From an optimization exercise on the open Yosys and OpenROAD flow, aimed at small area, a short achievable clock period and few clock cycles per item; shortcuts taken in it are not production practice. At most, simulation tests tie the RTL to the original design; equivalence was not proved. The series may have gaps, and a smaller design here may also do less where the tests do not look. Only the layout flow was run in run 3; the RTL was not checked for function there.

Figure 1. Cell sizes after repair (run 1).
Drawn at 2 px/µm.
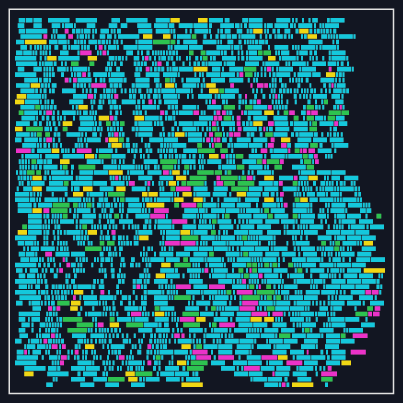
Figure 2. Critical path on the layout (run 1).
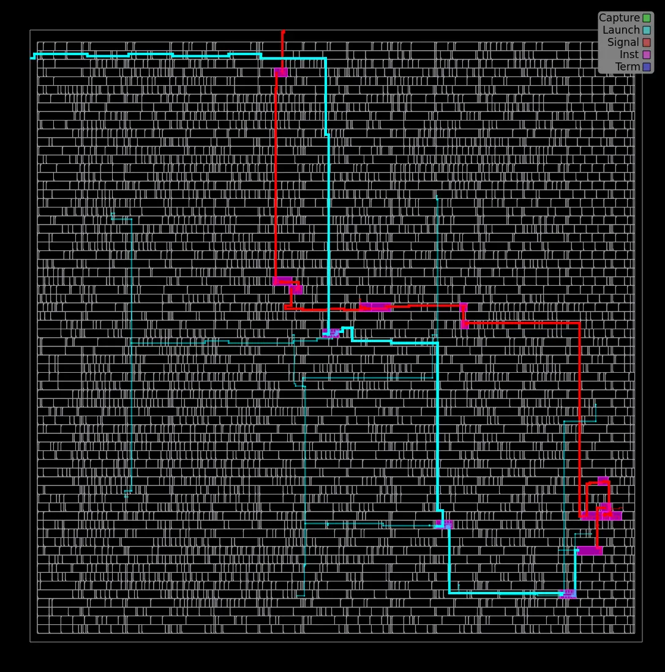
Figure 3. Where the registers sit (run 1).
Drawn at 2 px/µm.
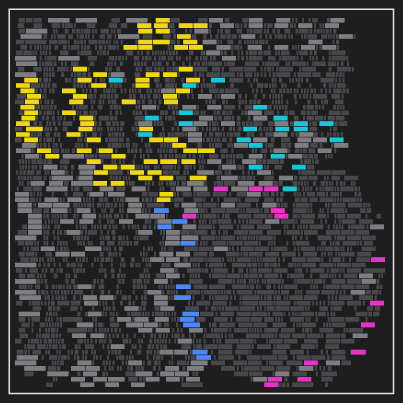
[config.mk]
export PLATFORM = sky130hd
export DESIGN_NAME = geofence
export DESIGN_NICKNAME = geofence
export VERILOG_FILES = /design/flow/design.v
export SDC_FILE = /design/flow/constraint.sdc
export NUM_CORES = 4
export LEC_CHECK = 0
export ABC_AREA = 1
export CAP_MARGIN = 20
export CORE_MARGIN = 2
export CORE_UTILIZATION = 60
export CTS_BUF_LIST = sky130_fd_sc_hd__clkbuf_4 sky130_fd_sc_hd__clkbuf_8
export PLACE_DENSITY = 0.75
export SETUP_SLACK_MARGIN = 4.0
export SLEW_MARGIN = 20
export SYNTH_HIERARCHICAL = 1
export SYNTH_MINIMUM_KEEP_SIZE = 0
[design.v]
`timescale 1ns/10ps
module geofence (clk,reset,X,Y,valid,is_inside);
input           clk;
input           reset;
input   [9:0]   X;
input   [9:0]   Y;
output          valid;
output          is_inside;
reg  [4:0]  cnt;
reg         ph0, ph1, in_vtx, st8, chk, last;
reg  [5:0]  vm;                
reg  [9:0]  ox, oy;
reg  signed [10:0] rx [0:6];
reg  signed [10:0] ry [0:6];
reg         rg [0:6];
reg         rl [0:6];          
reg  [2:0]  rk [0:6];
reg         pl [0:6][0:5];     
reg         pe [0:6][0:5];     
reg         yl [0:5];          
reg         nyl, nyp, newl_r;  
reg  signed [10:0] sx, sy;
reg         bxp, bxn, byp, byn;    
integer i, j, k;
function automatic [10:0] sub10(input [9:0] a, input [9:0] b);
    reg [9:0] g, p, nb;
    integer q, d;
    begin
        nb = ~b;
        g = a & nb;
        p = a | nb;
        for (d = 1; d < 10; d = d * 2)
            for (q = 9; q >= d; q = q - 1) begin
                g[q] = g[q] | (p[q] & g[q-d]);
                p[q] = p[q] & p[q-d];
            end
        sub10 = {~(g[9] | p[9]), (a ^ nb) ^ {g[8:0] | p[8:0], 1'b1}};
    end
endfunction
function automatic [1:0] cmp11(input [10:0] a, input [10:0] b);
    reg [10:0] ua, ub, g, p;
    integer q, d;
    begin
        ua = {~a[10], a[9:0]};
        ub = {~b[10], b[9:0]};
        g = ub & ~ua;
        p = ub | ~ua;
        for (d = 1; d < 11; d = d * 2)
            for (q = 10; q >= d; q = q - 1) begin
                g[q] = g[q] | (p[q] & g[q-d]);
                p[q] = p[q] & p[q-d];
            end
        cmp11 = {g[10], g[10] | p[10]};
    end
endfunction
wire signed [10:0] nx = sub10(X, ox);
wire signed [10:0] ny = sub10(Y, oy);
wire        nz = (X == 10'd0);
reg  [1:0] cx [0:5];
reg  [1:0] cy [0:5];
reg        cl;
always @(*) begin
    cl = 1'b0;
    for (k = 0; k < 6; k = k + 1) begin
        cx[k] = cmp11(nx, rx[k]);
        cy[k] = cmp11(ry[k], ny);
        if (k > 0) cl = cl | (rl[k] & !cy[k][0]);
    end
end
reg        newl, ng;
reg        gn [0:6];           
always @(*) begin
    newl = 1'b1;
    for (k = 0; k < 6; k = k + 1)
        newl = newl & (pl[0][k] | !vm[k]);
    ng = !newl && (newl_r ? nyp : nyl);
    gn[0] = ng;
    for (k = 1; k < 7; k = k + 1)
        gn[k] = newl ? yl[k-1] : rg[k];
end
always @(posedge clk) begin
    if (ph0) begin
        ox <= X;
        oy <= Y;
    end
    for (k = 0; k < 6; k = k + 1) begin
        pl[0][k] <= cx[k][1];
        pe[0][k] <= cx[k][0];
        yl[k] <= cy[k][1];
    end
    for (i = 1; i < 7; i = i + 1)
        for (k = 0; k < 6; k = k + 1) begin
            pl[i][k] <= pl[i-1][k];
            pe[i][k] <= pe[i-1][k];
        end
    if (in_vtx) begin
        bxp <= (bxp || ph1) && !nx[10];
        bxn <= (bxn || ph1) && (nx[10] || X == ox);
        byp <= (byp || ph1) && !ny[10];
        byn <= (byn || ph1) && (ny[10] || Y == oy);
    end
    nyl <= cl && !nz;
    nyp <= !cy[0][0] && !nz;
    newl_r <= newl;
    if (in_vtx) begin
        rx[0] <= nx;
        ry[0] <= ny;
        rg[0] <= 1'b0;
    end else begin
        rx[0] <= rx[6];
        ry[0] <= ry[6];
        rg[0] <= gn[6];
    end
    rl[0] <= 1'b0;
    rl[1] <= newl | rl[0];
    for (i = 1; i < 7; i = i + 1) begin
        rx[i] <= rx[i-1];
        ry[i] <= ry[i-1];
        rg[i] <= gn[i-1];
        if (i > 1) rl[i] <= rl[i-1] & !newl;
    end
end
reg        g [0:6];
reg        lt [0:6][0:6];    
reg  [2:0] rank [0:6];
reg        smax;
reg        sel0 [0:6];       
always @(*) begin
    for (i = 0; i < 7; i = i + 1)
        g[i] = gn[6-i];
    for (i = 0; i < 7; i = i + 1)
        for (j = 0; j < 7; j = j + 1) lt[i][j] = 1'b0;
    for (i = 0; i < 7; i = i + 1)
        for (j = i + 1; j < 7; j = j + 1) begin
            if (!g[i] && !g[j])     lt[i][j] = !pl[6-j][j-1-i];
            else if (g[i] && g[j])  lt[i][j] = pe[6-j][j-1-i];
            else                    lt[i][j] = g[i];
            lt[j][i] = !lt[i][j];
        end
    for (j = 0; j < 7; j = j + 1) begin
        rank[j] = 3'd0;
        for (i = 0; i < 7; i = i + 1)
            rank[j] = rank[j] + {2'b0, lt[i][j]};
    end
    smax = 1'b1;
    for (j = 1; j < 7; j = j + 1)
        smax = smax & !lt[0][j];
    sel0[0] = 1'b0;
    for (j = 1; j < 7; j = j + 1) begin
        sel0[j] = smax ? 1'b1 : lt[0][j];
        for (k = 0; k < 7; k = k + 1)
            if (k != j) begin
                if (smax) sel0[j] = sel0[j] & !lt[k][j];
                else if (k != 0) sel0[j] = sel0[j] & !(lt[0][k] & lt[k][j]);
            end
    end
end
always @(posedge clk) begin
    if (st8) begin
        rk[0] <= rank[0];
        for (i = 1; i < 7; i = i + 1)
            rk[7-i] <= rank[i];
    end else begin
        rk[0] <= rk[6];
        for (i = 1; i < 7; i = i + 1)
            rk[i] <= rk[i-1];
    end
end
reg [2:0] tgt;
reg       sel [0:6];
reg signed [10:0] nsx, nsy;
always @(*) begin
    tgt = (rk[6] == 3'd6) ? 3'd0 : rk[6] + 3'd1;
    for (i = 0; i < 7; i = i + 1)
        sel[i] = st8 ? sel0[6-i] : (rk[i] == tgt);
    nsx = 11'sd0;
    nsy = 11'sd0;
    for (i = 0; i < 7; i = i + 1)
        if (sel[i]) begin
            nsx = nsx | rx[i];
            nsy = nsy | ry[i];
        end
end
wire [10:0] a1 = sx, b1 = ry[0], a2 = sy, b2 = rx[0];
wire [21:0] ca, cb;
wire p1 = ~(a1[0] & b1[0]);
wire p2 = ~(a1[0] & b1[1]);
wire p3 = ~(a1[0] & b1[2]);
wire p4 = ~(a1[0] & b1[3]);
wire p5 = ~(a1[0] & b1[4]);
wire p6 = ~(a1[0] & b1[5]);
wire p7 = ~(a1[0] & b1[6]);
wire p8 = ~(a1[0] & b1[7]);
wire p9 = ~(a1[0] & b1[8]);
wire p10 = ~(a1[0] & b1[9]);
wire p11 = ~(a1[0] & b1[10]);
wire p12 = ~(a1[1] & b1[0]);
wire p13 = ~(a1[1] & b1[1]);
wire p14 = ~(a1[1] & b1[2]);
wire p15 = ~(a1[1] & b1[3]);
wire p16 = ~(a1[1] & b1[4]);
wire p17 = ~(a1[1] & b1[5]);
wire p18 = ~(a1[1] & b1[6]);
wire p19 = ~(a1[1] & b1[7]);
wire p20 = ~(a1[1] & b1[8]);
wire p21 = ~(a1[1] & b1[9]);
wire p22 = ~(a1[1] & b1[10]);
wire p23 = ~(a1[2] & b1[0]);
wire p24 = ~(a1[2] & b1[1]);
wire p25 = ~(a1[2] & b1[2]);
wire p26 = ~(a1[2] & b1[3]);
wire p27 = ~(a1[2] & b1[4]);
wire p28 = ~(a1[2] & b1[5]);
wire p29 = ~(a1[2] & b1[6]);
wire p30 = ~(a1[2] & b1[7]);
wire p31 = ~(a1[2] & b1[8]);
wire p32 = ~(a1[2] & b1[9]);
wire p33 = ~(a1[2] & b1[10]);
wire p34 = ~(a1[3] & b1[0]);
wire p35 = ~(a1[3] & b1[1]);
wire p36 = ~(a1[3] & b1[2]);
wire p37 = ~(a1[3] & b1[3]);
wire p38 = ~(a1[3] & b1[4]);
wire p39 = ~(a1[3] & b1[5]);
wire p40 = ~(a1[3] & b1[6]);
wire p41 = ~(a1[3] & b1[7]);
wire p42 = ~(a1[3] & b1[8]);
wire p43 = ~(a1[3] & b1[9]);
wire p44 = ~(a1[3] & b1[10]);
wire p45 = ~(a1[4] & b1[0]);
wire p46 = ~(a1[4] & b1[1]);
wire p47 = ~(a1[4] & b1[2]);
wire p48 = ~(a1[4] & b1[3]);
wire p49 = ~(a1[4] & b1[4]);
wire p50 = ~(a1[4] & b1[5]);
wire p51 = ~(a1[4] & b1[6]);
wire p52 = ~(a1[4] & b1[7]);
wire p53 = ~(a1[4] & b1[8]);
wire p54 = ~(a1[4] & b1[9]);
wire p55 = ~(a1[4] & b1[10]);
wire p56 = ~(a1[5] & b1[0]);
wire p57 = ~(a1[5] & b1[1]);
wire p58 = ~(a1[5] & b1[2]);
wire p59 = ~(a1[5] & b1[3]);
wire p60 = ~(a1[5] & b1[4]);
wire p61 = ~(a1[5] & b1[5]);
wire p62 = ~(a1[5] & b1[6]);
wire p63 = ~(a1[5] & b1[7]);
wire p64 = ~(a1[5] & b1[8]);
wire p65 = ~(a1[5] & b1[9]);
wire p66 = ~(a1[5] & b1[10]);
wire p67 = ~(a1[6] & b1[0]);
wire p68 = ~(a1[6] & b1[1]);
wire p69 = ~(a1[6] & b1[2]);
wire p70 = ~(a1[6] & b1[3]);
wire p71 = ~(a1[6] & b1[4]);
wire p72 = ~(a1[6] & b1[5]);
wire p73 = ~(a1[6] & b1[6]);
wire p74 = ~(a1[6] & b1[7]);
wire p75 = ~(a1[6] & b1[8]);
wire p76 = ~(a1[6] & b1[9]);
wire p77 = ~(a1[6] & b1[10]);
wire p78 = ~(a1[7] & b1[0]);
wire p79 = ~(a1[7] & b1[1]);
wire p80 = ~(a1[7] & b1[2]);
wire p81 = ~(a1[7] & b1[3]);
wire p82 = ~(a1[7] & b1[4]);
wire p83 = ~(a1[7] & b1[5]);
wire p84 = ~(a1[7] & b1[6]);
wire p85 = ~(a1[7] & b1[7]);
wire p86 = ~(a1[7] & b1[8]);
wire p87 = ~(a1[7] & b1[9]);
wire p88 = ~(a1[7] & b1[10]);
wire p89 = ~(a1[8] & b1[0]);
wire p90 = ~(a1[8] & b1[1]);
wire p91 = ~(a1[8] & b1[2]);
wire p92 = ~(a1[8] & b1[3]);
wire p93 = ~(a1[8] & b1[4]);
wire p94 = ~(a1[8] & b1[5]);
wire p95 = ~(a1[8] & b1[6]);
wire p96 = ~(a1[8] & b1[7]);
wire p97 = ~(a1[8] & b1[8]);
wire p98 = ~(a1[8] & b1[9]);
wire p99 = ~(a1[8] & b1[10]);
wire p100 = ~(a1[9] & b1[0]);
wire p101 = ~(a1[9] & b1[1]);
wire p102 = ~(a1[9] & b1[2]);
wire p103 = ~(a1[9] & b1[3]);
wire p104 = ~(a1[9] & b1[4]);
wire p105 = ~(a1[9] & b1[5]);
wire p106 = ~(a1[9] & b1[6]);
wire p107 = ~(a1[9] & b1[7]);
wire p108 = ~(a1[9] & b1[8]);
wire p109 = ~(a1[9] & b1[9]);
wire p110 = ~(a1[9] & b1[10]);
wire p111 = ~(a1[10] & b1[0]);
wire p112 = ~(a1[10] & b1[1]);
wire p113 = ~(a1[10] & b1[2]);
wire p114 = ~(a1[10] & b1[3]);
wire p115 = ~(a1[10] & b1[4]);
wire p116 = ~(a1[10] & b1[5]);
wire p117 = ~(a1[10] & b1[6]);
wire p118 = ~(a1[10] & b1[7]);
wire p119 = ~(a1[10] & b1[8]);
wire p120 = ~(a1[10] & b1[9]);
wire p121 = ~(a1[10] & b1[10]);
wire p122 = ~(a2[0] & b2[0]);
wire p123 = ~(a2[0] & b2[1]);
wire p124 = ~(a2[0] & b2[2]);
wire p125 = ~(a2[0] & b2[3]);
wire p126 = ~(a2[0] & b2[4]);
wire p127 = ~(a2[0] & b2[5]);
wire p128 = ~(a2[0] & b2[6]);
wire p129 = ~(a2[0] & b2[7]);
wire p130 = ~(a2[0] & b2[8]);
wire p131 = ~(a2[0] & b2[9]);
wire p132 = ~(a2[0] & b2[10]);
wire p133 = ~(a2[1] & b2[0]);
wire p134 = ~(a2[1] & b2[1]);
wire p135 = ~(a2[1] & b2[2]);
wire p136 = ~(a2[1] & b2[3]);
wire p137 = ~(a2[1] & b2[4]);
wire p138 = ~(a2[1] & b2[5]);
wire p139 = ~(a2[1] & b2[6]);
wire p140 = ~(a2[1] & b2[7]);
wire p141 = ~(a2[1] & b2[8]);
wire p142 = ~(a2[1] & b2[9]);
wire p143 = ~(a2[1] & b2[10]);
wire p144 = ~(a2[2] & b2[0]);
wire p145 = ~(a2[2] & b2[1]);
wire p146 = ~(a2[2] & b2[2]);
wire p147 = ~(a2[2] & b2[3]);
wire p148 = ~(a2[2] & b2[4]);
wire p149 = ~(a2[2] & b2[5]);
wire p150 = ~(a2[2] & b2[6]);
wire p151 = ~(a2[2] & b2[7]);
wire p152 = ~(a2[2] & b2[8]);
wire p153 = ~(a2[2] & b2[9]);
wire p154 = ~(a2[2] & b2[10]);
wire p155 = ~(a2[3] & b2[0]);
wire p156 = ~(a2[3] & b2[1]);
wire p157 = ~(a2[3] & b2[2]);
wire p158 = ~(a2[3] & b2[3]);
wire p159 = ~(a2[3] & b2[4]);
wire p160 = ~(a2[3] & b2[5]);
wire p161 = ~(a2[3] & b2[6]);
wire p162 = ~(a2[3] & b2[7]);
wire p163 = ~(a2[3] & b2[8]);
wire p164 = ~(a2[3] & b2[9]);
wire p165 = ~(a2[3] & b2[10]);
wire p166 = ~(a2[4] & b2[0]);
wire p167 = ~(a2[4] & b2[1]);
wire p168 = ~(a2[4] & b2[2]);
wire p169 = ~(a2[4] & b2[3]);
wire p170 = ~(a2[4] & b2[4]);
wire p171 = ~(a2[4] & b2[5]);
wire p172 = ~(a2[4] & b2[6]);
wire p173 = ~(a2[4] & b2[7]);
wire p174 = ~(a2[4] & b2[8]);
wire p175 = ~(a2[4] & b2[9]);
wire p176 = ~(a2[4] & b2[10]);
wire p177 = ~(a2[5] & b2[0]);
wire p178 = ~(a2[5] & b2[1]);
wire p179 = ~(a2[5] & b2[2]);
wire p180 = ~(a2[5] & b2[3]);
wire p181 = ~(a2[5] & b2[4]);
wire p182 = ~(a2[5] & b2[5]);
wire p183 = ~(a2[5] & b2[6]);
wire p184 = ~(a2[5] & b2[7]);
wire p185 = ~(a2[5] & b2[8]);
wire p186 = ~(a2[5] & b2[9]);
wire p187 = ~(a2[5] & b2[10]);
wire p188 = ~(a2[6] & b2[0]);
wire p189 = ~(a2[6] & b2[1]);
wire p190 = ~(a2[6] & b2[2]);
wire p191 = ~(a2[6] & b2[3]);
wire p192 = ~(a2[6] & b2[4]);
wire p193 = ~(a2[6] & b2[5]);
wire p194 = ~(a2[6] & b2[6]);
wire p195 = ~(a2[6] & b2[7]);
wire p196 = ~(a2[6] & b2[8]);
wire p197 = ~(a2[6] & b2[9]);
wire p198 = ~(a2[6] & b2[10]);
wire p199 = ~(a2[7] & b2[0]);
wire p200 = ~(a2[7] & b2[1]);
wire p201 = ~(a2[7] & b2[2]);
wire p202 = ~(a2[7] & b2[3]);
wire p203 = ~(a2[7] & b2[4]);
wire p204 = ~(a2[7] & b2[5]);
wire p205 = ~(a2[7] & b2[6]);
wire p206 = ~(a2[7] & b2[7]);
wire p207 = ~(a2[7] & b2[8]);
wire p208 = ~(a2[7] & b2[9]);
wire p209 = ~(a2[7] & b2[10]);
wire p210 = ~(a2[8] & b2[0]);
wire p211 = ~(a2[8] & b2[1]);
wire p212 = ~(a2[8] & b2[2]);
wire p213 = ~(a2[8] & b2[3]);
wire p214 = ~(a2[8] & b2[4]);
wire p215 = ~(a2[8] & b2[5]);
wire p216 = ~(a2[8] & b2[6]);
wire p217 = ~(a2[8] & b2[7]);
wire p218 = ~(a2[8] & b2[8]);
wire p219 = ~(a2[8] & b2[9]);
wire p220 = ~(a2[8] & b2[10]);
wire p221 = ~(a2[9] & b2[0]);
wire p222 = ~(a2[9] & b2[1]);
wire p223 = ~(a2[9] & b2[2]);
wire p224 = ~(a2[9] & b2[3]);
wire p225 = ~(a2[9] & b2[4]);
wire p226 = ~(a2[9] & b2[5]);
wire p227 = ~(a2[9] & b2[6]);
wire p228 = ~(a2[9] & b2[7]);
wire p229 = ~(a2[9] & b2[8]);
wire p230 = ~(a2[9] & b2[9]);
wire p231 = ~(a2[9] & b2[10]);
wire p232 = ~(a2[10] & b2[0]);
wire p233 = ~(a2[10] & b2[1]);
wire p234 = ~(a2[10] & b2[2]);
wire p235 = ~(a2[10] & b2[3]);
wire p236 = ~(a2[10] & b2[4]);
wire p237 = ~(a2[10] & b2[5]);
wire p238 = ~(a2[10] & b2[6]);
wire p239 = ~(a2[10] & b2[7]);
wire p240 = ~(a2[10] & b2[8]);
wire p241 = ~(a2[10] & b2[9]);
wire p242 = ~(a2[10] & b2[10]);
wire s243 = p131 ^ p141;
wire c244 = p131 | p141;
wire s245 = p11 ^ p111;
wire c246 = p11 | p111;
wire s247, c248;
fadd us247 (.a(p21), .b(p31), .c(p41), .s(s247), .co(c248));
wire s249 = p142 ^ p152;
wire c250 = p142 & p152;
wire s251 = p22 ^ p112;
wire c252 = p22 | p112;
wire s253, c254;
fadd us253 (.a(p32), .b(p42), .c(p52), .s(s253), .co(c254));
wire s255 = p153 ^ p163;
wire c256 = p153 & p163;
wire s257, c258;
fadd us257 (.a(p43), .b(p53), .c(p63), .s(s257), .co(c258));
wire s259 = p128 ^ p138;
wire c260 = p128 | p138;
wire s261 = p129 ^ p139;
wire c262 = p129 | p139;
wire s263, c264;
fadd us263 (.a(p8), .b(p18), .c(p28), .s(s263), .co(c264));
wire s265 = p149 ^ p159;
wire c266 = p149 & p159;
wire s267 = p130 ^ p140;
wire c268 = p130 | p140;
wire s269, c270;
fadd us269 (.a(p9), .b(p19), .c(p29), .s(s269), .co(c270));
wire s271, c272;
fadd us271 (.a(p39), .b(p49), .c(p59), .s(s271), .co(c272));
wire s273, c274;
fadd us273 (.a(p69), .b(p79), .c(p89), .s(s273), .co(c274));
wire s275 = p150 ^ p160;
wire c276 = p150 & p160;
wire s277, c278;
fadd us277 (.a(p10), .b(p20), .c(p30), .s(s277), .co(c278));
wire s279, c280;
fadd us279 (.a(p40), .b(p50), .c(p60), .s(s279), .co(c280));
wire s281, c282;
fadd us281 (.a(p70), .b(p80), .c(p90), .s(s281), .co(c282));
wire s283, c284;
fadd us283 (.a(p151), .b(p161), .c(p171), .s(s283), .co(c284));
wire s285, c286;
fadd us285 (.a(p181), .b(p191), .c(p201), .s(s285), .co(c286));
wire s287 = p211 ^ p221;
wire c288 = p211 & p221;
wire s289, c290;
fadd us289 (.a(p51), .b(p61), .c(p71), .s(s289), .co(c290));
wire s291, c292;
fadd us291 (.a(p81), .b(p91), .c(p101), .s(s291), .co(c292));
wire s293, c294;
fadd us293 (.a(p132), .b(p232), .c(s245), .s(s293), .co(c294));
wire s295, c296;
fadd us295 (.a(p162), .b(p172), .c(p182), .s(s295), .co(c296));
wire s297, c298;
fadd us297 (.a(p192), .b(p202), .c(p212), .s(s297), .co(c298));
wire s299, c300;
fadd us299 (.a(p222), .b(c244), .c(s249), .s(s299), .co(c300));
wire s301, c302;
fadd us301 (.a(p62), .b(p72), .c(p82), .s(s301), .co(c302));
wire s303, c304;
fadd us303 (.a(p92), .b(p102), .c(p143), .s(s303), .co(c304));
wire s305, c306;
fadd us305 (.a(p233), .b(c248), .c(s251), .s(s305), .co(c306));
wire s307, c308;
fadd us307 (.a(p173), .b(p183), .c(p193), .s(s307), .co(c308));
wire s309, c310;
fadd us309 (.a(p203), .b(p213), .c(p223), .s(s309), .co(c310));
wire s311, c312;
fadd us311 (.a(c246), .b(c250), .c(s255), .s(s311), .co(c312));
wire s313, c314;
fadd us313 (.a(p73), .b(p83), .c(p93), .s(s313), .co(c314));
wire s315, c316;
fadd us315 (.a(p103), .b(p154), .c(p234), .s(s315), .co(c316));
wire s317, c318;
fadd us317 (.a(p33), .b(p113), .c(p164), .s(s317), .co(c318));
wire s319, c320;
fadd us319 (.a(p174), .b(p184), .c(p194), .s(s319), .co(c320));
wire s321, c322;
fadd us321 (.a(p204), .b(p214), .c(p224), .s(s321), .co(c322));
wire i323 = ~c254;
wire s324, c325;
fadd us324 (.a(c252), .b(c256), .c(i323), .s(s324), .co(c325));
wire s326, c327;
fadd us326 (.a(p54), .b(p64), .c(p74), .s(s326), .co(c327));
wire s328, c329;
fadd us328 (.a(p84), .b(p94), .c(p104), .s(s328), .co(c329));
wire s330, c331;
fadd us330 (.a(p165), .b(p235), .c(c258), .s(s330), .co(c331));
wire s332, c333;
fadd us332 (.a(p44), .b(p114), .c(p175), .s(s332), .co(c333));
wire s334, c335;
fadd us334 (.a(p185), .b(p195), .c(p205), .s(s334), .co(c335));
wire s336, c337;
fadd us336 (.a(p65), .b(p75), .c(p85), .s(s336), .co(c337));
wire s338, c339;
fadd us338 (.a(p95), .b(p105), .c(p176), .s(s338), .co(c339));
wire s340, c341;
fadd us340 (.a(p55), .b(p115), .c(p186), .s(s340), .co(c341));
wire s342, c343;
fadd us342 (.a(p76), .b(p86), .c(p96), .s(s342), .co(c343));
wire s344 = p126 ^ p136;
wire c345 = p126 | p136;
wire s346 = p127 ^ p137;
wire c347 = p127 | p137;
wire s348, c349;
fadd us348 (.a(p6), .b(p16), .c(p26), .s(s348), .co(c349));
wire s350 = p147 ^ p157;
wire c351 = p147 & p157;
wire s352, c353;
fadd us352 (.a(p7), .b(p17), .c(p27), .s(s352), .co(c353));
wire s354, c355;
fadd us354 (.a(p37), .b(p47), .c(p57), .s(s354), .co(c355));
wire s356, c357;
fadd us356 (.a(p148), .b(p158), .c(p168), .s(s356), .co(c357));
wire s358 = p178 ^ p188;
wire c359 = p178 & p188;
wire s360, c361;
fadd us360 (.a(p38), .b(p48), .c(p58), .s(s360), .co(c361));
wire s362, c363;
fadd us362 (.a(p68), .b(p78), .c(s261), .s(s362), .co(c363));
wire s364, c365;
fadd us364 (.a(p169), .b(p179), .c(p189), .s(s364), .co(c365));
wire s366, c367;
fadd us366 (.a(p199), .b(c260), .c(s265), .s(s366), .co(c367));
wire s368, c369;
fadd us368 (.a(c264), .b(s267), .c(s269), .s(s368), .co(c369));
wire s370, c371;
fadd us370 (.a(p170), .b(p180), .c(p190), .s(s370), .co(c371));
wire s372, c373;
fadd us372 (.a(p200), .b(p210), .c(c262), .s(s372), .co(c373));
wire i374 = ~s271;
wire s375, c376;
fadd us375 (.a(c266), .b(s275), .c(i374), .s(s375), .co(c376));
wire s377, c378;
fadd us377 (.a(p100), .b(s243), .c(c270), .s(s377), .co(c378));
wire s379, c380;
fadd us379 (.a(c272), .b(c274), .c(s277), .s(s379), .co(c380));
wire s381, c382;
fadd us381 (.a(c268), .b(c276), .c(s283), .s(s381), .co(c382));
wire i383 = ~s279;
wire s384, c385;
fadd us384 (.a(s285), .b(s287), .c(i383), .s(s384), .co(c385));
wire s386, c387;
fadd us386 (.a(s247), .b(c278), .c(c280), .s(s386), .co(c387));
wire s388, c389;
fadd us388 (.a(c282), .b(s289), .c(s291), .s(s388), .co(c389));
wire s390, c391;
fadd us390 (.a(c284), .b(c286), .c(c288), .s(s390), .co(c391));
wire s392, c393;
fadd us392 (.a(s295), .b(s297), .c(s299), .s(s392), .co(c393));
wire s394, c395;
fadd us394 (.a(s253), .b(c290), .c(c292), .s(s394), .co(c395));
wire s396, c397;
fadd us396 (.a(c294), .b(s301), .c(s303), .s(s396), .co(c397));
wire s398, c399;
fadd us398 (.a(c296), .b(c298), .c(c300), .s(s398), .co(c399));
wire s400, c401;
fadd us400 (.a(s307), .b(s309), .c(s311), .s(s400), .co(c401));
wire s402, c403;
fadd us402 (.a(s257), .b(c302), .c(c304), .s(s402), .co(c403));
wire s404, c405;
fadd us404 (.a(c306), .b(s313), .c(s315), .s(s404), .co(c405));
wire s406, c407;
fadd us406 (.a(c308), .b(c310), .c(c312), .s(s406), .co(c407));
wire s408, c409;
fadd us408 (.a(s317), .b(s319), .c(s321), .s(s408), .co(c409));
wire s410, c411;
fadd us410 (.a(c314), .b(c316), .c(s326), .s(s410), .co(c411));
wire s412, c413;
fadd us412 (.a(p215), .b(p225), .c(c318), .s(s412), .co(c413));
wire s414, c415;
fadd us414 (.a(c320), .b(c322), .c(c325), .s(s414), .co(c415));
wire i416 = ~s328;
wire s417, c418;
fadd us417 (.a(s332), .b(s334), .c(i416), .s(s417), .co(c418));
wire s419, c420;
fadd us419 (.a(p236), .b(c327), .c(c329), .s(s419), .co(c420));
wire s421, c422;
fadd us421 (.a(c331), .b(s336), .c(s338), .s(s421), .co(c422));
wire s423, c424;
fadd us423 (.a(p196), .b(p206), .c(p216), .s(s423), .co(c424));
wire s425, c426;
fadd us425 (.a(p226), .b(c333), .c(c335), .s(s425), .co(c426));
wire s427, c428;
fadd us427 (.a(p106), .b(p187), .c(p237), .s(s427), .co(c428));
wire s429, c430;
fadd us429 (.a(c337), .b(c339), .c(s342), .s(s429), .co(c430));
wire s431, c432;
fadd us431 (.a(p66), .b(p116), .c(p197), .s(s431), .co(c432));
wire s433, c434;
fadd us433 (.a(p207), .b(p217), .c(p227), .s(s433), .co(c434));
wire s435, c436;
fadd us435 (.a(p87), .b(p97), .c(p107), .s(s435), .co(c436));
wire s437, c438;
fadd us437 (.a(p198), .b(p238), .c(c343), .s(s437), .co(c438));
wire s439, c440;
fadd us439 (.a(p77), .b(p117), .c(p208), .s(s439), .co(c440));
wire s441, c442;
fadd us441 (.a(p98), .b(p108), .c(p209), .s(s441), .co(c442));
wire s443 = p124 ^ p134;
wire c444 = p124 & p134;
wire s445 = p125 ^ p135;
wire c446 = p125 | p135;
wire s447, c448;
fadd us447 (.a(p4), .b(p14), .c(p24), .s(s447), .co(c448));
wire s449, c450;
fadd us449 (.a(p5), .b(p15), .c(p25), .s(s449), .co(c450));
wire s451, c452;
fadd us451 (.a(p35), .b(p45), .c(s344), .s(s451), .co(c452));
wire s453 = p146 ^ p156;
wire c454 = p146 & p156;
wire s455, c456;
fadd us455 (.a(p36), .b(p46), .c(p56), .s(s455), .co(c456));
wire s457, c458;
fadd us457 (.a(p167), .b(p177), .c(c345), .s(s457), .co(c458));
wire i459 = ~s350;
wire s460, c461;
fadd us460 (.a(i459), .b(s346), .c(s348), .s(s460), .co(c461));
wire s462, c463;
fadd us462 (.a(p67), .b(s259), .c(c349), .s(s462), .co(c463));
wire s464, c465;
fadd us464 (.a(c347), .b(c351), .c(s356), .s(s464), .co(c465));
wire i466 = ~s358;
wire s467, c468;
fadd us467 (.a(i466), .b(s352), .c(s354), .s(s467), .co(c468));
wire s469, c470;
fadd us469 (.a(s263), .b(c353), .c(c355), .s(s469), .co(c470));
wire s471, c472;
fadd us471 (.a(c357), .b(c359), .c(s364), .s(s471), .co(c472));
wire i473 = ~s366;
wire s474, c475;
fadd us474 (.a(i473), .b(s360), .c(s362), .s(s474), .co(c475));
wire s476, c477;
fadd us476 (.a(s273), .b(c361), .c(c363), .s(s476), .co(c477));
wire s478, c479;
fadd us478 (.a(c365), .b(c367), .c(s370), .s(s478), .co(c479));
wire i480 = ~s368;
wire s481, c482;
fadd us481 (.a(s372), .b(s375), .c(i480), .s(s481), .co(c482));
wire s483, c484;
fadd us483 (.a(s281), .b(c369), .c(s377), .s(s483), .co(c484));
wire s485, c486;
fadd us485 (.a(c371), .b(c373), .c(c376), .s(s485), .co(c486));
wire i487 = ~s379;
wire s488, c489;
fadd us488 (.a(s381), .b(s384), .c(i487), .s(s488), .co(c489));
wire s490, c491;
fadd us490 (.a(s293), .b(c378), .c(c380), .s(s490), .co(c491));
wire s492, c493;
fadd us492 (.a(c382), .b(c385), .c(s390), .s(s492), .co(c493));
wire i494 = ~s392;
wire s495, c496;
fadd us495 (.a(i494), .b(s386), .c(s388), .s(s495), .co(c496));
wire s497, c498;
fadd us497 (.a(s305), .b(c387), .c(c389), .s(s497), .co(c498));
wire s499, c500;
fadd us499 (.a(c391), .b(c393), .c(s398), .s(s499), .co(c500));
wire i501 = ~s400;
wire s502, c503;
fadd us502 (.a(i501), .b(s394), .c(s396), .s(s502), .co(c503));
wire s504, c505;
fadd us504 (.a(c395), .b(c397), .c(s402), .s(s504), .co(c505));
wire s506, c507;
fadd us506 (.a(s324), .b(c399), .c(c401), .s(s506), .co(c507));
wire i508 = ~s404;
wire s509, c510;
fadd us509 (.a(s406), .b(s408), .c(i508), .s(s509), .co(c510));
wire s511, c512;
fadd us511 (.a(s330), .b(c403), .c(c405), .s(s511), .co(c512));
wire s513, c514;
fadd us513 (.a(c407), .b(c409), .c(s412), .s(s513), .co(c514));
wire i515 = ~s410;
wire s516, c517;
fadd us516 (.a(s414), .b(s417), .c(i515), .s(s516), .co(c517));
wire s518, c519;
fadd us518 (.a(c411), .b(s419), .c(s421), .s(s518), .co(c519));
wire s520, c521;
fadd us520 (.a(s340), .b(c413), .c(c415), .s(s520), .co(c521));
wire s522, c523;
fadd us522 (.a(c418), .b(s423), .c(s425), .s(s522), .co(c523));
wire s524, c525;
fadd us524 (.a(c420), .b(c422), .c(s427), .s(s524), .co(c525));
wire s526, c527;
fadd us526 (.a(c341), .b(c424), .c(c426), .s(s526), .co(c527));
wire i528 = ~s429;
wire s529, c530;
fadd us529 (.a(s431), .b(s433), .c(i528), .s(s529), .co(c530));
wire s531, c532;
fadd us531 (.a(c428), .b(c430), .c(s435), .s(s531), .co(c532));
wire s533, c534;
fadd us533 (.a(p218), .b(p228), .c(c432), .s(s533), .co(c534));
wire i535 = ~s437;
wire s536, c537;
fadd us536 (.a(c434), .b(s439), .c(i535), .s(s536), .co(c537));
wire s538, c539;
fadd us538 (.a(p239), .b(c436), .c(c438), .s(s538), .co(c539));
wire s540, c541;
fadd us540 (.a(p88), .b(p118), .c(p219), .s(s540), .co(c541));
wire i542 = ~s441;
wire s543, c544;
fadd us543 (.a(p229), .b(c440), .c(i542), .s(s543), .co(c544));
wire s545, c546;
fadd us545 (.a(p109), .b(p220), .c(p240), .s(s545), .co(c546));
wire s547, c548;
fadd us547 (.a(p99), .b(p119), .c(p230), .s(s547), .co(c548));
wire s549 = p123 ^ p133;
wire c550 = p123 & p133;
wire s551 = p144 ^ s443;
wire c552 = p144 | s443;
wire s553 = p3 ^ p13;
wire c554 = ~p3 & ~p13;
wire s555, c556;
fadd us555 (.a(p34), .b(s445), .c(s447), .s(s555), .co(c556));
wire s557, c558;
fadd us557 (.a(p145), .b(p155), .c(c444), .s(s557), .co(c558));
wire s559, c560;
fadd us559 (.a(c448), .b(s449), .c(s451), .s(s559), .co(c560));
wire s561, c562;
fadd us561 (.a(p166), .b(c446), .c(s453), .s(s561), .co(c562));
wire s563, c564;
fadd us563 (.a(c450), .b(c452), .c(s455), .s(s563), .co(c564));
wire i565 = ~s460;
wire s566, c567;
fadd us566 (.a(c454), .b(s457), .c(i565), .s(s566), .co(c567));
wire s568, c569;
fadd us568 (.a(c456), .b(c461), .c(s462), .s(s568), .co(c569));
wire i570 = ~s467;
wire s571, c572;
fadd us571 (.a(c458), .b(s464), .c(i570), .s(s571), .co(c572));
wire s573, c574;
fadd us573 (.a(c463), .b(c468), .c(s469), .s(s573), .co(c574));
wire i575 = ~s474;
wire s576, c577;
fadd us576 (.a(c465), .b(s471), .c(i575), .s(s576), .co(c577));
wire s578, c579;
fadd us578 (.a(c470), .b(c475), .c(s476), .s(s578), .co(c579));
wire s580, c581;
fadd us580 (.a(c472), .b(s478), .c(s481), .s(s580), .co(c581));
wire s582, c583;
fadd us582 (.a(c479), .b(c482), .c(s485), .s(s582), .co(c583));
wire i584 = ~s488;
wire s585, c586;
fadd us585 (.a(i584), .b(c477), .c(s483), .s(s585), .co(c586));
wire s587, c588;
fadd us587 (.a(c484), .b(s490), .c(s495), .s(s587), .co(c588));
wire s589, c590;
fadd us589 (.a(c486), .b(c489), .c(s492), .s(s589), .co(c590));
wire s591, c592;
fadd us591 (.a(c491), .b(c496), .c(s497), .s(s591), .co(c592));
wire i593 = ~s502;
wire s594, c595;
fadd us594 (.a(c493), .b(s499), .c(i593), .s(s594), .co(c595));
wire s596, c597;
fadd us596 (.a(c498), .b(c503), .c(s504), .s(s596), .co(c597));
wire s598, c599;
fadd us598 (.a(c500), .b(s506), .c(s509), .s(s598), .co(c599));
wire s600, c601;
fadd us600 (.a(c507), .b(c510), .c(s513), .s(s600), .co(c601));
wire i602 = ~s516;
wire s603, c604;
fadd us603 (.a(i602), .b(c505), .c(s511), .s(s603), .co(c604));
wire s605, c606;
fadd us605 (.a(c514), .b(c517), .c(s520), .s(s605), .co(c606));
wire i607 = ~s522;
wire s608, c609;
fadd us608 (.a(i607), .b(c512), .c(s518), .s(s608), .co(c609));
wire s610, c611;
fadd us610 (.a(c521), .b(c523), .c(s526), .s(s610), .co(c611));
wire i612 = ~s529;
wire s613, c614;
fadd us613 (.a(i612), .b(c519), .c(s524), .s(s613), .co(c614));
wire s615, c616;
fadd us615 (.a(c527), .b(c530), .c(s533), .s(s615), .co(c616));
wire i617 = ~s536;
wire s618, c619;
fadd us618 (.a(i617), .b(c525), .c(s531), .s(s618), .co(c619));
wire s620, c621;
fadd us620 (.a(c534), .b(c537), .c(s540), .s(s620), .co(c621));
wire i622 = ~s543;
wire s623, c624;
fadd us623 (.a(i622), .b(c532), .c(s538), .s(s623), .co(c624));
wire s625, c626;
fadd us625 (.a(c442), .b(c539), .c(s545), .s(s625), .co(c626));
wire s627, c628;
fadd us627 (.a(c541), .b(c544), .c(s547), .s(s627), .co(c628));
wire s629, c630;
fadd us629 (.a(p231), .b(p241), .c(c546), .s(s629), .co(c630));
wire s631, c632;
fadd us631 (.a(p110), .b(p120), .c(c548), .s(s631), .co(c632));
wire s633 = s549 ^ p2;
wire c634 = s549 & ~p2;
wire i635 = ~p23;
wire s636, c637;
fadd us636 (.a(c550), .b(s553), .c(i635), .s(s636), .co(c637));
wire s638, c639;
fadd us638 (.a(c552), .b(c554), .c(s557), .s(s638), .co(c639));
wire i640 = ~c556;
wire s641, c642;
fadd us641 (.a(c558), .b(s561), .c(i640), .s(s641), .co(c642));
wire i643 = ~c560;
wire s644, c645;
fadd us644 (.a(c562), .b(s566), .c(i643), .s(s644), .co(c645));
wire i646 = ~c564;
wire s647, c648;
fadd us647 (.a(c567), .b(s571), .c(i646), .s(s647), .co(c648));
wire i649 = ~c569;
wire s650, c651;
fadd us650 (.a(c572), .b(s576), .c(i649), .s(s650), .co(c651));
wire i652 = ~c574;
wire s653, c654;
fadd us653 (.a(c577), .b(s580), .c(i652), .s(s653), .co(c654));
wire i655 = ~c579;
wire s656, c657;
fadd us656 (.a(c581), .b(s582), .c(i655), .s(s656), .co(c657));
wire i658 = ~c586;
wire s659, c660;
fadd us659 (.a(c583), .b(s589), .c(i658), .s(s659), .co(c660));
wire i661 = ~c588;
wire s662, c663;
fadd us662 (.a(c590), .b(s594), .c(i661), .s(s662), .co(c663));
wire i664 = ~c592;
wire s665, c666;
fadd us665 (.a(c595), .b(s598), .c(i664), .s(s665), .co(c666));
wire i667 = ~c597;
wire s668, c669;
fadd us668 (.a(c599), .b(s600), .c(i667), .s(s668), .co(c669));
wire i670 = ~c604;
wire s671, c672;
fadd us671 (.a(c601), .b(s605), .c(i670), .s(s671), .co(c672));
wire i673 = ~c609;
wire s674, c675;
fadd us674 (.a(c606), .b(s610), .c(i673), .s(s674), .co(c675));
wire i676 = ~c614;
wire s677, c678;
fadd us677 (.a(c611), .b(s615), .c(i676), .s(s677), .co(c678));
wire i679 = ~c619;
wire s680, c681;
fadd us680 (.a(c616), .b(s620), .c(i679), .s(s680), .co(c681));
wire i682 = ~c624;
wire s683, c684;
fadd us683 (.a(c621), .b(s627), .c(i682), .s(s683), .co(c684));
wire i685 = ~c626;
wire s686, c687;
fadd us686 (.a(c628), .b(s631), .c(i685), .s(s686), .co(c687));
wire i688 = ~p121;
wire s689, c690;
fadd us689 (.a(p242), .b(c632), .c(i688), .s(s689), .co(c690));
wire s691 = p12 ^ s633;
wire c692 = ~p12 & ~s633;
wire i693 = ~s551;
wire s694, c695;
fadd us694 (.a(c634), .b(s636), .c(i693), .s(s694), .co(c695));
wire i696 = ~s555;
wire s697, c698;
fadd us697 (.a(c637), .b(s638), .c(i696), .s(s697), .co(c698));
wire i699 = ~s559;
wire s700, c701;
fadd us700 (.a(c639), .b(s641), .c(i699), .s(s700), .co(c701));
wire i702 = ~s563;
wire s703, c704;
fadd us703 (.a(c642), .b(s644), .c(i702), .s(s703), .co(c704));
wire i705 = ~s568;
wire s706, c707;
fadd us706 (.a(c645), .b(s647), .c(i705), .s(s706), .co(c707));
wire i708 = ~s573;
wire s709, c710;
fadd us709 (.a(c648), .b(s650), .c(i708), .s(s709), .co(c710));
wire i711 = ~s578;
wire s712, c713;
fadd us712 (.a(c651), .b(s653), .c(i711), .s(s712), .co(c713));
wire i714 = ~s585;
wire s715, c716;
fadd us715 (.a(c654), .b(s656), .c(i714), .s(s715), .co(c716));
wire i717 = ~s587;
wire s718, c719;
fadd us718 (.a(c657), .b(s659), .c(i717), .s(s718), .co(c719));
wire i720 = ~s591;
wire s721, c722;
fadd us721 (.a(c660), .b(s662), .c(i720), .s(s721), .co(c722));
wire i723 = ~s596;
wire s724, c725;
fadd us724 (.a(c663), .b(s665), .c(i723), .s(s724), .co(c725));
wire i726 = ~s603;
wire s727, c728;
fadd us727 (.a(c666), .b(s668), .c(i726), .s(s727), .co(c728));
wire i729 = ~s608;
wire s730, c731;
fadd us730 (.a(c669), .b(s671), .c(i729), .s(s730), .co(c731));
wire i732 = ~s613;
wire s733, c734;
fadd us733 (.a(c672), .b(s674), .c(i732), .s(s733), .co(c734));
wire i735 = ~s618;
wire s736, c737;
fadd us736 (.a(c675), .b(s677), .c(i735), .s(s736), .co(c737));
wire i738 = ~s623;
wire s739, c740;
fadd us739 (.a(c678), .b(s680), .c(i738), .s(s739), .co(c740));
wire i741 = ~s625;
wire s742, c743;
fadd us742 (.a(c681), .b(s683), .c(i741), .s(s742), .co(c743));
wire i744 = ~s629;
wire s745, c746;
fadd us745 (.a(c684), .b(s686), .c(i744), .s(s745), .co(c746));
wire i747 = ~c630;
wire s748, c749;
fadd us748 (.a(c687), .b(s689), .c(i747), .s(s748), .co(c749));
assign ca = {c690, c746, c743, c740, c737, c734, c731, c728, c725, c722, c719, c716, c713, c710, c707, c704, c701, c698, c695, c692, s691, p122};
assign cb = {c749, s748, s745, s742, s739, s736, s733, s730, s727, s724, s721, s718, s715, s712, s709, s706, s703, s700, s697, s694, 1'b1, ~p1};
function automatic carry8(input [7:0] a, input [7:0] b);
    reg [7:0] g, p;
    integer q, d;
    begin
        g = a & b;
        p = a | b;
        for (d = 1; d < 8; d = d * 2)
            for (q = 2 * d - 1; q < 8; q = q + 2 * d) begin
                g[q] = g[q] | (p[q] & g[q-d]);
                p[q] = p[q] & p[q-d];
            end
        carry8 = g[7];
    end
endfunction
reg  [21:8] csa, csb;
reg         cs8;
always @(posedge clk) begin
    sx <= nsx;
    sy <= nsy;
    csa <= ca[21:8];
    csb <= cb[21:8];
    cs8 <= carry8(ca[7:0], cb[7:0]);
end
reg  [12:0] tg, tp;
integer q, d;
always @(*) begin
    tg = csa[20:8] & csb[20:8];
    tp = csa[20:8] | csb[20:8];
    for (d = 1; d < 8; d = d * 2)
        for (q = 2 * d - 1; q < 13; q = q + 2 * d) begin
            tg[q] = tg[q] | (tp[q] & tg[q-d]);
            tp[q] = tp[q] & tp[q-d];
        end
end
wire c16 = tg[7] | (tp[7] & cs8);
wire c20 = tg[11] | (tp[11] & c16);
wire c21 = tg[12] | (tp[12] & c20);
wire pass = !(csa[21] ^ csb[21] ^ c21);
wire boxout = bxp || bxn || byp || byn;
wire done = last || (chk && !pass) || (st8 && boxout);
wire [4:0] cnt_n = done ? 5'd0 : cnt + 5'd1;
always @(posedge clk) begin
    if (reset) begin
        cnt <= 5'd0;
        ph0 <= 1'b1;
        ph1 <= 1'b0;
        in_vtx <= 1'b0;
        st8 <= 1'b0;
        chk <= 1'b0;
        last <= 1'b0;
    end else begin
        cnt <= cnt_n;
        ph0 <= cnt_n == 5'd0;
        ph1 <= cnt_n == 5'd1;
        in_vtx <= cnt_n >= 5'd1 && cnt_n <= 5'd7;
        st8 <= cnt_n == 5'd8;
        chk <= cnt_n >= 5'd10 && cnt_n <= 5'd16;
        last <= cnt_n == 5'd16;
    end
    vm <= (ph0 || ph1) ? 6'd0 : {vm[4:0], 1'b1};
end
assign valid = done;
assign is_inside = pass && !st8;
endmodule
module fadd (a, b, c, s, co);
input  a, b, c;
output s, co;
assign s = a ^ b ^ c;
assign co = (a & b) | (c & (a ^ b));
endmodule
[run.sh]
#!/bin/bash
# synth_recipe.tcl (not shown) runs the flow's synth.tcl, then flattens the netlist and writes it again
# the make line also repeats each setting of config.mk as NAME=value (left out here)
make -C /OpenROAD-flow-scripts/flow DESIGN_CONFIG=/design/flow/config.mk WORK_HOME=/design/flow/orfs CLKGATE_MAP_FILE= SYNTH_SCRIPT=/design/flow/synth_recipe.tcl finish
[constraint.sdc]
create_clock -name core_clock -period 8.0 [get_ports {clk}]
set_input_delay 1.6000 -clock core_clock [delete_from_list [all_inputs] [get_ports {clk}]]
set_output_delay 1.6000 -clock core_clock [all_outputs]
set_load 0.01 [all_outputs]
==> results.py, run 1 <==
metrics = {
    "outcome": {
        "status": "timing/DRC/antenna clean",
    },
    "setup_path": {
        "critPathMaxStageDelay_ns": 0.32,
        "crit_type": "reg2out",
        "cp.required_ns": 6.40,
        "path_delay_family": "simple AND/OR/NAND/NOR gates",
        "cp_common_cell": "nand2_2",
        "cp.arrival_ns": 2.43,
        "r2r_slack_ns": 4.05,
        "critPathLaunchType": "flop",
        "crit_fanout": 2,
        "end_kind": "output port",
        "crit_start": "csa[11]",
        "crit_path_cell_trace": "or2_4 > nand3_2 > nand2_2 > o21ai_2 > nand3_4 > nand2_2 > nand2_2 > o21ai_4 > nand3_2 > buf_6 > a21oi_4 > buf_6",
        "slowest_stage": "dfxtp_2",
        "r2r_start": "sx[5]",
        "cp.buffers_inverters": 2,
    },
    "layout": {
        "layout-drive-gt1-share": 0.139,
        "final_common_cell": "nand2_1",
        "diodes": 1,
        "final-clk-cell-share": 0.0492,
        "top_area_cell_class": "multi-input gates",
        "final.clkbuf_count": 76,
        "finalInstanceArea_um2": 23700,
        "fill_cells": 2783,
        "seq_cell_count": 328,
        "nNonClkBuffers": 95,
        "multiInputGateArea_um2": 12800,
        "finalNetCount": 3016,
        "area_share_nonclk_buffers": 0.0359,
        "syn2layout_area_growth_pct": 12.7,
        "nMultiInputCombCells": 1846,
        "inverters": 372,
        "multi_input_area_share": 0.540,
        "final_cell_mix": "748 x nand2_1, 353 x inv_1, 262 x dfxtp_1, 221 x nor2_1, 209 x fa_1",
    },
    "global_routing": {
        "grt_pass1_vias": 17600,
        "grt_max_degree": 47,
        "overflow": 0,
        "grt_pass1_wl_um": 92200,
        "antenna_found_initial": 0,
        "grt_util_all_layers": 0.327,
    },
    "hold_path": {
        "min-delay-start": "pe[18]",
        "hold_class": "reg2reg",
    },
    "route": {
        "wl_per_cell_um": 18.6,
        "antenna_left": 0,
        "drt_pass1_iterations": 8,
        "via_count": 18100,
        "via_per_inst": 5.66,
        "drt_wl_total_um": 59300,
        "first_iter_violations": 1835,
        "drcViolationCount": 0,
    },
    "synth": {
        "synthCells": 2631,
        "synth-compound-area-share": 0.0678,
        "synth_xor_area_frac": 0.00908,
        "synthAdderAreaFrac": 0.255,
        "synth_area_leaders": "dfxtp_1 29%, fa_1 21%, nand2_1 14%",
        "avgSynthCellArea_um2": 8.01,
        "synth.most_common_cell": "nand2_1",
        "synth_top_family_by_area": "simple AND/OR/NAND/NOR gates",
        "synth_common_cells": "770 x nand2_1, 359 x inv_1, 304 x dfxtp_1",
        "postSynth.asyncResetShare": 0,
        "ys_dominant_reg_cell": "dfxtp_1",
        "synth_top_cell_by_area": "dfxtp_1",
        "synth_top_area_share": 0.289,
        "yosys.area_share.simple": 0.260,
        "muxShareOfSynthArea": 0,
        "ys_ff_latch": 328,
        "synth_cell_types": 53,
        "seq_area_frac_synth": 0.323,
        "yosys_warnings": 23,
        "synth_edf_count": 24,
        "syn_area_um2": 21100,
        "synth_nets": 2951,
    },
    "clock_network": {
        "tritoncts": "yes",
        "cts_buffers": 53,
        "cts-htree-levels": 2,
        "hold_buffers": 0,
        "cts.clk_slew.worst_paths_ns": 0.06,
        "cts_sinks": 328,
        "insertion_delay_ns": 0.68,
        "cts_root_buf": "clkbuf_8",
        "ctsLongestPathBuffers": 3,
    },
    "place": {
        "portBuffers": 23,
        "place_congestion": 0.931,
        "place_area_um2": 21600,
        "dp_hpwl_um": 42000,
        "dp.cells": 3038,
        "dpl_worst_slack_ns": 3.34,
    },
    "floorplan": {
        "coreArea_um2": 34500,
        "die_width_um": 191,
        "die_area_um2": 36600,
        "tap_cells": 455,
        "io_pins": 24,
        "num_rows": 68,
        "initial_utilization": 0.610,
        "die_h_um": 191,
    },
    "timing": {
        "setup_viol": 0,
        "worstMarginPinSlew_ns": 0.809,
        "hold_viol": 0,
        "max_freq_mhz": 248,
        "period_share": 0.504,
        "holdWs_ns": 0.339,
        "slew-limit-headroom": 0.459,
        "fin_ws_ns": 3.97,
        "grt_setup_unrepaired": "yes",
        "timing.final.max_slew_violations": 0,
        "min_period_ns": 4.03,
        "fin_skew_ns": 0.0365,
    },
    "flow_run": {
        "maxCapViolations": 0,
    },
}
Testbench counts for the RTL of run 1, summed over its fixed seeds: cycles 30,239, items 2,400.
Notes on Figure 1 above:
drive 3 to 4: drawn in green, cells 149, share 5.4%, most used buf_4. drive 2: drawn in magenta, cells 150, share 5.5%, most used nand2_2. drive 1 or less: drawn in cyan, cells 2356, share 86%, most used nand2_1. drive 6 and up: drawn in yellow, cells 81, share 3.0%, most used clkbuf_8.

Notes on Figure 2 above:
final std cells w/o fill: 3192
setup TNS: 0 ns

Notes on Figure 3 above:
pl: drawn in cyan, flops 21. csb: drawn in magenta, flops 14. sy: drawn in blue, flops 11. rx: drawn in yellow, flops 77.
final core occ: 0.687
Storage cell area: 6920 µm²
register share of the cell area: 0.292

==> run 1: repair_timing <==
item                                    CTS  global route
endpoints found under the setup margin   45            67
setup buffers                            26            31
gates resized for setup                  92           100
pin swaps                                11            35
cloned                                    0             1
==> run 1: per-module statistics from Yosys (local to each module, per instance) <==
module / flops+latches / area [µm²]
geofence: 328 / 17100
fadd: 0 / 20.0
==> run 1: sequential cells by signal (all words and copies together) (netlist names), 5 cells and up <==
name,count
oy,10
rx,77
rk,21
ry,77
sy,11
pl,21
vm,6
csa,14
csb,14
rl,5
yl,6
cnt,5
rg,6
pe,21
sx,11
ox,10
==> run 1: worst paths after layout <==
| kind | cells past startpoint | endpoint |
|---|---|---|
| worst max-delay path | 12 | is_inside |
| worst min-delay path | 0 | pe[24] |
| worst max register to register | 9 | csb[16] |
| worst min register to register | 0 | pe[24] |
==> run 1: routing by layer <==
| metal | track usage | part of all wire | up-vias | routed length, µm |
|---|---|---|---|---|
| li1 | - | - | 8265 | - |
| met1 | 0.435 | 0.40 | 8575 | 23700 |
| met2 | 0.520 | 0.46 | 1014 | 27300 |
| met3 | 0.0549 | 0.097 | 213 | 5750 |
| met4 | 0.160 | 0.044 | 0 | 2620 |
| met5 | 0 | 0 | - | 0 |
--- run 2 (diff from run 1) ---
--- a/design.v
+++ b/design.v
@@ -9,4 +9,3 @@
 reg  [4:0]  cnt;
-reg         ph0, ph1, in_vtx, st8, chk, last;
-reg  [5:0]  vm;                
+reg         ph0, ph1, ph2, in_vtx, st8, chk, last;
 reg  [9:0]  ox, oy;
@@ -72,5 +71,5 @@
 always @(*) begin
-    newl = 1'b1;
+    newl = ph2;
     for (k = 0; k < 6; k = k + 1)
-        newl = newl & (pl[0][k] | !vm[k]);
+        newl = newl | (rl[k+1] & pl[0][k]);
     ng = !newl && (newl_r ? nyp : nyl);
@@ -97,5 +96,5 @@
         bxp <= (bxp || ph1) && !nx[10];
-        bxn <= (bxn || ph1) && (nx[10] || X == ox);
+        bxn <= (bxn || ph1) && (nx[10] || nx == 11'd0);
         byp <= (byp || ph1) && !ny[10];
-        byn <= (byn || ph1) && (ny[10] || Y == oy);
+        byn <= (byn || ph1) && (ny[10] || ny == 11'd0);
     end
@@ -982,2 +981,3 @@
         ph1 <= 1'b0;
+        ph2 <= 1'b0;
         in_vtx <= 1'b0;
@@ -990,2 +990,3 @@
         ph1 <= cnt_n == 5'd1;
+        ph2 <= cnt_n == 5'd2;
         in_vtx <= cnt_n >= 5'd1 && cnt_n <= 5'd7;
@@ -995,3 +996,2 @@
     end
-    vm <= (ph0 || ph1) ? 6'd0 : {vm[4:0], 1'b1};
 end
--- a/config.mk
+++ b/config.mk
@@ -11,3 +11,2 @@
 export CORE_UTILIZATION = 60
-export CTS_BUF_LIST = sky130_fd_sc_hd__clkbuf_4 sky130_fd_sc_hd__clkbuf_8
 export PLACE_DENSITY = 0.75
Figure 4. Where the registers sit (run 2).
Drawn at 2 px/µm.
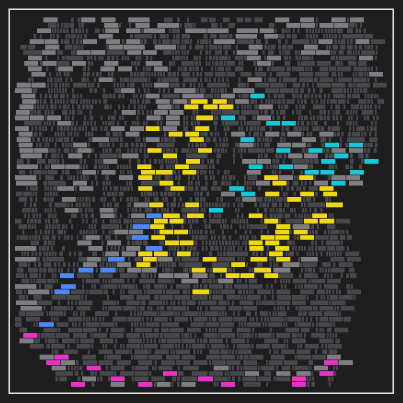
sy: drawn in blue, flops 11. pl: drawn in cyan, flops 21. csb: drawn in magenta, flops 14. rx: drawn in yellow, flops 77, where centre.
Storage cell area: 6840 µm²
register share of the cell area: 0.288

Figure 5. Routed metal, one colour a layer (run 2).
Drawn at 2 px/µm. Two of the layers only.
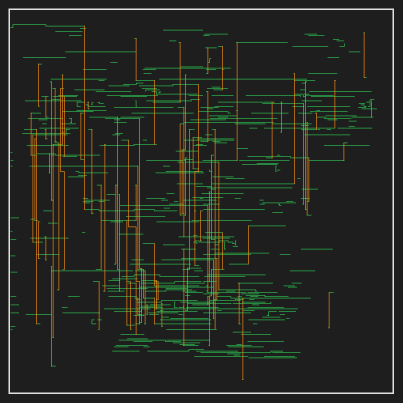
met3: drawn in green, wire length 4730 µm. met4: drawn in orange, wire length 3230 µm.
total wire length: 60000 µm
via count: 17800
drt wl/cell: 18.9 µm
total track usage: 0.329

Figure 6. Routed clock nets over the placement (run 2).
Drawn at 2 px/µm.
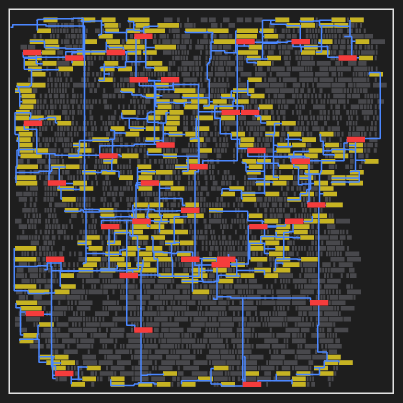
flip-flops: drawn in yellow, count 324. clock wires: drawn in blue, length 4100 µm. cells driving clock nets: drawn in red, count 36.
There are 37 routed clock nets.
Clock Skews: 0.0199 ns
Worst-Skew Late Latency: 0.54 ns

Figure 7. Cell sizes after repair (run 2).
Drawn at 2 px/µm.
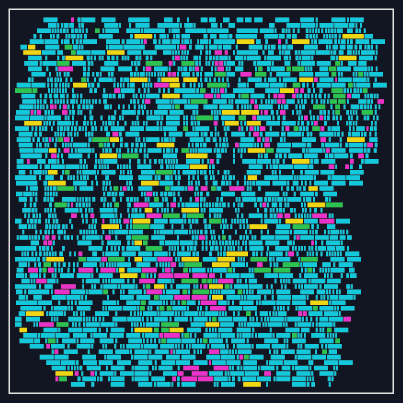
drive 2: drawn in magenta, cells 153, share 5.6%, most used nand2_2. drive 3 to 4: drawn in green, cells 110, share 4.0%, most used buf_4. drive 6 and up: drawn in yellow, cells 63, share 2.3%, most used clkbuf_16. drive 1 or less: drawn in cyan, cells 2400, share 88%, most used nand2_1.

==> run 2 against run 1 <==
Compared with the run above:
- still clean
- utilization barely moved
- critical path depth fell by 2
- non-clock buffer count fell by 9
- synthesized cell count rose by 1.3%
- sequential cell count fell by 4
- count of clock-buffer cells in the layout fell by 30
- worst hold slack improved by 0.0037 ns
- worst setup slack improved by 0.050 ns
- final area barely moved
- critical path type is now reg2reg
==> results.py, run 2 <==
metrics = {
    "outcome": {
        "status": "timing/DRC/antenna clean",
    },
    "setup_path": {
        "critPathMaxStageDelay_ns": 0.56,
        "cp.required_ns": 8.40,
        "r2r_end": "csb[11]",
        "path_delay_family": "adder cells",
        "cp.buffers_inverters": 2,
        "cp.arrival_ns": 4.38,
        "cp_common_cell": "fa_1",
        "crit_start": "rx[0][8]",
        "crit_path_cell_trace": "nand2_4 > ha_4 > fa_1 > fa_1 > inv_1 > fa_1 > inv_2 > fa_1 > fa_1 > fa_1",
        "slowest_stage": "fa_1",
        "crit_type": "reg2reg",
        "critPathLaunchType": "flop",
        "timing.critical_path.to": "csb[11]",
        "reg2reg_depth": 10,
        "worst-path-stages": 10,
        "crit_fanout": 5,
        "r2r_slack_ns": 4.02,
        "end_kind": "flop",
        "r2r_start": "rx[0][8]",
    },
    "place": {
        "dp_hpwl_um": 41800,
        "place_area_um2": 21500,
        "dpl_worst_slack_ns": 3.07,
        "dp.cells": 3065,
        "portBuffers": 23,
        "place_congestion": 0.937,
    },
    "layout": {
        "reg.largest.list": "rx x77, ry x77",
        "finalNetCount": 3021,
        "seq_cell_count": 324,
        "final_common_cell": "nand2_1",
        "stdcell_count": 3181,
        "final.clkbuf_count": 46,
        "top_area_cell_class": "multi-input gates",
        "nMultiInputCombCells": 1866,
        "syn2layout_area_growth_pct": 12.8,
        "final-clk-cell-share": 0.0501,
        "nNonClkBuffers": 86,
        "inverters": 387,
        "area_share_nonclk_buffers": 0.0344,
        "multi_input_area_share": 0.542,
        "final_cell_mix": "800 x nand2_1, 373 x inv_1, 257 x dfxtp_1, 210 x fa_1, 198 x nor2_1",
        "diodes": 0,
        "finalInstanceArea_um2": 23700,
        "fill_cells": 2758,
        "layout-drive-gt1-share": 0.120,
        "multiInputGateArea_um2": 12900,
    },
    "global_routing": {
        "grt_max_degree": 50,
        "grt_pass1_wl_um": 92600,
        "grt_pass1_vias": 17700,
        "overflow": 0,
        "antenna_found_initial": 1,
    },
    "floorplan": {
        "io_pins": 24,
        "tap_cells": 455,
        "initial_utilization": 0.609,
        "num_rows": 68,
        "die_h_um": 191,
        "die_width_um": 191,
        "coreArea_um2": 34500,
        "die_area_um2": 36600,
    },
    "synth": {
        "postSynth.asyncResetShare": 0,
        "synth_edf_count": 24,
        "synth_common_cells": "820 x nand2_1, 383 x inv_1, 300 x dfxtp_1",
        "seq_area_frac_synth": 0.320,
        "ys_dominant_reg_cell": "dfxtp_1",
        "synth_xor_area_frac": 0.00791,
        "synth_top_cell_by_area": "dfxtp_1",
        "synth_top_area_share": 0.285,
        "yosys_warnings": 23,
        "synthAdderAreaFrac": 0.256,
        "synth-compound-area-share": 0.0780,
        "synth_top_family_by_area": "adder cells",
        "synth_area_leaders": "dfxtp_1 29%, fa_1 21%, nand2_1 15%",
        "muxShareOfSynthArea": 0,
        "syn_area_um2": 21000,
        "synth.most_common_cell": "nand2_1",
        "avgSynthCellArea_um2": 7.89,
        "synth_nets": 2986,
        "synth_cell_types": 48,
        "ys_ff_latch": 324,
        "synthCells": 2666,
        "yosys.area_share.simple": 0.248,
    },
    "timing": {
        "setup_viol": 0,
        "grt_setup_unrepaired": "yes",
        "period_share": 0.498,
        "min_period_ns": 3.98,
        "fin_ws_ns": 4.02,
        "worstMarginPinSlew_ns": 1.09,
        "setup_tns_ns": 0,
        "timing.final.max_slew_violations": 0,
        "hold_viol": 0,
        "slew-limit-headroom": 0.270,
        "max_freq_mhz": 251,
    },
    "clock_network": {
        "cts_buffers": 36,
        "tritoncts": "yes",
        "cts.clk_slew.worst_paths_ns": 0.07,
        "hold_buffers": 0,
        "cts_root_buf": "clkbuf_16",
        "cts-htree-levels": 2,
        "ctsLongestPathBuffers": 3,
        "cts_sinks": 324,
    },
    "hold_path": {
        "min-delay-start": "pe[12]",
        "min_to": "pe[18]",
        "hold_depth": 0,
        "hold_class": "reg2reg",
    },
    "route": {
        "wl_met2_um": 28200,
        "wl_met1_um": 23800,
        "highest_layer": "met5",
        "antenna_left": 0,
        "met3_length_um": 4730,
        "first_iter_violations": 1629,
        "drcViolationCount": 0,
        "drt_pass1_iterations": 6,
        "via_per_inst": 5.61,
    },
    "flow_run": {
        "maxCapViolations": 0,
    },
}
Testbench counts for the RTL of run 2, summed over its fixed seeds: cycles 30,239, items 2,400.
[run 2: kinds of logic (layout without fill, tap and decap cells)]
family	after synthesis	in the layout
buffers and inverters	478	536
adder cells (fa/ha/maj)	299	299
flip-flops	324	324
XOR/XNOR	19	19
AND/OR/NAND/NOR	1264	1266
AO/OA/AOI/OAI	282	282
[run 2: metrics by stage]
step | utilization | hold WS, ns
floorplan | - | 0.324
global placement | 0.622 | 0.329
detailed placement | 0.622 | 0.332
CTS | 0.669 | 0.342
global route | 0.687 | 0.349
finish | 0.687 | 0.342
[run 2: what timing repair did]
action / CTS / global route
buffers inserted: 25 / 26
setup endpoints to repair: 64 / 72
resized for setup: 91 / 123
pin swaps: 6 / 34
cloned: 0 / 2
[run 2: per-module statistics from Yosys (local to each module, per instance)]
module / cell area [µm²] / flip-flops and latches / cells inside / copies in the design
fadd: 20.0 / 0 / 1 / 199
geofence: 17100 / 324 / 2467 / 1
[run 2: per-layer routing]
metal,GRT usage,vias up
li1,-,8310
met2,0.542,855
met4,0.168,2
met3,0.0529,203
met1,0.419,8461
met5,0,-
--- run 3 (diff from run 2) ---
--- a/design.v
+++ b/design.v
@@ -9,3 +9,3 @@
 reg  [4:0]  cnt;
-reg         ph0, ph1, ph2, in_vtx, st8, chk, last;
+reg         ph0, ph2, in_vtx, st8, st9, chk, last;
 reg  [9:0]  ox, oy;
@@ -13,11 +13,11 @@
 reg  signed [10:0] ry [0:6];
-reg         rg [0:6];
+reg         nzr;               
+reg         rg [0:6];          
 reg         rl [0:6];          
 reg  [2:0]  rk [0:6];
-reg         pl [0:6][0:5];     
-reg         pe [0:6][0:5];     
-reg         yl [0:5];          
-reg         nyl, nyp, newl_r;  
+reg         pl [1:6][0:5];     
+reg         pe [1:6][0:5];     
 reg  signed [10:0] sx, sy;
 reg         bxp, bxn, byp, byn;    
+reg         pr;                
 integer i, j, k;
@@ -56,14 +56,31 @@
 wire signed [10:0] ny = sub10(Y, oy);
-wire        nz = (X == 10'd0);
-reg  [1:0] cx [0:5];
-reg  [1:0] cy [0:5];
-reg        cl;
-always @(*) begin
-    cl = 1'b0;
-    for (k = 0; k < 6; k = k + 1) begin
-        cx[k] = cmp11(nx, rx[k]);
-        cy[k] = cmp11(ry[k], ny);
-        if (k > 0) cl = cl | (rl[k] & !cy[k][0]);
+always @(posedge clk) begin
+    if (ph0) begin
+        ox <= X;
+        oy <= Y;
+    end
+    if (in_vtx) begin
+        rx[0] <= nx;
+        ry[0] <= ny;
+        nzr <= (X == 10'd0);
+    end else begin
+        rx[0] <= rx[6];
+        ry[0] <= ry[6];
+    end
+    for (i = 1; i < 7; i = i + 1) begin
+        rx[i] <= rx[i-1];
+        ry[i] <= ry[i-1];
     end
 end
+reg first;
+always @(posedge clk) begin
+    if (in_vtx) begin
+        bxp <= (bxp || first) && !nx[10];
+        bxn <= (bxn || first) && (nx[10] || nx == 11'd0);
+        byp <= (byp || first) && !ny[10];
+        byn <= (byn || first) && (ny[10] || ny == 11'd0);
+    end
+end
+reg  [1:0] cx [1:6];
+reg  [1:0] cy [1:6];
 reg        newl, ng;
@@ -72,20 +89,19 @@
     newl = ph2;
-    for (k = 0; k < 6; k = k + 1)
-        newl = newl | (rl[k+1] & pl[0][k]);
-    ng = !newl && (newl_r ? nyp : nyl);
-    gn[0] = ng;
+    ng = 1'b0;
+    for (k = 1; k < 7; k = k + 1) begin
+        cx[k] = cmp11(rx[0], rx[k]);
+        cy[k] = cmp11(ry[k], ry[0]);
+        newl = newl | (rl[k] & cx[k][1]);
+        ng = ng | (rl[k] & !cy[k][0]);
+    end
+    gn[0] = !newl && ng && !nzr;
     for (k = 1; k < 7; k = k + 1)
-        gn[k] = newl ? yl[k-1] : rg[k];
+        gn[k] = newl ? cy[k][1] : rg[k];
 end
 always @(posedge clk) begin
-    if (ph0) begin
-        ox <= X;
-        oy <= Y;
-    end
-    for (k = 0; k < 6; k = k + 1) begin
-        pl[0][k] <= cx[k][1];
-        pe[0][k] <= cx[k][0];
-        yl[k] <= cy[k][1];
+    for (k = 1; k < 7; k = k + 1) begin
+        pl[1][k-1] <= cx[k][1];
+        pe[1][k-1] <= cx[k][0];
     end
-    for (i = 1; i < 7; i = i + 1)
+    for (i = 2; i < 7; i = i + 1)
         for (k = 0; k < 6; k = k + 1) begin
@@ -94,25 +110,6 @@
         end
-    if (in_vtx) begin
-        bxp <= (bxp || ph1) && !nx[10];
-        bxn <= (bxn || ph1) && (nx[10] || nx == 11'd0);
-        byp <= (byp || ph1) && !ny[10];
-        byn <= (byn || ph1) && (ny[10] || ny == 11'd0);
-    end
-    nyl <= cl && !nz;
-    nyp <= !cy[0][0] && !nz;
-    newl_r <= newl;
-    if (in_vtx) begin
-        rx[0] <= nx;
-        ry[0] <= ny;
-        rg[0] <= 1'b0;
-    end else begin
-        rx[0] <= rx[6];
-        ry[0] <= ry[6];
-        rg[0] <= gn[6];
-    end
     rl[0] <= 1'b0;
-    rl[1] <= newl | rl[0];
+    rl[1] <= newl;
+    rg[0] <= gn[6];
     for (i = 1; i < 7; i = i + 1) begin
-        rx[i] <= rx[i-1];
-        ry[i] <= ry[i-1];
         rg[i] <= gn[i-1];
@@ -128,3 +125,3 @@
     for (i = 0; i < 7; i = i + 1)
-        g[i] = gn[6-i];
+        g[i] = rg[(7-i)%7];
     for (i = 0; i < 7; i = i + 1)
@@ -133,4 +130,4 @@
         for (j = i + 1; j < 7; j = j + 1) begin
-            if (!g[i] && !g[j])     lt[i][j] = !pl[6-j][j-1-i];
-            else if (g[i] && g[j])  lt[i][j] = pe[6-j][j-1-i];
+            if (!g[i] && !g[j])     lt[i][j] = !pl[7-j][j-1-i];
+            else if (g[i] && g[j])  lt[i][j] = pe[7-j][j-1-i];
             else                    lt[i][j] = g[i];
@@ -144,11 +141,10 @@
     smax = 1'b1;
-    for (j = 1; j < 7; j = j + 1)
-        smax = smax & !lt[0][j];
-    sel0[0] = 1'b0;
-    for (j = 1; j < 7; j = j + 1) begin
-        sel0[j] = smax ? 1'b1 : lt[0][j];
+    for (j = 0; j < 7; j = j + 1)
+        if (j != 1) smax = smax & !lt[1][j];
+    for (j = 0; j < 7; j = j + 1) begin
+        sel0[j] = (j == 1) ? 1'b0 : smax ? 1'b1 : lt[1][j];
         for (k = 0; k < 7; k = k + 1)
-            if (k != j) begin
+            if (k != j && j != 1) begin
                 if (smax) sel0[j] = sel0[j] & !lt[k][j];
-                else if (k != 0) sel0[j] = sel0[j] & !(lt[0][k] & lt[k][j]);
+                else if (k != 1) sel0[j] = sel0[j] & !(lt[1][k] & lt[k][j]);
             end
@@ -157,6 +153,5 @@
 always @(posedge clk) begin
-    if (st8) begin
-        rk[0] <= rank[0];
-        for (i = 1; i < 7; i = i + 1)
-            rk[7-i] <= rank[i];
+    if (st9) begin
+        for (i = 0; i < 7; i = i + 1)
+            rk[(8-i)%7] <= rank[i];
     end else begin
@@ -173,3 +168,3 @@
     for (i = 0; i < 7; i = i + 1)
-        sel[i] = st8 ? sel0[6-i] : (rk[i] == tgt);
+        sel[i] = st9 ? sel0[(7-i)%7] : (rk[i] == tgt);
     nsx = 11'sd0;
@@ -183,2 +178,4 @@
 wire [10:0] a1 = sx, b1 = ry[0], a2 = sy, b2 = rx[0];
+wire [80:0] mid;
+reg  [80:0] midr;
 wire [21:0] ca, cb;
@@ -816,137 +813,122 @@
 fadd us631 (.a(p110), .b(p120), .c(c548), .s(s631), .co(c632));
-wire s633 = s549 ^ p2;
-wire c634 = s549 & ~p2;
-wire i635 = ~p23;
-wire s636, c637;
-fadd us636 (.a(c550), .b(s553), .c(i635), .s(s636), .co(c637));
-wire s638, c639;
-fadd us638 (.a(c552), .b(c554), .c(s557), .s(s638), .co(c639));
-wire i640 = ~c556;
-wire s641, c642;
-fadd us641 (.a(c558), .b(s561), .c(i640), .s(s641), .co(c642));
-wire i643 = ~c560;
-wire s644, c645;
-fadd us644 (.a(c562), .b(s566), .c(i643), .s(s644), .co(c645));
-wire i646 = ~c564;
-wire s647, c648;
-fadd us647 (.a(c567), .b(s571), .c(i646), .s(s647), .co(c648));
-wire i649 = ~c569;
-wire s650, c651;
-fadd us650 (.a(c572), .b(s576), .c(i649), .s(s650), .co(c651));
-wire i652 = ~c574;
-wire s653, c654;
-fadd us653 (.a(c577), .b(s580), .c(i652), .s(s653), .co(c654));
-wire i655 = ~c579;
-wire s656, c657;
-fadd us656 (.a(c581), .b(s582), .c(i655), .s(s656), .co(c657));
-wire i658 = ~c586;
-wire s659, c660;
-fadd us659 (.a(c583), .b(s589), .c(i658), .s(s659), .co(c660));
-wire i661 = ~c588;
-wire s662, c663;
-fadd us662 (.a(c590), .b(s594), .c(i661), .s(s662), .co(c663));
-wire i664 = ~c592;
-wire s665, c666;
-fadd us665 (.a(c595), .b(s598), .c(i664), .s(s665), .co(c666));
-wire i667 = ~c597;
-wire s668, c669;
-fadd us668 (.a(c599), .b(s600), .c(i667), .s(s668), .co(c669));
-wire i670 = ~c604;
-wire s671, c672;
-fadd us671 (.a(c601), .b(s605), .c(i670), .s(s671), .co(c672));
-wire i673 = ~c609;
-wire s674, c675;
-fadd us674 (.a(c606), .b(s610), .c(i673), .s(s674), .co(c675));
-wire i676 = ~c614;
-wire s677, c678;
-fadd us677 (.a(c611), .b(s615), .c(i676), .s(s677), .co(c678));
-wire i679 = ~c619;
-wire s680, c681;
-fadd us680 (.a(c616), .b(s620), .c(i679), .s(s680), .co(c681));
-wire i682 = ~c624;
-wire s683, c684;
-fadd us683 (.a(c621), .b(s627), .c(i682), .s(s683), .co(c684));
-wire i685 = ~c626;
-wire s686, c687;
-fadd us686 (.a(c628), .b(s631), .c(i685), .s(s686), .co(c687));
-wire i688 = ~p121;
-wire s689, c690;
-fadd us689 (.a(p242), .b(c632), .c(i688), .s(s689), .co(c690));
-wire s691 = p12 ^ s633;
-wire c692 = ~p12 & ~s633;
-wire i693 = ~s551;
+assign mid = {c632, c630, p121, p242, s631, s629, c628, c626, s627, s625, c624, c621, s623, s620, c619, c616, s618, s615, c614, c611, s613, s610, c609, c606, s608, s605, c604, c601, s603, s600, c599, c597, s598, s596, c595, c592, s594, s591, c590, c588, s589, s587, c586, c583, s585, s582, c581, c579, s580, s578, c577, c574, s576, s573, c572, c569, s571, s568, c567, c564, s566, s563, c562, c560, s561, s559, c558, c556, s557, s555, c554, c552, s553, s551, c550, p23, s549, p12, p2, p1, p122};
+wire s633 = midr[4] ^ midr[2];
+wire c634 = midr[4] & ~midr[2];
+wire i635 = ~midr[5];
+wire s636 = midr[6] ^ midr[8] ^ i635;
+wire c637 = (midr[6] & midr[8]) | (i635 & (midr[6] ^ midr[8]));
+wire s638 = midr[9] ^ midr[10] ^ midr[12];
+wire c639 = (midr[9] & midr[10]) | (midr[12] & (midr[9] ^ midr[10]));
+wire i640 = ~midr[13];
+wire s641 = midr[14] ^ midr[16] ^ i640;
+wire c642 = (midr[14] & midr[16]) | (i640 & (midr[14] ^ midr[16]));
+wire i643 = ~midr[17];
+wire s644 = midr[18] ^ midr[20] ^ i643;
+wire c645 = (midr[18] & midr[20]) | (i643 & (midr[18] ^ midr[20]));
+wire i646 = ~midr[21];
+wire s647 = midr[22] ^ midr[24] ^ i646;
+wire c648 = (midr[22] & midr[24]) | (i646 & (midr[22] ^ midr[24]));
+wire i649 = ~midr[25];
+wire s650 = midr[26] ^ midr[28] ^ i649;
+wire c651 = (midr[26] & midr[28]) | (i649 & (midr[26] ^ midr[28]));
+wire i652 = ~midr[29];
+wire s653 = midr[30] ^ midr[32] ^ i652;
+wire c654 = (midr[30] & midr[32]) | (i652 & (midr[30] ^ midr[32]));
+wire i655 = ~midr[33];
+wire s656 = midr[34] ^ midr[35] ^ i655;
+wire c657 = (midr[34] & midr[35]) | (i655 & (midr[34] ^ midr[35]));
+wire i658 = ~midr[38];
+wire s659 = midr[37] ^ midr[40] ^ i658;
+wire c660 = (midr[37] & midr[40]) | (i658 & (midr[37] ^ midr[40]));
+wire i661 = ~midr[41];
+wire s662 = midr[42] ^ midr[44] ^ i661;
+wire c663 = (midr[42] & midr[44]) | (i661 & (midr[42] ^ midr[44]));
+wire i664 = ~midr[45];
+wire s665 = midr[46] ^ midr[48] ^ i664;
+wire c666 = (midr[46] & midr[48]) | (i664 & (midr[46] ^ midr[48]));
+wire i667 = ~midr[49];
+wire s668 = midr[50] ^ midr[51] ^ i667;
+wire c669 = (midr[50] & midr[51]) | (i667 & (midr[50] ^ midr[51]));
+wire i670 = ~midr[54];
+wire s671 = midr[53] ^ midr[55] ^ i670;
+wire c672 = (midr[53] & midr[55]) | (i670 & (midr[53] ^ midr[55]));
+wire i673 = ~midr[58];
+wire s674 = midr[57] ^ midr[59] ^ i673;
+wire c675 = (midr[57] & midr[59]) | (i673 & (midr[57] ^ midr[59]));
+wire i676 = ~midr[62];
+wire s677 = midr[61] ^ midr[63] ^ i676;
+wire c678 = (midr[61] & midr[63]) | (i676 & (midr[61] ^ midr[63]));
+wire i679 = ~midr[66];
+wire s680 = midr[65] ^ midr[67] ^ i679;
+wire c681 = (midr[65] & midr[67]) | (i679 & (midr[65] ^ midr[67]));
+wire i682 = ~midr[70];
+wire s683 = midr[69] ^ midr[72] ^ i682;
+wire c684 = (midr[69] & midr[72]) | (i682 & (midr[69] ^ midr[72]));
+wire i685 = ~midr[73];
+wire s686 = midr[74] ^ midr[76] ^ i685;
+wire c687 = (midr[74] & midr[76]) | (i685 & (midr[74] ^ midr[76]));
+wire i688 = ~midr[78];
+wire s689 = midr[77] ^ midr[80] ^ i688;
+wire c690 = (midr[77] & midr[80]) | (i688 & (midr[77] ^ midr[80]));
+wire s691 = midr[3] ^ s633;
+wire c692 = ~midr[3] & ~s633;
+wire i693 = ~midr[7];
 wire s694, c695;
 fadd us694 (.a(c634), .b(s636), .c(i693), .s(s694), .co(c695));
-wire i696 = ~s555;
+wire i696 = ~midr[11];
 wire s697, c698;
 fadd us697 (.a(c637), .b(s638), .c(i696), .s(s697), .co(c698));
-wire i699 = ~s559;
+wire i699 = ~midr[15];
 wire s700, c701;
 fadd us700 (.a(c639), .b(s641), .c(i699), .s(s700), .co(c701));
-wire i702 = ~s563;
+wire i702 = ~midr[19];
 wire s703, c704;
 fadd us703 (.a(c642), .b(s644), .c(i702), .s(s703), .co(c704));
-wire i705 = ~s568;
+wire i705 = ~midr[23];
 wire s706, c707;
 fadd us706 (.a(c645), .b(s647), .c(i705), .s(s706), .co(c707));
-wire i708 = ~s573;
+wire i708 = ~midr[27];
 wire s709, c710;
 fadd us709 (.a(c648), .b(s650), .c(i708), .s(s709), .co(c710));
-wire i711 = ~s578;
+wire i711 = ~midr[31];
 wire s712, c713;
 fadd us712 (.a(c651), .b(s653), .c(i711), .s(s712), .co(c713));
-wire i714 = ~s585;
+wire i714 = ~midr[36];
 wire s715, c716;
 fadd us715 (.a(c654), .b(s656), .c(i714), .s(s715), .co(c716));
-wire i717 = ~s587;
+wire i717 = ~midr[39];
 wire s718, c719;
 fadd us718 (.a(c657), .b(s659), .c(i717), .s(s718), .co(c719));
-wire i720 = ~s591;
+wire i720 = ~midr[43];
 wire s721, c722;
 fadd us721 (.a(c660), .b(s662), .c(i720), .s(s721), .co(c722));
-wire i723 = ~s596;
+wire i723 = ~midr[47];
 wire s724, c725;
 fadd us724 (.a(c663), .b(s665), .c(i723), .s(s724), .co(c725));
-wire i726 = ~s603;
+wire i726 = ~midr[52];
 wire s727, c728;
 fadd us727 (.a(c666), .b(s668), .c(i726), .s(s727), .co(c728));
-wire i729 = ~s608;
+wire i729 = ~midr[56];
 wire s730, c731;
 fadd us730 (.a(c669), .b(s671), .c(i729), .s(s730), .co(c731));
-wire i732 = ~s613;
+wire i732 = ~midr[60];
 wire s733, c734;
 fadd us733 (.a(c672), .b(s674), .c(i732), .s(s733), .co(c734));
-wire i735 = ~s618;
+wire i735 = ~midr[64];
 wire s736, c737;
 fadd us736 (.a(c675), .b(s677), .c(i735), .s(s736), .co(c737));
-wire i738 = ~s623;
+wire i738 = ~midr[68];
 wire s739, c740;
 fadd us739 (.a(c678), .b(s680), .c(i738), .s(s739), .co(c740));
-wire i741 = ~s625;
+wire i741 = ~midr[71];
 wire s742, c743;
 fadd us742 (.a(c681), .b(s683), .c(i741), .s(s742), .co(c743));
-wire i744 = ~s629;
+wire i744 = ~midr[75];
 wire s745, c746;
 fadd us745 (.a(c684), .b(s686), .c(i744), .s(s745), .co(c746));
-wire i747 = ~c630;
+wire i747 = ~midr[79];
 wire s748, c749;
 fadd us748 (.a(c687), .b(s689), .c(i747), .s(s748), .co(c749));
-assign ca = {c690, c746, c743, c740, c737, c734, c731, c728, c725, c722, c719, c716, c713, c710, c707, c704, c701, c698, c695, c692, s691, p122};
-assign cb = {c749, s748, s745, s742, s739, s736, s733, s730, s727, s724, s721, s718, s715, s712, s709, s706, s703, s700, s697, s694, 1'b1, ~p1};
-function automatic carry8(input [7:0] a, input [7:0] b);
-    reg [7:0] g, p;
-    integer q, d;
-    begin
-        g = a & b;
-        p = a | b;
-        for (d = 1; d < 8; d = d * 2)
-            for (q = 2 * d - 1; q < 8; q = q + 2 * d) begin
-                g[q] = g[q] | (p[q] & g[q-d]);
-                p[q] = p[q] & p[q-d];
-            end
-        carry8 = g[7];
-    end
-endfunction
-reg  [21:8] csa, csb;
-reg         cs8;
+assign ca = {c690, c746, c743, c740, c737, c734, c731, c728, c725, c722, c719, c716, c713, c710, c707, c704, c701, c698, c695, c692, s691, midr[0]};
+assign cb = {c749, s748, s745, s742, s739, s736, s733, s730, s727, s724, s721, s718, s715, s712, s709, s706, s703, s700, s697, s694, 1'b1, ~midr[1]};
 always @(posedge clk) begin
@@ -954,13 +936,11 @@
     sy <= nsy;
-    csa <= ca[21:8];
-    csb <= cb[21:8];
-    cs8 <= carry8(ca[7:0], cb[7:0]);
+    midr <= mid;
 end
-reg  [12:0] tg, tp;
+reg  [20:0] tg, tp;
 integer q, d;
 always @(*) begin
-    tg = csa[20:8] & csb[20:8];
-    tp = csa[20:8] | csb[20:8];
-    for (d = 1; d < 8; d = d * 2)
-        for (q = 2 * d - 1; q < 13; q = q + 2 * d) begin
+    tg = ca[20:0] & cb[20:0];
+    tp = ca[20:0] | cb[20:0];
+    for (d = 1; d < 16; d = d * 2)
+        for (q = 2 * d - 1; q < 21; q = q + 2 * d) begin
             tg[q] = tg[q] | (tp[q] & tg[q-d]);
@@ -969,10 +949,10 @@
 end
-wire c16 = tg[7] | (tp[7] & cs8);
-wire c20 = tg[11] | (tp[11] & c16);
-wire c21 = tg[12] | (tp[12] & c20);
-wire pass = !(csa[21] ^ csb[21] ^ c21);
+wire c20 = tg[19] | (tp[19] & tg[15]);
+wire c21 = tg[20] | (tp[20] & c20);
+wire pass = !(ca[21] ^ cb[21] ^ c21);
 wire boxout = bxp || bxn || byp || byn;
-wire done = last || (chk && !pass) || (st8 && boxout);
+wire done = last || (chk && !pr) || (st8 && boxout);
 wire [4:0] cnt_n = done ? 5'd0 : cnt + 5'd1;
 always @(posedge clk) begin
+    pr <= pass;
     if (reset) begin
@@ -980,3 +960,3 @@
         ph0 <= 1'b1;
-        ph1 <= 1'b0;
+        first <= 1'b0;
         ph2 <= 1'b0;
@@ -984,2 +964,3 @@
         st8 <= 1'b0;
+        st9 <= 1'b0;
         chk <= 1'b0;
@@ -989,3 +970,3 @@
         ph0 <= cnt_n == 5'd0;
-        ph1 <= cnt_n == 5'd1;
+        first <= cnt_n == 5'd1;
         ph2 <= cnt_n == 5'd2;
@@ -993,4 +974,5 @@
         st8 <= cnt_n == 5'd8;
-        chk <= cnt_n >= 5'd10 && cnt_n <= 5'd16;
-        last <= cnt_n == 5'd16;
+        st9 <= cnt_n == 5'd9;
+        chk <= cnt_n >= 5'd12 && cnt_n <= 5'd18;
+        last <= cnt_n == 5'd18;
     end
@@ -998,3 +980,3 @@
 assign valid = done;
-assign is_inside = pass && !st8;
+assign is_inside = pr && !st8;
 endmodule
--- a/config.mk
+++ b/config.mk
@@ -10,5 +10,5 @@
 export CORE_MARGIN = 2
-export CORE_UTILIZATION = 60
-export PLACE_DENSITY = 0.75
-export SETUP_SLACK_MARGIN = 4.0
+export CORE_UTILIZATION = 70
+export PLACE_DENSITY = 0.85
+export SETUP_SLACK_MARGIN = 4.7
 export SLEW_MARGIN = 20
Figure 8. Routed clock nets over the placement (run 3).
Drawn at 2 px/µm.
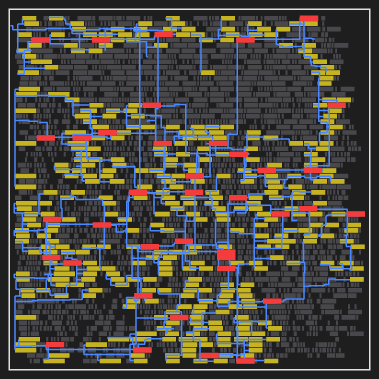
flip-flops: drawn in yellow, count 372. clock wires: drawn in blue, length 4240 µm. cells driving clock nets: drawn in red, count 38.
Position of the flops: widely spread.
Worst-Skew Late Latency: 0.55 ns

Figure 9. Where the registers sit (run 3).
Drawn at 3 px/µm.
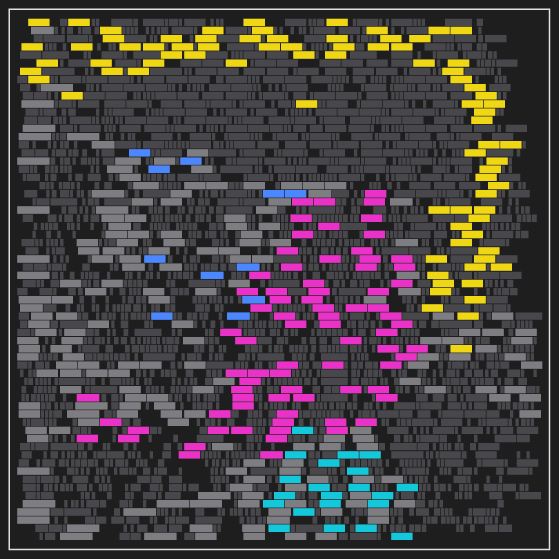
rx: drawn in magenta, flops 77. pl: drawn in cyan, flops 21, where south. midr: drawn in yellow, flops 81. sy: drawn in blue, flops 11.
Another 182 sequential cells are not coloured.
register share of the cell area: 0.328
final core occ: 0.773
Storage cell area: 7740 µm²

Figure 10. Cell sizes after repair (run 3).
Drawn at 2 px/µm.
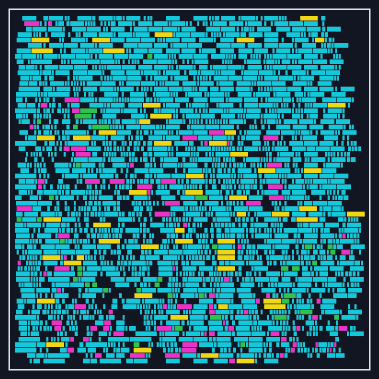
Area Overhead vs Synth: 9.27%
worst setup margin: 4.69 ns
final instance area: 23600 µm²
non-clock buffer count: 45

Figure 11. Critical path on the layout (run 3).
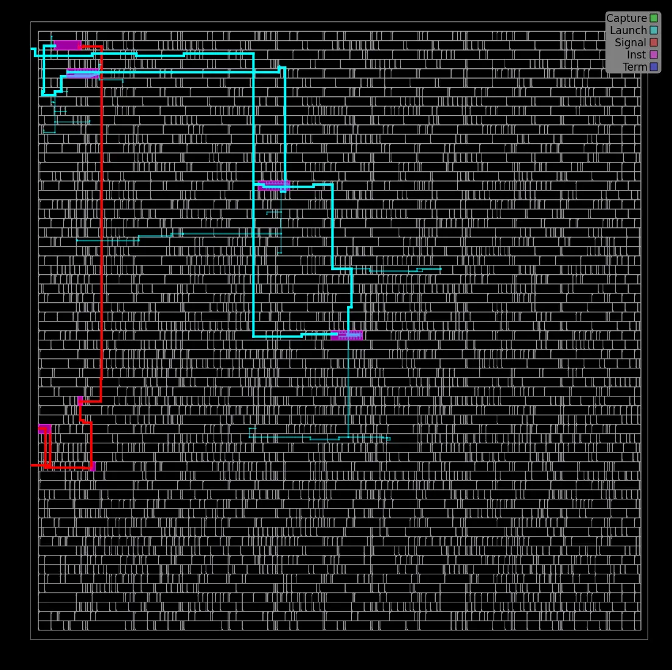
final std cells w/o fill: 3016
Final min period: 3.31 ns

==> run 3 against run 2 <==
Compared with the run above:
- clock skew is essentially flat
- largest cell class unchanged
- via count is essentially flat
- utilization increased by 8.6 points
- still clean
- worst setup slack better by 0.67 ns
- worst hold slack better by 0.0045 ns
- sequential cell count rose by 48
==> results.py, run 3 <==
metrics = {
    "flow_run": {
        "maxCapViolations": 0,
    },
    "floorplan": {
        "io_pins": 24,
        "tap_cells": 396,
        "coreArea_um2": 30500,
        "num_rows": 64,
        "die_width_um": 180,
        "die_h_um": 180,
        "die_area_um2": 32200,
        "initial_utilization": 0.707,
    },
    "synth": {
        "synth_nets": 2921,
        "synth-compound-area-share": 0.0895,
        "synthCells": 2601,
        "synthAdderAreaFrac": 0.249,
        "yosys.area_share.simple": 0.197,
        "synth_top_area_share": 0.322,
        "synth_top_family_by_area": "adder cells",
        "postSynth.asyncResetShare": 0,
        "avgSynthCellArea_um2": 8.29,
        "synth_common_cells": "684 x nand2_1, 420 x inv_1, 347 x dfxtp_1",
        "ys_ff_latch": 372,
        "synth_area_leaders": "dfxtp_1 32%, fa_1 20%, nand2_1 12%",
        "synth_edf_count": 25,
        "ys_dominant_reg_cell": "dfxtp_1",
        "muxShareOfSynthArea": 0,
        "synth_cell_types": 55,
        "syn_area_um2": 21600,
        "synth_top_cell_by_area": "dfxtp_1",
        "synth.most_common_cell": "nand2_1",
        "synth_xor_area_frac": 0.0114,
        "yosys_warnings": 22,
    },
    "global_routing": {
        "grt_util_met2": 0.579,
        "use_met1": 0.451,
        "grt_pass1_vias": 18400,
        "busiest_layer": "met2",
        "grtUsageMet3": 0.0665,
        "overflow": 0,
        "grt_util_all_layers": 0.357,
        "antenna_found_initial": 0,
    },
    "route": {
        "wl_met1_um": 21900,
        "via_count": 17800,
        "first_iter_violations": 1888,
        "highest_layer": "met4",
        "via_per_inst": 5.91,
        "wl_met2_um": 26700,
        "drcViolationCount": 0,
        "drt_pass1_iterations": 8,
        "wl_per_cell_um": 19.1,
        "met3_length_um": 5530,
        "antenna_left": 0,
    },
    "setup_path": {
        "path_delay_family": "buffers and inverters",
        "cp.arrival_ns": 1.71,
        "critPathLaunchType": "flop",
        "cp.buffers_inverters": 2,
        "crit_path_cell_trace": "inv_1 > nor2_1 > clkdlybuf4s50_1",
        "crit_fanout": 2,
        "cp.required_ns": 6.40,
        "crit_type": "reg2out",
        "end_kind": "output port",
        "slowest_stage": "clkdlybuf4s50_1",
    },
    "clock_network": {
        "cts.repair.resized": 19,
        "cts-htree-levels": 2,
        "cts_root_buf": "clkbuf_16",
        "cts_buffers": 38,
        "post_cts.repair.setup_buffers": 1,
        "hold_buffers": 0,
        "tritoncts": "yes",
        "ctsLongestPathBuffers": 3,
        "cts_sinks": 372,
        "cts.clk_slew.worst_paths_ns": 0.06,
    },
    "place": {
        "dpl_worst_slack_ns": 4.20,
        "place_area_um2": 22000,
        "dp.cells": 2944,
        "place_congestion": 0.940,
        "portBuffers": 23,
    },
    "layout": {
        "largest_reg_flops": 81,
        "nMultiInputCombCells": 1710,
        "finalNetCount": 2913,
        "layout-drive-gt1-share": 0.0668,
        "final-clk-cell-share": 0.0573,
        "top_area_cell_class": "multi-input gates",
        "fill_cells": 2045,
        "regMostFlops": "midr",
        "final_common_cell": "nand2_1",
        "area_share_nonclk_buffers": 0.0169,
        "final.clkbuf_count": 49,
        "diodes": 0,
        "multiInputGateArea_um2": 12000,
        "reg.largest.list": "midr x81, rx x77, ry x77",
        "inverters": 426,
        "final_cell_mix": "683 x nand2_1, 417 x inv_1, 319 x dfxtp_1, 220 x fa_1, 178 x nor2_1",
        "seq_cell_count": 372,
        "multi_input_area_share": 0.509,
    },
    "timing": {
        "setup_viol": 0,
        "grt_setup_unrepaired": "no",
        "max_freq_mhz": 302,
        "hold_viol": 0,
        "setup_tns_ns": 0,
        "worstMarginPinSlew_ns": 1.07,
        "holdWs_ns": 0.347,
        "fin_skew_ns": 0.0201,
        "slew-limit-headroom": 0.279,
        "timing.final.max_slew_violations": 0,
        "period_share": 0.414,
    },
    "hold_path": {
        "hold_class": "reg2reg",
    },
    "outcome": {
        "status": "timing/DRC/antenna clean",
    },
}
[run 3: cell count changes after synthesis, sizes merged, moves of 8 or more]
| cell | delta |
|---|---|
| buf | +11 |
| clkbuf | -8 |
| dfxtp | +47 |
| inv | +39 |
| nand2 | -153 |
| nand3 | -11 |
| nand3b | -9 |
| nand4 | -17 |
| nor2 | -26 |
| o211ai | +17 |
| o22ai | +33 |
| xor2 | +8 |
[run 3: modules after synthesis, one instance, submodules excluded]
module    copies in the design  area, µm²
geofence                     1      18000
fadd                       180       20.0
[run 3: worst paths after layout]
check / to / from / depth (start not counted) / slack (ns)
max: is_inside / pr / 3 / 4.69
min: pl[9] / pl[3] / 0 / 0.35
max reg2reg: midr[44] / rx[0][9] / 9 / 4.75
min reg2reg: pl[9] / pl[3] / 0 / 0.35
--- run 4 (diff from run 3) ---
--- a/design.v
+++ b/design.v
@@ -9,3 +9,4 @@
 reg  [4:0]  cnt;
-reg         ph0, ph2, in_vtx, st8, st9, chk, last;
+reg         ph0, ph2, in_vtx, st7, st9;
+reg         valid_r;
 reg  [9:0]  ox, oy;
@@ -19,3 +20,3 @@
 reg         pe [1:6][0:5];     
-reg  signed [10:0] sx, sy;
+reg  signed [10:0] sx, sy, hx, hy;
 reg         bxp, bxn, byp, byn;    
@@ -78,5 +79,5 @@
         bxp <= (bxp || first) && !nx[10];
-        bxn <= (bxn || first) && (nx[10] || nx == 11'd0);
+        bxn <= (bxn || first) && (nx[10] || X == ox);
         byp <= (byp || first) && !ny[10];
-        byn <= (byn || first) && (ny[10] || ny == 11'd0);
+        byn <= (byn || first) && (ny[10] || Y == oy);
     end
@@ -177,3 +178,3 @@
 end
-wire [10:0] a1 = sx, b1 = ry[0], a2 = sy, b2 = rx[0];
+wire [10:0] a1 = sx, b1 = hy, a2 = sy, b2 = hx;
 wire [80:0] mid;
@@ -936,2 +937,4 @@
     sy <= nsy;
+    hx <= rx[6];
+    hy <= ry[6];
     midr <= mid;
@@ -952,9 +955,12 @@
 wire pass = !(ca[21] ^ cb[21] ^ c21);
-wire boxout = bxp || bxn || byp || byn;
-wire done = last || (chk && !pr) || (st8 && boxout);
-wire [4:0] cnt_n = done ? 5'd0 : cnt + 5'd1;
+wire boxout = (bxp && !nx[10]) || (bxn && (nx[10] || X == ox)) ||
+              (byp && !ny[10]) || (byn && (ny[10] || Y == oy));
+wire [4:0] cnt_n = valid_r ? 5'd0 : cnt + 5'd1;
+wire chk_n  = cnt_n >= 5'd12 && cnt_n <= 5'd18;
+wire last_n = cnt_n == 5'd18;
 always @(posedge clk) begin
-    pr <= pass;
+    pr <= pass && !st7;
     if (reset) begin
         cnt <= 5'd0;
+        valid_r <= 1'b0;
         ph0 <= 1'b1;
@@ -963,8 +969,7 @@
         in_vtx <= 1'b0;
-        st8 <= 1'b0;
+        st7 <= 1'b0;
         st9 <= 1'b0;
-        chk <= 1'b0;
-        last <= 1'b0;
     end else begin
         cnt <= cnt_n;
+        valid_r <= last_n || (chk_n && !pass) || (st7 && boxout);
         ph0 <= cnt_n == 5'd0;
@@ -973,10 +978,8 @@
         in_vtx <= cnt_n >= 5'd1 && cnt_n <= 5'd7;
-        st8 <= cnt_n == 5'd8;
+        st7 <= cnt_n == 5'd7;
         st9 <= cnt_n == 5'd9;
-        chk <= cnt_n >= 5'd12 && cnt_n <= 5'd18;
-        last <= cnt_n == 5'd18;
     end
 end
-assign valid = done;
-assign is_inside = pr && !st8;
+assign valid = valid_r;
+assign is_inside = pr;
 endmodule
--- a/config.mk
+++ b/config.mk
@@ -12,3 +12,3 @@
 export PLACE_DENSITY = 0.85
-export SETUP_SLACK_MARGIN = 4.7
+export SETUP_SLACK_MARGIN = 4.8
 export SLEW_MARGIN = 20
Figure 12. Routed clock nets over the placement (run 4).
Drawn at 2 px/µm.
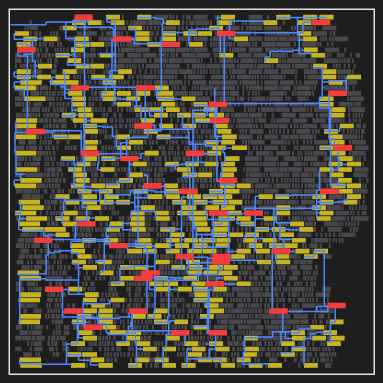
flip-flops: drawn in yellow, count 393. clock wires: drawn in blue, length 4480 µm. cells driving clock nets: drawn in red, count 41.
Position of the flops: widely spread.

Figure 13. Where the registers sit (run 4).
Drawn at 2 px/µm.
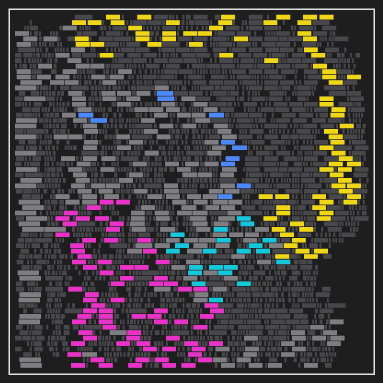
pl: drawn in cyan, flops 21. rx: drawn in magenta, flops 77. midr: drawn in yellow, flops 81. hy: drawn in blue, flops 11.

Figure 14. Cell sizes after repair (run 4).
Drawn at 2 px/µm.
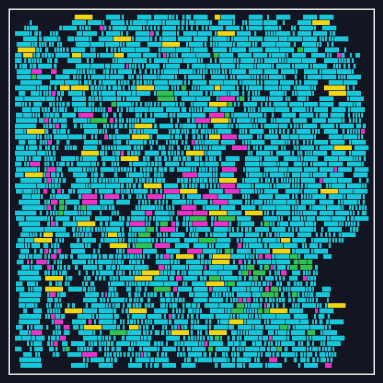
drive 2: drawn in magenta, cells 100, share 3.7%, most used dfxtp_2. drive 1 or less: drawn in cyan, cells 2466, share 92%, most used nand2_1. drive 6 and up: drawn in yellow, cells 57, share 2.1%, most used clkbuf_16. drive 3 to 4: drawn in green, cells 53, share 2.0%, most used buf_4.

Figure 15. Critical path on the layout (run 4).
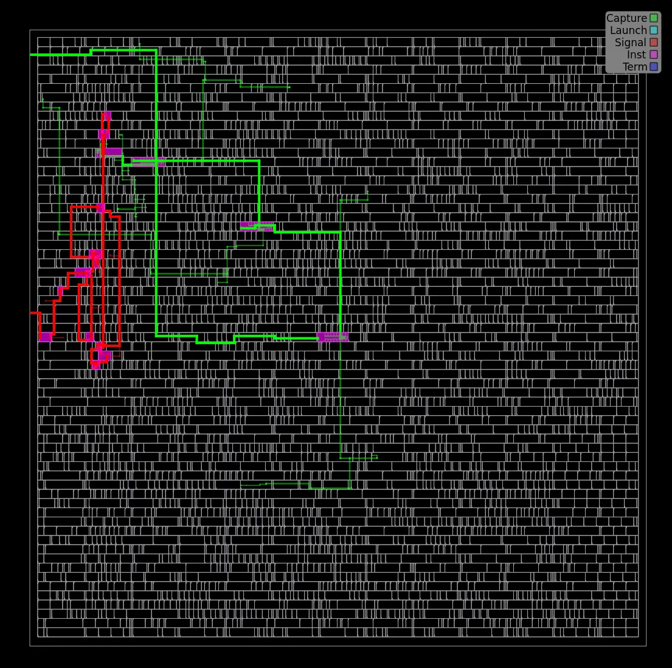
final std cells w/o fill: 3078
worst setup margin: 4.83 ns
final core occ: 0.772
Final min period: 3.17 ns

==> run 4 against run 3 <==
Compared with the run above:
- still clean on timing, DRC and antenna
- non-clock buffer count unchanged
- sequential share of layout area increased by 1.0 points
- critical path type is now in2reg
- highest routed layer unchanged
==> results.py, run 4 <==
metrics = {
    "outcome": {
        "status": "timing/DRC/antenna clean",
    },
    "place": {
        "portBuffers": 23,
        "place_congestion": 0.992,
        "dp.cells": 2987,
        "dp_hpwl_um": 40500,
        "dpl_worst_slack_ns": 4.18,
    },
    "hold_path": {
        "hold_depth": 0,
        "hold_class": "reg2reg",
        "min_to": "ry[3][1]",
        "min-delay-start": "ry[2][1]",
    },
    "floorplan": {
        "die_h_um": 182,
        "num_rows": 65,
        "io_pins": 24,
        "die_area_um2": 33000,
        "coreArea_um2": 31300,
        "initial_utilization": 0.706,
        "die_width_um": 182,
    },
    "setup_path": {
        "cp.arrival_ns": 3.58,
        "crit_type": "in2reg",
        "r2r_slack_ns": 4.85,
        "r2r_end": "midr[39]",
        "cp.buffers_inverters": 2,
        "crit_path_cell_trace": "clkdlybuf4s50_1 > inv_1 > ha_1 > nor2_2 > nand2_1 > nor2_2 > nand2_1 > nand4_1 > nand2_1 > nand2_2 > nand3_2 > a21oi_2 > a21oi_1",
        "reg2reg_depth": 6,
        "path_delay_family": "simple AND/OR/NAND/NOR gates",
        "cp_common_cell": "nand2_1",
        "crit_start": "Y[2]",
        "timing.critical_path.to": "valid_r",
        "worst-path-stages": 13,
        "critPathLaunchType": "input port",
        "cp.required_ns": 8.41,
        "critPathMaxStageDelay_ns": 0.51,
        "r2r_start": "sy[6]",
        "end_kind": "flop",
        "crit_fanout": 4,
        "slowest_stage": "clkdlybuf4s50_1",
    },
    "route": {
        "drt_wl_total_um": 57100,
        "met3_length_um": 5610,
        "first_iter_violations": 2137,
        "antenna_left": 0,
        "drt_pass1_iterations": 8,
        "drcViolationCount": 0,
        "wl_met2_um": 26900,
        "via_count": 17900,
        "highest_layer": "met4",
        "wl_per_cell_um": 18.6,
        "via_per_inst": 5.81,
    },
    "layout": {
        "reg.largest.list": "midr x81, rx x77, ry x77",
        "layout-drive-gt1-share": 0.0785,
        "final_common_cell": "nand2_1",
        "diodes": 0,
        "finalNetCount": 2967,
        "finalInstanceArea_um2": 24200,
        "syn2layout_area_growth_pct": 9.28,
        "largest_reg_flops": 81,
        "fill_cells": 2093,
        "final_cell_mix": "709 x nand2_1, 407 x inv_1, 332 x dfxtp_1, 219 x fa_1, 179 x nor2_1",
    },
    "timing": {
        "hold_viol": 0,
        "setup_viol": 0,
        "holdWs_ns": 0.346,
        "grt_setup_unrepaired": "yes",
        "period_share": 0.396,
        "timing.final.max_slew_violations": 0,
        "setup_tns_ns": 0,
        "slew-limit-headroom": 0.351,
        "fin_skew_ns": 0.0145,
        "max_freq_mhz": 315,
        "worstMarginPinSlew_ns": 0.963,
    },
    "clock_network": {
        "cts_sinks": 393,
        "insertion_delay_ns": 0.54,
        "ctsLongestPathBuffers": 3,
        "cts_root_buf": "clkbuf_16",
        "cts-htree-levels": 2,
        "cts.clk_slew.worst_paths_ns": 0.06,
        "cts_buffers": 41,
    },
    "synth": {
        "syn_area_um2": 22100,
        "synth_top_area_share": 0.333,
        "synth_cell_types": 47,
        "postSynth.asyncResetShare": 0,
        "synth_common_cells": "713 x nand2_1, 410 x inv_1, 368 x dfxtp_1",
        "avgSynthCellArea_um2": 8.35,
        "ys_dominant_reg_cell": "dfxtp_1",
        "yosys_warnings": 22,
        "synth_edf_count": 25,
        "synth_area_leaders": "dfxtp_1 33%, fa_1 20%, nand2_1 12%",
        "synthCells": 2649,
        "seq_area_frac_synth": 0.367,
    },
    "global_routing": {
        "overflow": 0,
        "grt_util_all_layers": 0.345,
        "busiest_layer": "met2",
        "grt_max_degree": 44,
        "grt_pass1_vias": 17900,
        "use_met1": 0.431,
        "grt_pass1_wl_um": 90000,
    },
    "flow_run": {
        "maxCapViolations": 0,
    },
}
Testbench counts for the RTL of run 4, summed over its fixed seeds: cycles 32,845, items 2,400.
## run 4: changes by cell type after synthesis, moves of 5 or more
cell,before,now
a21oi_1,80,86
buf_1,6,0
buf_2,14,7
dfxtp_1,347,368
inv_1,420,410
nand2_1,684,713
nand4_1,6,13
nor2_1,185,193
o211ai_1,25,15
or2_2,6,11
## run 4: timing repair
item | CTS | global route
hold buffers | 0 | 0
hold endpoints to repair | 0 | 0
setup endpoints to repair | 47 | 60
cloned | 0 | 2
setup buffers | 0 | 17
pin swaps | 0 | 10
resized for setup | 27 | 77
## run 4: logic make-up after synthesis
kind of cell    Yosys count  synth area share
compound gates          319            0.0806
buf+inv                 510            0.0927
fa+ha+maj               298             0.243
simple gates           1102             0.206
xor+xnor                 27            0.0107
flops                   393             0.367
## run 4: cell type report
type | instances | area, µm² | share of cell area
Clock inverter | 17 | 134 | 0.00554
Timing Repair Buffer | 45 | 410 | 0.0170
Inverter | 418 | 1570 | 0.0650
Clock buffer | 55 | 1220 | 0.0506
Sequential cell | 393 | 8190 | 0.339
Tap cell | 402 | 503 | 0.0208
Multi-Input combinational cell | 1748 | 12100 | 0.502
--- run 5 (diff from run 4) ---
--- a/config.mk
+++ b/config.mk
@@ -11,2 +11,4 @@
 export CORE_UTILIZATION = 70
+export CTS_CLUSTER_DIAMETER = 80
+export CTS_CLUSTER_SIZE = 22
 export PLACE_DENSITY = 0.85
Figure 16. Routed clock nets over the placement (run 5).
Drawn at 2 px/µm.
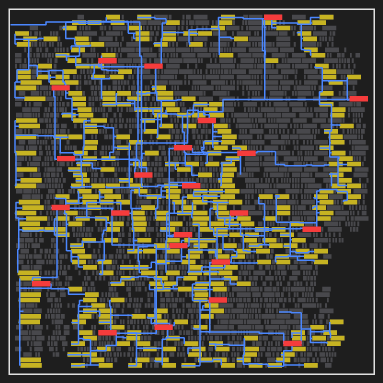
flip-flops: drawn in yellow, count 393. clock wires: drawn in blue, length 4040 µm. cells driving clock nets: drawn in red, count 23.
Position of the flops: widely spread.
Worst-Skew Late Latency: 0.56 ns

Figure 17. Where the registers sit (run 5).
Drawn at 2 px/µm.
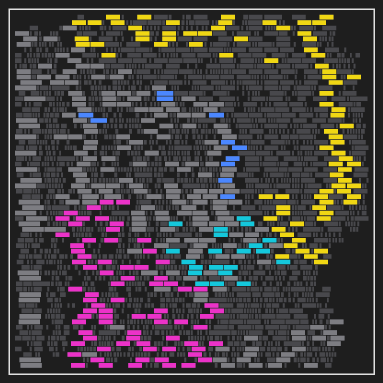
rx: drawn in magenta, flops 77. midr: drawn in yellow, flops 81. hy: drawn in blue, flops 11. pl: drawn in cyan, flops 21.
Another 203 sequential cells are not coloured.

Figure 18. Critical path on the layout (run 5).
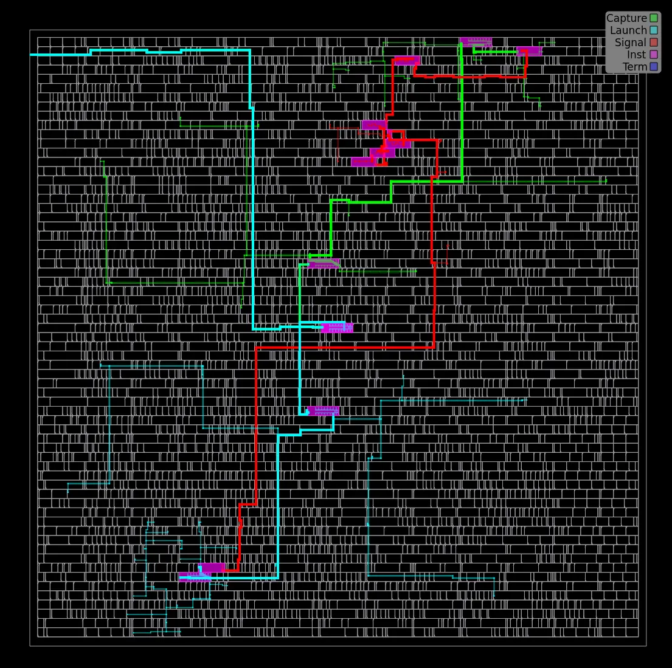
final std cells w/o fill: 3040
Final min period: 3.19 ns
final core occ: 0.751

Figure 19. Clock routing (run 5).
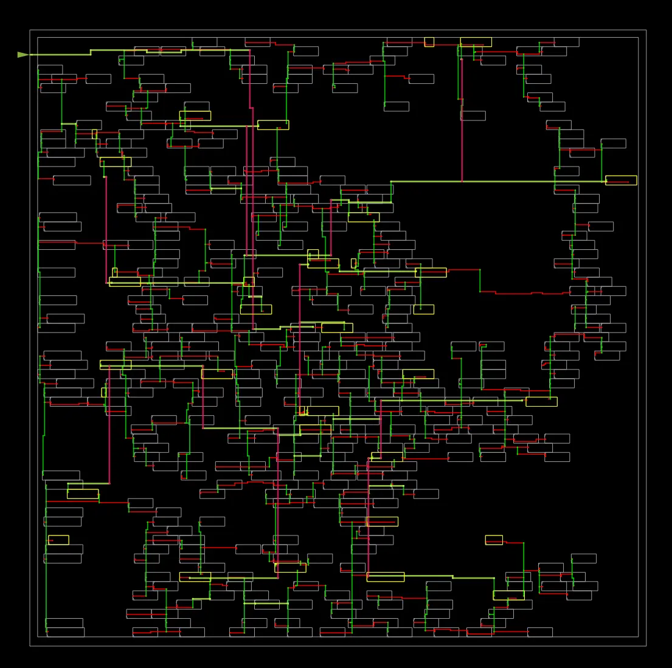
clk sinks: 393
sequential cell count: 393
CTS Buf Count: 23
Clock Skews: 0.0160 ns

==> run 5 against run 4 <==
Compared with the run above:
- die area unchanged
- count of clock-buffer cells in the layout fell by 26
- largest cell class unchanged
- area after synthesis unchanged
- worst setup slack got worse by 0.016 ns
==> results.py, run 5 <==
metrics = {
    "outcome": {
        "status": "timing/DRC/antenna clean",
    },
    "flow_run": {
        "maxCapViolations": 0,
    },
    "global_routing": {
        "grt_pass1_wl_um": 87900,
        "grt_pass1_vias": 17500,
        "antenna_found_initial": 0,
        "grtUsageMet3": 0.0564,
        "overflow": 0,
        "busiest_layer": "met2",
        "grt_util_all_layers": 0.336,
        "grt_max_degree": 44,
        "use_met1": 0.427,
        "grt_util_met2": 0.566,
    },
    "timing": {
        "holdWs_ns": 0.348,
        "timing.final.max_slew_violations": 0,
        "worstMarginPinSlew_ns": 0.926,
        "fin_ws_ns": 4.81,
        "slew-limit-headroom": 0.376,
        "max_freq_mhz": 314,
        "setup_tns_ns": 0,
        "hold_viol": 0,
        "grt_setup_unrepaired": "no",
        "period_share": 0.398,
        "setup_viol": 0,
    },
    "layout": {
        "finalNetCount": 2948,
        "reg.largest.list": "midr x81, rx x77, ry x77",
        "regMostFlops": "midr",
        "syn2layout_area_growth_pct": 6.30,
        "diodes": 0,
        "largest_reg_flops": 81,
        "finalInstanceArea_um2": 23500,
        "fill_cells": 2239,
        "final_cell_mix": "709 x nand2_1, 409 x inv_1, 331 x dfxtp_1, 219 x fa_1, 177 x nor2_1",
        "layout-drive-gt1-share": 0.0641,
        "final_common_cell": "nand2_1",
    },
    "route": {
        "wl_met1_um": 21200,
        "wl_met2_um": 26200,
        "via_count": 17600,
        "via_per_inst": 5.79,
        "first_iter_violations": 2075,
        "highest_layer": "met4",
        "drt_pass1_iterations": 6,
        "drt_wl_total_um": 55900,
        "drcViolationCount": 0,
        "wl_per_cell_um": 18.4,
        "met3_length_um": 5380,
        "antenna_left": 0,
    },
    "synth": {
        "synth.most_common_cell": "nand2_1",
        "seq_area_frac_synth": 0.367,
        "synthCells": 2649,
        "synth_common_cells": "713 x nand2_1, 410 x inv_1, 368 x dfxtp_1",
        "synth_cell_types": 47,
        "synth_top_cell_by_area": "dfxtp_1",
        "syn_area_um2": 22100,
        "postSynth.asyncResetShare": 0,
        "synth_area_leaders": "dfxtp_1 33%, fa_1 20%, nand2_1 12%",
        "ys_dominant_reg_cell": "dfxtp_1",
        "yosys_warnings": 22,
        "synth_edf_count": 25,
        "synth_nets": 2969,
        "synth_top_area_share": 0.333,
        "ys_ff_latch": 393,
        "avgSynthCellArea_um2": 8.35,
    },
    "setup_path": {
        "end_kind": "flop",
        "crit_type": "reg2reg",
        "r2r_start": "sx[5]",
        "cp.required_ns": 8.42,
        "crit_fanout": 11,
        "cp.arrival_ns": 3.61,
        "critPathLaunchType": "flop",
        "crit_start": "sx[5]",
    },
    "clock_network": {
        "cts.clk_slew.worst_paths_ns": 0.09,
        "cts_root_buf": "clkbuf_16",
        "cts.repair.resized": 30,
        "post_cts.repair.setup_buffers": 0,
        "hold_buffers": 0,
        "ctsLongestPathBuffers": 3,
        "tritoncts": "yes",
        "cts-htree-levels": 1,
    },
    "place": {
        "place_area_um2": 22400,
        "dp.cells": 2987,
        "portBuffers": 23,
        "dpl_worst_slack_ns": 4.18,
        "place_congestion": 0.992,
        "dp_hpwl_um": 40500,
    },
    "hold_path": {
        "min-delay-start": "rx[2][7]",
        "hold_class": "reg2reg",
    },
    "floorplan": {
        "die_h_um": 182,
        "initial_utilization": 0.706,
        "die_area_um2": 33000,
        "coreArea_um2": 31300,
        "num_rows": 65,
        "io_pins": 24,
        "die_width_um": 182,
    },
}
-- run 5: cell families (layout without fill, tap and decap cells) --
logic type	after synthesis	after routing	synth area share
flops	393	393	0.367
buf+inv	510	496	0.0927
xor+xnor	27	27	0.0107
fa+ha+maj	298	298	0.243
compound gates	319	319	0.0806
simple gates	1102	1105	0.206
-- run 5: per-module statistics from Yosys, one instance, submodules excluded --
module	times used	flops+latches
fadd	180	0
geofence	1	393
-- run 5: critical path, cell delays in order, from the launching register on --
cell	delay [ns]
dfxtp_2	0.58
nand2_1	0.13
fa_1	0.39
fa_1	0.40
fa_1	0.58
fa_1	0.46
fa_1	0.50
-- run 5: final timing paths --
check	endpoint	slack, ns	depth (start not counted)
worst max-delay path	midr[56]	4.81	6
worst min-delay path	rx[3][7]	0.35	0
worst max register to register	midr[56]	4.81	6
worst min register to register	rx[3][7]	0.35	0
-- run 5: cell type report --
class                           instances  area, µm²  area share
Clock inverter                          6       87.6     0.00373
Timing Repair Buffer                   43        388      0.0165
Sequential cell                       393       8190       0.348
Clock buffer                           29        608      0.0259
Multi-Input combinational cell       1749      12200       0.517
Inverter                              418       1570      0.0668
Tap cell                              402        503      0.0214
--- run 6 (diff from run 5) ---
--- a/config.mk
+++ b/config.mk
@@ -11,4 +11,4 @@
 export CORE_UTILIZATION = 70
-export CTS_CLUSTER_DIAMETER = 80
-export CTS_CLUSTER_SIZE = 22
+export CTS_CLUSTER_DIAMETER = 90
+export CTS_CLUSTER_SIZE = 28
 export PLACE_DENSITY = 0.85
Figure 20. Where the registers sit (run 6).
Drawn at 2 px/µm.
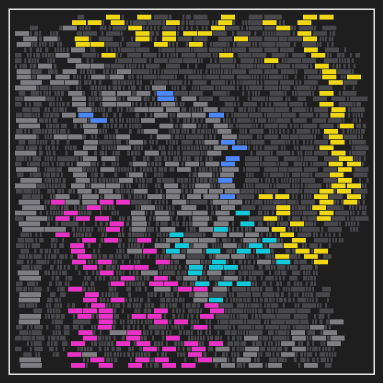
final core occ: 0.748
Storage cell area: 8200 µm²

Figure 21. Routed metal, one colour a layer (run 6).
Drawn at 2 px/µm. Two of the layers only.
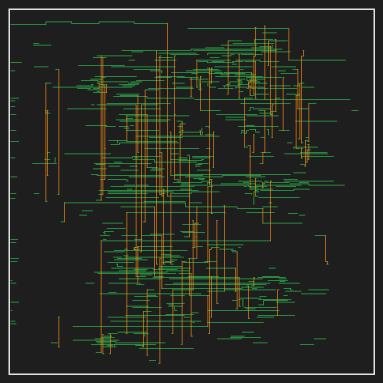
met3: drawn in green, wire length 5330 µm. met4: drawn in orange, wire length 2730 µm.

Figure 22. Routed clock nets over the placement (run 6).
Drawn at 2 px/µm.
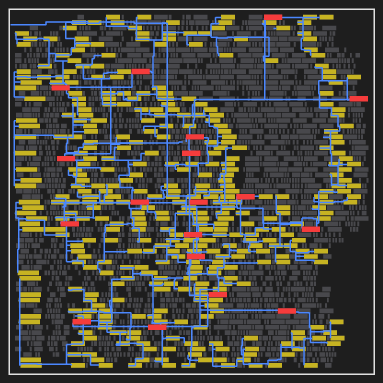

Figure 23. Critical path on the layout (run 6).
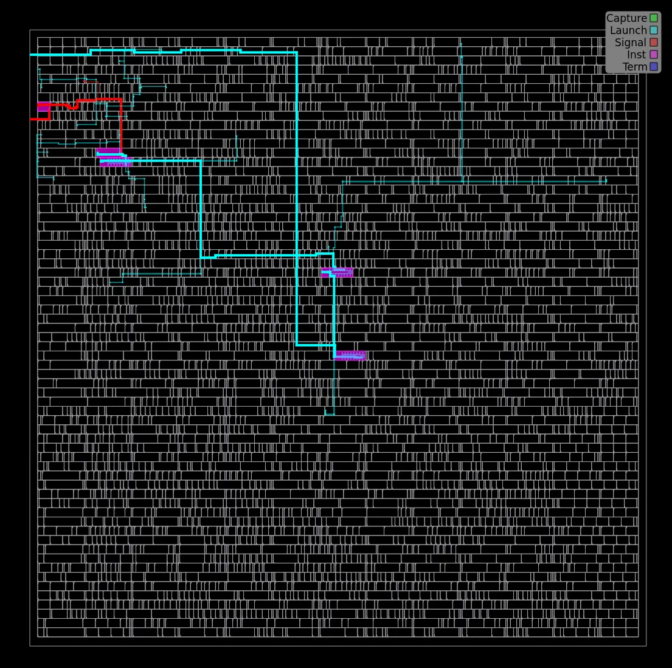
worst setup margin: 4.85 ns
final std cells w/o fill: 3037
Final min period: 3.15 ns

==> run 6 against run 5 <==
Compared with the run above:
- sequential share of layout area grew 0.18 points
- fmax grew 1.3%
- largest cell class unchanged
- critical endpoint is now valid
- die area unchanged
- clock skew grew 0.0083 ns
- sequential cell count unchanged
- final area decreased by 0.43%
- synthesized cell count is the same
- still clean
- final cell count hardly changed
==> results.py, run 6 <==
metrics = {
    "synth": {
        "yosys.area_share.simple": 0.206,
        "synth_top_family_by_area": "adder cells",
        "synth_cell_types": 47,
        "synth_edf_count": 25,
        "synth-compound-area-share": 0.0806,
        "yosys_warnings": 22,
        "synth.most_common_cell": "nand2_1",
        "seq_area_frac_synth": 0.367,
        "synth_xor_area_frac": 0.0107,
        "avgSynthCellArea_um2": 8.35,
        "synth_top_cell_by_area": "dfxtp_1",
        "synthAdderAreaFrac": 0.243,
        "synth_nets": 2969,
        "muxShareOfSynthArea": 0,
        "synth_common_cells": "713 x nand2_1, 410 x inv_1, 368 x dfxtp_1",
        "ys_ff_latch": 393,
    },
    "setup_path": {
        "cp.buffers_inverters": 1,
        "r2r_slack_ns": 4.87,
        "r2r_end": "midr[56]",
        "cp.arrival_ns": 1.55,
        "critPathMaxStageDelay_ns": 0.57,
        "cp.required_ns": 6.40,
        "crit_path_cell_trace": "clkdlybuf4s50_1",
        "path_delay_family": "buffers and inverters",
        "crit_type": "reg2out",
        "r2r_start": "hy[9]",
        "critPathLaunchType": "flop",
    },
    "route": {
        "wl_per_cell_um": 18.3,
        "first_iter_violations": 1908,
        "drt_pass1_iterations": 6,
        "antenna_left": 0,
        "wl_met1_um": 21200,
        "highest_layer": "met4",
    },
    "outcome": {
        "status": "timing/DRC/antenna clean",
    },
    "clock_network": {
        "insertion_delay_ns": 0.55,
        "cts.clk_slew.worst_paths_ns": 0.11,
        "ctsLongestPathBuffers": 3,
        "cts_root_buf": "clkbuf_16",
        "cts-htree-levels": 1,
        "cts.repair.resized": 31,
        "hold_buffers": 0,
    },
    "timing": {
        "max_freq_mhz": 318,
        "holdWs_ns": 0.349,
        "setup_tns_ns": 0,
        "slew-limit-headroom": 0.425,
        "grt_setup_unrepaired": "yes",
        "fin_skew_ns": 0.0243,
        "timing.final.max_slew_violations": 0,
        "setup_viol": 0,
        "worstMarginPinSlew_ns": 0.854,
    },
    "hold_path": {
        "min_to": "ry[4][1]",
        "hold_class": "reg2reg",
        "hold_depth": 0,
        "min-delay-start": "ry[3][1]",
    },
    "floorplan": {
        "die_area_um2": 33000,
        "coreArea_um2": 31300,
        "die_width_um": 182,
    },
    "layout": {
        "finalInstanceArea_um2": 23400,
        "reg.largest.list": "midr x81, rx x77, ry x77",
        "largest_reg_flops": 81,
        "final_cell_mix": "709 x nand2_1, 408 x inv_1, 329 x dfxtp_1, 219 x fa_1, 177 x nor2_1",
        "final_common_cell": "nand2_1",
        "diodes": 0,
        "finalNetCount": 2948,
        "layout-drive-gt1-share": 0.0657,
    },
    "place": {
        "dpl_worst_slack_ns": 4.18,
        "dp.cells": 2987,
    },
    "global_routing": {
        "busiest_layer": "met2",
        "antenna_found_initial": 0,
        "grt_pass1_wl_um": 87200,
        "grt_util_met2": 0.555,
        "grt_util_all_layers": 0.333,
    },
}
run 6: cell types whose count changed in the layout (fill, tap and decap cells not counted), sizes merged:
cell,delta
bufinv,-1
clkbuf,-7
inv,-3
clkinv,+2
clkinvlp,+1
buf,+5
run 6: worst max-delay path by stage:
stage	start	slack [ns]	end	cells past startpoint
final	valid_r	4.85	valid	1
after global routing	rg[6]	4.77	sx[3]	14
after CTS	rg[5]	4.79	sy[1]	14
after detailed placement	X[0]	4.18	rx[0][8]	14
after global placement	X[1]	4.19	rx[0][8]	14
after floorplan	sx[1]	4.87	midr[48]	8
run 6: area by class of cell:
class                      count  area [µm²]
fill                        2260        7900
multi-input combinational   1749       12200
clock inverter                 5        56.3
timing repair buffer          48         435
sequential                   393        8200
clock buffer                  22         465
inverter                     418        1570
tap                          402         503
run 6: per-module statistics from Yosys, one instance, submodules excluded:
module / cell area (µm²) / flops+latches
fadd: 20.0 / 0
geofence: 18500 / 393
--- run 7 (diff from run 6) ---
--- a/config.mk
+++ b/config.mk
@@ -12,3 +12,3 @@
 export CTS_CLUSTER_DIAMETER = 90
-export CTS_CLUSTER_SIZE = 28
+export CTS_CLUSTER_SIZE = 26
 export PLACE_DENSITY = 0.85
Figure 24. Routed metal, one colour a layer (run 7).
Drawn at 2 px/µm. Two of the layers only.
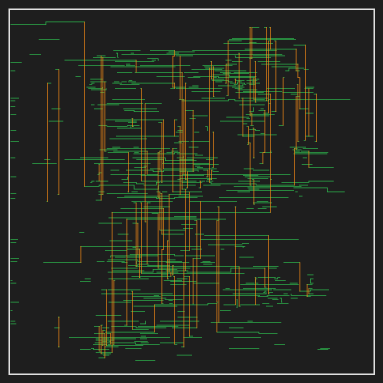
met3: drawn in green, wire length 5170 µm. met4: drawn in orange, wire length 2830 µm.
via count: 17600
drt wl/cell: 18.4 µm

Figure 25. Cell sizes after repair (run 7).
Drawn at 2 px/µm.
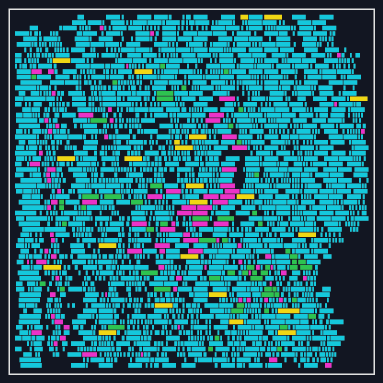
non-clock buffer count: 50
final instance area: 23400 µm²
worst setup margin: 4.85 ns
Area Overhead vs Synth: 5.97%

Figure 26. Routed clock nets over the placement (run 7).
Drawn at 2 px/µm.
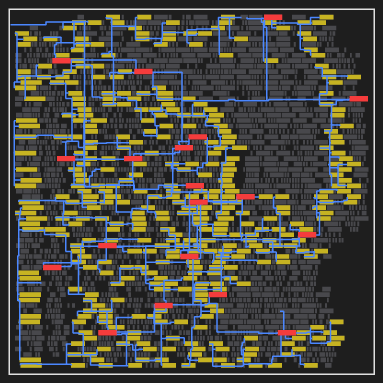
cells driving clock nets: drawn in red, count 19. flip-flops: drawn in yellow, count 393. clock wires: drawn in blue, length 3930 µm.
There are 20 routed clock nets.

Figure 27. Critical path on the layout (run 7).
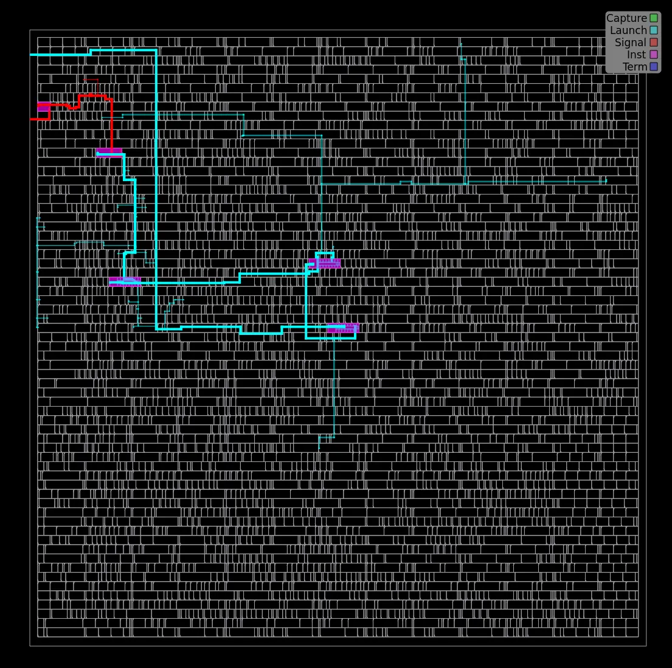
final std cells w/o fill: 3041
final core occ: 0.748
Final min period: 3.15 ns

==> run 7 against run 6 <==
Compared with the run above:
- non-clock buffer count rose by 2
- via count up 0.31%
- critical path depth did not move
- first-iteration DRC count increased by 2.5%
- fmax down 0.11%
- critical endpoint unchanged
- largest cell class unchanged
==> results.py, run 7 <==
metrics = {
    "synth": {
        "synth_top_family_by_area": "adder cells",
        "synth_edf_count": 25,
        "synth.most_common_cell": "nand2_1",
        "ys_dominant_reg_cell": "dfxtp_1",
        "synth_nets": 2969,
        "yosys.area_share.simple": 0.206,
        "synth_common_cells": "713 x nand2_1, 410 x inv_1, 368 x dfxtp_1",
        "avgSynthCellArea_um2": 8.35,
        "postSynth.asyncResetShare": 0,
        "synth-compound-area-share": 0.0806,
        "syn_area_um2": 22100,
        "synth_xor_area_frac": 0.0107,
        "muxShareOfSynthArea": 0,
        "synth_cell_types": 47,
        "synth_area_leaders": "dfxtp_1 33%, fa_1 20%, nand2_1 12%",
        "synth_top_cell_by_area": "dfxtp_1",
        "synth_top_area_share": 0.333,
        "seq_area_frac_synth": 0.367,
        "yosys_warnings": 22,
    },
    "timing": {
        "worstMarginPinSlew_ns": 0.990,
        "holdWs_ns": 0.352,
        "period_share": 0.394,
        "timing.final.max_slew_violations": 0,
        "setup_tns_ns": 0,
        "grt_setup_unrepaired": "no",
        "max_freq_mhz": 318,
        "slew-limit-headroom": 0.333,
        "setup_viol": 0,
        "hold_viol": 0,
        "fin_skew_ns": 0.0166,
    },
    "global_routing": {
        "busiest_layer": "met2",
        "grt_util_met2": 0.561,
        "grtUsageMet3": 0.0540,
        "antenna_found_initial": 0,
        "grt_pass1_wl_um": 87500,
        "overflow": 0,
        "use_met1": 0.429,
        "grt_util_all_layers": 0.334,
        "grt_pass1_vias": 17400,
    },
    "route": {
        "antenna_left": 0,
        "via_per_inst": 5.80,
        "drt_wl_total_um": 56000,
        "first_iter_violations": 1955,
        "drt_pass1_iterations": 8,
        "drcViolationCount": 0,
    },
    "place": {
        "dpl_worst_slack_ns": 4.18,
        "dp.cells": 2987,
        "place_congestion": 0.992,
        "dp_hpwl_um": 40500,
        "place_area_um2": 22400,
        "portBuffers": 23,
    },
    "setup_path": {
        "critPathMaxStageDelay_ns": 0.57,
        "cp.buffers_inverters": 1,
        "crit_type": "reg2out",
        "critPathLaunchType": "flop",
        "r2r_end": "midr[52]",
        "timing.critical_path.to": "valid",
        "reg2reg_depth": 6,
        "crit_path_cell_trace": "clkdlybuf4s50_1",
        "slowest_stage": "clkdlybuf4s50_1",
        "r2r_slack_ns": 4.86,
        "crit_start": "valid_r",
        "r2r_start": "sy[6]",
        "path_delay_family": "buffers and inverters",
        "cp.arrival_ns": 1.55,
        "crit_fanout": 5,
    },
    "hold_path": {
        "min_to": "ry[4][1]",
        "min-delay-start": "ry[3][1]",
        "hold_class": "reg2reg",
        "hold_depth": 0,
    },
    "clock_network": {
        "insertion_delay_ns": 0.55,
        "cts-htree-levels": 1,
        "tritoncts": "yes",
        "cts_buffers": 19,
        "cts_sinks": 393,
        "ctsLongestPathBuffers": 3,
        "hold_buffers": 0,
        "cts_root_buf": "clkbuf_16",
        "cts.clk_slew.worst_paths_ns": 0.10,
    },
    "flow_run": {
        "maxCapViolations": 0,
    },
    "outcome": {
        "status": "timing/DRC/antenna clean",
    },
    "floorplan": {
        "die_width_um": 182,
        "initial_utilization": 0.706,
        "io_pins": 24,
        "die_h_um": 182,
        "coreArea_um2": 31300,
        "num_rows": 65,
        "die_area_um2": 33000,
    },
    "layout": {
        "regMostFlops": "midr",
        "layout-drive-gt1-share": 0.0659,
        "diodes": 0,
        "finalNetCount": 2951,
        "final_cell_mix": "709 x nand2_1, 408 x inv_1, 330 x dfxtp_1, 219 x fa_1, 177 x nor2_1",
        "final_common_cell": "nand2_1",
        "largest_reg_flops": 81,
    },
}
run 7: per-layer routing:
layer | routed length (µm) | part of all wire | up-vias
li1 | - | - | 8135
met3 | 5170 | 0.092 | 236
met4 | 2830 | 0.051 | 0
met5 | 0 | 0 | -
met2 | 26300 | 0.47 | 974
met1 | 21600 | 0.39 | 8296
run 7: cell type report:
type / instances / area (µm²)
clock buffers: 24 / 494
inverters: 418 / 1570
multi-input cells: 1749 / 12200
fillers: 2256 / 7880
repair buffers: 50 / 443
flip-flops and latches: 393 / 8190
clock inverters: 5 / 63.8
well taps: 402 / 503
run 7: repair_timing:
item,CTS,global route
buffers inserted,0,22
resized for setup,31,78
setup endpoints to repair,47,59
pin swaps,0,9
gates cloned,0,3
run 7: Yosys stat by module, one instance, submodules excluded:
module | flops+latches | cells inside
geofence | 393 | 2469
fadd | 0 | 1
--- run 8 (diff from run 7) ---
--- a/config.mk
+++ b/config.mk
@@ -13,3 +13,3 @@
 export CTS_CLUSTER_SIZE = 26
-export PLACE_DENSITY = 0.85
+export PLACE_DENSITY = 0.9
 export SETUP_SLACK_MARGIN = 4.8
Figure 28. Routed clock nets over the placement (run 8).
Drawn at 2 px/µm.
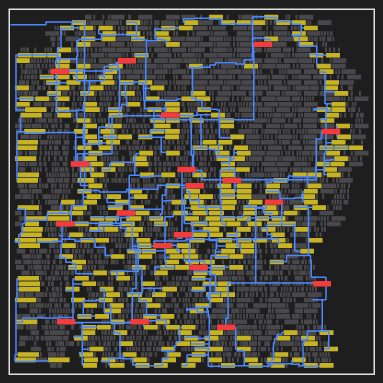
flip-flops: drawn in yellow, count 393. cells driving clock nets: drawn in red, count 19. clock wires: drawn in blue, length 3920 µm.
Position of the flops: widely spread.
Worst-Skew Late Latency: 0.54 ns
Clock Skews: 0.0197 ns

Figure 29. Clock routing (run 8).
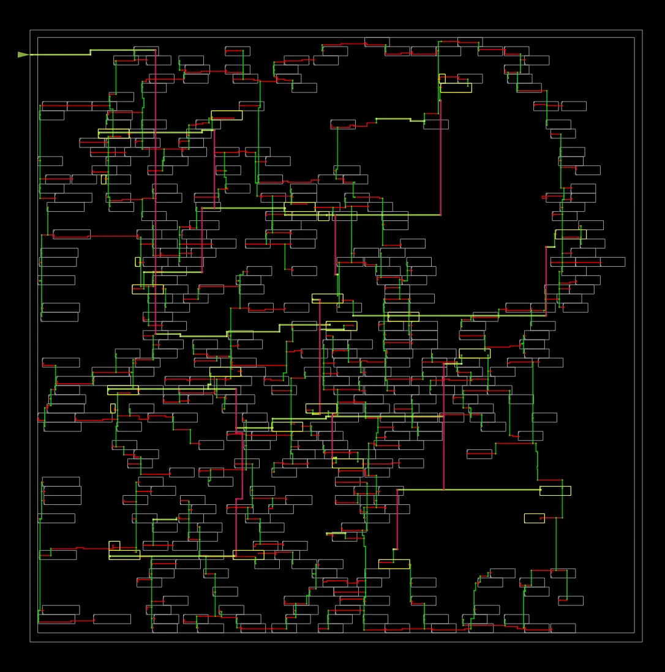
CTS Buf Count: 19
clk_buf instances: 22

Figure 30. Routed metal, one colour a layer (run 8).
Drawn at 2 px/µm. Two of the layers only.
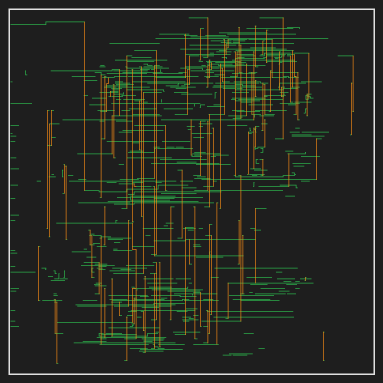
met4: drawn in orange, wire length 3330 µm. met3: drawn in green, wire length 5090 µm.

Figure 31. Where the registers sit (run 8).
Drawn at 2 px/µm.
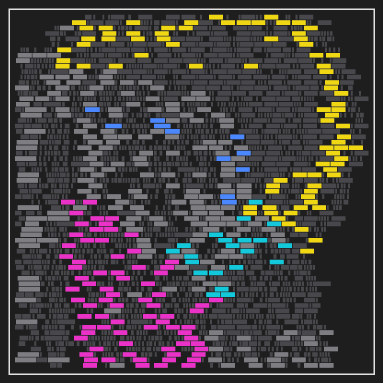
register share of the cell area: 0.351
Storage cell area: 8190 µm²
final core occ: 0.745

==> run 8 against run 7 <==
Compared with the run above:
- still clean
- first-iteration DRC count grew 19%
- non-clock buffer count down 10
- final area decreased by 0.51%
- global-route usage up 0.25 points
- via count increased by 0.52%
- die area is the same
- critical path depth up 12
- largest cell class unchanged
==> results.py, run 8 <==
metrics = {
    "outcome": {
        "status": "timing/DRC/antenna clean",
    },
    "clock_network": {
        "ctsLongestPathBuffers": 3,
        "cts_sinks": 393,
        "tritoncts": "yes",
        "cts-htree-levels": 1,
        "cts.clk_slew.worst_paths_ns": 0.11,
        "cts_root_buf": "clkbuf_16",
    },
    "floorplan": {
        "io_pins": 24,
        "die_area_um2": 33000,
        "num_rows": 65,
        "die_width_um": 182,
        "die_h_um": 182,
        "coreArea_um2": 31300,
        "initial_utilization": 0.706,
    },
    "timing": {
        "timing.final.max_slew_violations": 0,
        "fin_ws_ns": 4.77,
        "grt_setup_unrepaired": "yes",
        "slew-limit-headroom": 0.357,
        "period_share": 0.404,
        "max_freq_mhz": 310,
        "hold_viol": 0,
        "setup_tns_ns": 0,
        "worstMarginPinSlew_ns": 0.954,
        "setup_viol": 0,
        "min_period_ns": 3.23,
    },
    "layout": {
        "fill_cells": 2146,
        "finalInstanceArea_um2": 23300,
        "finalNetCount": 2939,
        "regMostFlops": "midr",
        "reg.largest.list": "midr x81, rx x77, ry x77",
        "layout-drive-gt1-share": 0.0633,
        "stdcell_count": 3026,
        "final_common_cell": "nand2_1",
        "final_cell_mix": "709 x nand2_1, 405 x inv_1, 329 x dfxtp_1, 220 x fa_1, 178 x nor2_1",
        "diodes": 0,
        "largest_reg_flops": 81,
        "multiInputGateArea_um2": 12200,
        "syn2layout_area_growth_pct": 5.44,
    },
    "synth": {
        "ys_ff_latch": 393,
        "synthCells": 2649,
        "synth_nets": 2969,
        "synth-compound-area-share": 0.0806,
        "synth_top_cell_by_area": "dfxtp_1",
        "muxShareOfSynthArea": 0,
        "ys_dominant_reg_cell": "dfxtp_1",
        "synth_top_family_by_area": "adder cells",
        "synth_top_area_share": 0.333,
        "synth_common_cells": "713 x nand2_1, 410 x inv_1, 368 x dfxtp_1",
        "synth_cell_types": 47,
        "yosys.area_share.simple": 0.206,
        "postSynth.asyncResetShare": 0,
        "seq_area_frac_synth": 0.367,
        "synth_xor_area_frac": 0.0107,
        "synthAdderAreaFrac": 0.243,
        "syn_area_um2": 22100,
        "synth_edf_count": 25,
        "yosys_warnings": 22,
        "synth.most_common_cell": "nand2_1",
        "avgSynthCellArea_um2": 8.35,
        "synth_area_leaders": "dfxtp_1 33%, fa_1 20%, nand2_1 12%",
    },
    "setup_path": {
        "path_delay_family": "buffers and inverters",
        "cp.arrival_ns": 3.64,
        "cp.required_ns": 8.41,
        "slowest_stage": "clkdlybuf4s50_1",
        "crit_fanout": 4,
        "r2r_end": "midr[44]",
        "r2r_slack_ns": 4.85,
        "cp.buffers_inverters": 4,
        "worst-path-stages": 13,
        "reg2reg_depth": 7,
        "critPathLaunchType": "input port",
        "crit_start": "Y[7]",
        "crit_type": "in2reg",
        "timing.critical_path.to": "valid_r",
        "critPathMaxStageDelay_ns": 0.46,
        "end_kind": "flop",
        "crit_path_cell_trace": "clkdlybuf4s50_1 > inv_1 > ha_4 > o21ai_0 > a21oi_1 > nand4_1 > buf_4 > nand2_1 > nand2_1 > inv_1 > nand3_2 > a21oi_2 > a21oi_1",
        "r2r_start": "sy[8]",
    },
    "place": {
        "place_congestion": 0.973,
        "dp_hpwl_um": 40500,
        "dp.cells": 2986,
        "portBuffers": 23,
        "place_area_um2": 22400,
        "dpl_worst_slack_ns": 4.13,
    },
    "route": {
        "drt_pass1_iterations": 6,
        "wl_per_cell_um": 18.4,
        "met3_length_um": 5090,
        "antenna_left": 0,
        "via_count": 17700,
        "wl_met1_um": 21100,
        "highest_layer": "met4",
        "wl_met2_um": 26100,
        "first_iter_violations": 2323,
        "drcViolationCount": 0,
        "via_per_inst": 5.86,
        "drt_wl_total_um": 55700,
    },
    "hold_path": {
        "hold_depth": 0,
        "min_to": "ry[3][10]",
        "min-delay-start": "ry[2][10]",
        "hold_class": "reg2reg",
    },
    "global_routing": {
        "grt_pass1_wl_um": 88100,
        "overflow": 0,
        "grt_pass1_vias": 17800,
        "grt_util_all_layers": 0.337,
        "antenna_found_initial": 0,
        "grt_max_degree": 44,
    },
    "flow_run": {
        "maxCapViolations": 0,
    },
}
-- run 8: cell types whose count changed in the layout (fill, tap and decap cells not counted), moves of 3 or more --
cell,change
buf_4,-9
dfxtp_2,+4
dfxtp_4,-3
ha_1,-4
inv_1,-3
inv_2,+3
-- run 8: stage by stage --
step | utilization | hold slack, ns
after floorplan | - | 0.324
after detailed placement | 0.716 | 0.335
after global routing | 0.745 | 0.356
final | 0.745 | 0.347
after global placement | 0.716 | 0.331
after CTS | 0.735 | 0.342
-- run 8: metal layers --
| layer | GRT usage | up-vias |
|---|---|---|
| met5 | 0 | - |
| met4 | 0.183 | 0 |
| met3 | 0.0580 | 245 |
| met2 | 0.557 | 1021 |
| met1 | 0.425 | 8359 |
| li1 | - | 8107 |
-- run 8: repair_timing --
action,4_1_cts,5_1_grt
gates resized for setup,25,86
hold buffers,0,0
endpoints found under the setup margin,52,61
pin swaps,1,11
gates cloned,0,1
setup buffers,2,11
-- run 8: layout make-up --
type / count / share of cell area
inverter: 418 / 0.0674
clock inverter: 4 / 0.00166
timing repair buffer: 40 / 0.0160
tap: 402 / 0.0216
sequential: 393 / 0.351
clock buffer: 22 / 0.0209
multi-input combinational: 1747 / 0.521
--- run 9 (diff from run 8) ---
--- a/config.mk
+++ b/config.mk
@@ -13,4 +13,4 @@
 export CTS_CLUSTER_SIZE = 26
-export PLACE_DENSITY = 0.9
-export SETUP_SLACK_MARGIN = 4.8
+export PLACE_DENSITY = 0.85
+export SETUP_SLACK_MARGIN = 5.0
 export SLEW_MARGIN = 20
Figure 32. Cell sizes after repair (run 9).
Drawn at 2 px/µm.
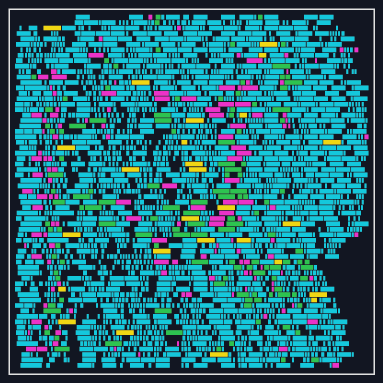
non-clock buffer count: 89
final instance area: 24000 µm²
Area Overhead vs Synth: 8.44%

Figure 33. Critical path on the layout (run 9).
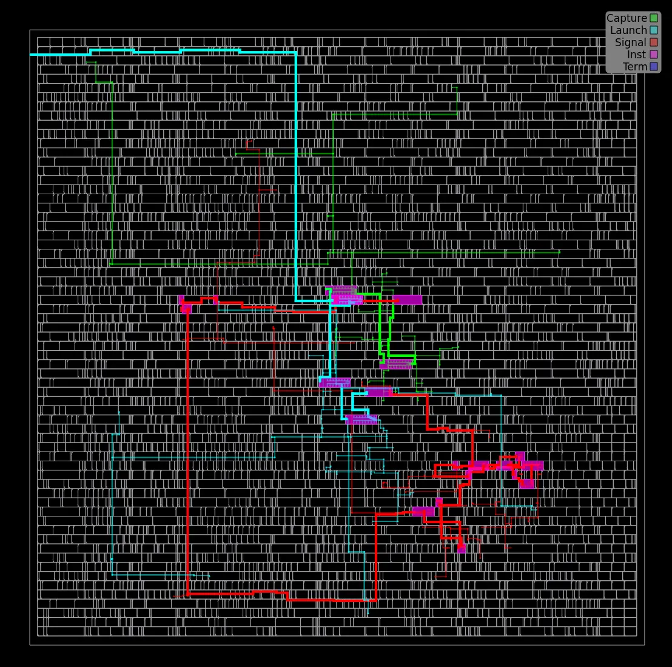
Final min period: 3.03 ns
final core occ: 0.766

Figure 34. Clock routing (run 9).
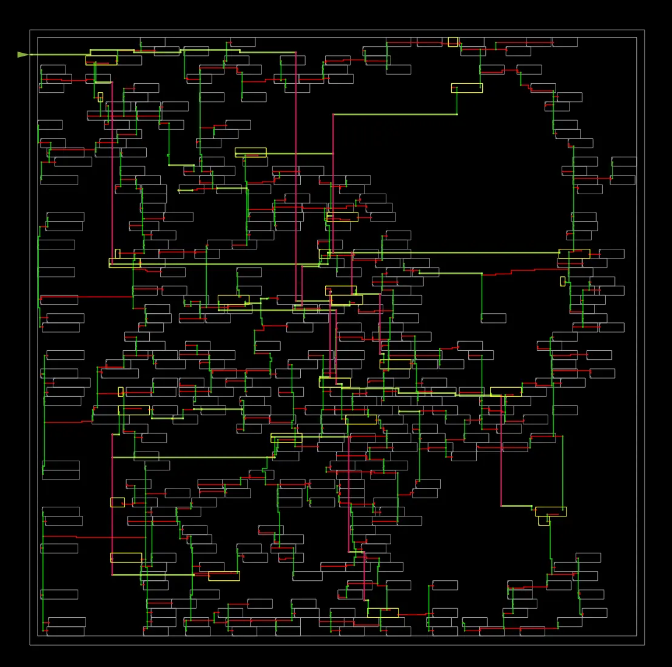
Worst-Skew Late Latency: 0.55 ns
Clock Skews: 0.0156 ns
clk_buf instances: 23

Figure 35. Routed clock nets over the placement (run 9).
Drawn at 2 px/µm.
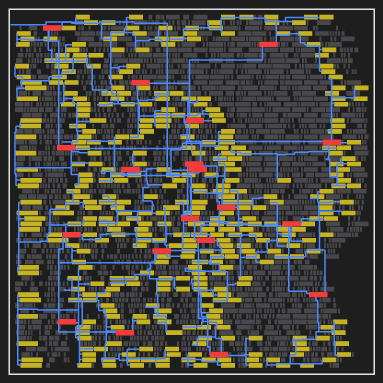
clock wires: drawn in blue, length 3870 µm. cells driving clock nets: drawn in red, count 19. flip-flops: drawn in yellow, count 393.
Position of the flops: widely spread. There are 20 routed clock nets.

==> run 9 against run 8 <==
Compared with the run above:
- routed wire length grew 2.8%
- count of clock-buffer cells in the layout is 1 higher
- worst hold slack worse by 0.0055 ns
==> results.py, run 9 <==
metrics = {
    "outcome": {
        "status": "timing/DRC/antenna clean",
    },
    "synth": {
        "yosys_warnings": 22,
        "ys_dominant_reg_cell": "dfxtp_1",
        "postSynth.asyncResetShare": 0,
        "synth_area_leaders": "dfxtp_1 33%, fa_1 20%, nand2_1 12%",
        "avgSynthCellArea_um2": 8.35,
        "synth_edf_count": 25,
        "ys_ff_latch": 393,
        "synth_cell_types": 47,
        "synthAdderAreaFrac": 0.243,
        "yosys.area_share.simple": 0.206,
        "synthCells": 2649,
        "synth_top_cell_by_area": "dfxtp_1",
        "muxShareOfSynthArea": 0,
        "seq_area_frac_synth": 0.367,
        "syn_area_um2": 22100,
        "synth_xor_area_frac": 0.0107,
        "synth_top_family_by_area": "adder cells",
    },
    "route": {
        "via_per_inst": 5.81,
        "first_iter_violations": 1972,
        "via_count": 17900,
        "drt_wl_total_um": 57300,
        "drt_pass1_iterations": 7,
        "wl_per_cell_um": 18.6,
        "drcViolationCount": 0,
        "antenna_left": 0,
    },
    "timing": {
        "hold_viol": 0,
        "max_freq_mhz": 330,
        "worstMarginPinSlew_ns": 0.869,
        "setup_viol": 0,
        "timing.final.max_slew_violations": 0,
        "grt_setup_unrepaired": "yes",
        "holdWs_ns": 0.341,
        "setup_tns_ns": 0,
    },
    "setup_path": {
        "crit_path_cell_trace": "inv_2 > o21ai_1 > o21ai_4 > buf_4 > ha_1 > inv_1 > nor2_4 > nand3_4 > a21oi_1 > nor2_2 > nand3_4 > a21boi_0 > nor2_1 > nand2_1",
        "cp.buffers_inverters": 3,
        "r2r_start": "rg[6]",
        "slowest_stage": "dfxtp_2",
        "timing.critical_path.to": "sy[2]",
        "crit_fanout": 18,
        "r2r_slack_ns": 4.97,
        "critPathMaxStageDelay_ns": 0.46,
        "cp.required_ns": 8.46,
        "critPathLaunchType": "flop",
        "path_delay_family": "simple AND/OR/NAND/NOR gates",
        "reg2reg_depth": 14,
        "cp.arrival_ns": 3.50,
        "r2r_end": "sy[2]",
        "crit_type": "reg2reg",
        "cp_common_cell": "nand3_4",
    },
    "hold_path": {
        "hold_class": "reg2reg",
        "hold_depth": 0,
        "min-delay-start": "pl[19]",
    },
    "place": {
        "place_congestion": 0.979,
        "portBuffers": 23,
    },
    "clock_network": {
        "cts.repair.resized": 115,
        "tritoncts": "yes",
        "cts_sinks": 393,
        "hold_buffers": 0,
        "cts_buffers": 19,
        "cts_root_buf": "clkbuf_16",
        "ctsLongestPathBuffers": 3,
        "cts.clk_slew.worst_paths_ns": 0.10,
    },
    "floorplan": {
        "die_area_um2": 33000,
        "initial_utilization": 0.706,
        "io_pins": 24,
        "die_width_um": 182,
    },
    "global_routing": {
        "grt_util_all_layers": 0.338,
        "grt_pass1_vias": 17800,
        "overflow": 0,
        "grt_max_degree": 44,
    },
    "layout": {
        "fill_cells": 2181,
        "reg.largest.list": "midr x81, rx x77, ry x77",
        "finalNetCount": 2988,
        "largest_reg_flops": 81,
        "regMostFlops": "midr",
        "final_common_cell": "nand2_1",
        "final_cell_mix": "692 x nand2_1, 393 x inv_1, 317 x dfxtp_1, 214 x fa_1, 173 x nor2_1",
        "multiInputGateArea_um2": 12400,
        "diodes": 0,
        "ff_latch_area_um2": 8250,
    },
    "flow_run": {
        "maxCapViolations": 0,
    },
}
## run 9: cell types whose count changed in the layout (fill, tap and decap cells not counted), sizes merged
cell / previous run / this run
inv: 420 / 421
dlygate4sd2: 0 / 7
buf: 17 / 64
clkinvlp: 0 / 1
clkdlybuf4s50: 17 / 1
clkinv: 2 / 0
dlymetal6s2s: 6 / 15
clkbuf: 22 / 25
## run 9: per-layer routing
metal | track usage | vias to the layer above | share of wire
li1 | - | 8195 | -
met1 | 0.427 | 8357 | 0.38
met2 | 0.576 | 1081 | 0.47
met3 | 0.0616 | 249 | 0.10
met4 | 0.144 | 0 | 0.051
met5 | 0 | - | 0
## run 9: final cells by class
type                            instances  share of cell area
Tap cell                              402              0.0210
Multi-Input combinational cell       1747               0.515
Sequential cell                       393               0.344
Clock buffer                           23              0.0205
Timing Repair Buffer                   89              0.0323
Clock inverter                          4             0.00151
Inverter                              418              0.0655
## run 9: through the flow
stage	utilization	instance area, µm²	cells	worst slack [ns]
3_3_place_gp	0.716	22400	2987	4.24
5_1_grt	0.766	24000	3076	4.91
2_1_floorplan	-	22100	2649	4.98
6_report	0.766	24000	3076	4.97
3_5_place_dp	0.716	22400	2987	4.19
4_1_cts	0.749	23500	3050	4.99
--- run 10 (diff from run 9) ---
--- a/config.mk
+++ b/config.mk
@@ -11,4 +11,2 @@
 export CORE_UTILIZATION = 70
-export CTS_CLUSTER_DIAMETER = 90
-export CTS_CLUSTER_SIZE = 26
 export PLACE_DENSITY = 0.85
Figure 36. Where the registers sit (run 10).
Drawn at 2 px/µm.
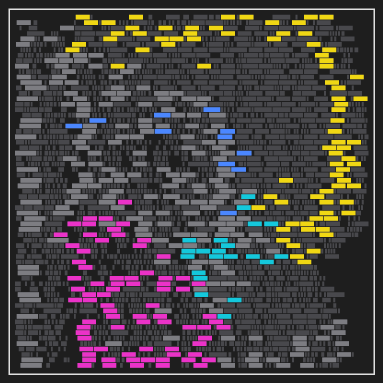
pl: drawn in cyan, flops 21. midr: drawn in yellow, flops 81. hy: drawn in blue, flops 11. rx: drawn in magenta, flops 77.
Another 203 sequential cells are not coloured.

Figure 37. Routed metal, one colour a layer (run 10).
Drawn at 2 px/µm. Two of the layers only.
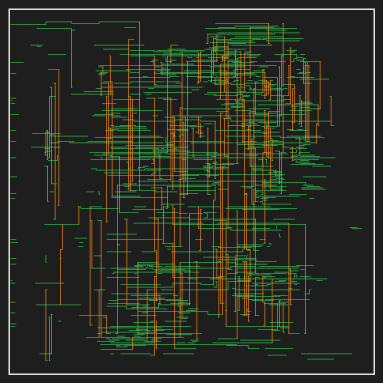
total wire length: 64300 µm
via count: 18900
drt wl/cell: 20.4 µm
total track usage: 0.360

Figure 38. Cell sizes after repair (run 10).
Drawn at 2 px/µm.
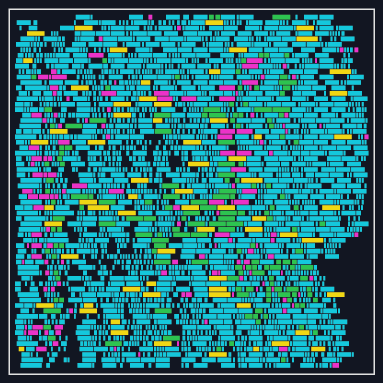
drive 1 or less: drawn in cyan, cells 2378, share 87%, most used nand2_1. drive 3 to 4: drawn in green, cells 162, share 5.9%, most used buf_4. drive 6 and up: drawn in yellow, cells 66, share 2.4%, most used clkbuf_16. drive 2: drawn in magenta, cells 137, share 5.0%, most used inv_2.

Figure 39. Clock routing (run 10).
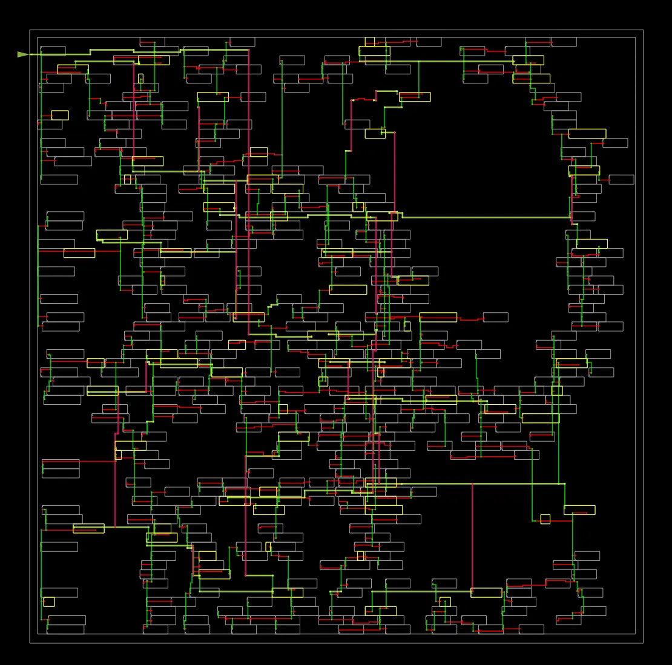
clk_buf instances: 54
Worst-Skew Late Latency: 0.56 ns

==> run 10 against run 9 <==
Compared with the run above:
- synthesized cell count did not move
- register-to-register slack worse by 0.05 ns
- critical path depth decreased by 5
- first-iteration DRC count rose by 15%
- sequential cell count stayed put
- critical endpoint is now midr[44]
- clock skew grew 0.0072 ns
- worst hold slack worse by 0.0042 ns
- final cell count grew 2.2%
- worst setup slack got worse by 0.045 ns
==> results.py, run 10 <==
metrics = {
    "floorplan": {
        "coreArea_um2": 31300,
        "num_rows": 65,
        "io_pins": 24,
        "die_width_um": 182,
        "die_h_um": 182,
        "die_area_um2": 33000,
        "initial_utilization": 0.706,
    },
    "timing": {
        "fin_skew_ns": 0.0228,
        "fin_ws_ns": 4.92,
        "setup_viol": 0,
        "timing.final.max_slew_violations": 0,
        "setup_tns_ns": 0,
        "slew-limit-headroom": 0.284,
        "hold_viol": 0,
        "worstMarginPinSlew_ns": 1.06,
        "period_share": 0.385,
        "grt_setup_unrepaired": "yes",
        "max_freq_mhz": 325,
        "min_period_ns": 3.08,
        "holdWs_ns": 0.337,
    },
    "flow_run": {
        "maxCapViolations": 0,
    },
    "synth": {
        "syn_area_um2": 22100,
        "avgSynthCellArea_um2": 8.35,
        "synth.most_common_cell": "nand2_1",
        "synthCells": 2649,
        "synth_cell_types": 47,
        "synth_top_family_by_area": "adder cells",
        "ys_ff_latch": 393,
        "synth_nets": 2969,
        "synth_xor_area_frac": 0.0107,
        "synth_area_leaders": "dfxtp_1 33%, fa_1 20%, nand2_1 12%",
        "synthAdderAreaFrac": 0.243,
        "synth_top_cell_by_area": "dfxtp_1",
        "synth_edf_count": 25,
        "ys_dominant_reg_cell": "dfxtp_1",
        "postSynth.asyncResetShare": 0,
        "muxShareOfSynthArea": 0,
        "seq_area_frac_synth": 0.367,
        "synth-compound-area-share": 0.0806,
        "synth_common_cells": "713 x nand2_1, 410 x inv_1, 368 x dfxtp_1",
        "yosys.area_share.simple": 0.206,
        "synth_top_area_share": 0.333,
        "yosys_warnings": 22,
    },
    "place": {
        "place_congestion": 0.979,
        "portBuffers": 23,
        "dpl_worst_slack_ns": 4.19,
        "dp_hpwl_um": 40300,
        "place_area_um2": 22400,
        "dp.cells": 2987,
    },
    "setup_path": {
        "critPathLaunchType": "flop",
        "end_kind": "flop",
        "cp_common_cell": "fa_1",
        "slowest_stage": "fa_1",
        "path_delay_family": "adder cells",
        "cp.arrival_ns": 3.50,
        "crit_fanout": 4,
        "worst-path-stages": 9,
        "crit_type": "reg2reg",
        "reg2reg_depth": 9,
        "cp.required_ns": 8.42,
        "crit_path_cell_trace": "buf_4 > nand2_4 > ha_4 > fa_1 > fa_1 > inv_2 > fa_1 > inv_1 > fa_1",
        "critPathMaxStageDelay_ns": 0.54,
        "cp.buffers_inverters": 3,
    },
    "layout": {
        "ff_latch_area_um2": 8270,
        "fill_cells": 1867,
        "syn2layout_area_growth_pct": 14.0,
        "layout-drive-gt1-share": 0.133,
        "fin_util": 0.805,
        "reg.largest.list": "midr x81, rx x77, ry x77",
        "final_common_cell": "nand2_1",
        "largest_reg_flops": 81,
        "finalInstanceArea_um2": 25200,
        "stdcell_count": 3145,
        "finalNetCount": 3031,
        "regMostFlops": "midr",
        "final_cell_mix": "691 x nand2_1, 388 x inv_1, 316 x dfxtp_1, 214 x fa_1, 173 x nor2_1",
        "multiInputGateArea_um2": 12500,
        "diodes": 0,
    },
    "clock_network": {
        "cts_root_buf": "clkbuf_16",
        "cts-htree-levels": 2,
        "cts_buffers": 41,
        "tritoncts": "yes",
        "ctsLongestPathBuffers": 3,
        "cts.clk_slew.worst_paths_ns": 0.07,
        "cts_sinks": 393,
    },
    "global_routing": {
        "overflow": 0,
        "grt_pass1_wl_um": 93300,
        "grt_max_degree": 44,
        "antenna_found_initial": 1,
        "grt_pass1_vias": 18500,
    },
    "route": {
        "antenna_left": 0,
        "first_iter_violations": 2268,
        "drt_pass1_iterations": 7,
        "drcViolationCount": 0,
        "via_per_inst": 6.01,
    },
    "outcome": {
        "status": "timing/DRC/antenna clean",
    },
    "hold_path": {
        "hold_depth": 0,
        "hold_class": "reg2reg",
    },
}
==> run 10: final cells by class <==
class / count / area share
clock inverter: 21 / 0.0126
clock buffer: 54 / 0.0475
timing repair buffer: 107 / 0.0354
tap: 402 / 0.0200
multi-input combinational: 1750 / 0.494
inverter: 418 / 0.0625
sequential: 393 / 0.328
==> run 10: path summary, 6_finish.rpt <==
check         from        to  slack [ns]
max          hx[9]  midr[44]        4.92
min          pl[0]     pl[6]        0.34
max reg2reg  hx[9]  midr[44]        4.92
min reg2reg  pl[0]     pl[6]        0.34
==> run 10: metal layers <==
| layer | vias to the layer above | wire length [µm] | track usage |
|---|---|---|---|
| met5 | - | 12 | 0 |
| met4 | 2 | 4490 | 0.181 |
| met3 | 363 | 7220 | 0.0724 |
| met2 | 1361 | 30000 | 0.607 |
| met1 | 8858 | 22500 | 0.443 |
| li1 | 8315 | - | - |
==> run 10: repair_timing <==
item,CTS,global route
hold buffers,0,0
hold endpoints to repair,0,0
cloned,0,4
pin swaps,14,40
gates resized for setup,125,137
endpoints found under the setup margin,74,66
buffers inserted,33,46
==> run 10: per-module statistics from Yosys, one instance, submodules excluded <==
module,area (µm²),cells inside,flops+latches
geofence,18500,2469,393
fadd,20.0,1,0
--- run 11 (diff from run 10) ---
--- a/config.mk
+++ b/config.mk
@@ -7,3 +7,3 @@
 export LEC_CHECK = 0
-export ABC_AREA = 1
+export ABC_AREA = 0
 export CAP_MARGIN = 20
@@ -11,2 +11,4 @@
 export CORE_UTILIZATION = 70
+export CTS_CLUSTER_DIAMETER = 90
+export CTS_CLUSTER_SIZE = 26
 export PLACE_DENSITY = 0.85
Figure 40. Routed clock nets over the placement (run 11).
Drawn at 2 px/µm.
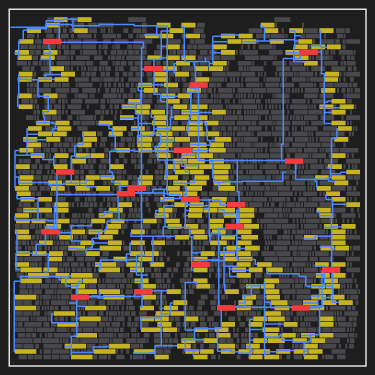
cells driving clock nets: drawn in red, count 19. flip-flops: drawn in yellow, count 393. clock wires: drawn in blue, length 3750 µm.
Position of the flops: widely spread. There are 20 routed clock nets.
Clock Skews: 0.0174 ns
Worst-Skew Late Latency: 0.54 ns

Figure 41. Clock routing (run 11).
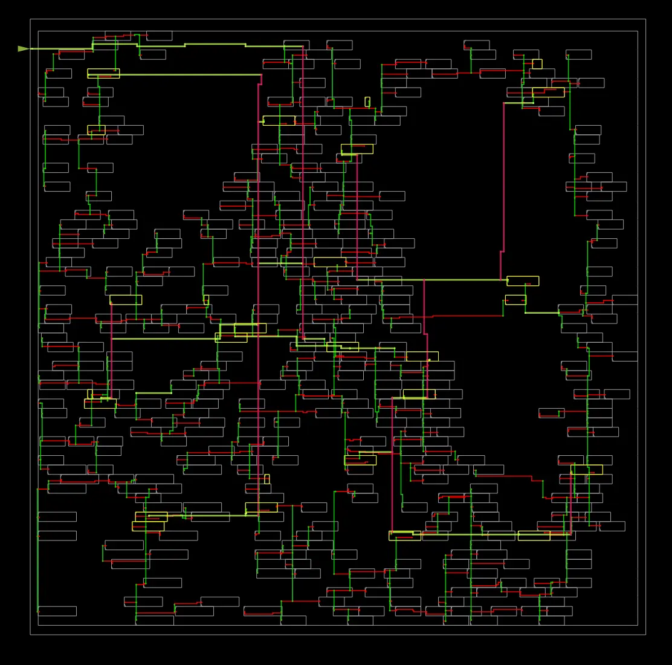
clk_buf instances: 25

Figure 42. Where the registers sit (run 11).
Drawn at 3 px/µm.
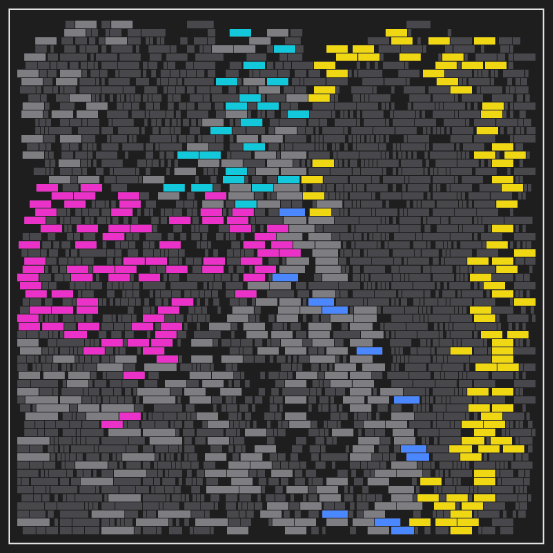
rx: drawn in magenta, flops 77. hy: drawn in blue, flops 11. pl: drawn in cyan, flops 21, where north. midr: drawn in yellow, flops 81.
register share of the cell area: 0.345
Storage cell area: 8260 µm²
final core occ: 0.807

Figure 43. Routed metal, one colour a layer (run 11).
Drawn at 3 px/µm. Two of the layers only.
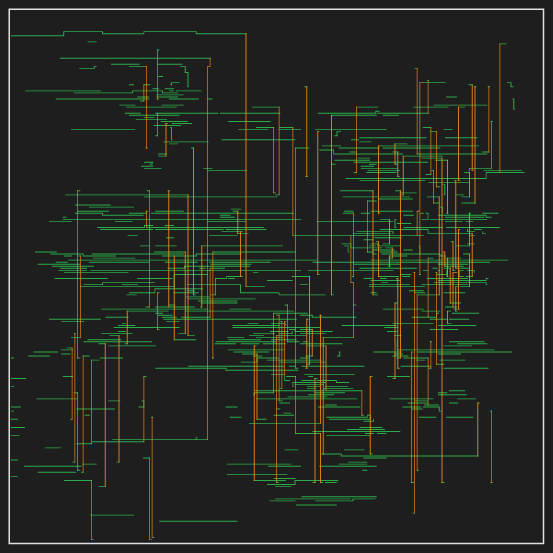
drt wl/cell: 22.6 µm
total track usage: 0.362
total wire length: 57500 µm

==> run 11 against run 10 <==
Compared with the run above:
- still clean
- synthesized cell count shrank 22%
- global-route usage grew 0.23 points
- final area shrank 5.1%
- via count shrank 14%
- worst hold slack gained 0.017 ns
- sequential share of layout area grew 1.7 points
==> results.py, run 11 <==
metrics = {
    "layout": {
        "reg.largest.list": "midr x81, rx x77, ry x77",
        "layout-drive-gt1-share": 0.179,
        "largest_reg_flops": 81,
        "final_cell_mix": "314 x dfxtp_1, 296 x nand2_1, 226 x inv_1, 211 x fa_1, 99 x buf_4",
        "diodes": 0,
        "final_common_cell": "dfxtp_1",
        "fill_cells": 1713,
        "finalNetCount": 2467,
        "finalInstanceArea_um2": 23900,
    },
    "setup_path": {
        "crit_type": "in2reg",
        "slowest_stage": "o41a_1",
        "cp.arrival_ns": 3.85,
        "crit_fanout": 3,
        "path_delay_family": "compound AO/OA/AOI/OAI gates",
        "critPathMaxStageDelay_ns": 0.40,
        "cp.required_ns": 8.43,
        "r2r_start": "midr[14]",
        "reg2reg_depth": 12,
        "r2r_slack_ns": 4.61,
    },
    "clock_network": {
        "hold_buffers": 0,
        "cts-htree-levels": 1,
        "ctsLongestPathBuffers": 3,
        "cts.repair.resized": 184,
        "cts_root_buf": "clkbuf_16",
    },
    "synth": {
        "synth_xor_area_frac": 0.0125,
        "seq_area_frac_synth": 0.385,
        "synth-compound-area-share": 0.117,
        "synth_area_leaders": "dfxtp_1 35%, fa_1 21%, nand2_1 5.3%",
        "synth_common_cells": "368 x dfxtp_1, 297 x nand2_1, 246 x inv_1",
        "synthAdderAreaFrac": 0.270,
        "synth_top_family_by_area": "adder cells",
        "synth_cell_types": 85,
        "postSynth.asyncResetShare": 0,
        "syn_area_um2": 21100,
        "synth_top_area_share": 0.349,
        "ys_ff_latch": 393,
    },
    "global_routing": {
        "grt_pass1_wl_um": 88500,
        "grt_max_degree": 35,
        "overflow": 0,
        "antenna_found_initial": 1,
        "grt_pass1_vias": 16700,
    },
    "floorplan": {
        "die_width_um": 178,
        "coreArea_um2": 29600,
        "die_area_um2": 31500,
        "io_pins": 24,
    },
    "timing": {
        "timing.final.max_slew_violations": 0,
        "setup_viol": 0,
        "fin_ws_ns": 4.58,
        "setup_tns_ns": 0,
        "holdWs_ns": 0.354,
    },
    "route": {
        "drcViolationCount": 0,
        "via_count": 16200,
        "met3_length_um": 5330,
        "drt_pass1_iterations": 8,
        "wl_met1_um": 21400,
        "first_iter_violations": 1937,
        "via_per_inst": 6.38,
    },
    "place": {
        "dpl_worst_slack_ns": 3.42,
    },
    "flow_run": {
        "maxCapViolations": 0,
    },
    "hold_path": {
        "hold_class": "reg2reg",
        "hold_depth": 0,
        "min_to": "pe[30]",
    },
    "outcome": {
        "status": "timing/DRC/antenna clean",
    },
}
==> run 11: changes by cell type in the layout (fill, tap and decap cells not counted), moves of 42 or more <==
cell     delta
nand2_1   -395
inv_1     -162
nand3_1    -93
o21ai_0    -90
nor2_1     -80
a21oi_1    -42
==> run 11: metal layers <==
metal | vias to the layer above | GRT usage
met1 | 7923 | 0.453
met5 | - | 0
li1 | 7028 | -
met4 | 0 | 0.169
met3 | 254 | 0.0722
met2 | 1017 | 0.607
==> run 11: layout make-up <==
cell class              instances  area (µm²)  area share
clock buffers                  25         529      0.0221
clock inverters                 2        23.8    0.000994
multi-input cells            1322       12300       0.514
repair buffers                149        1290      0.0539
flip-flops and latches        393        8260       0.345
well taps                     390         488      0.0204
inverters                     262        1040      0.0434
==> run 11: how the worst max path moves through the flow <==
stage,cells past startpoint,to
floorplan,10,valid_r
global placement,11,valid_r
detailed placement,11,valid_r
CTS,11,valid_r
global route,12,valid_r
finish,10,valid_r
--- run 12 (diff from run 11) ---
--- a/config.mk
+++ b/config.mk
@@ -14,3 +14,3 @@
 export PLACE_DENSITY = 0.85
-export SETUP_SLACK_MARGIN = 5.0
+export SETUP_SLACK_MARGIN = 4.8
 export SLEW_MARGIN = 20
Figure 44. Routed clock nets over the placement (run 12).
Drawn at 2 px/µm.
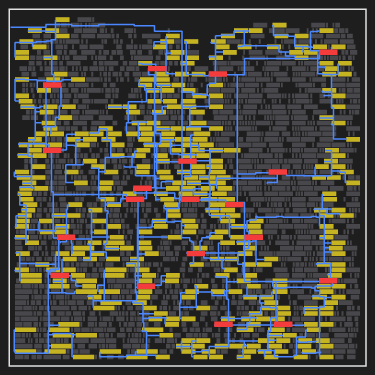
clock wires: drawn in blue, length 3740 µm. flip-flops: drawn in yellow, count 393. cells driving clock nets: drawn in red, count 19.
There are 20 routed clock nets.
Clock Skews: 0.0155 ns
Worst-Skew Late Latency: 0.53 ns

Figure 45. Clock routing (run 12).
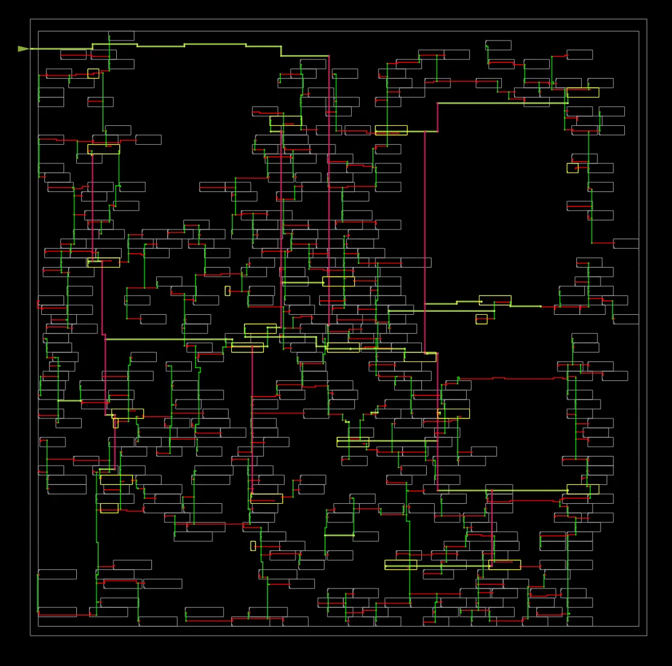
clk_buf instances: 23

Figure 46. Where the registers sit (run 12).
Drawn at 3 px/µm.
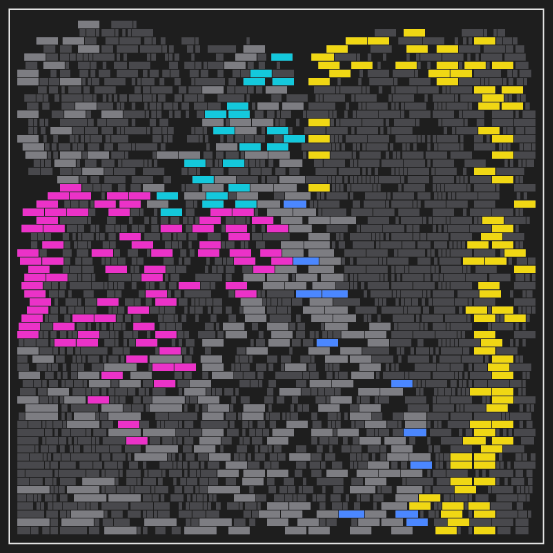
final core occ: 0.774
Storage cell area: 8200 µm²
register share of the cell area: 0.358

Figure 47. Cell sizes after repair (run 12).
Drawn at 2 px/µm.
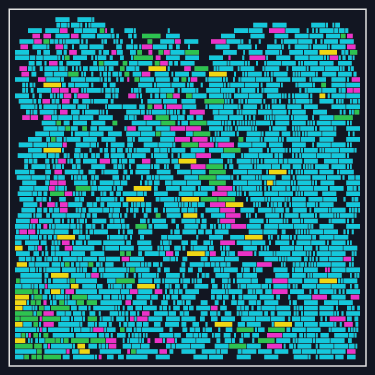
drive 2: drawn in magenta, cells 132, share 6.4%, most used mux2_2. drive 6 and up: drawn in yellow, cells 33, share 1.6%, most used clkbuf_16. drive 1 or less: drawn in cyan, cells 1814, share 87%, most used dfxtp_1. drive 3 to 4: drawn in green, cells 97, share 4.7%, most used buf_4.
worst setup margin: 4.59 ns
Area Overhead vs Synth: 8.75%
non-clock buffer count: 73
final instance area: 22900 µm²

==> run 12 against run 11 <==
Compared with the run above:
- clock skew down 0.0019 ns
- utilization down 3.3 points
- worst setup slack better by 0.0098 ns
- final cell count down 3.0%
- routed wire length down 2.3%
- sequential cell count unchanged
- critical endpoint unchanged
- largest cell class unchanged
- highest routed layer is now met5
==> results.py, run 12 <==
metrics = {
    "outcome": {
        "status": "timing/DRC/antenna clean",
    },
    "route": {
        "first_iter_violations": 1854,
        "wl_per_cell_um": 22.8,
        "via_count": 15900,
        "antenna_left": 0,
        "drcViolationCount": 0,
        "drt_pass1_iterations": 7,
        "via_per_inst": 6.44,
        "drt_wl_total_um": 56200,
    },
    "synth": {
        "postSynth.asyncResetShare": 0,
        "ys_ff_latch": 393,
        "synth_top_area_share": 0.349,
        "synth.most_common_cell": "dfxtp_1",
        "ys_dominant_reg_cell": "dfxtp_1",
        "synth_area_leaders": "dfxtp_1 35%, fa_1 21%, nand2_1 5.3%",
        "yosys_warnings": 22,
        "avgSynthCellArea_um2": 10.2,
        "synthCells": 2061,
        "syn_area_um2": 21100,
        "seq_area_frac_synth": 0.385,
        "synth_nets": 2381,
        "synth-compound-area-share": 0.117,
        "muxShareOfSynthArea": 0.0239,
        "synth_xor_area_frac": 0.0125,
        "synth_edf_count": 25,
        "synthAdderAreaFrac": 0.270,
        "synth_top_cell_by_area": "dfxtp_1",
        "yosys.area_share.simple": 0.129,
        "synth_top_family_by_area": "adder cells",
        "synth_cell_types": 85,
        "synth_common_cells": "368 x dfxtp_1, 297 x nand2_1, 246 x inv_1",
    },
    "setup_path": {
        "slowest_stage": "fa_2",
        "r2r_start": "midr[16]",
        "crit_start": "midr[16]",
        "critPathMaxStageDelay_ns": 0.60,
        "worst-path-stages": 12,
        "critPathLaunchType": "flop",
        "cp.buffers_inverters": 2,
        "r2r_slack_ns": 4.59,
        "crit_path_cell_trace": "inv_2 > fa_1 > inv_2 > fa_2 > a211oi_2 > o211ai_1 > nand4_1 > o31ai_2 > maj3_2 > o221ai_4 > xnor2_4 > a221o_1",
        "end_kind": "flop",
        "crit_type": "reg2reg",
        "cp.required_ns": 8.42,
        "crit_fanout": 4,
        "cp_common_cell": "inv_2",
        "path_delay_family": "adder cells",
        "r2r_end": "valid_r",
        "cp.arrival_ns": 3.83,
        "timing.critical_path.to": "valid_r",
        "reg2reg_depth": 12,
    },
    "layout": {
        "reg.largest.list": "midr x81, rx x77, ry x77",
        "regMostFlops": "midr",
        "final_cell_mix": "329 x dfxtp_1, 296 x nand2_1, 232 x inv_1, 216 x fa_1, 100 x nor2_1",
        "final_common_cell": "dfxtp_1",
        "finalNetCount": 2391,
        "largest_reg_flops": 81,
        "layout-drive-gt1-share": 0.126,
        "stdcell_count": 2466,
        "diodes": 0,
    },
    "timing": {
        "holdWs_ns": 0.348,
        "timing.final.max_slew_violations": 0,
        "hold_viol": 0,
        "max_freq_mhz": 293,
        "setup_viol": 0,
        "min_period_ns": 3.41,
        "period_share": 0.427,
        "grt_setup_unrepaired": "yes",
        "worstMarginPinSlew_ns": 0.986,
        "setup_tns_ns": 0,
        "slew-limit-headroom": 0.342,
    },
    "clock_network": {
        "cts_root_buf": "clkbuf_16",
        "cts_buffers": 19,
        "cts-htree-levels": 1,
        "cts_sinks": 393,
        "ctsLongestPathBuffers": 3,
        "tritoncts": "yes",
        "cts.clk_slew.worst_paths_ns": 0.10,
    },
    "place": {
        "dp_hpwl_um": 40200,
        "portBuffers": 23,
        "place_congestion": 0.960,
        "place_area_um2": 21600,
        "dpl_worst_slack_ns": 3.41,
        "dp.cells": 2397,
    },
    "floorplan": {
        "num_rows": 63,
        "initial_utilization": 0.711,
        "die_h_um": 178,
        "coreArea_um2": 29600,
        "die_width_um": 178,
        "io_pins": 24,
        "die_area_um2": 31500,
    },
    "flow_run": {
        "maxCapViolations": 0,
    },
    "hold_path": {
        "hold_class": "reg2reg",
        "hold_depth": 0,
    },
    "global_routing": {
        "grt_max_degree": 35,
        "busiest_layer": "met2",
        "grt_util_met2": 0.599,
        "grt_util_all_layers": 0.356,
        "grt_pass1_vias": 16300,
        "overflow": 0,
        "antenna_found_initial": 1,
        "grtUsageMet3": 0.0630,
        "use_met1": 0.442,
        "grt_pass1_wl_um": 86600,
    },
}
## run 12: worst min-delay path by stage
| stage | startpoint | end |
|---|---|---|
| after CTS | pe[19] | pe[25] |
| final | pe[19] | pe[25] |
| after global routing | pl[14] | pl[20] |
| after floorplan | pe[4] | pe[10] |
| after detailed placement | pe[4] | pe[10] |
| after global placement | pe[24] | pe[30] |
## run 12: Yosys stat by module (local to each module, per instance)
module | cell area [µm²] | cells inside | flip-flops and latches | times used
fadd | 20.0 | 1 | 0 | 180
geofence | 17500 | 1881 | 393 | 1
## run 12: routing by layer
metal | up-vias | share of wire
li1 | 6866 | -
met1 | 7766 | 0.37
met2 | 987 | 0.48
met3 | 255 | 0.087
met4 | 2 | 0.055
met5 | - | 0.00025
## run 12: area by class of cell
cell class / count / area (µm²)
Clock buffer: 23 / 500
Tap cell: 390 / 488
Clock inverter: 3 / 26.3
Fill cell: 1900 / 6710
Sequential cell: 393 / 8200
Inverter: 262 / 1020
Multi-Input combinational cell: 1322 / 12100
Timing Repair Buffer: 73 / 631
## run 12: timing repair
action,CTS,global route
hold buffers,0,0
setup buffers,31,12
setup endpoints to repair,68,55
pin swaps,28,39
gates resized for setup,108,86

==> what the ideal ports hide <==
In the flow no input, the clock included, has a driving cell. The finished layouts below were timed again as built, in two steps. Step 1, drivers: a clkbuf_16 drives clk and a buf_2 each remaining input, both assumed. Step 2 adds t to the input delays and takes it off the output delays; t is the mean of the earliest and latest rising clock arrival at the registers after step 1. Input paths then give back, and output paths get back, about the clock's delay inside the block. Three values: ideal, step 1, step 2; two values: the first two.
| run | t (ns) | slack for setup (ns) | clock arrival spread, ns | worst register clock-pin slew, ns |
|---|---|---|---|---|
| run 1 | 0.710 | 3.966 / 3.913 / 3.543 | 0.039 / 0.039 | 0.07 / 0.07 |
| run 2 | 0.585 | 4.016 / 4.016 / 3.599 | 0.022 / 0.021 | 0.07 / 0.07 |
| run 3 | 0.592 | 4.689 / 4.633 / 4.240 | 0.020 / 0.020 | 0.07 / 0.07 |
| run 4 | 0.589 | 4.829 / 4.807 / 4.266 | 0.015 / 0.015 | 0.07 / 0.07 |
| run 5 | 0.600 | 4.813 / 4.798 / 4.326 | 0.017 / 0.016 | 0.09 / 0.09 |
| run 6 | 0.589 | 4.854 / 4.802 / 4.328 | 0.025 / 0.025 | 0.11 / 0.11 |
| run 7 | 0.593 | 4.851 / 4.796 / 4.353 | 0.017 / 0.017 | 0.10 / 0.10 |
| run 8 | 0.591 | 4.770 / 4.804 / 4.213 | 0.021 / 0.020 | 0.11 / 0.11 |
| run 9 | 0.591 | 4.967 / 4.967 / 4.560 | 0.016 / 0.016 | 0.10 / 0.10 |
| run 10 | 0.603 | 4.921 / 4.921 / 4.555 | 0.024 / 0.024 | 0.07 / 0.07 |
| run 11 | 0.579 | 4.576 / 4.566 / 3.986 | 0.019 / 0.019 | 0.11 / 0.11 |
| run 12 | 0.575 | 4.586 / 4.583 / 4.008 | 0.017 / 0.017 | 0.11 / 0.11 |
After both steps setup and hold are still met in every run listed. For run 11, which loses most, drivers alone change the setup slack by -0.010 ns; drivers and shift together by -0.590 ns.
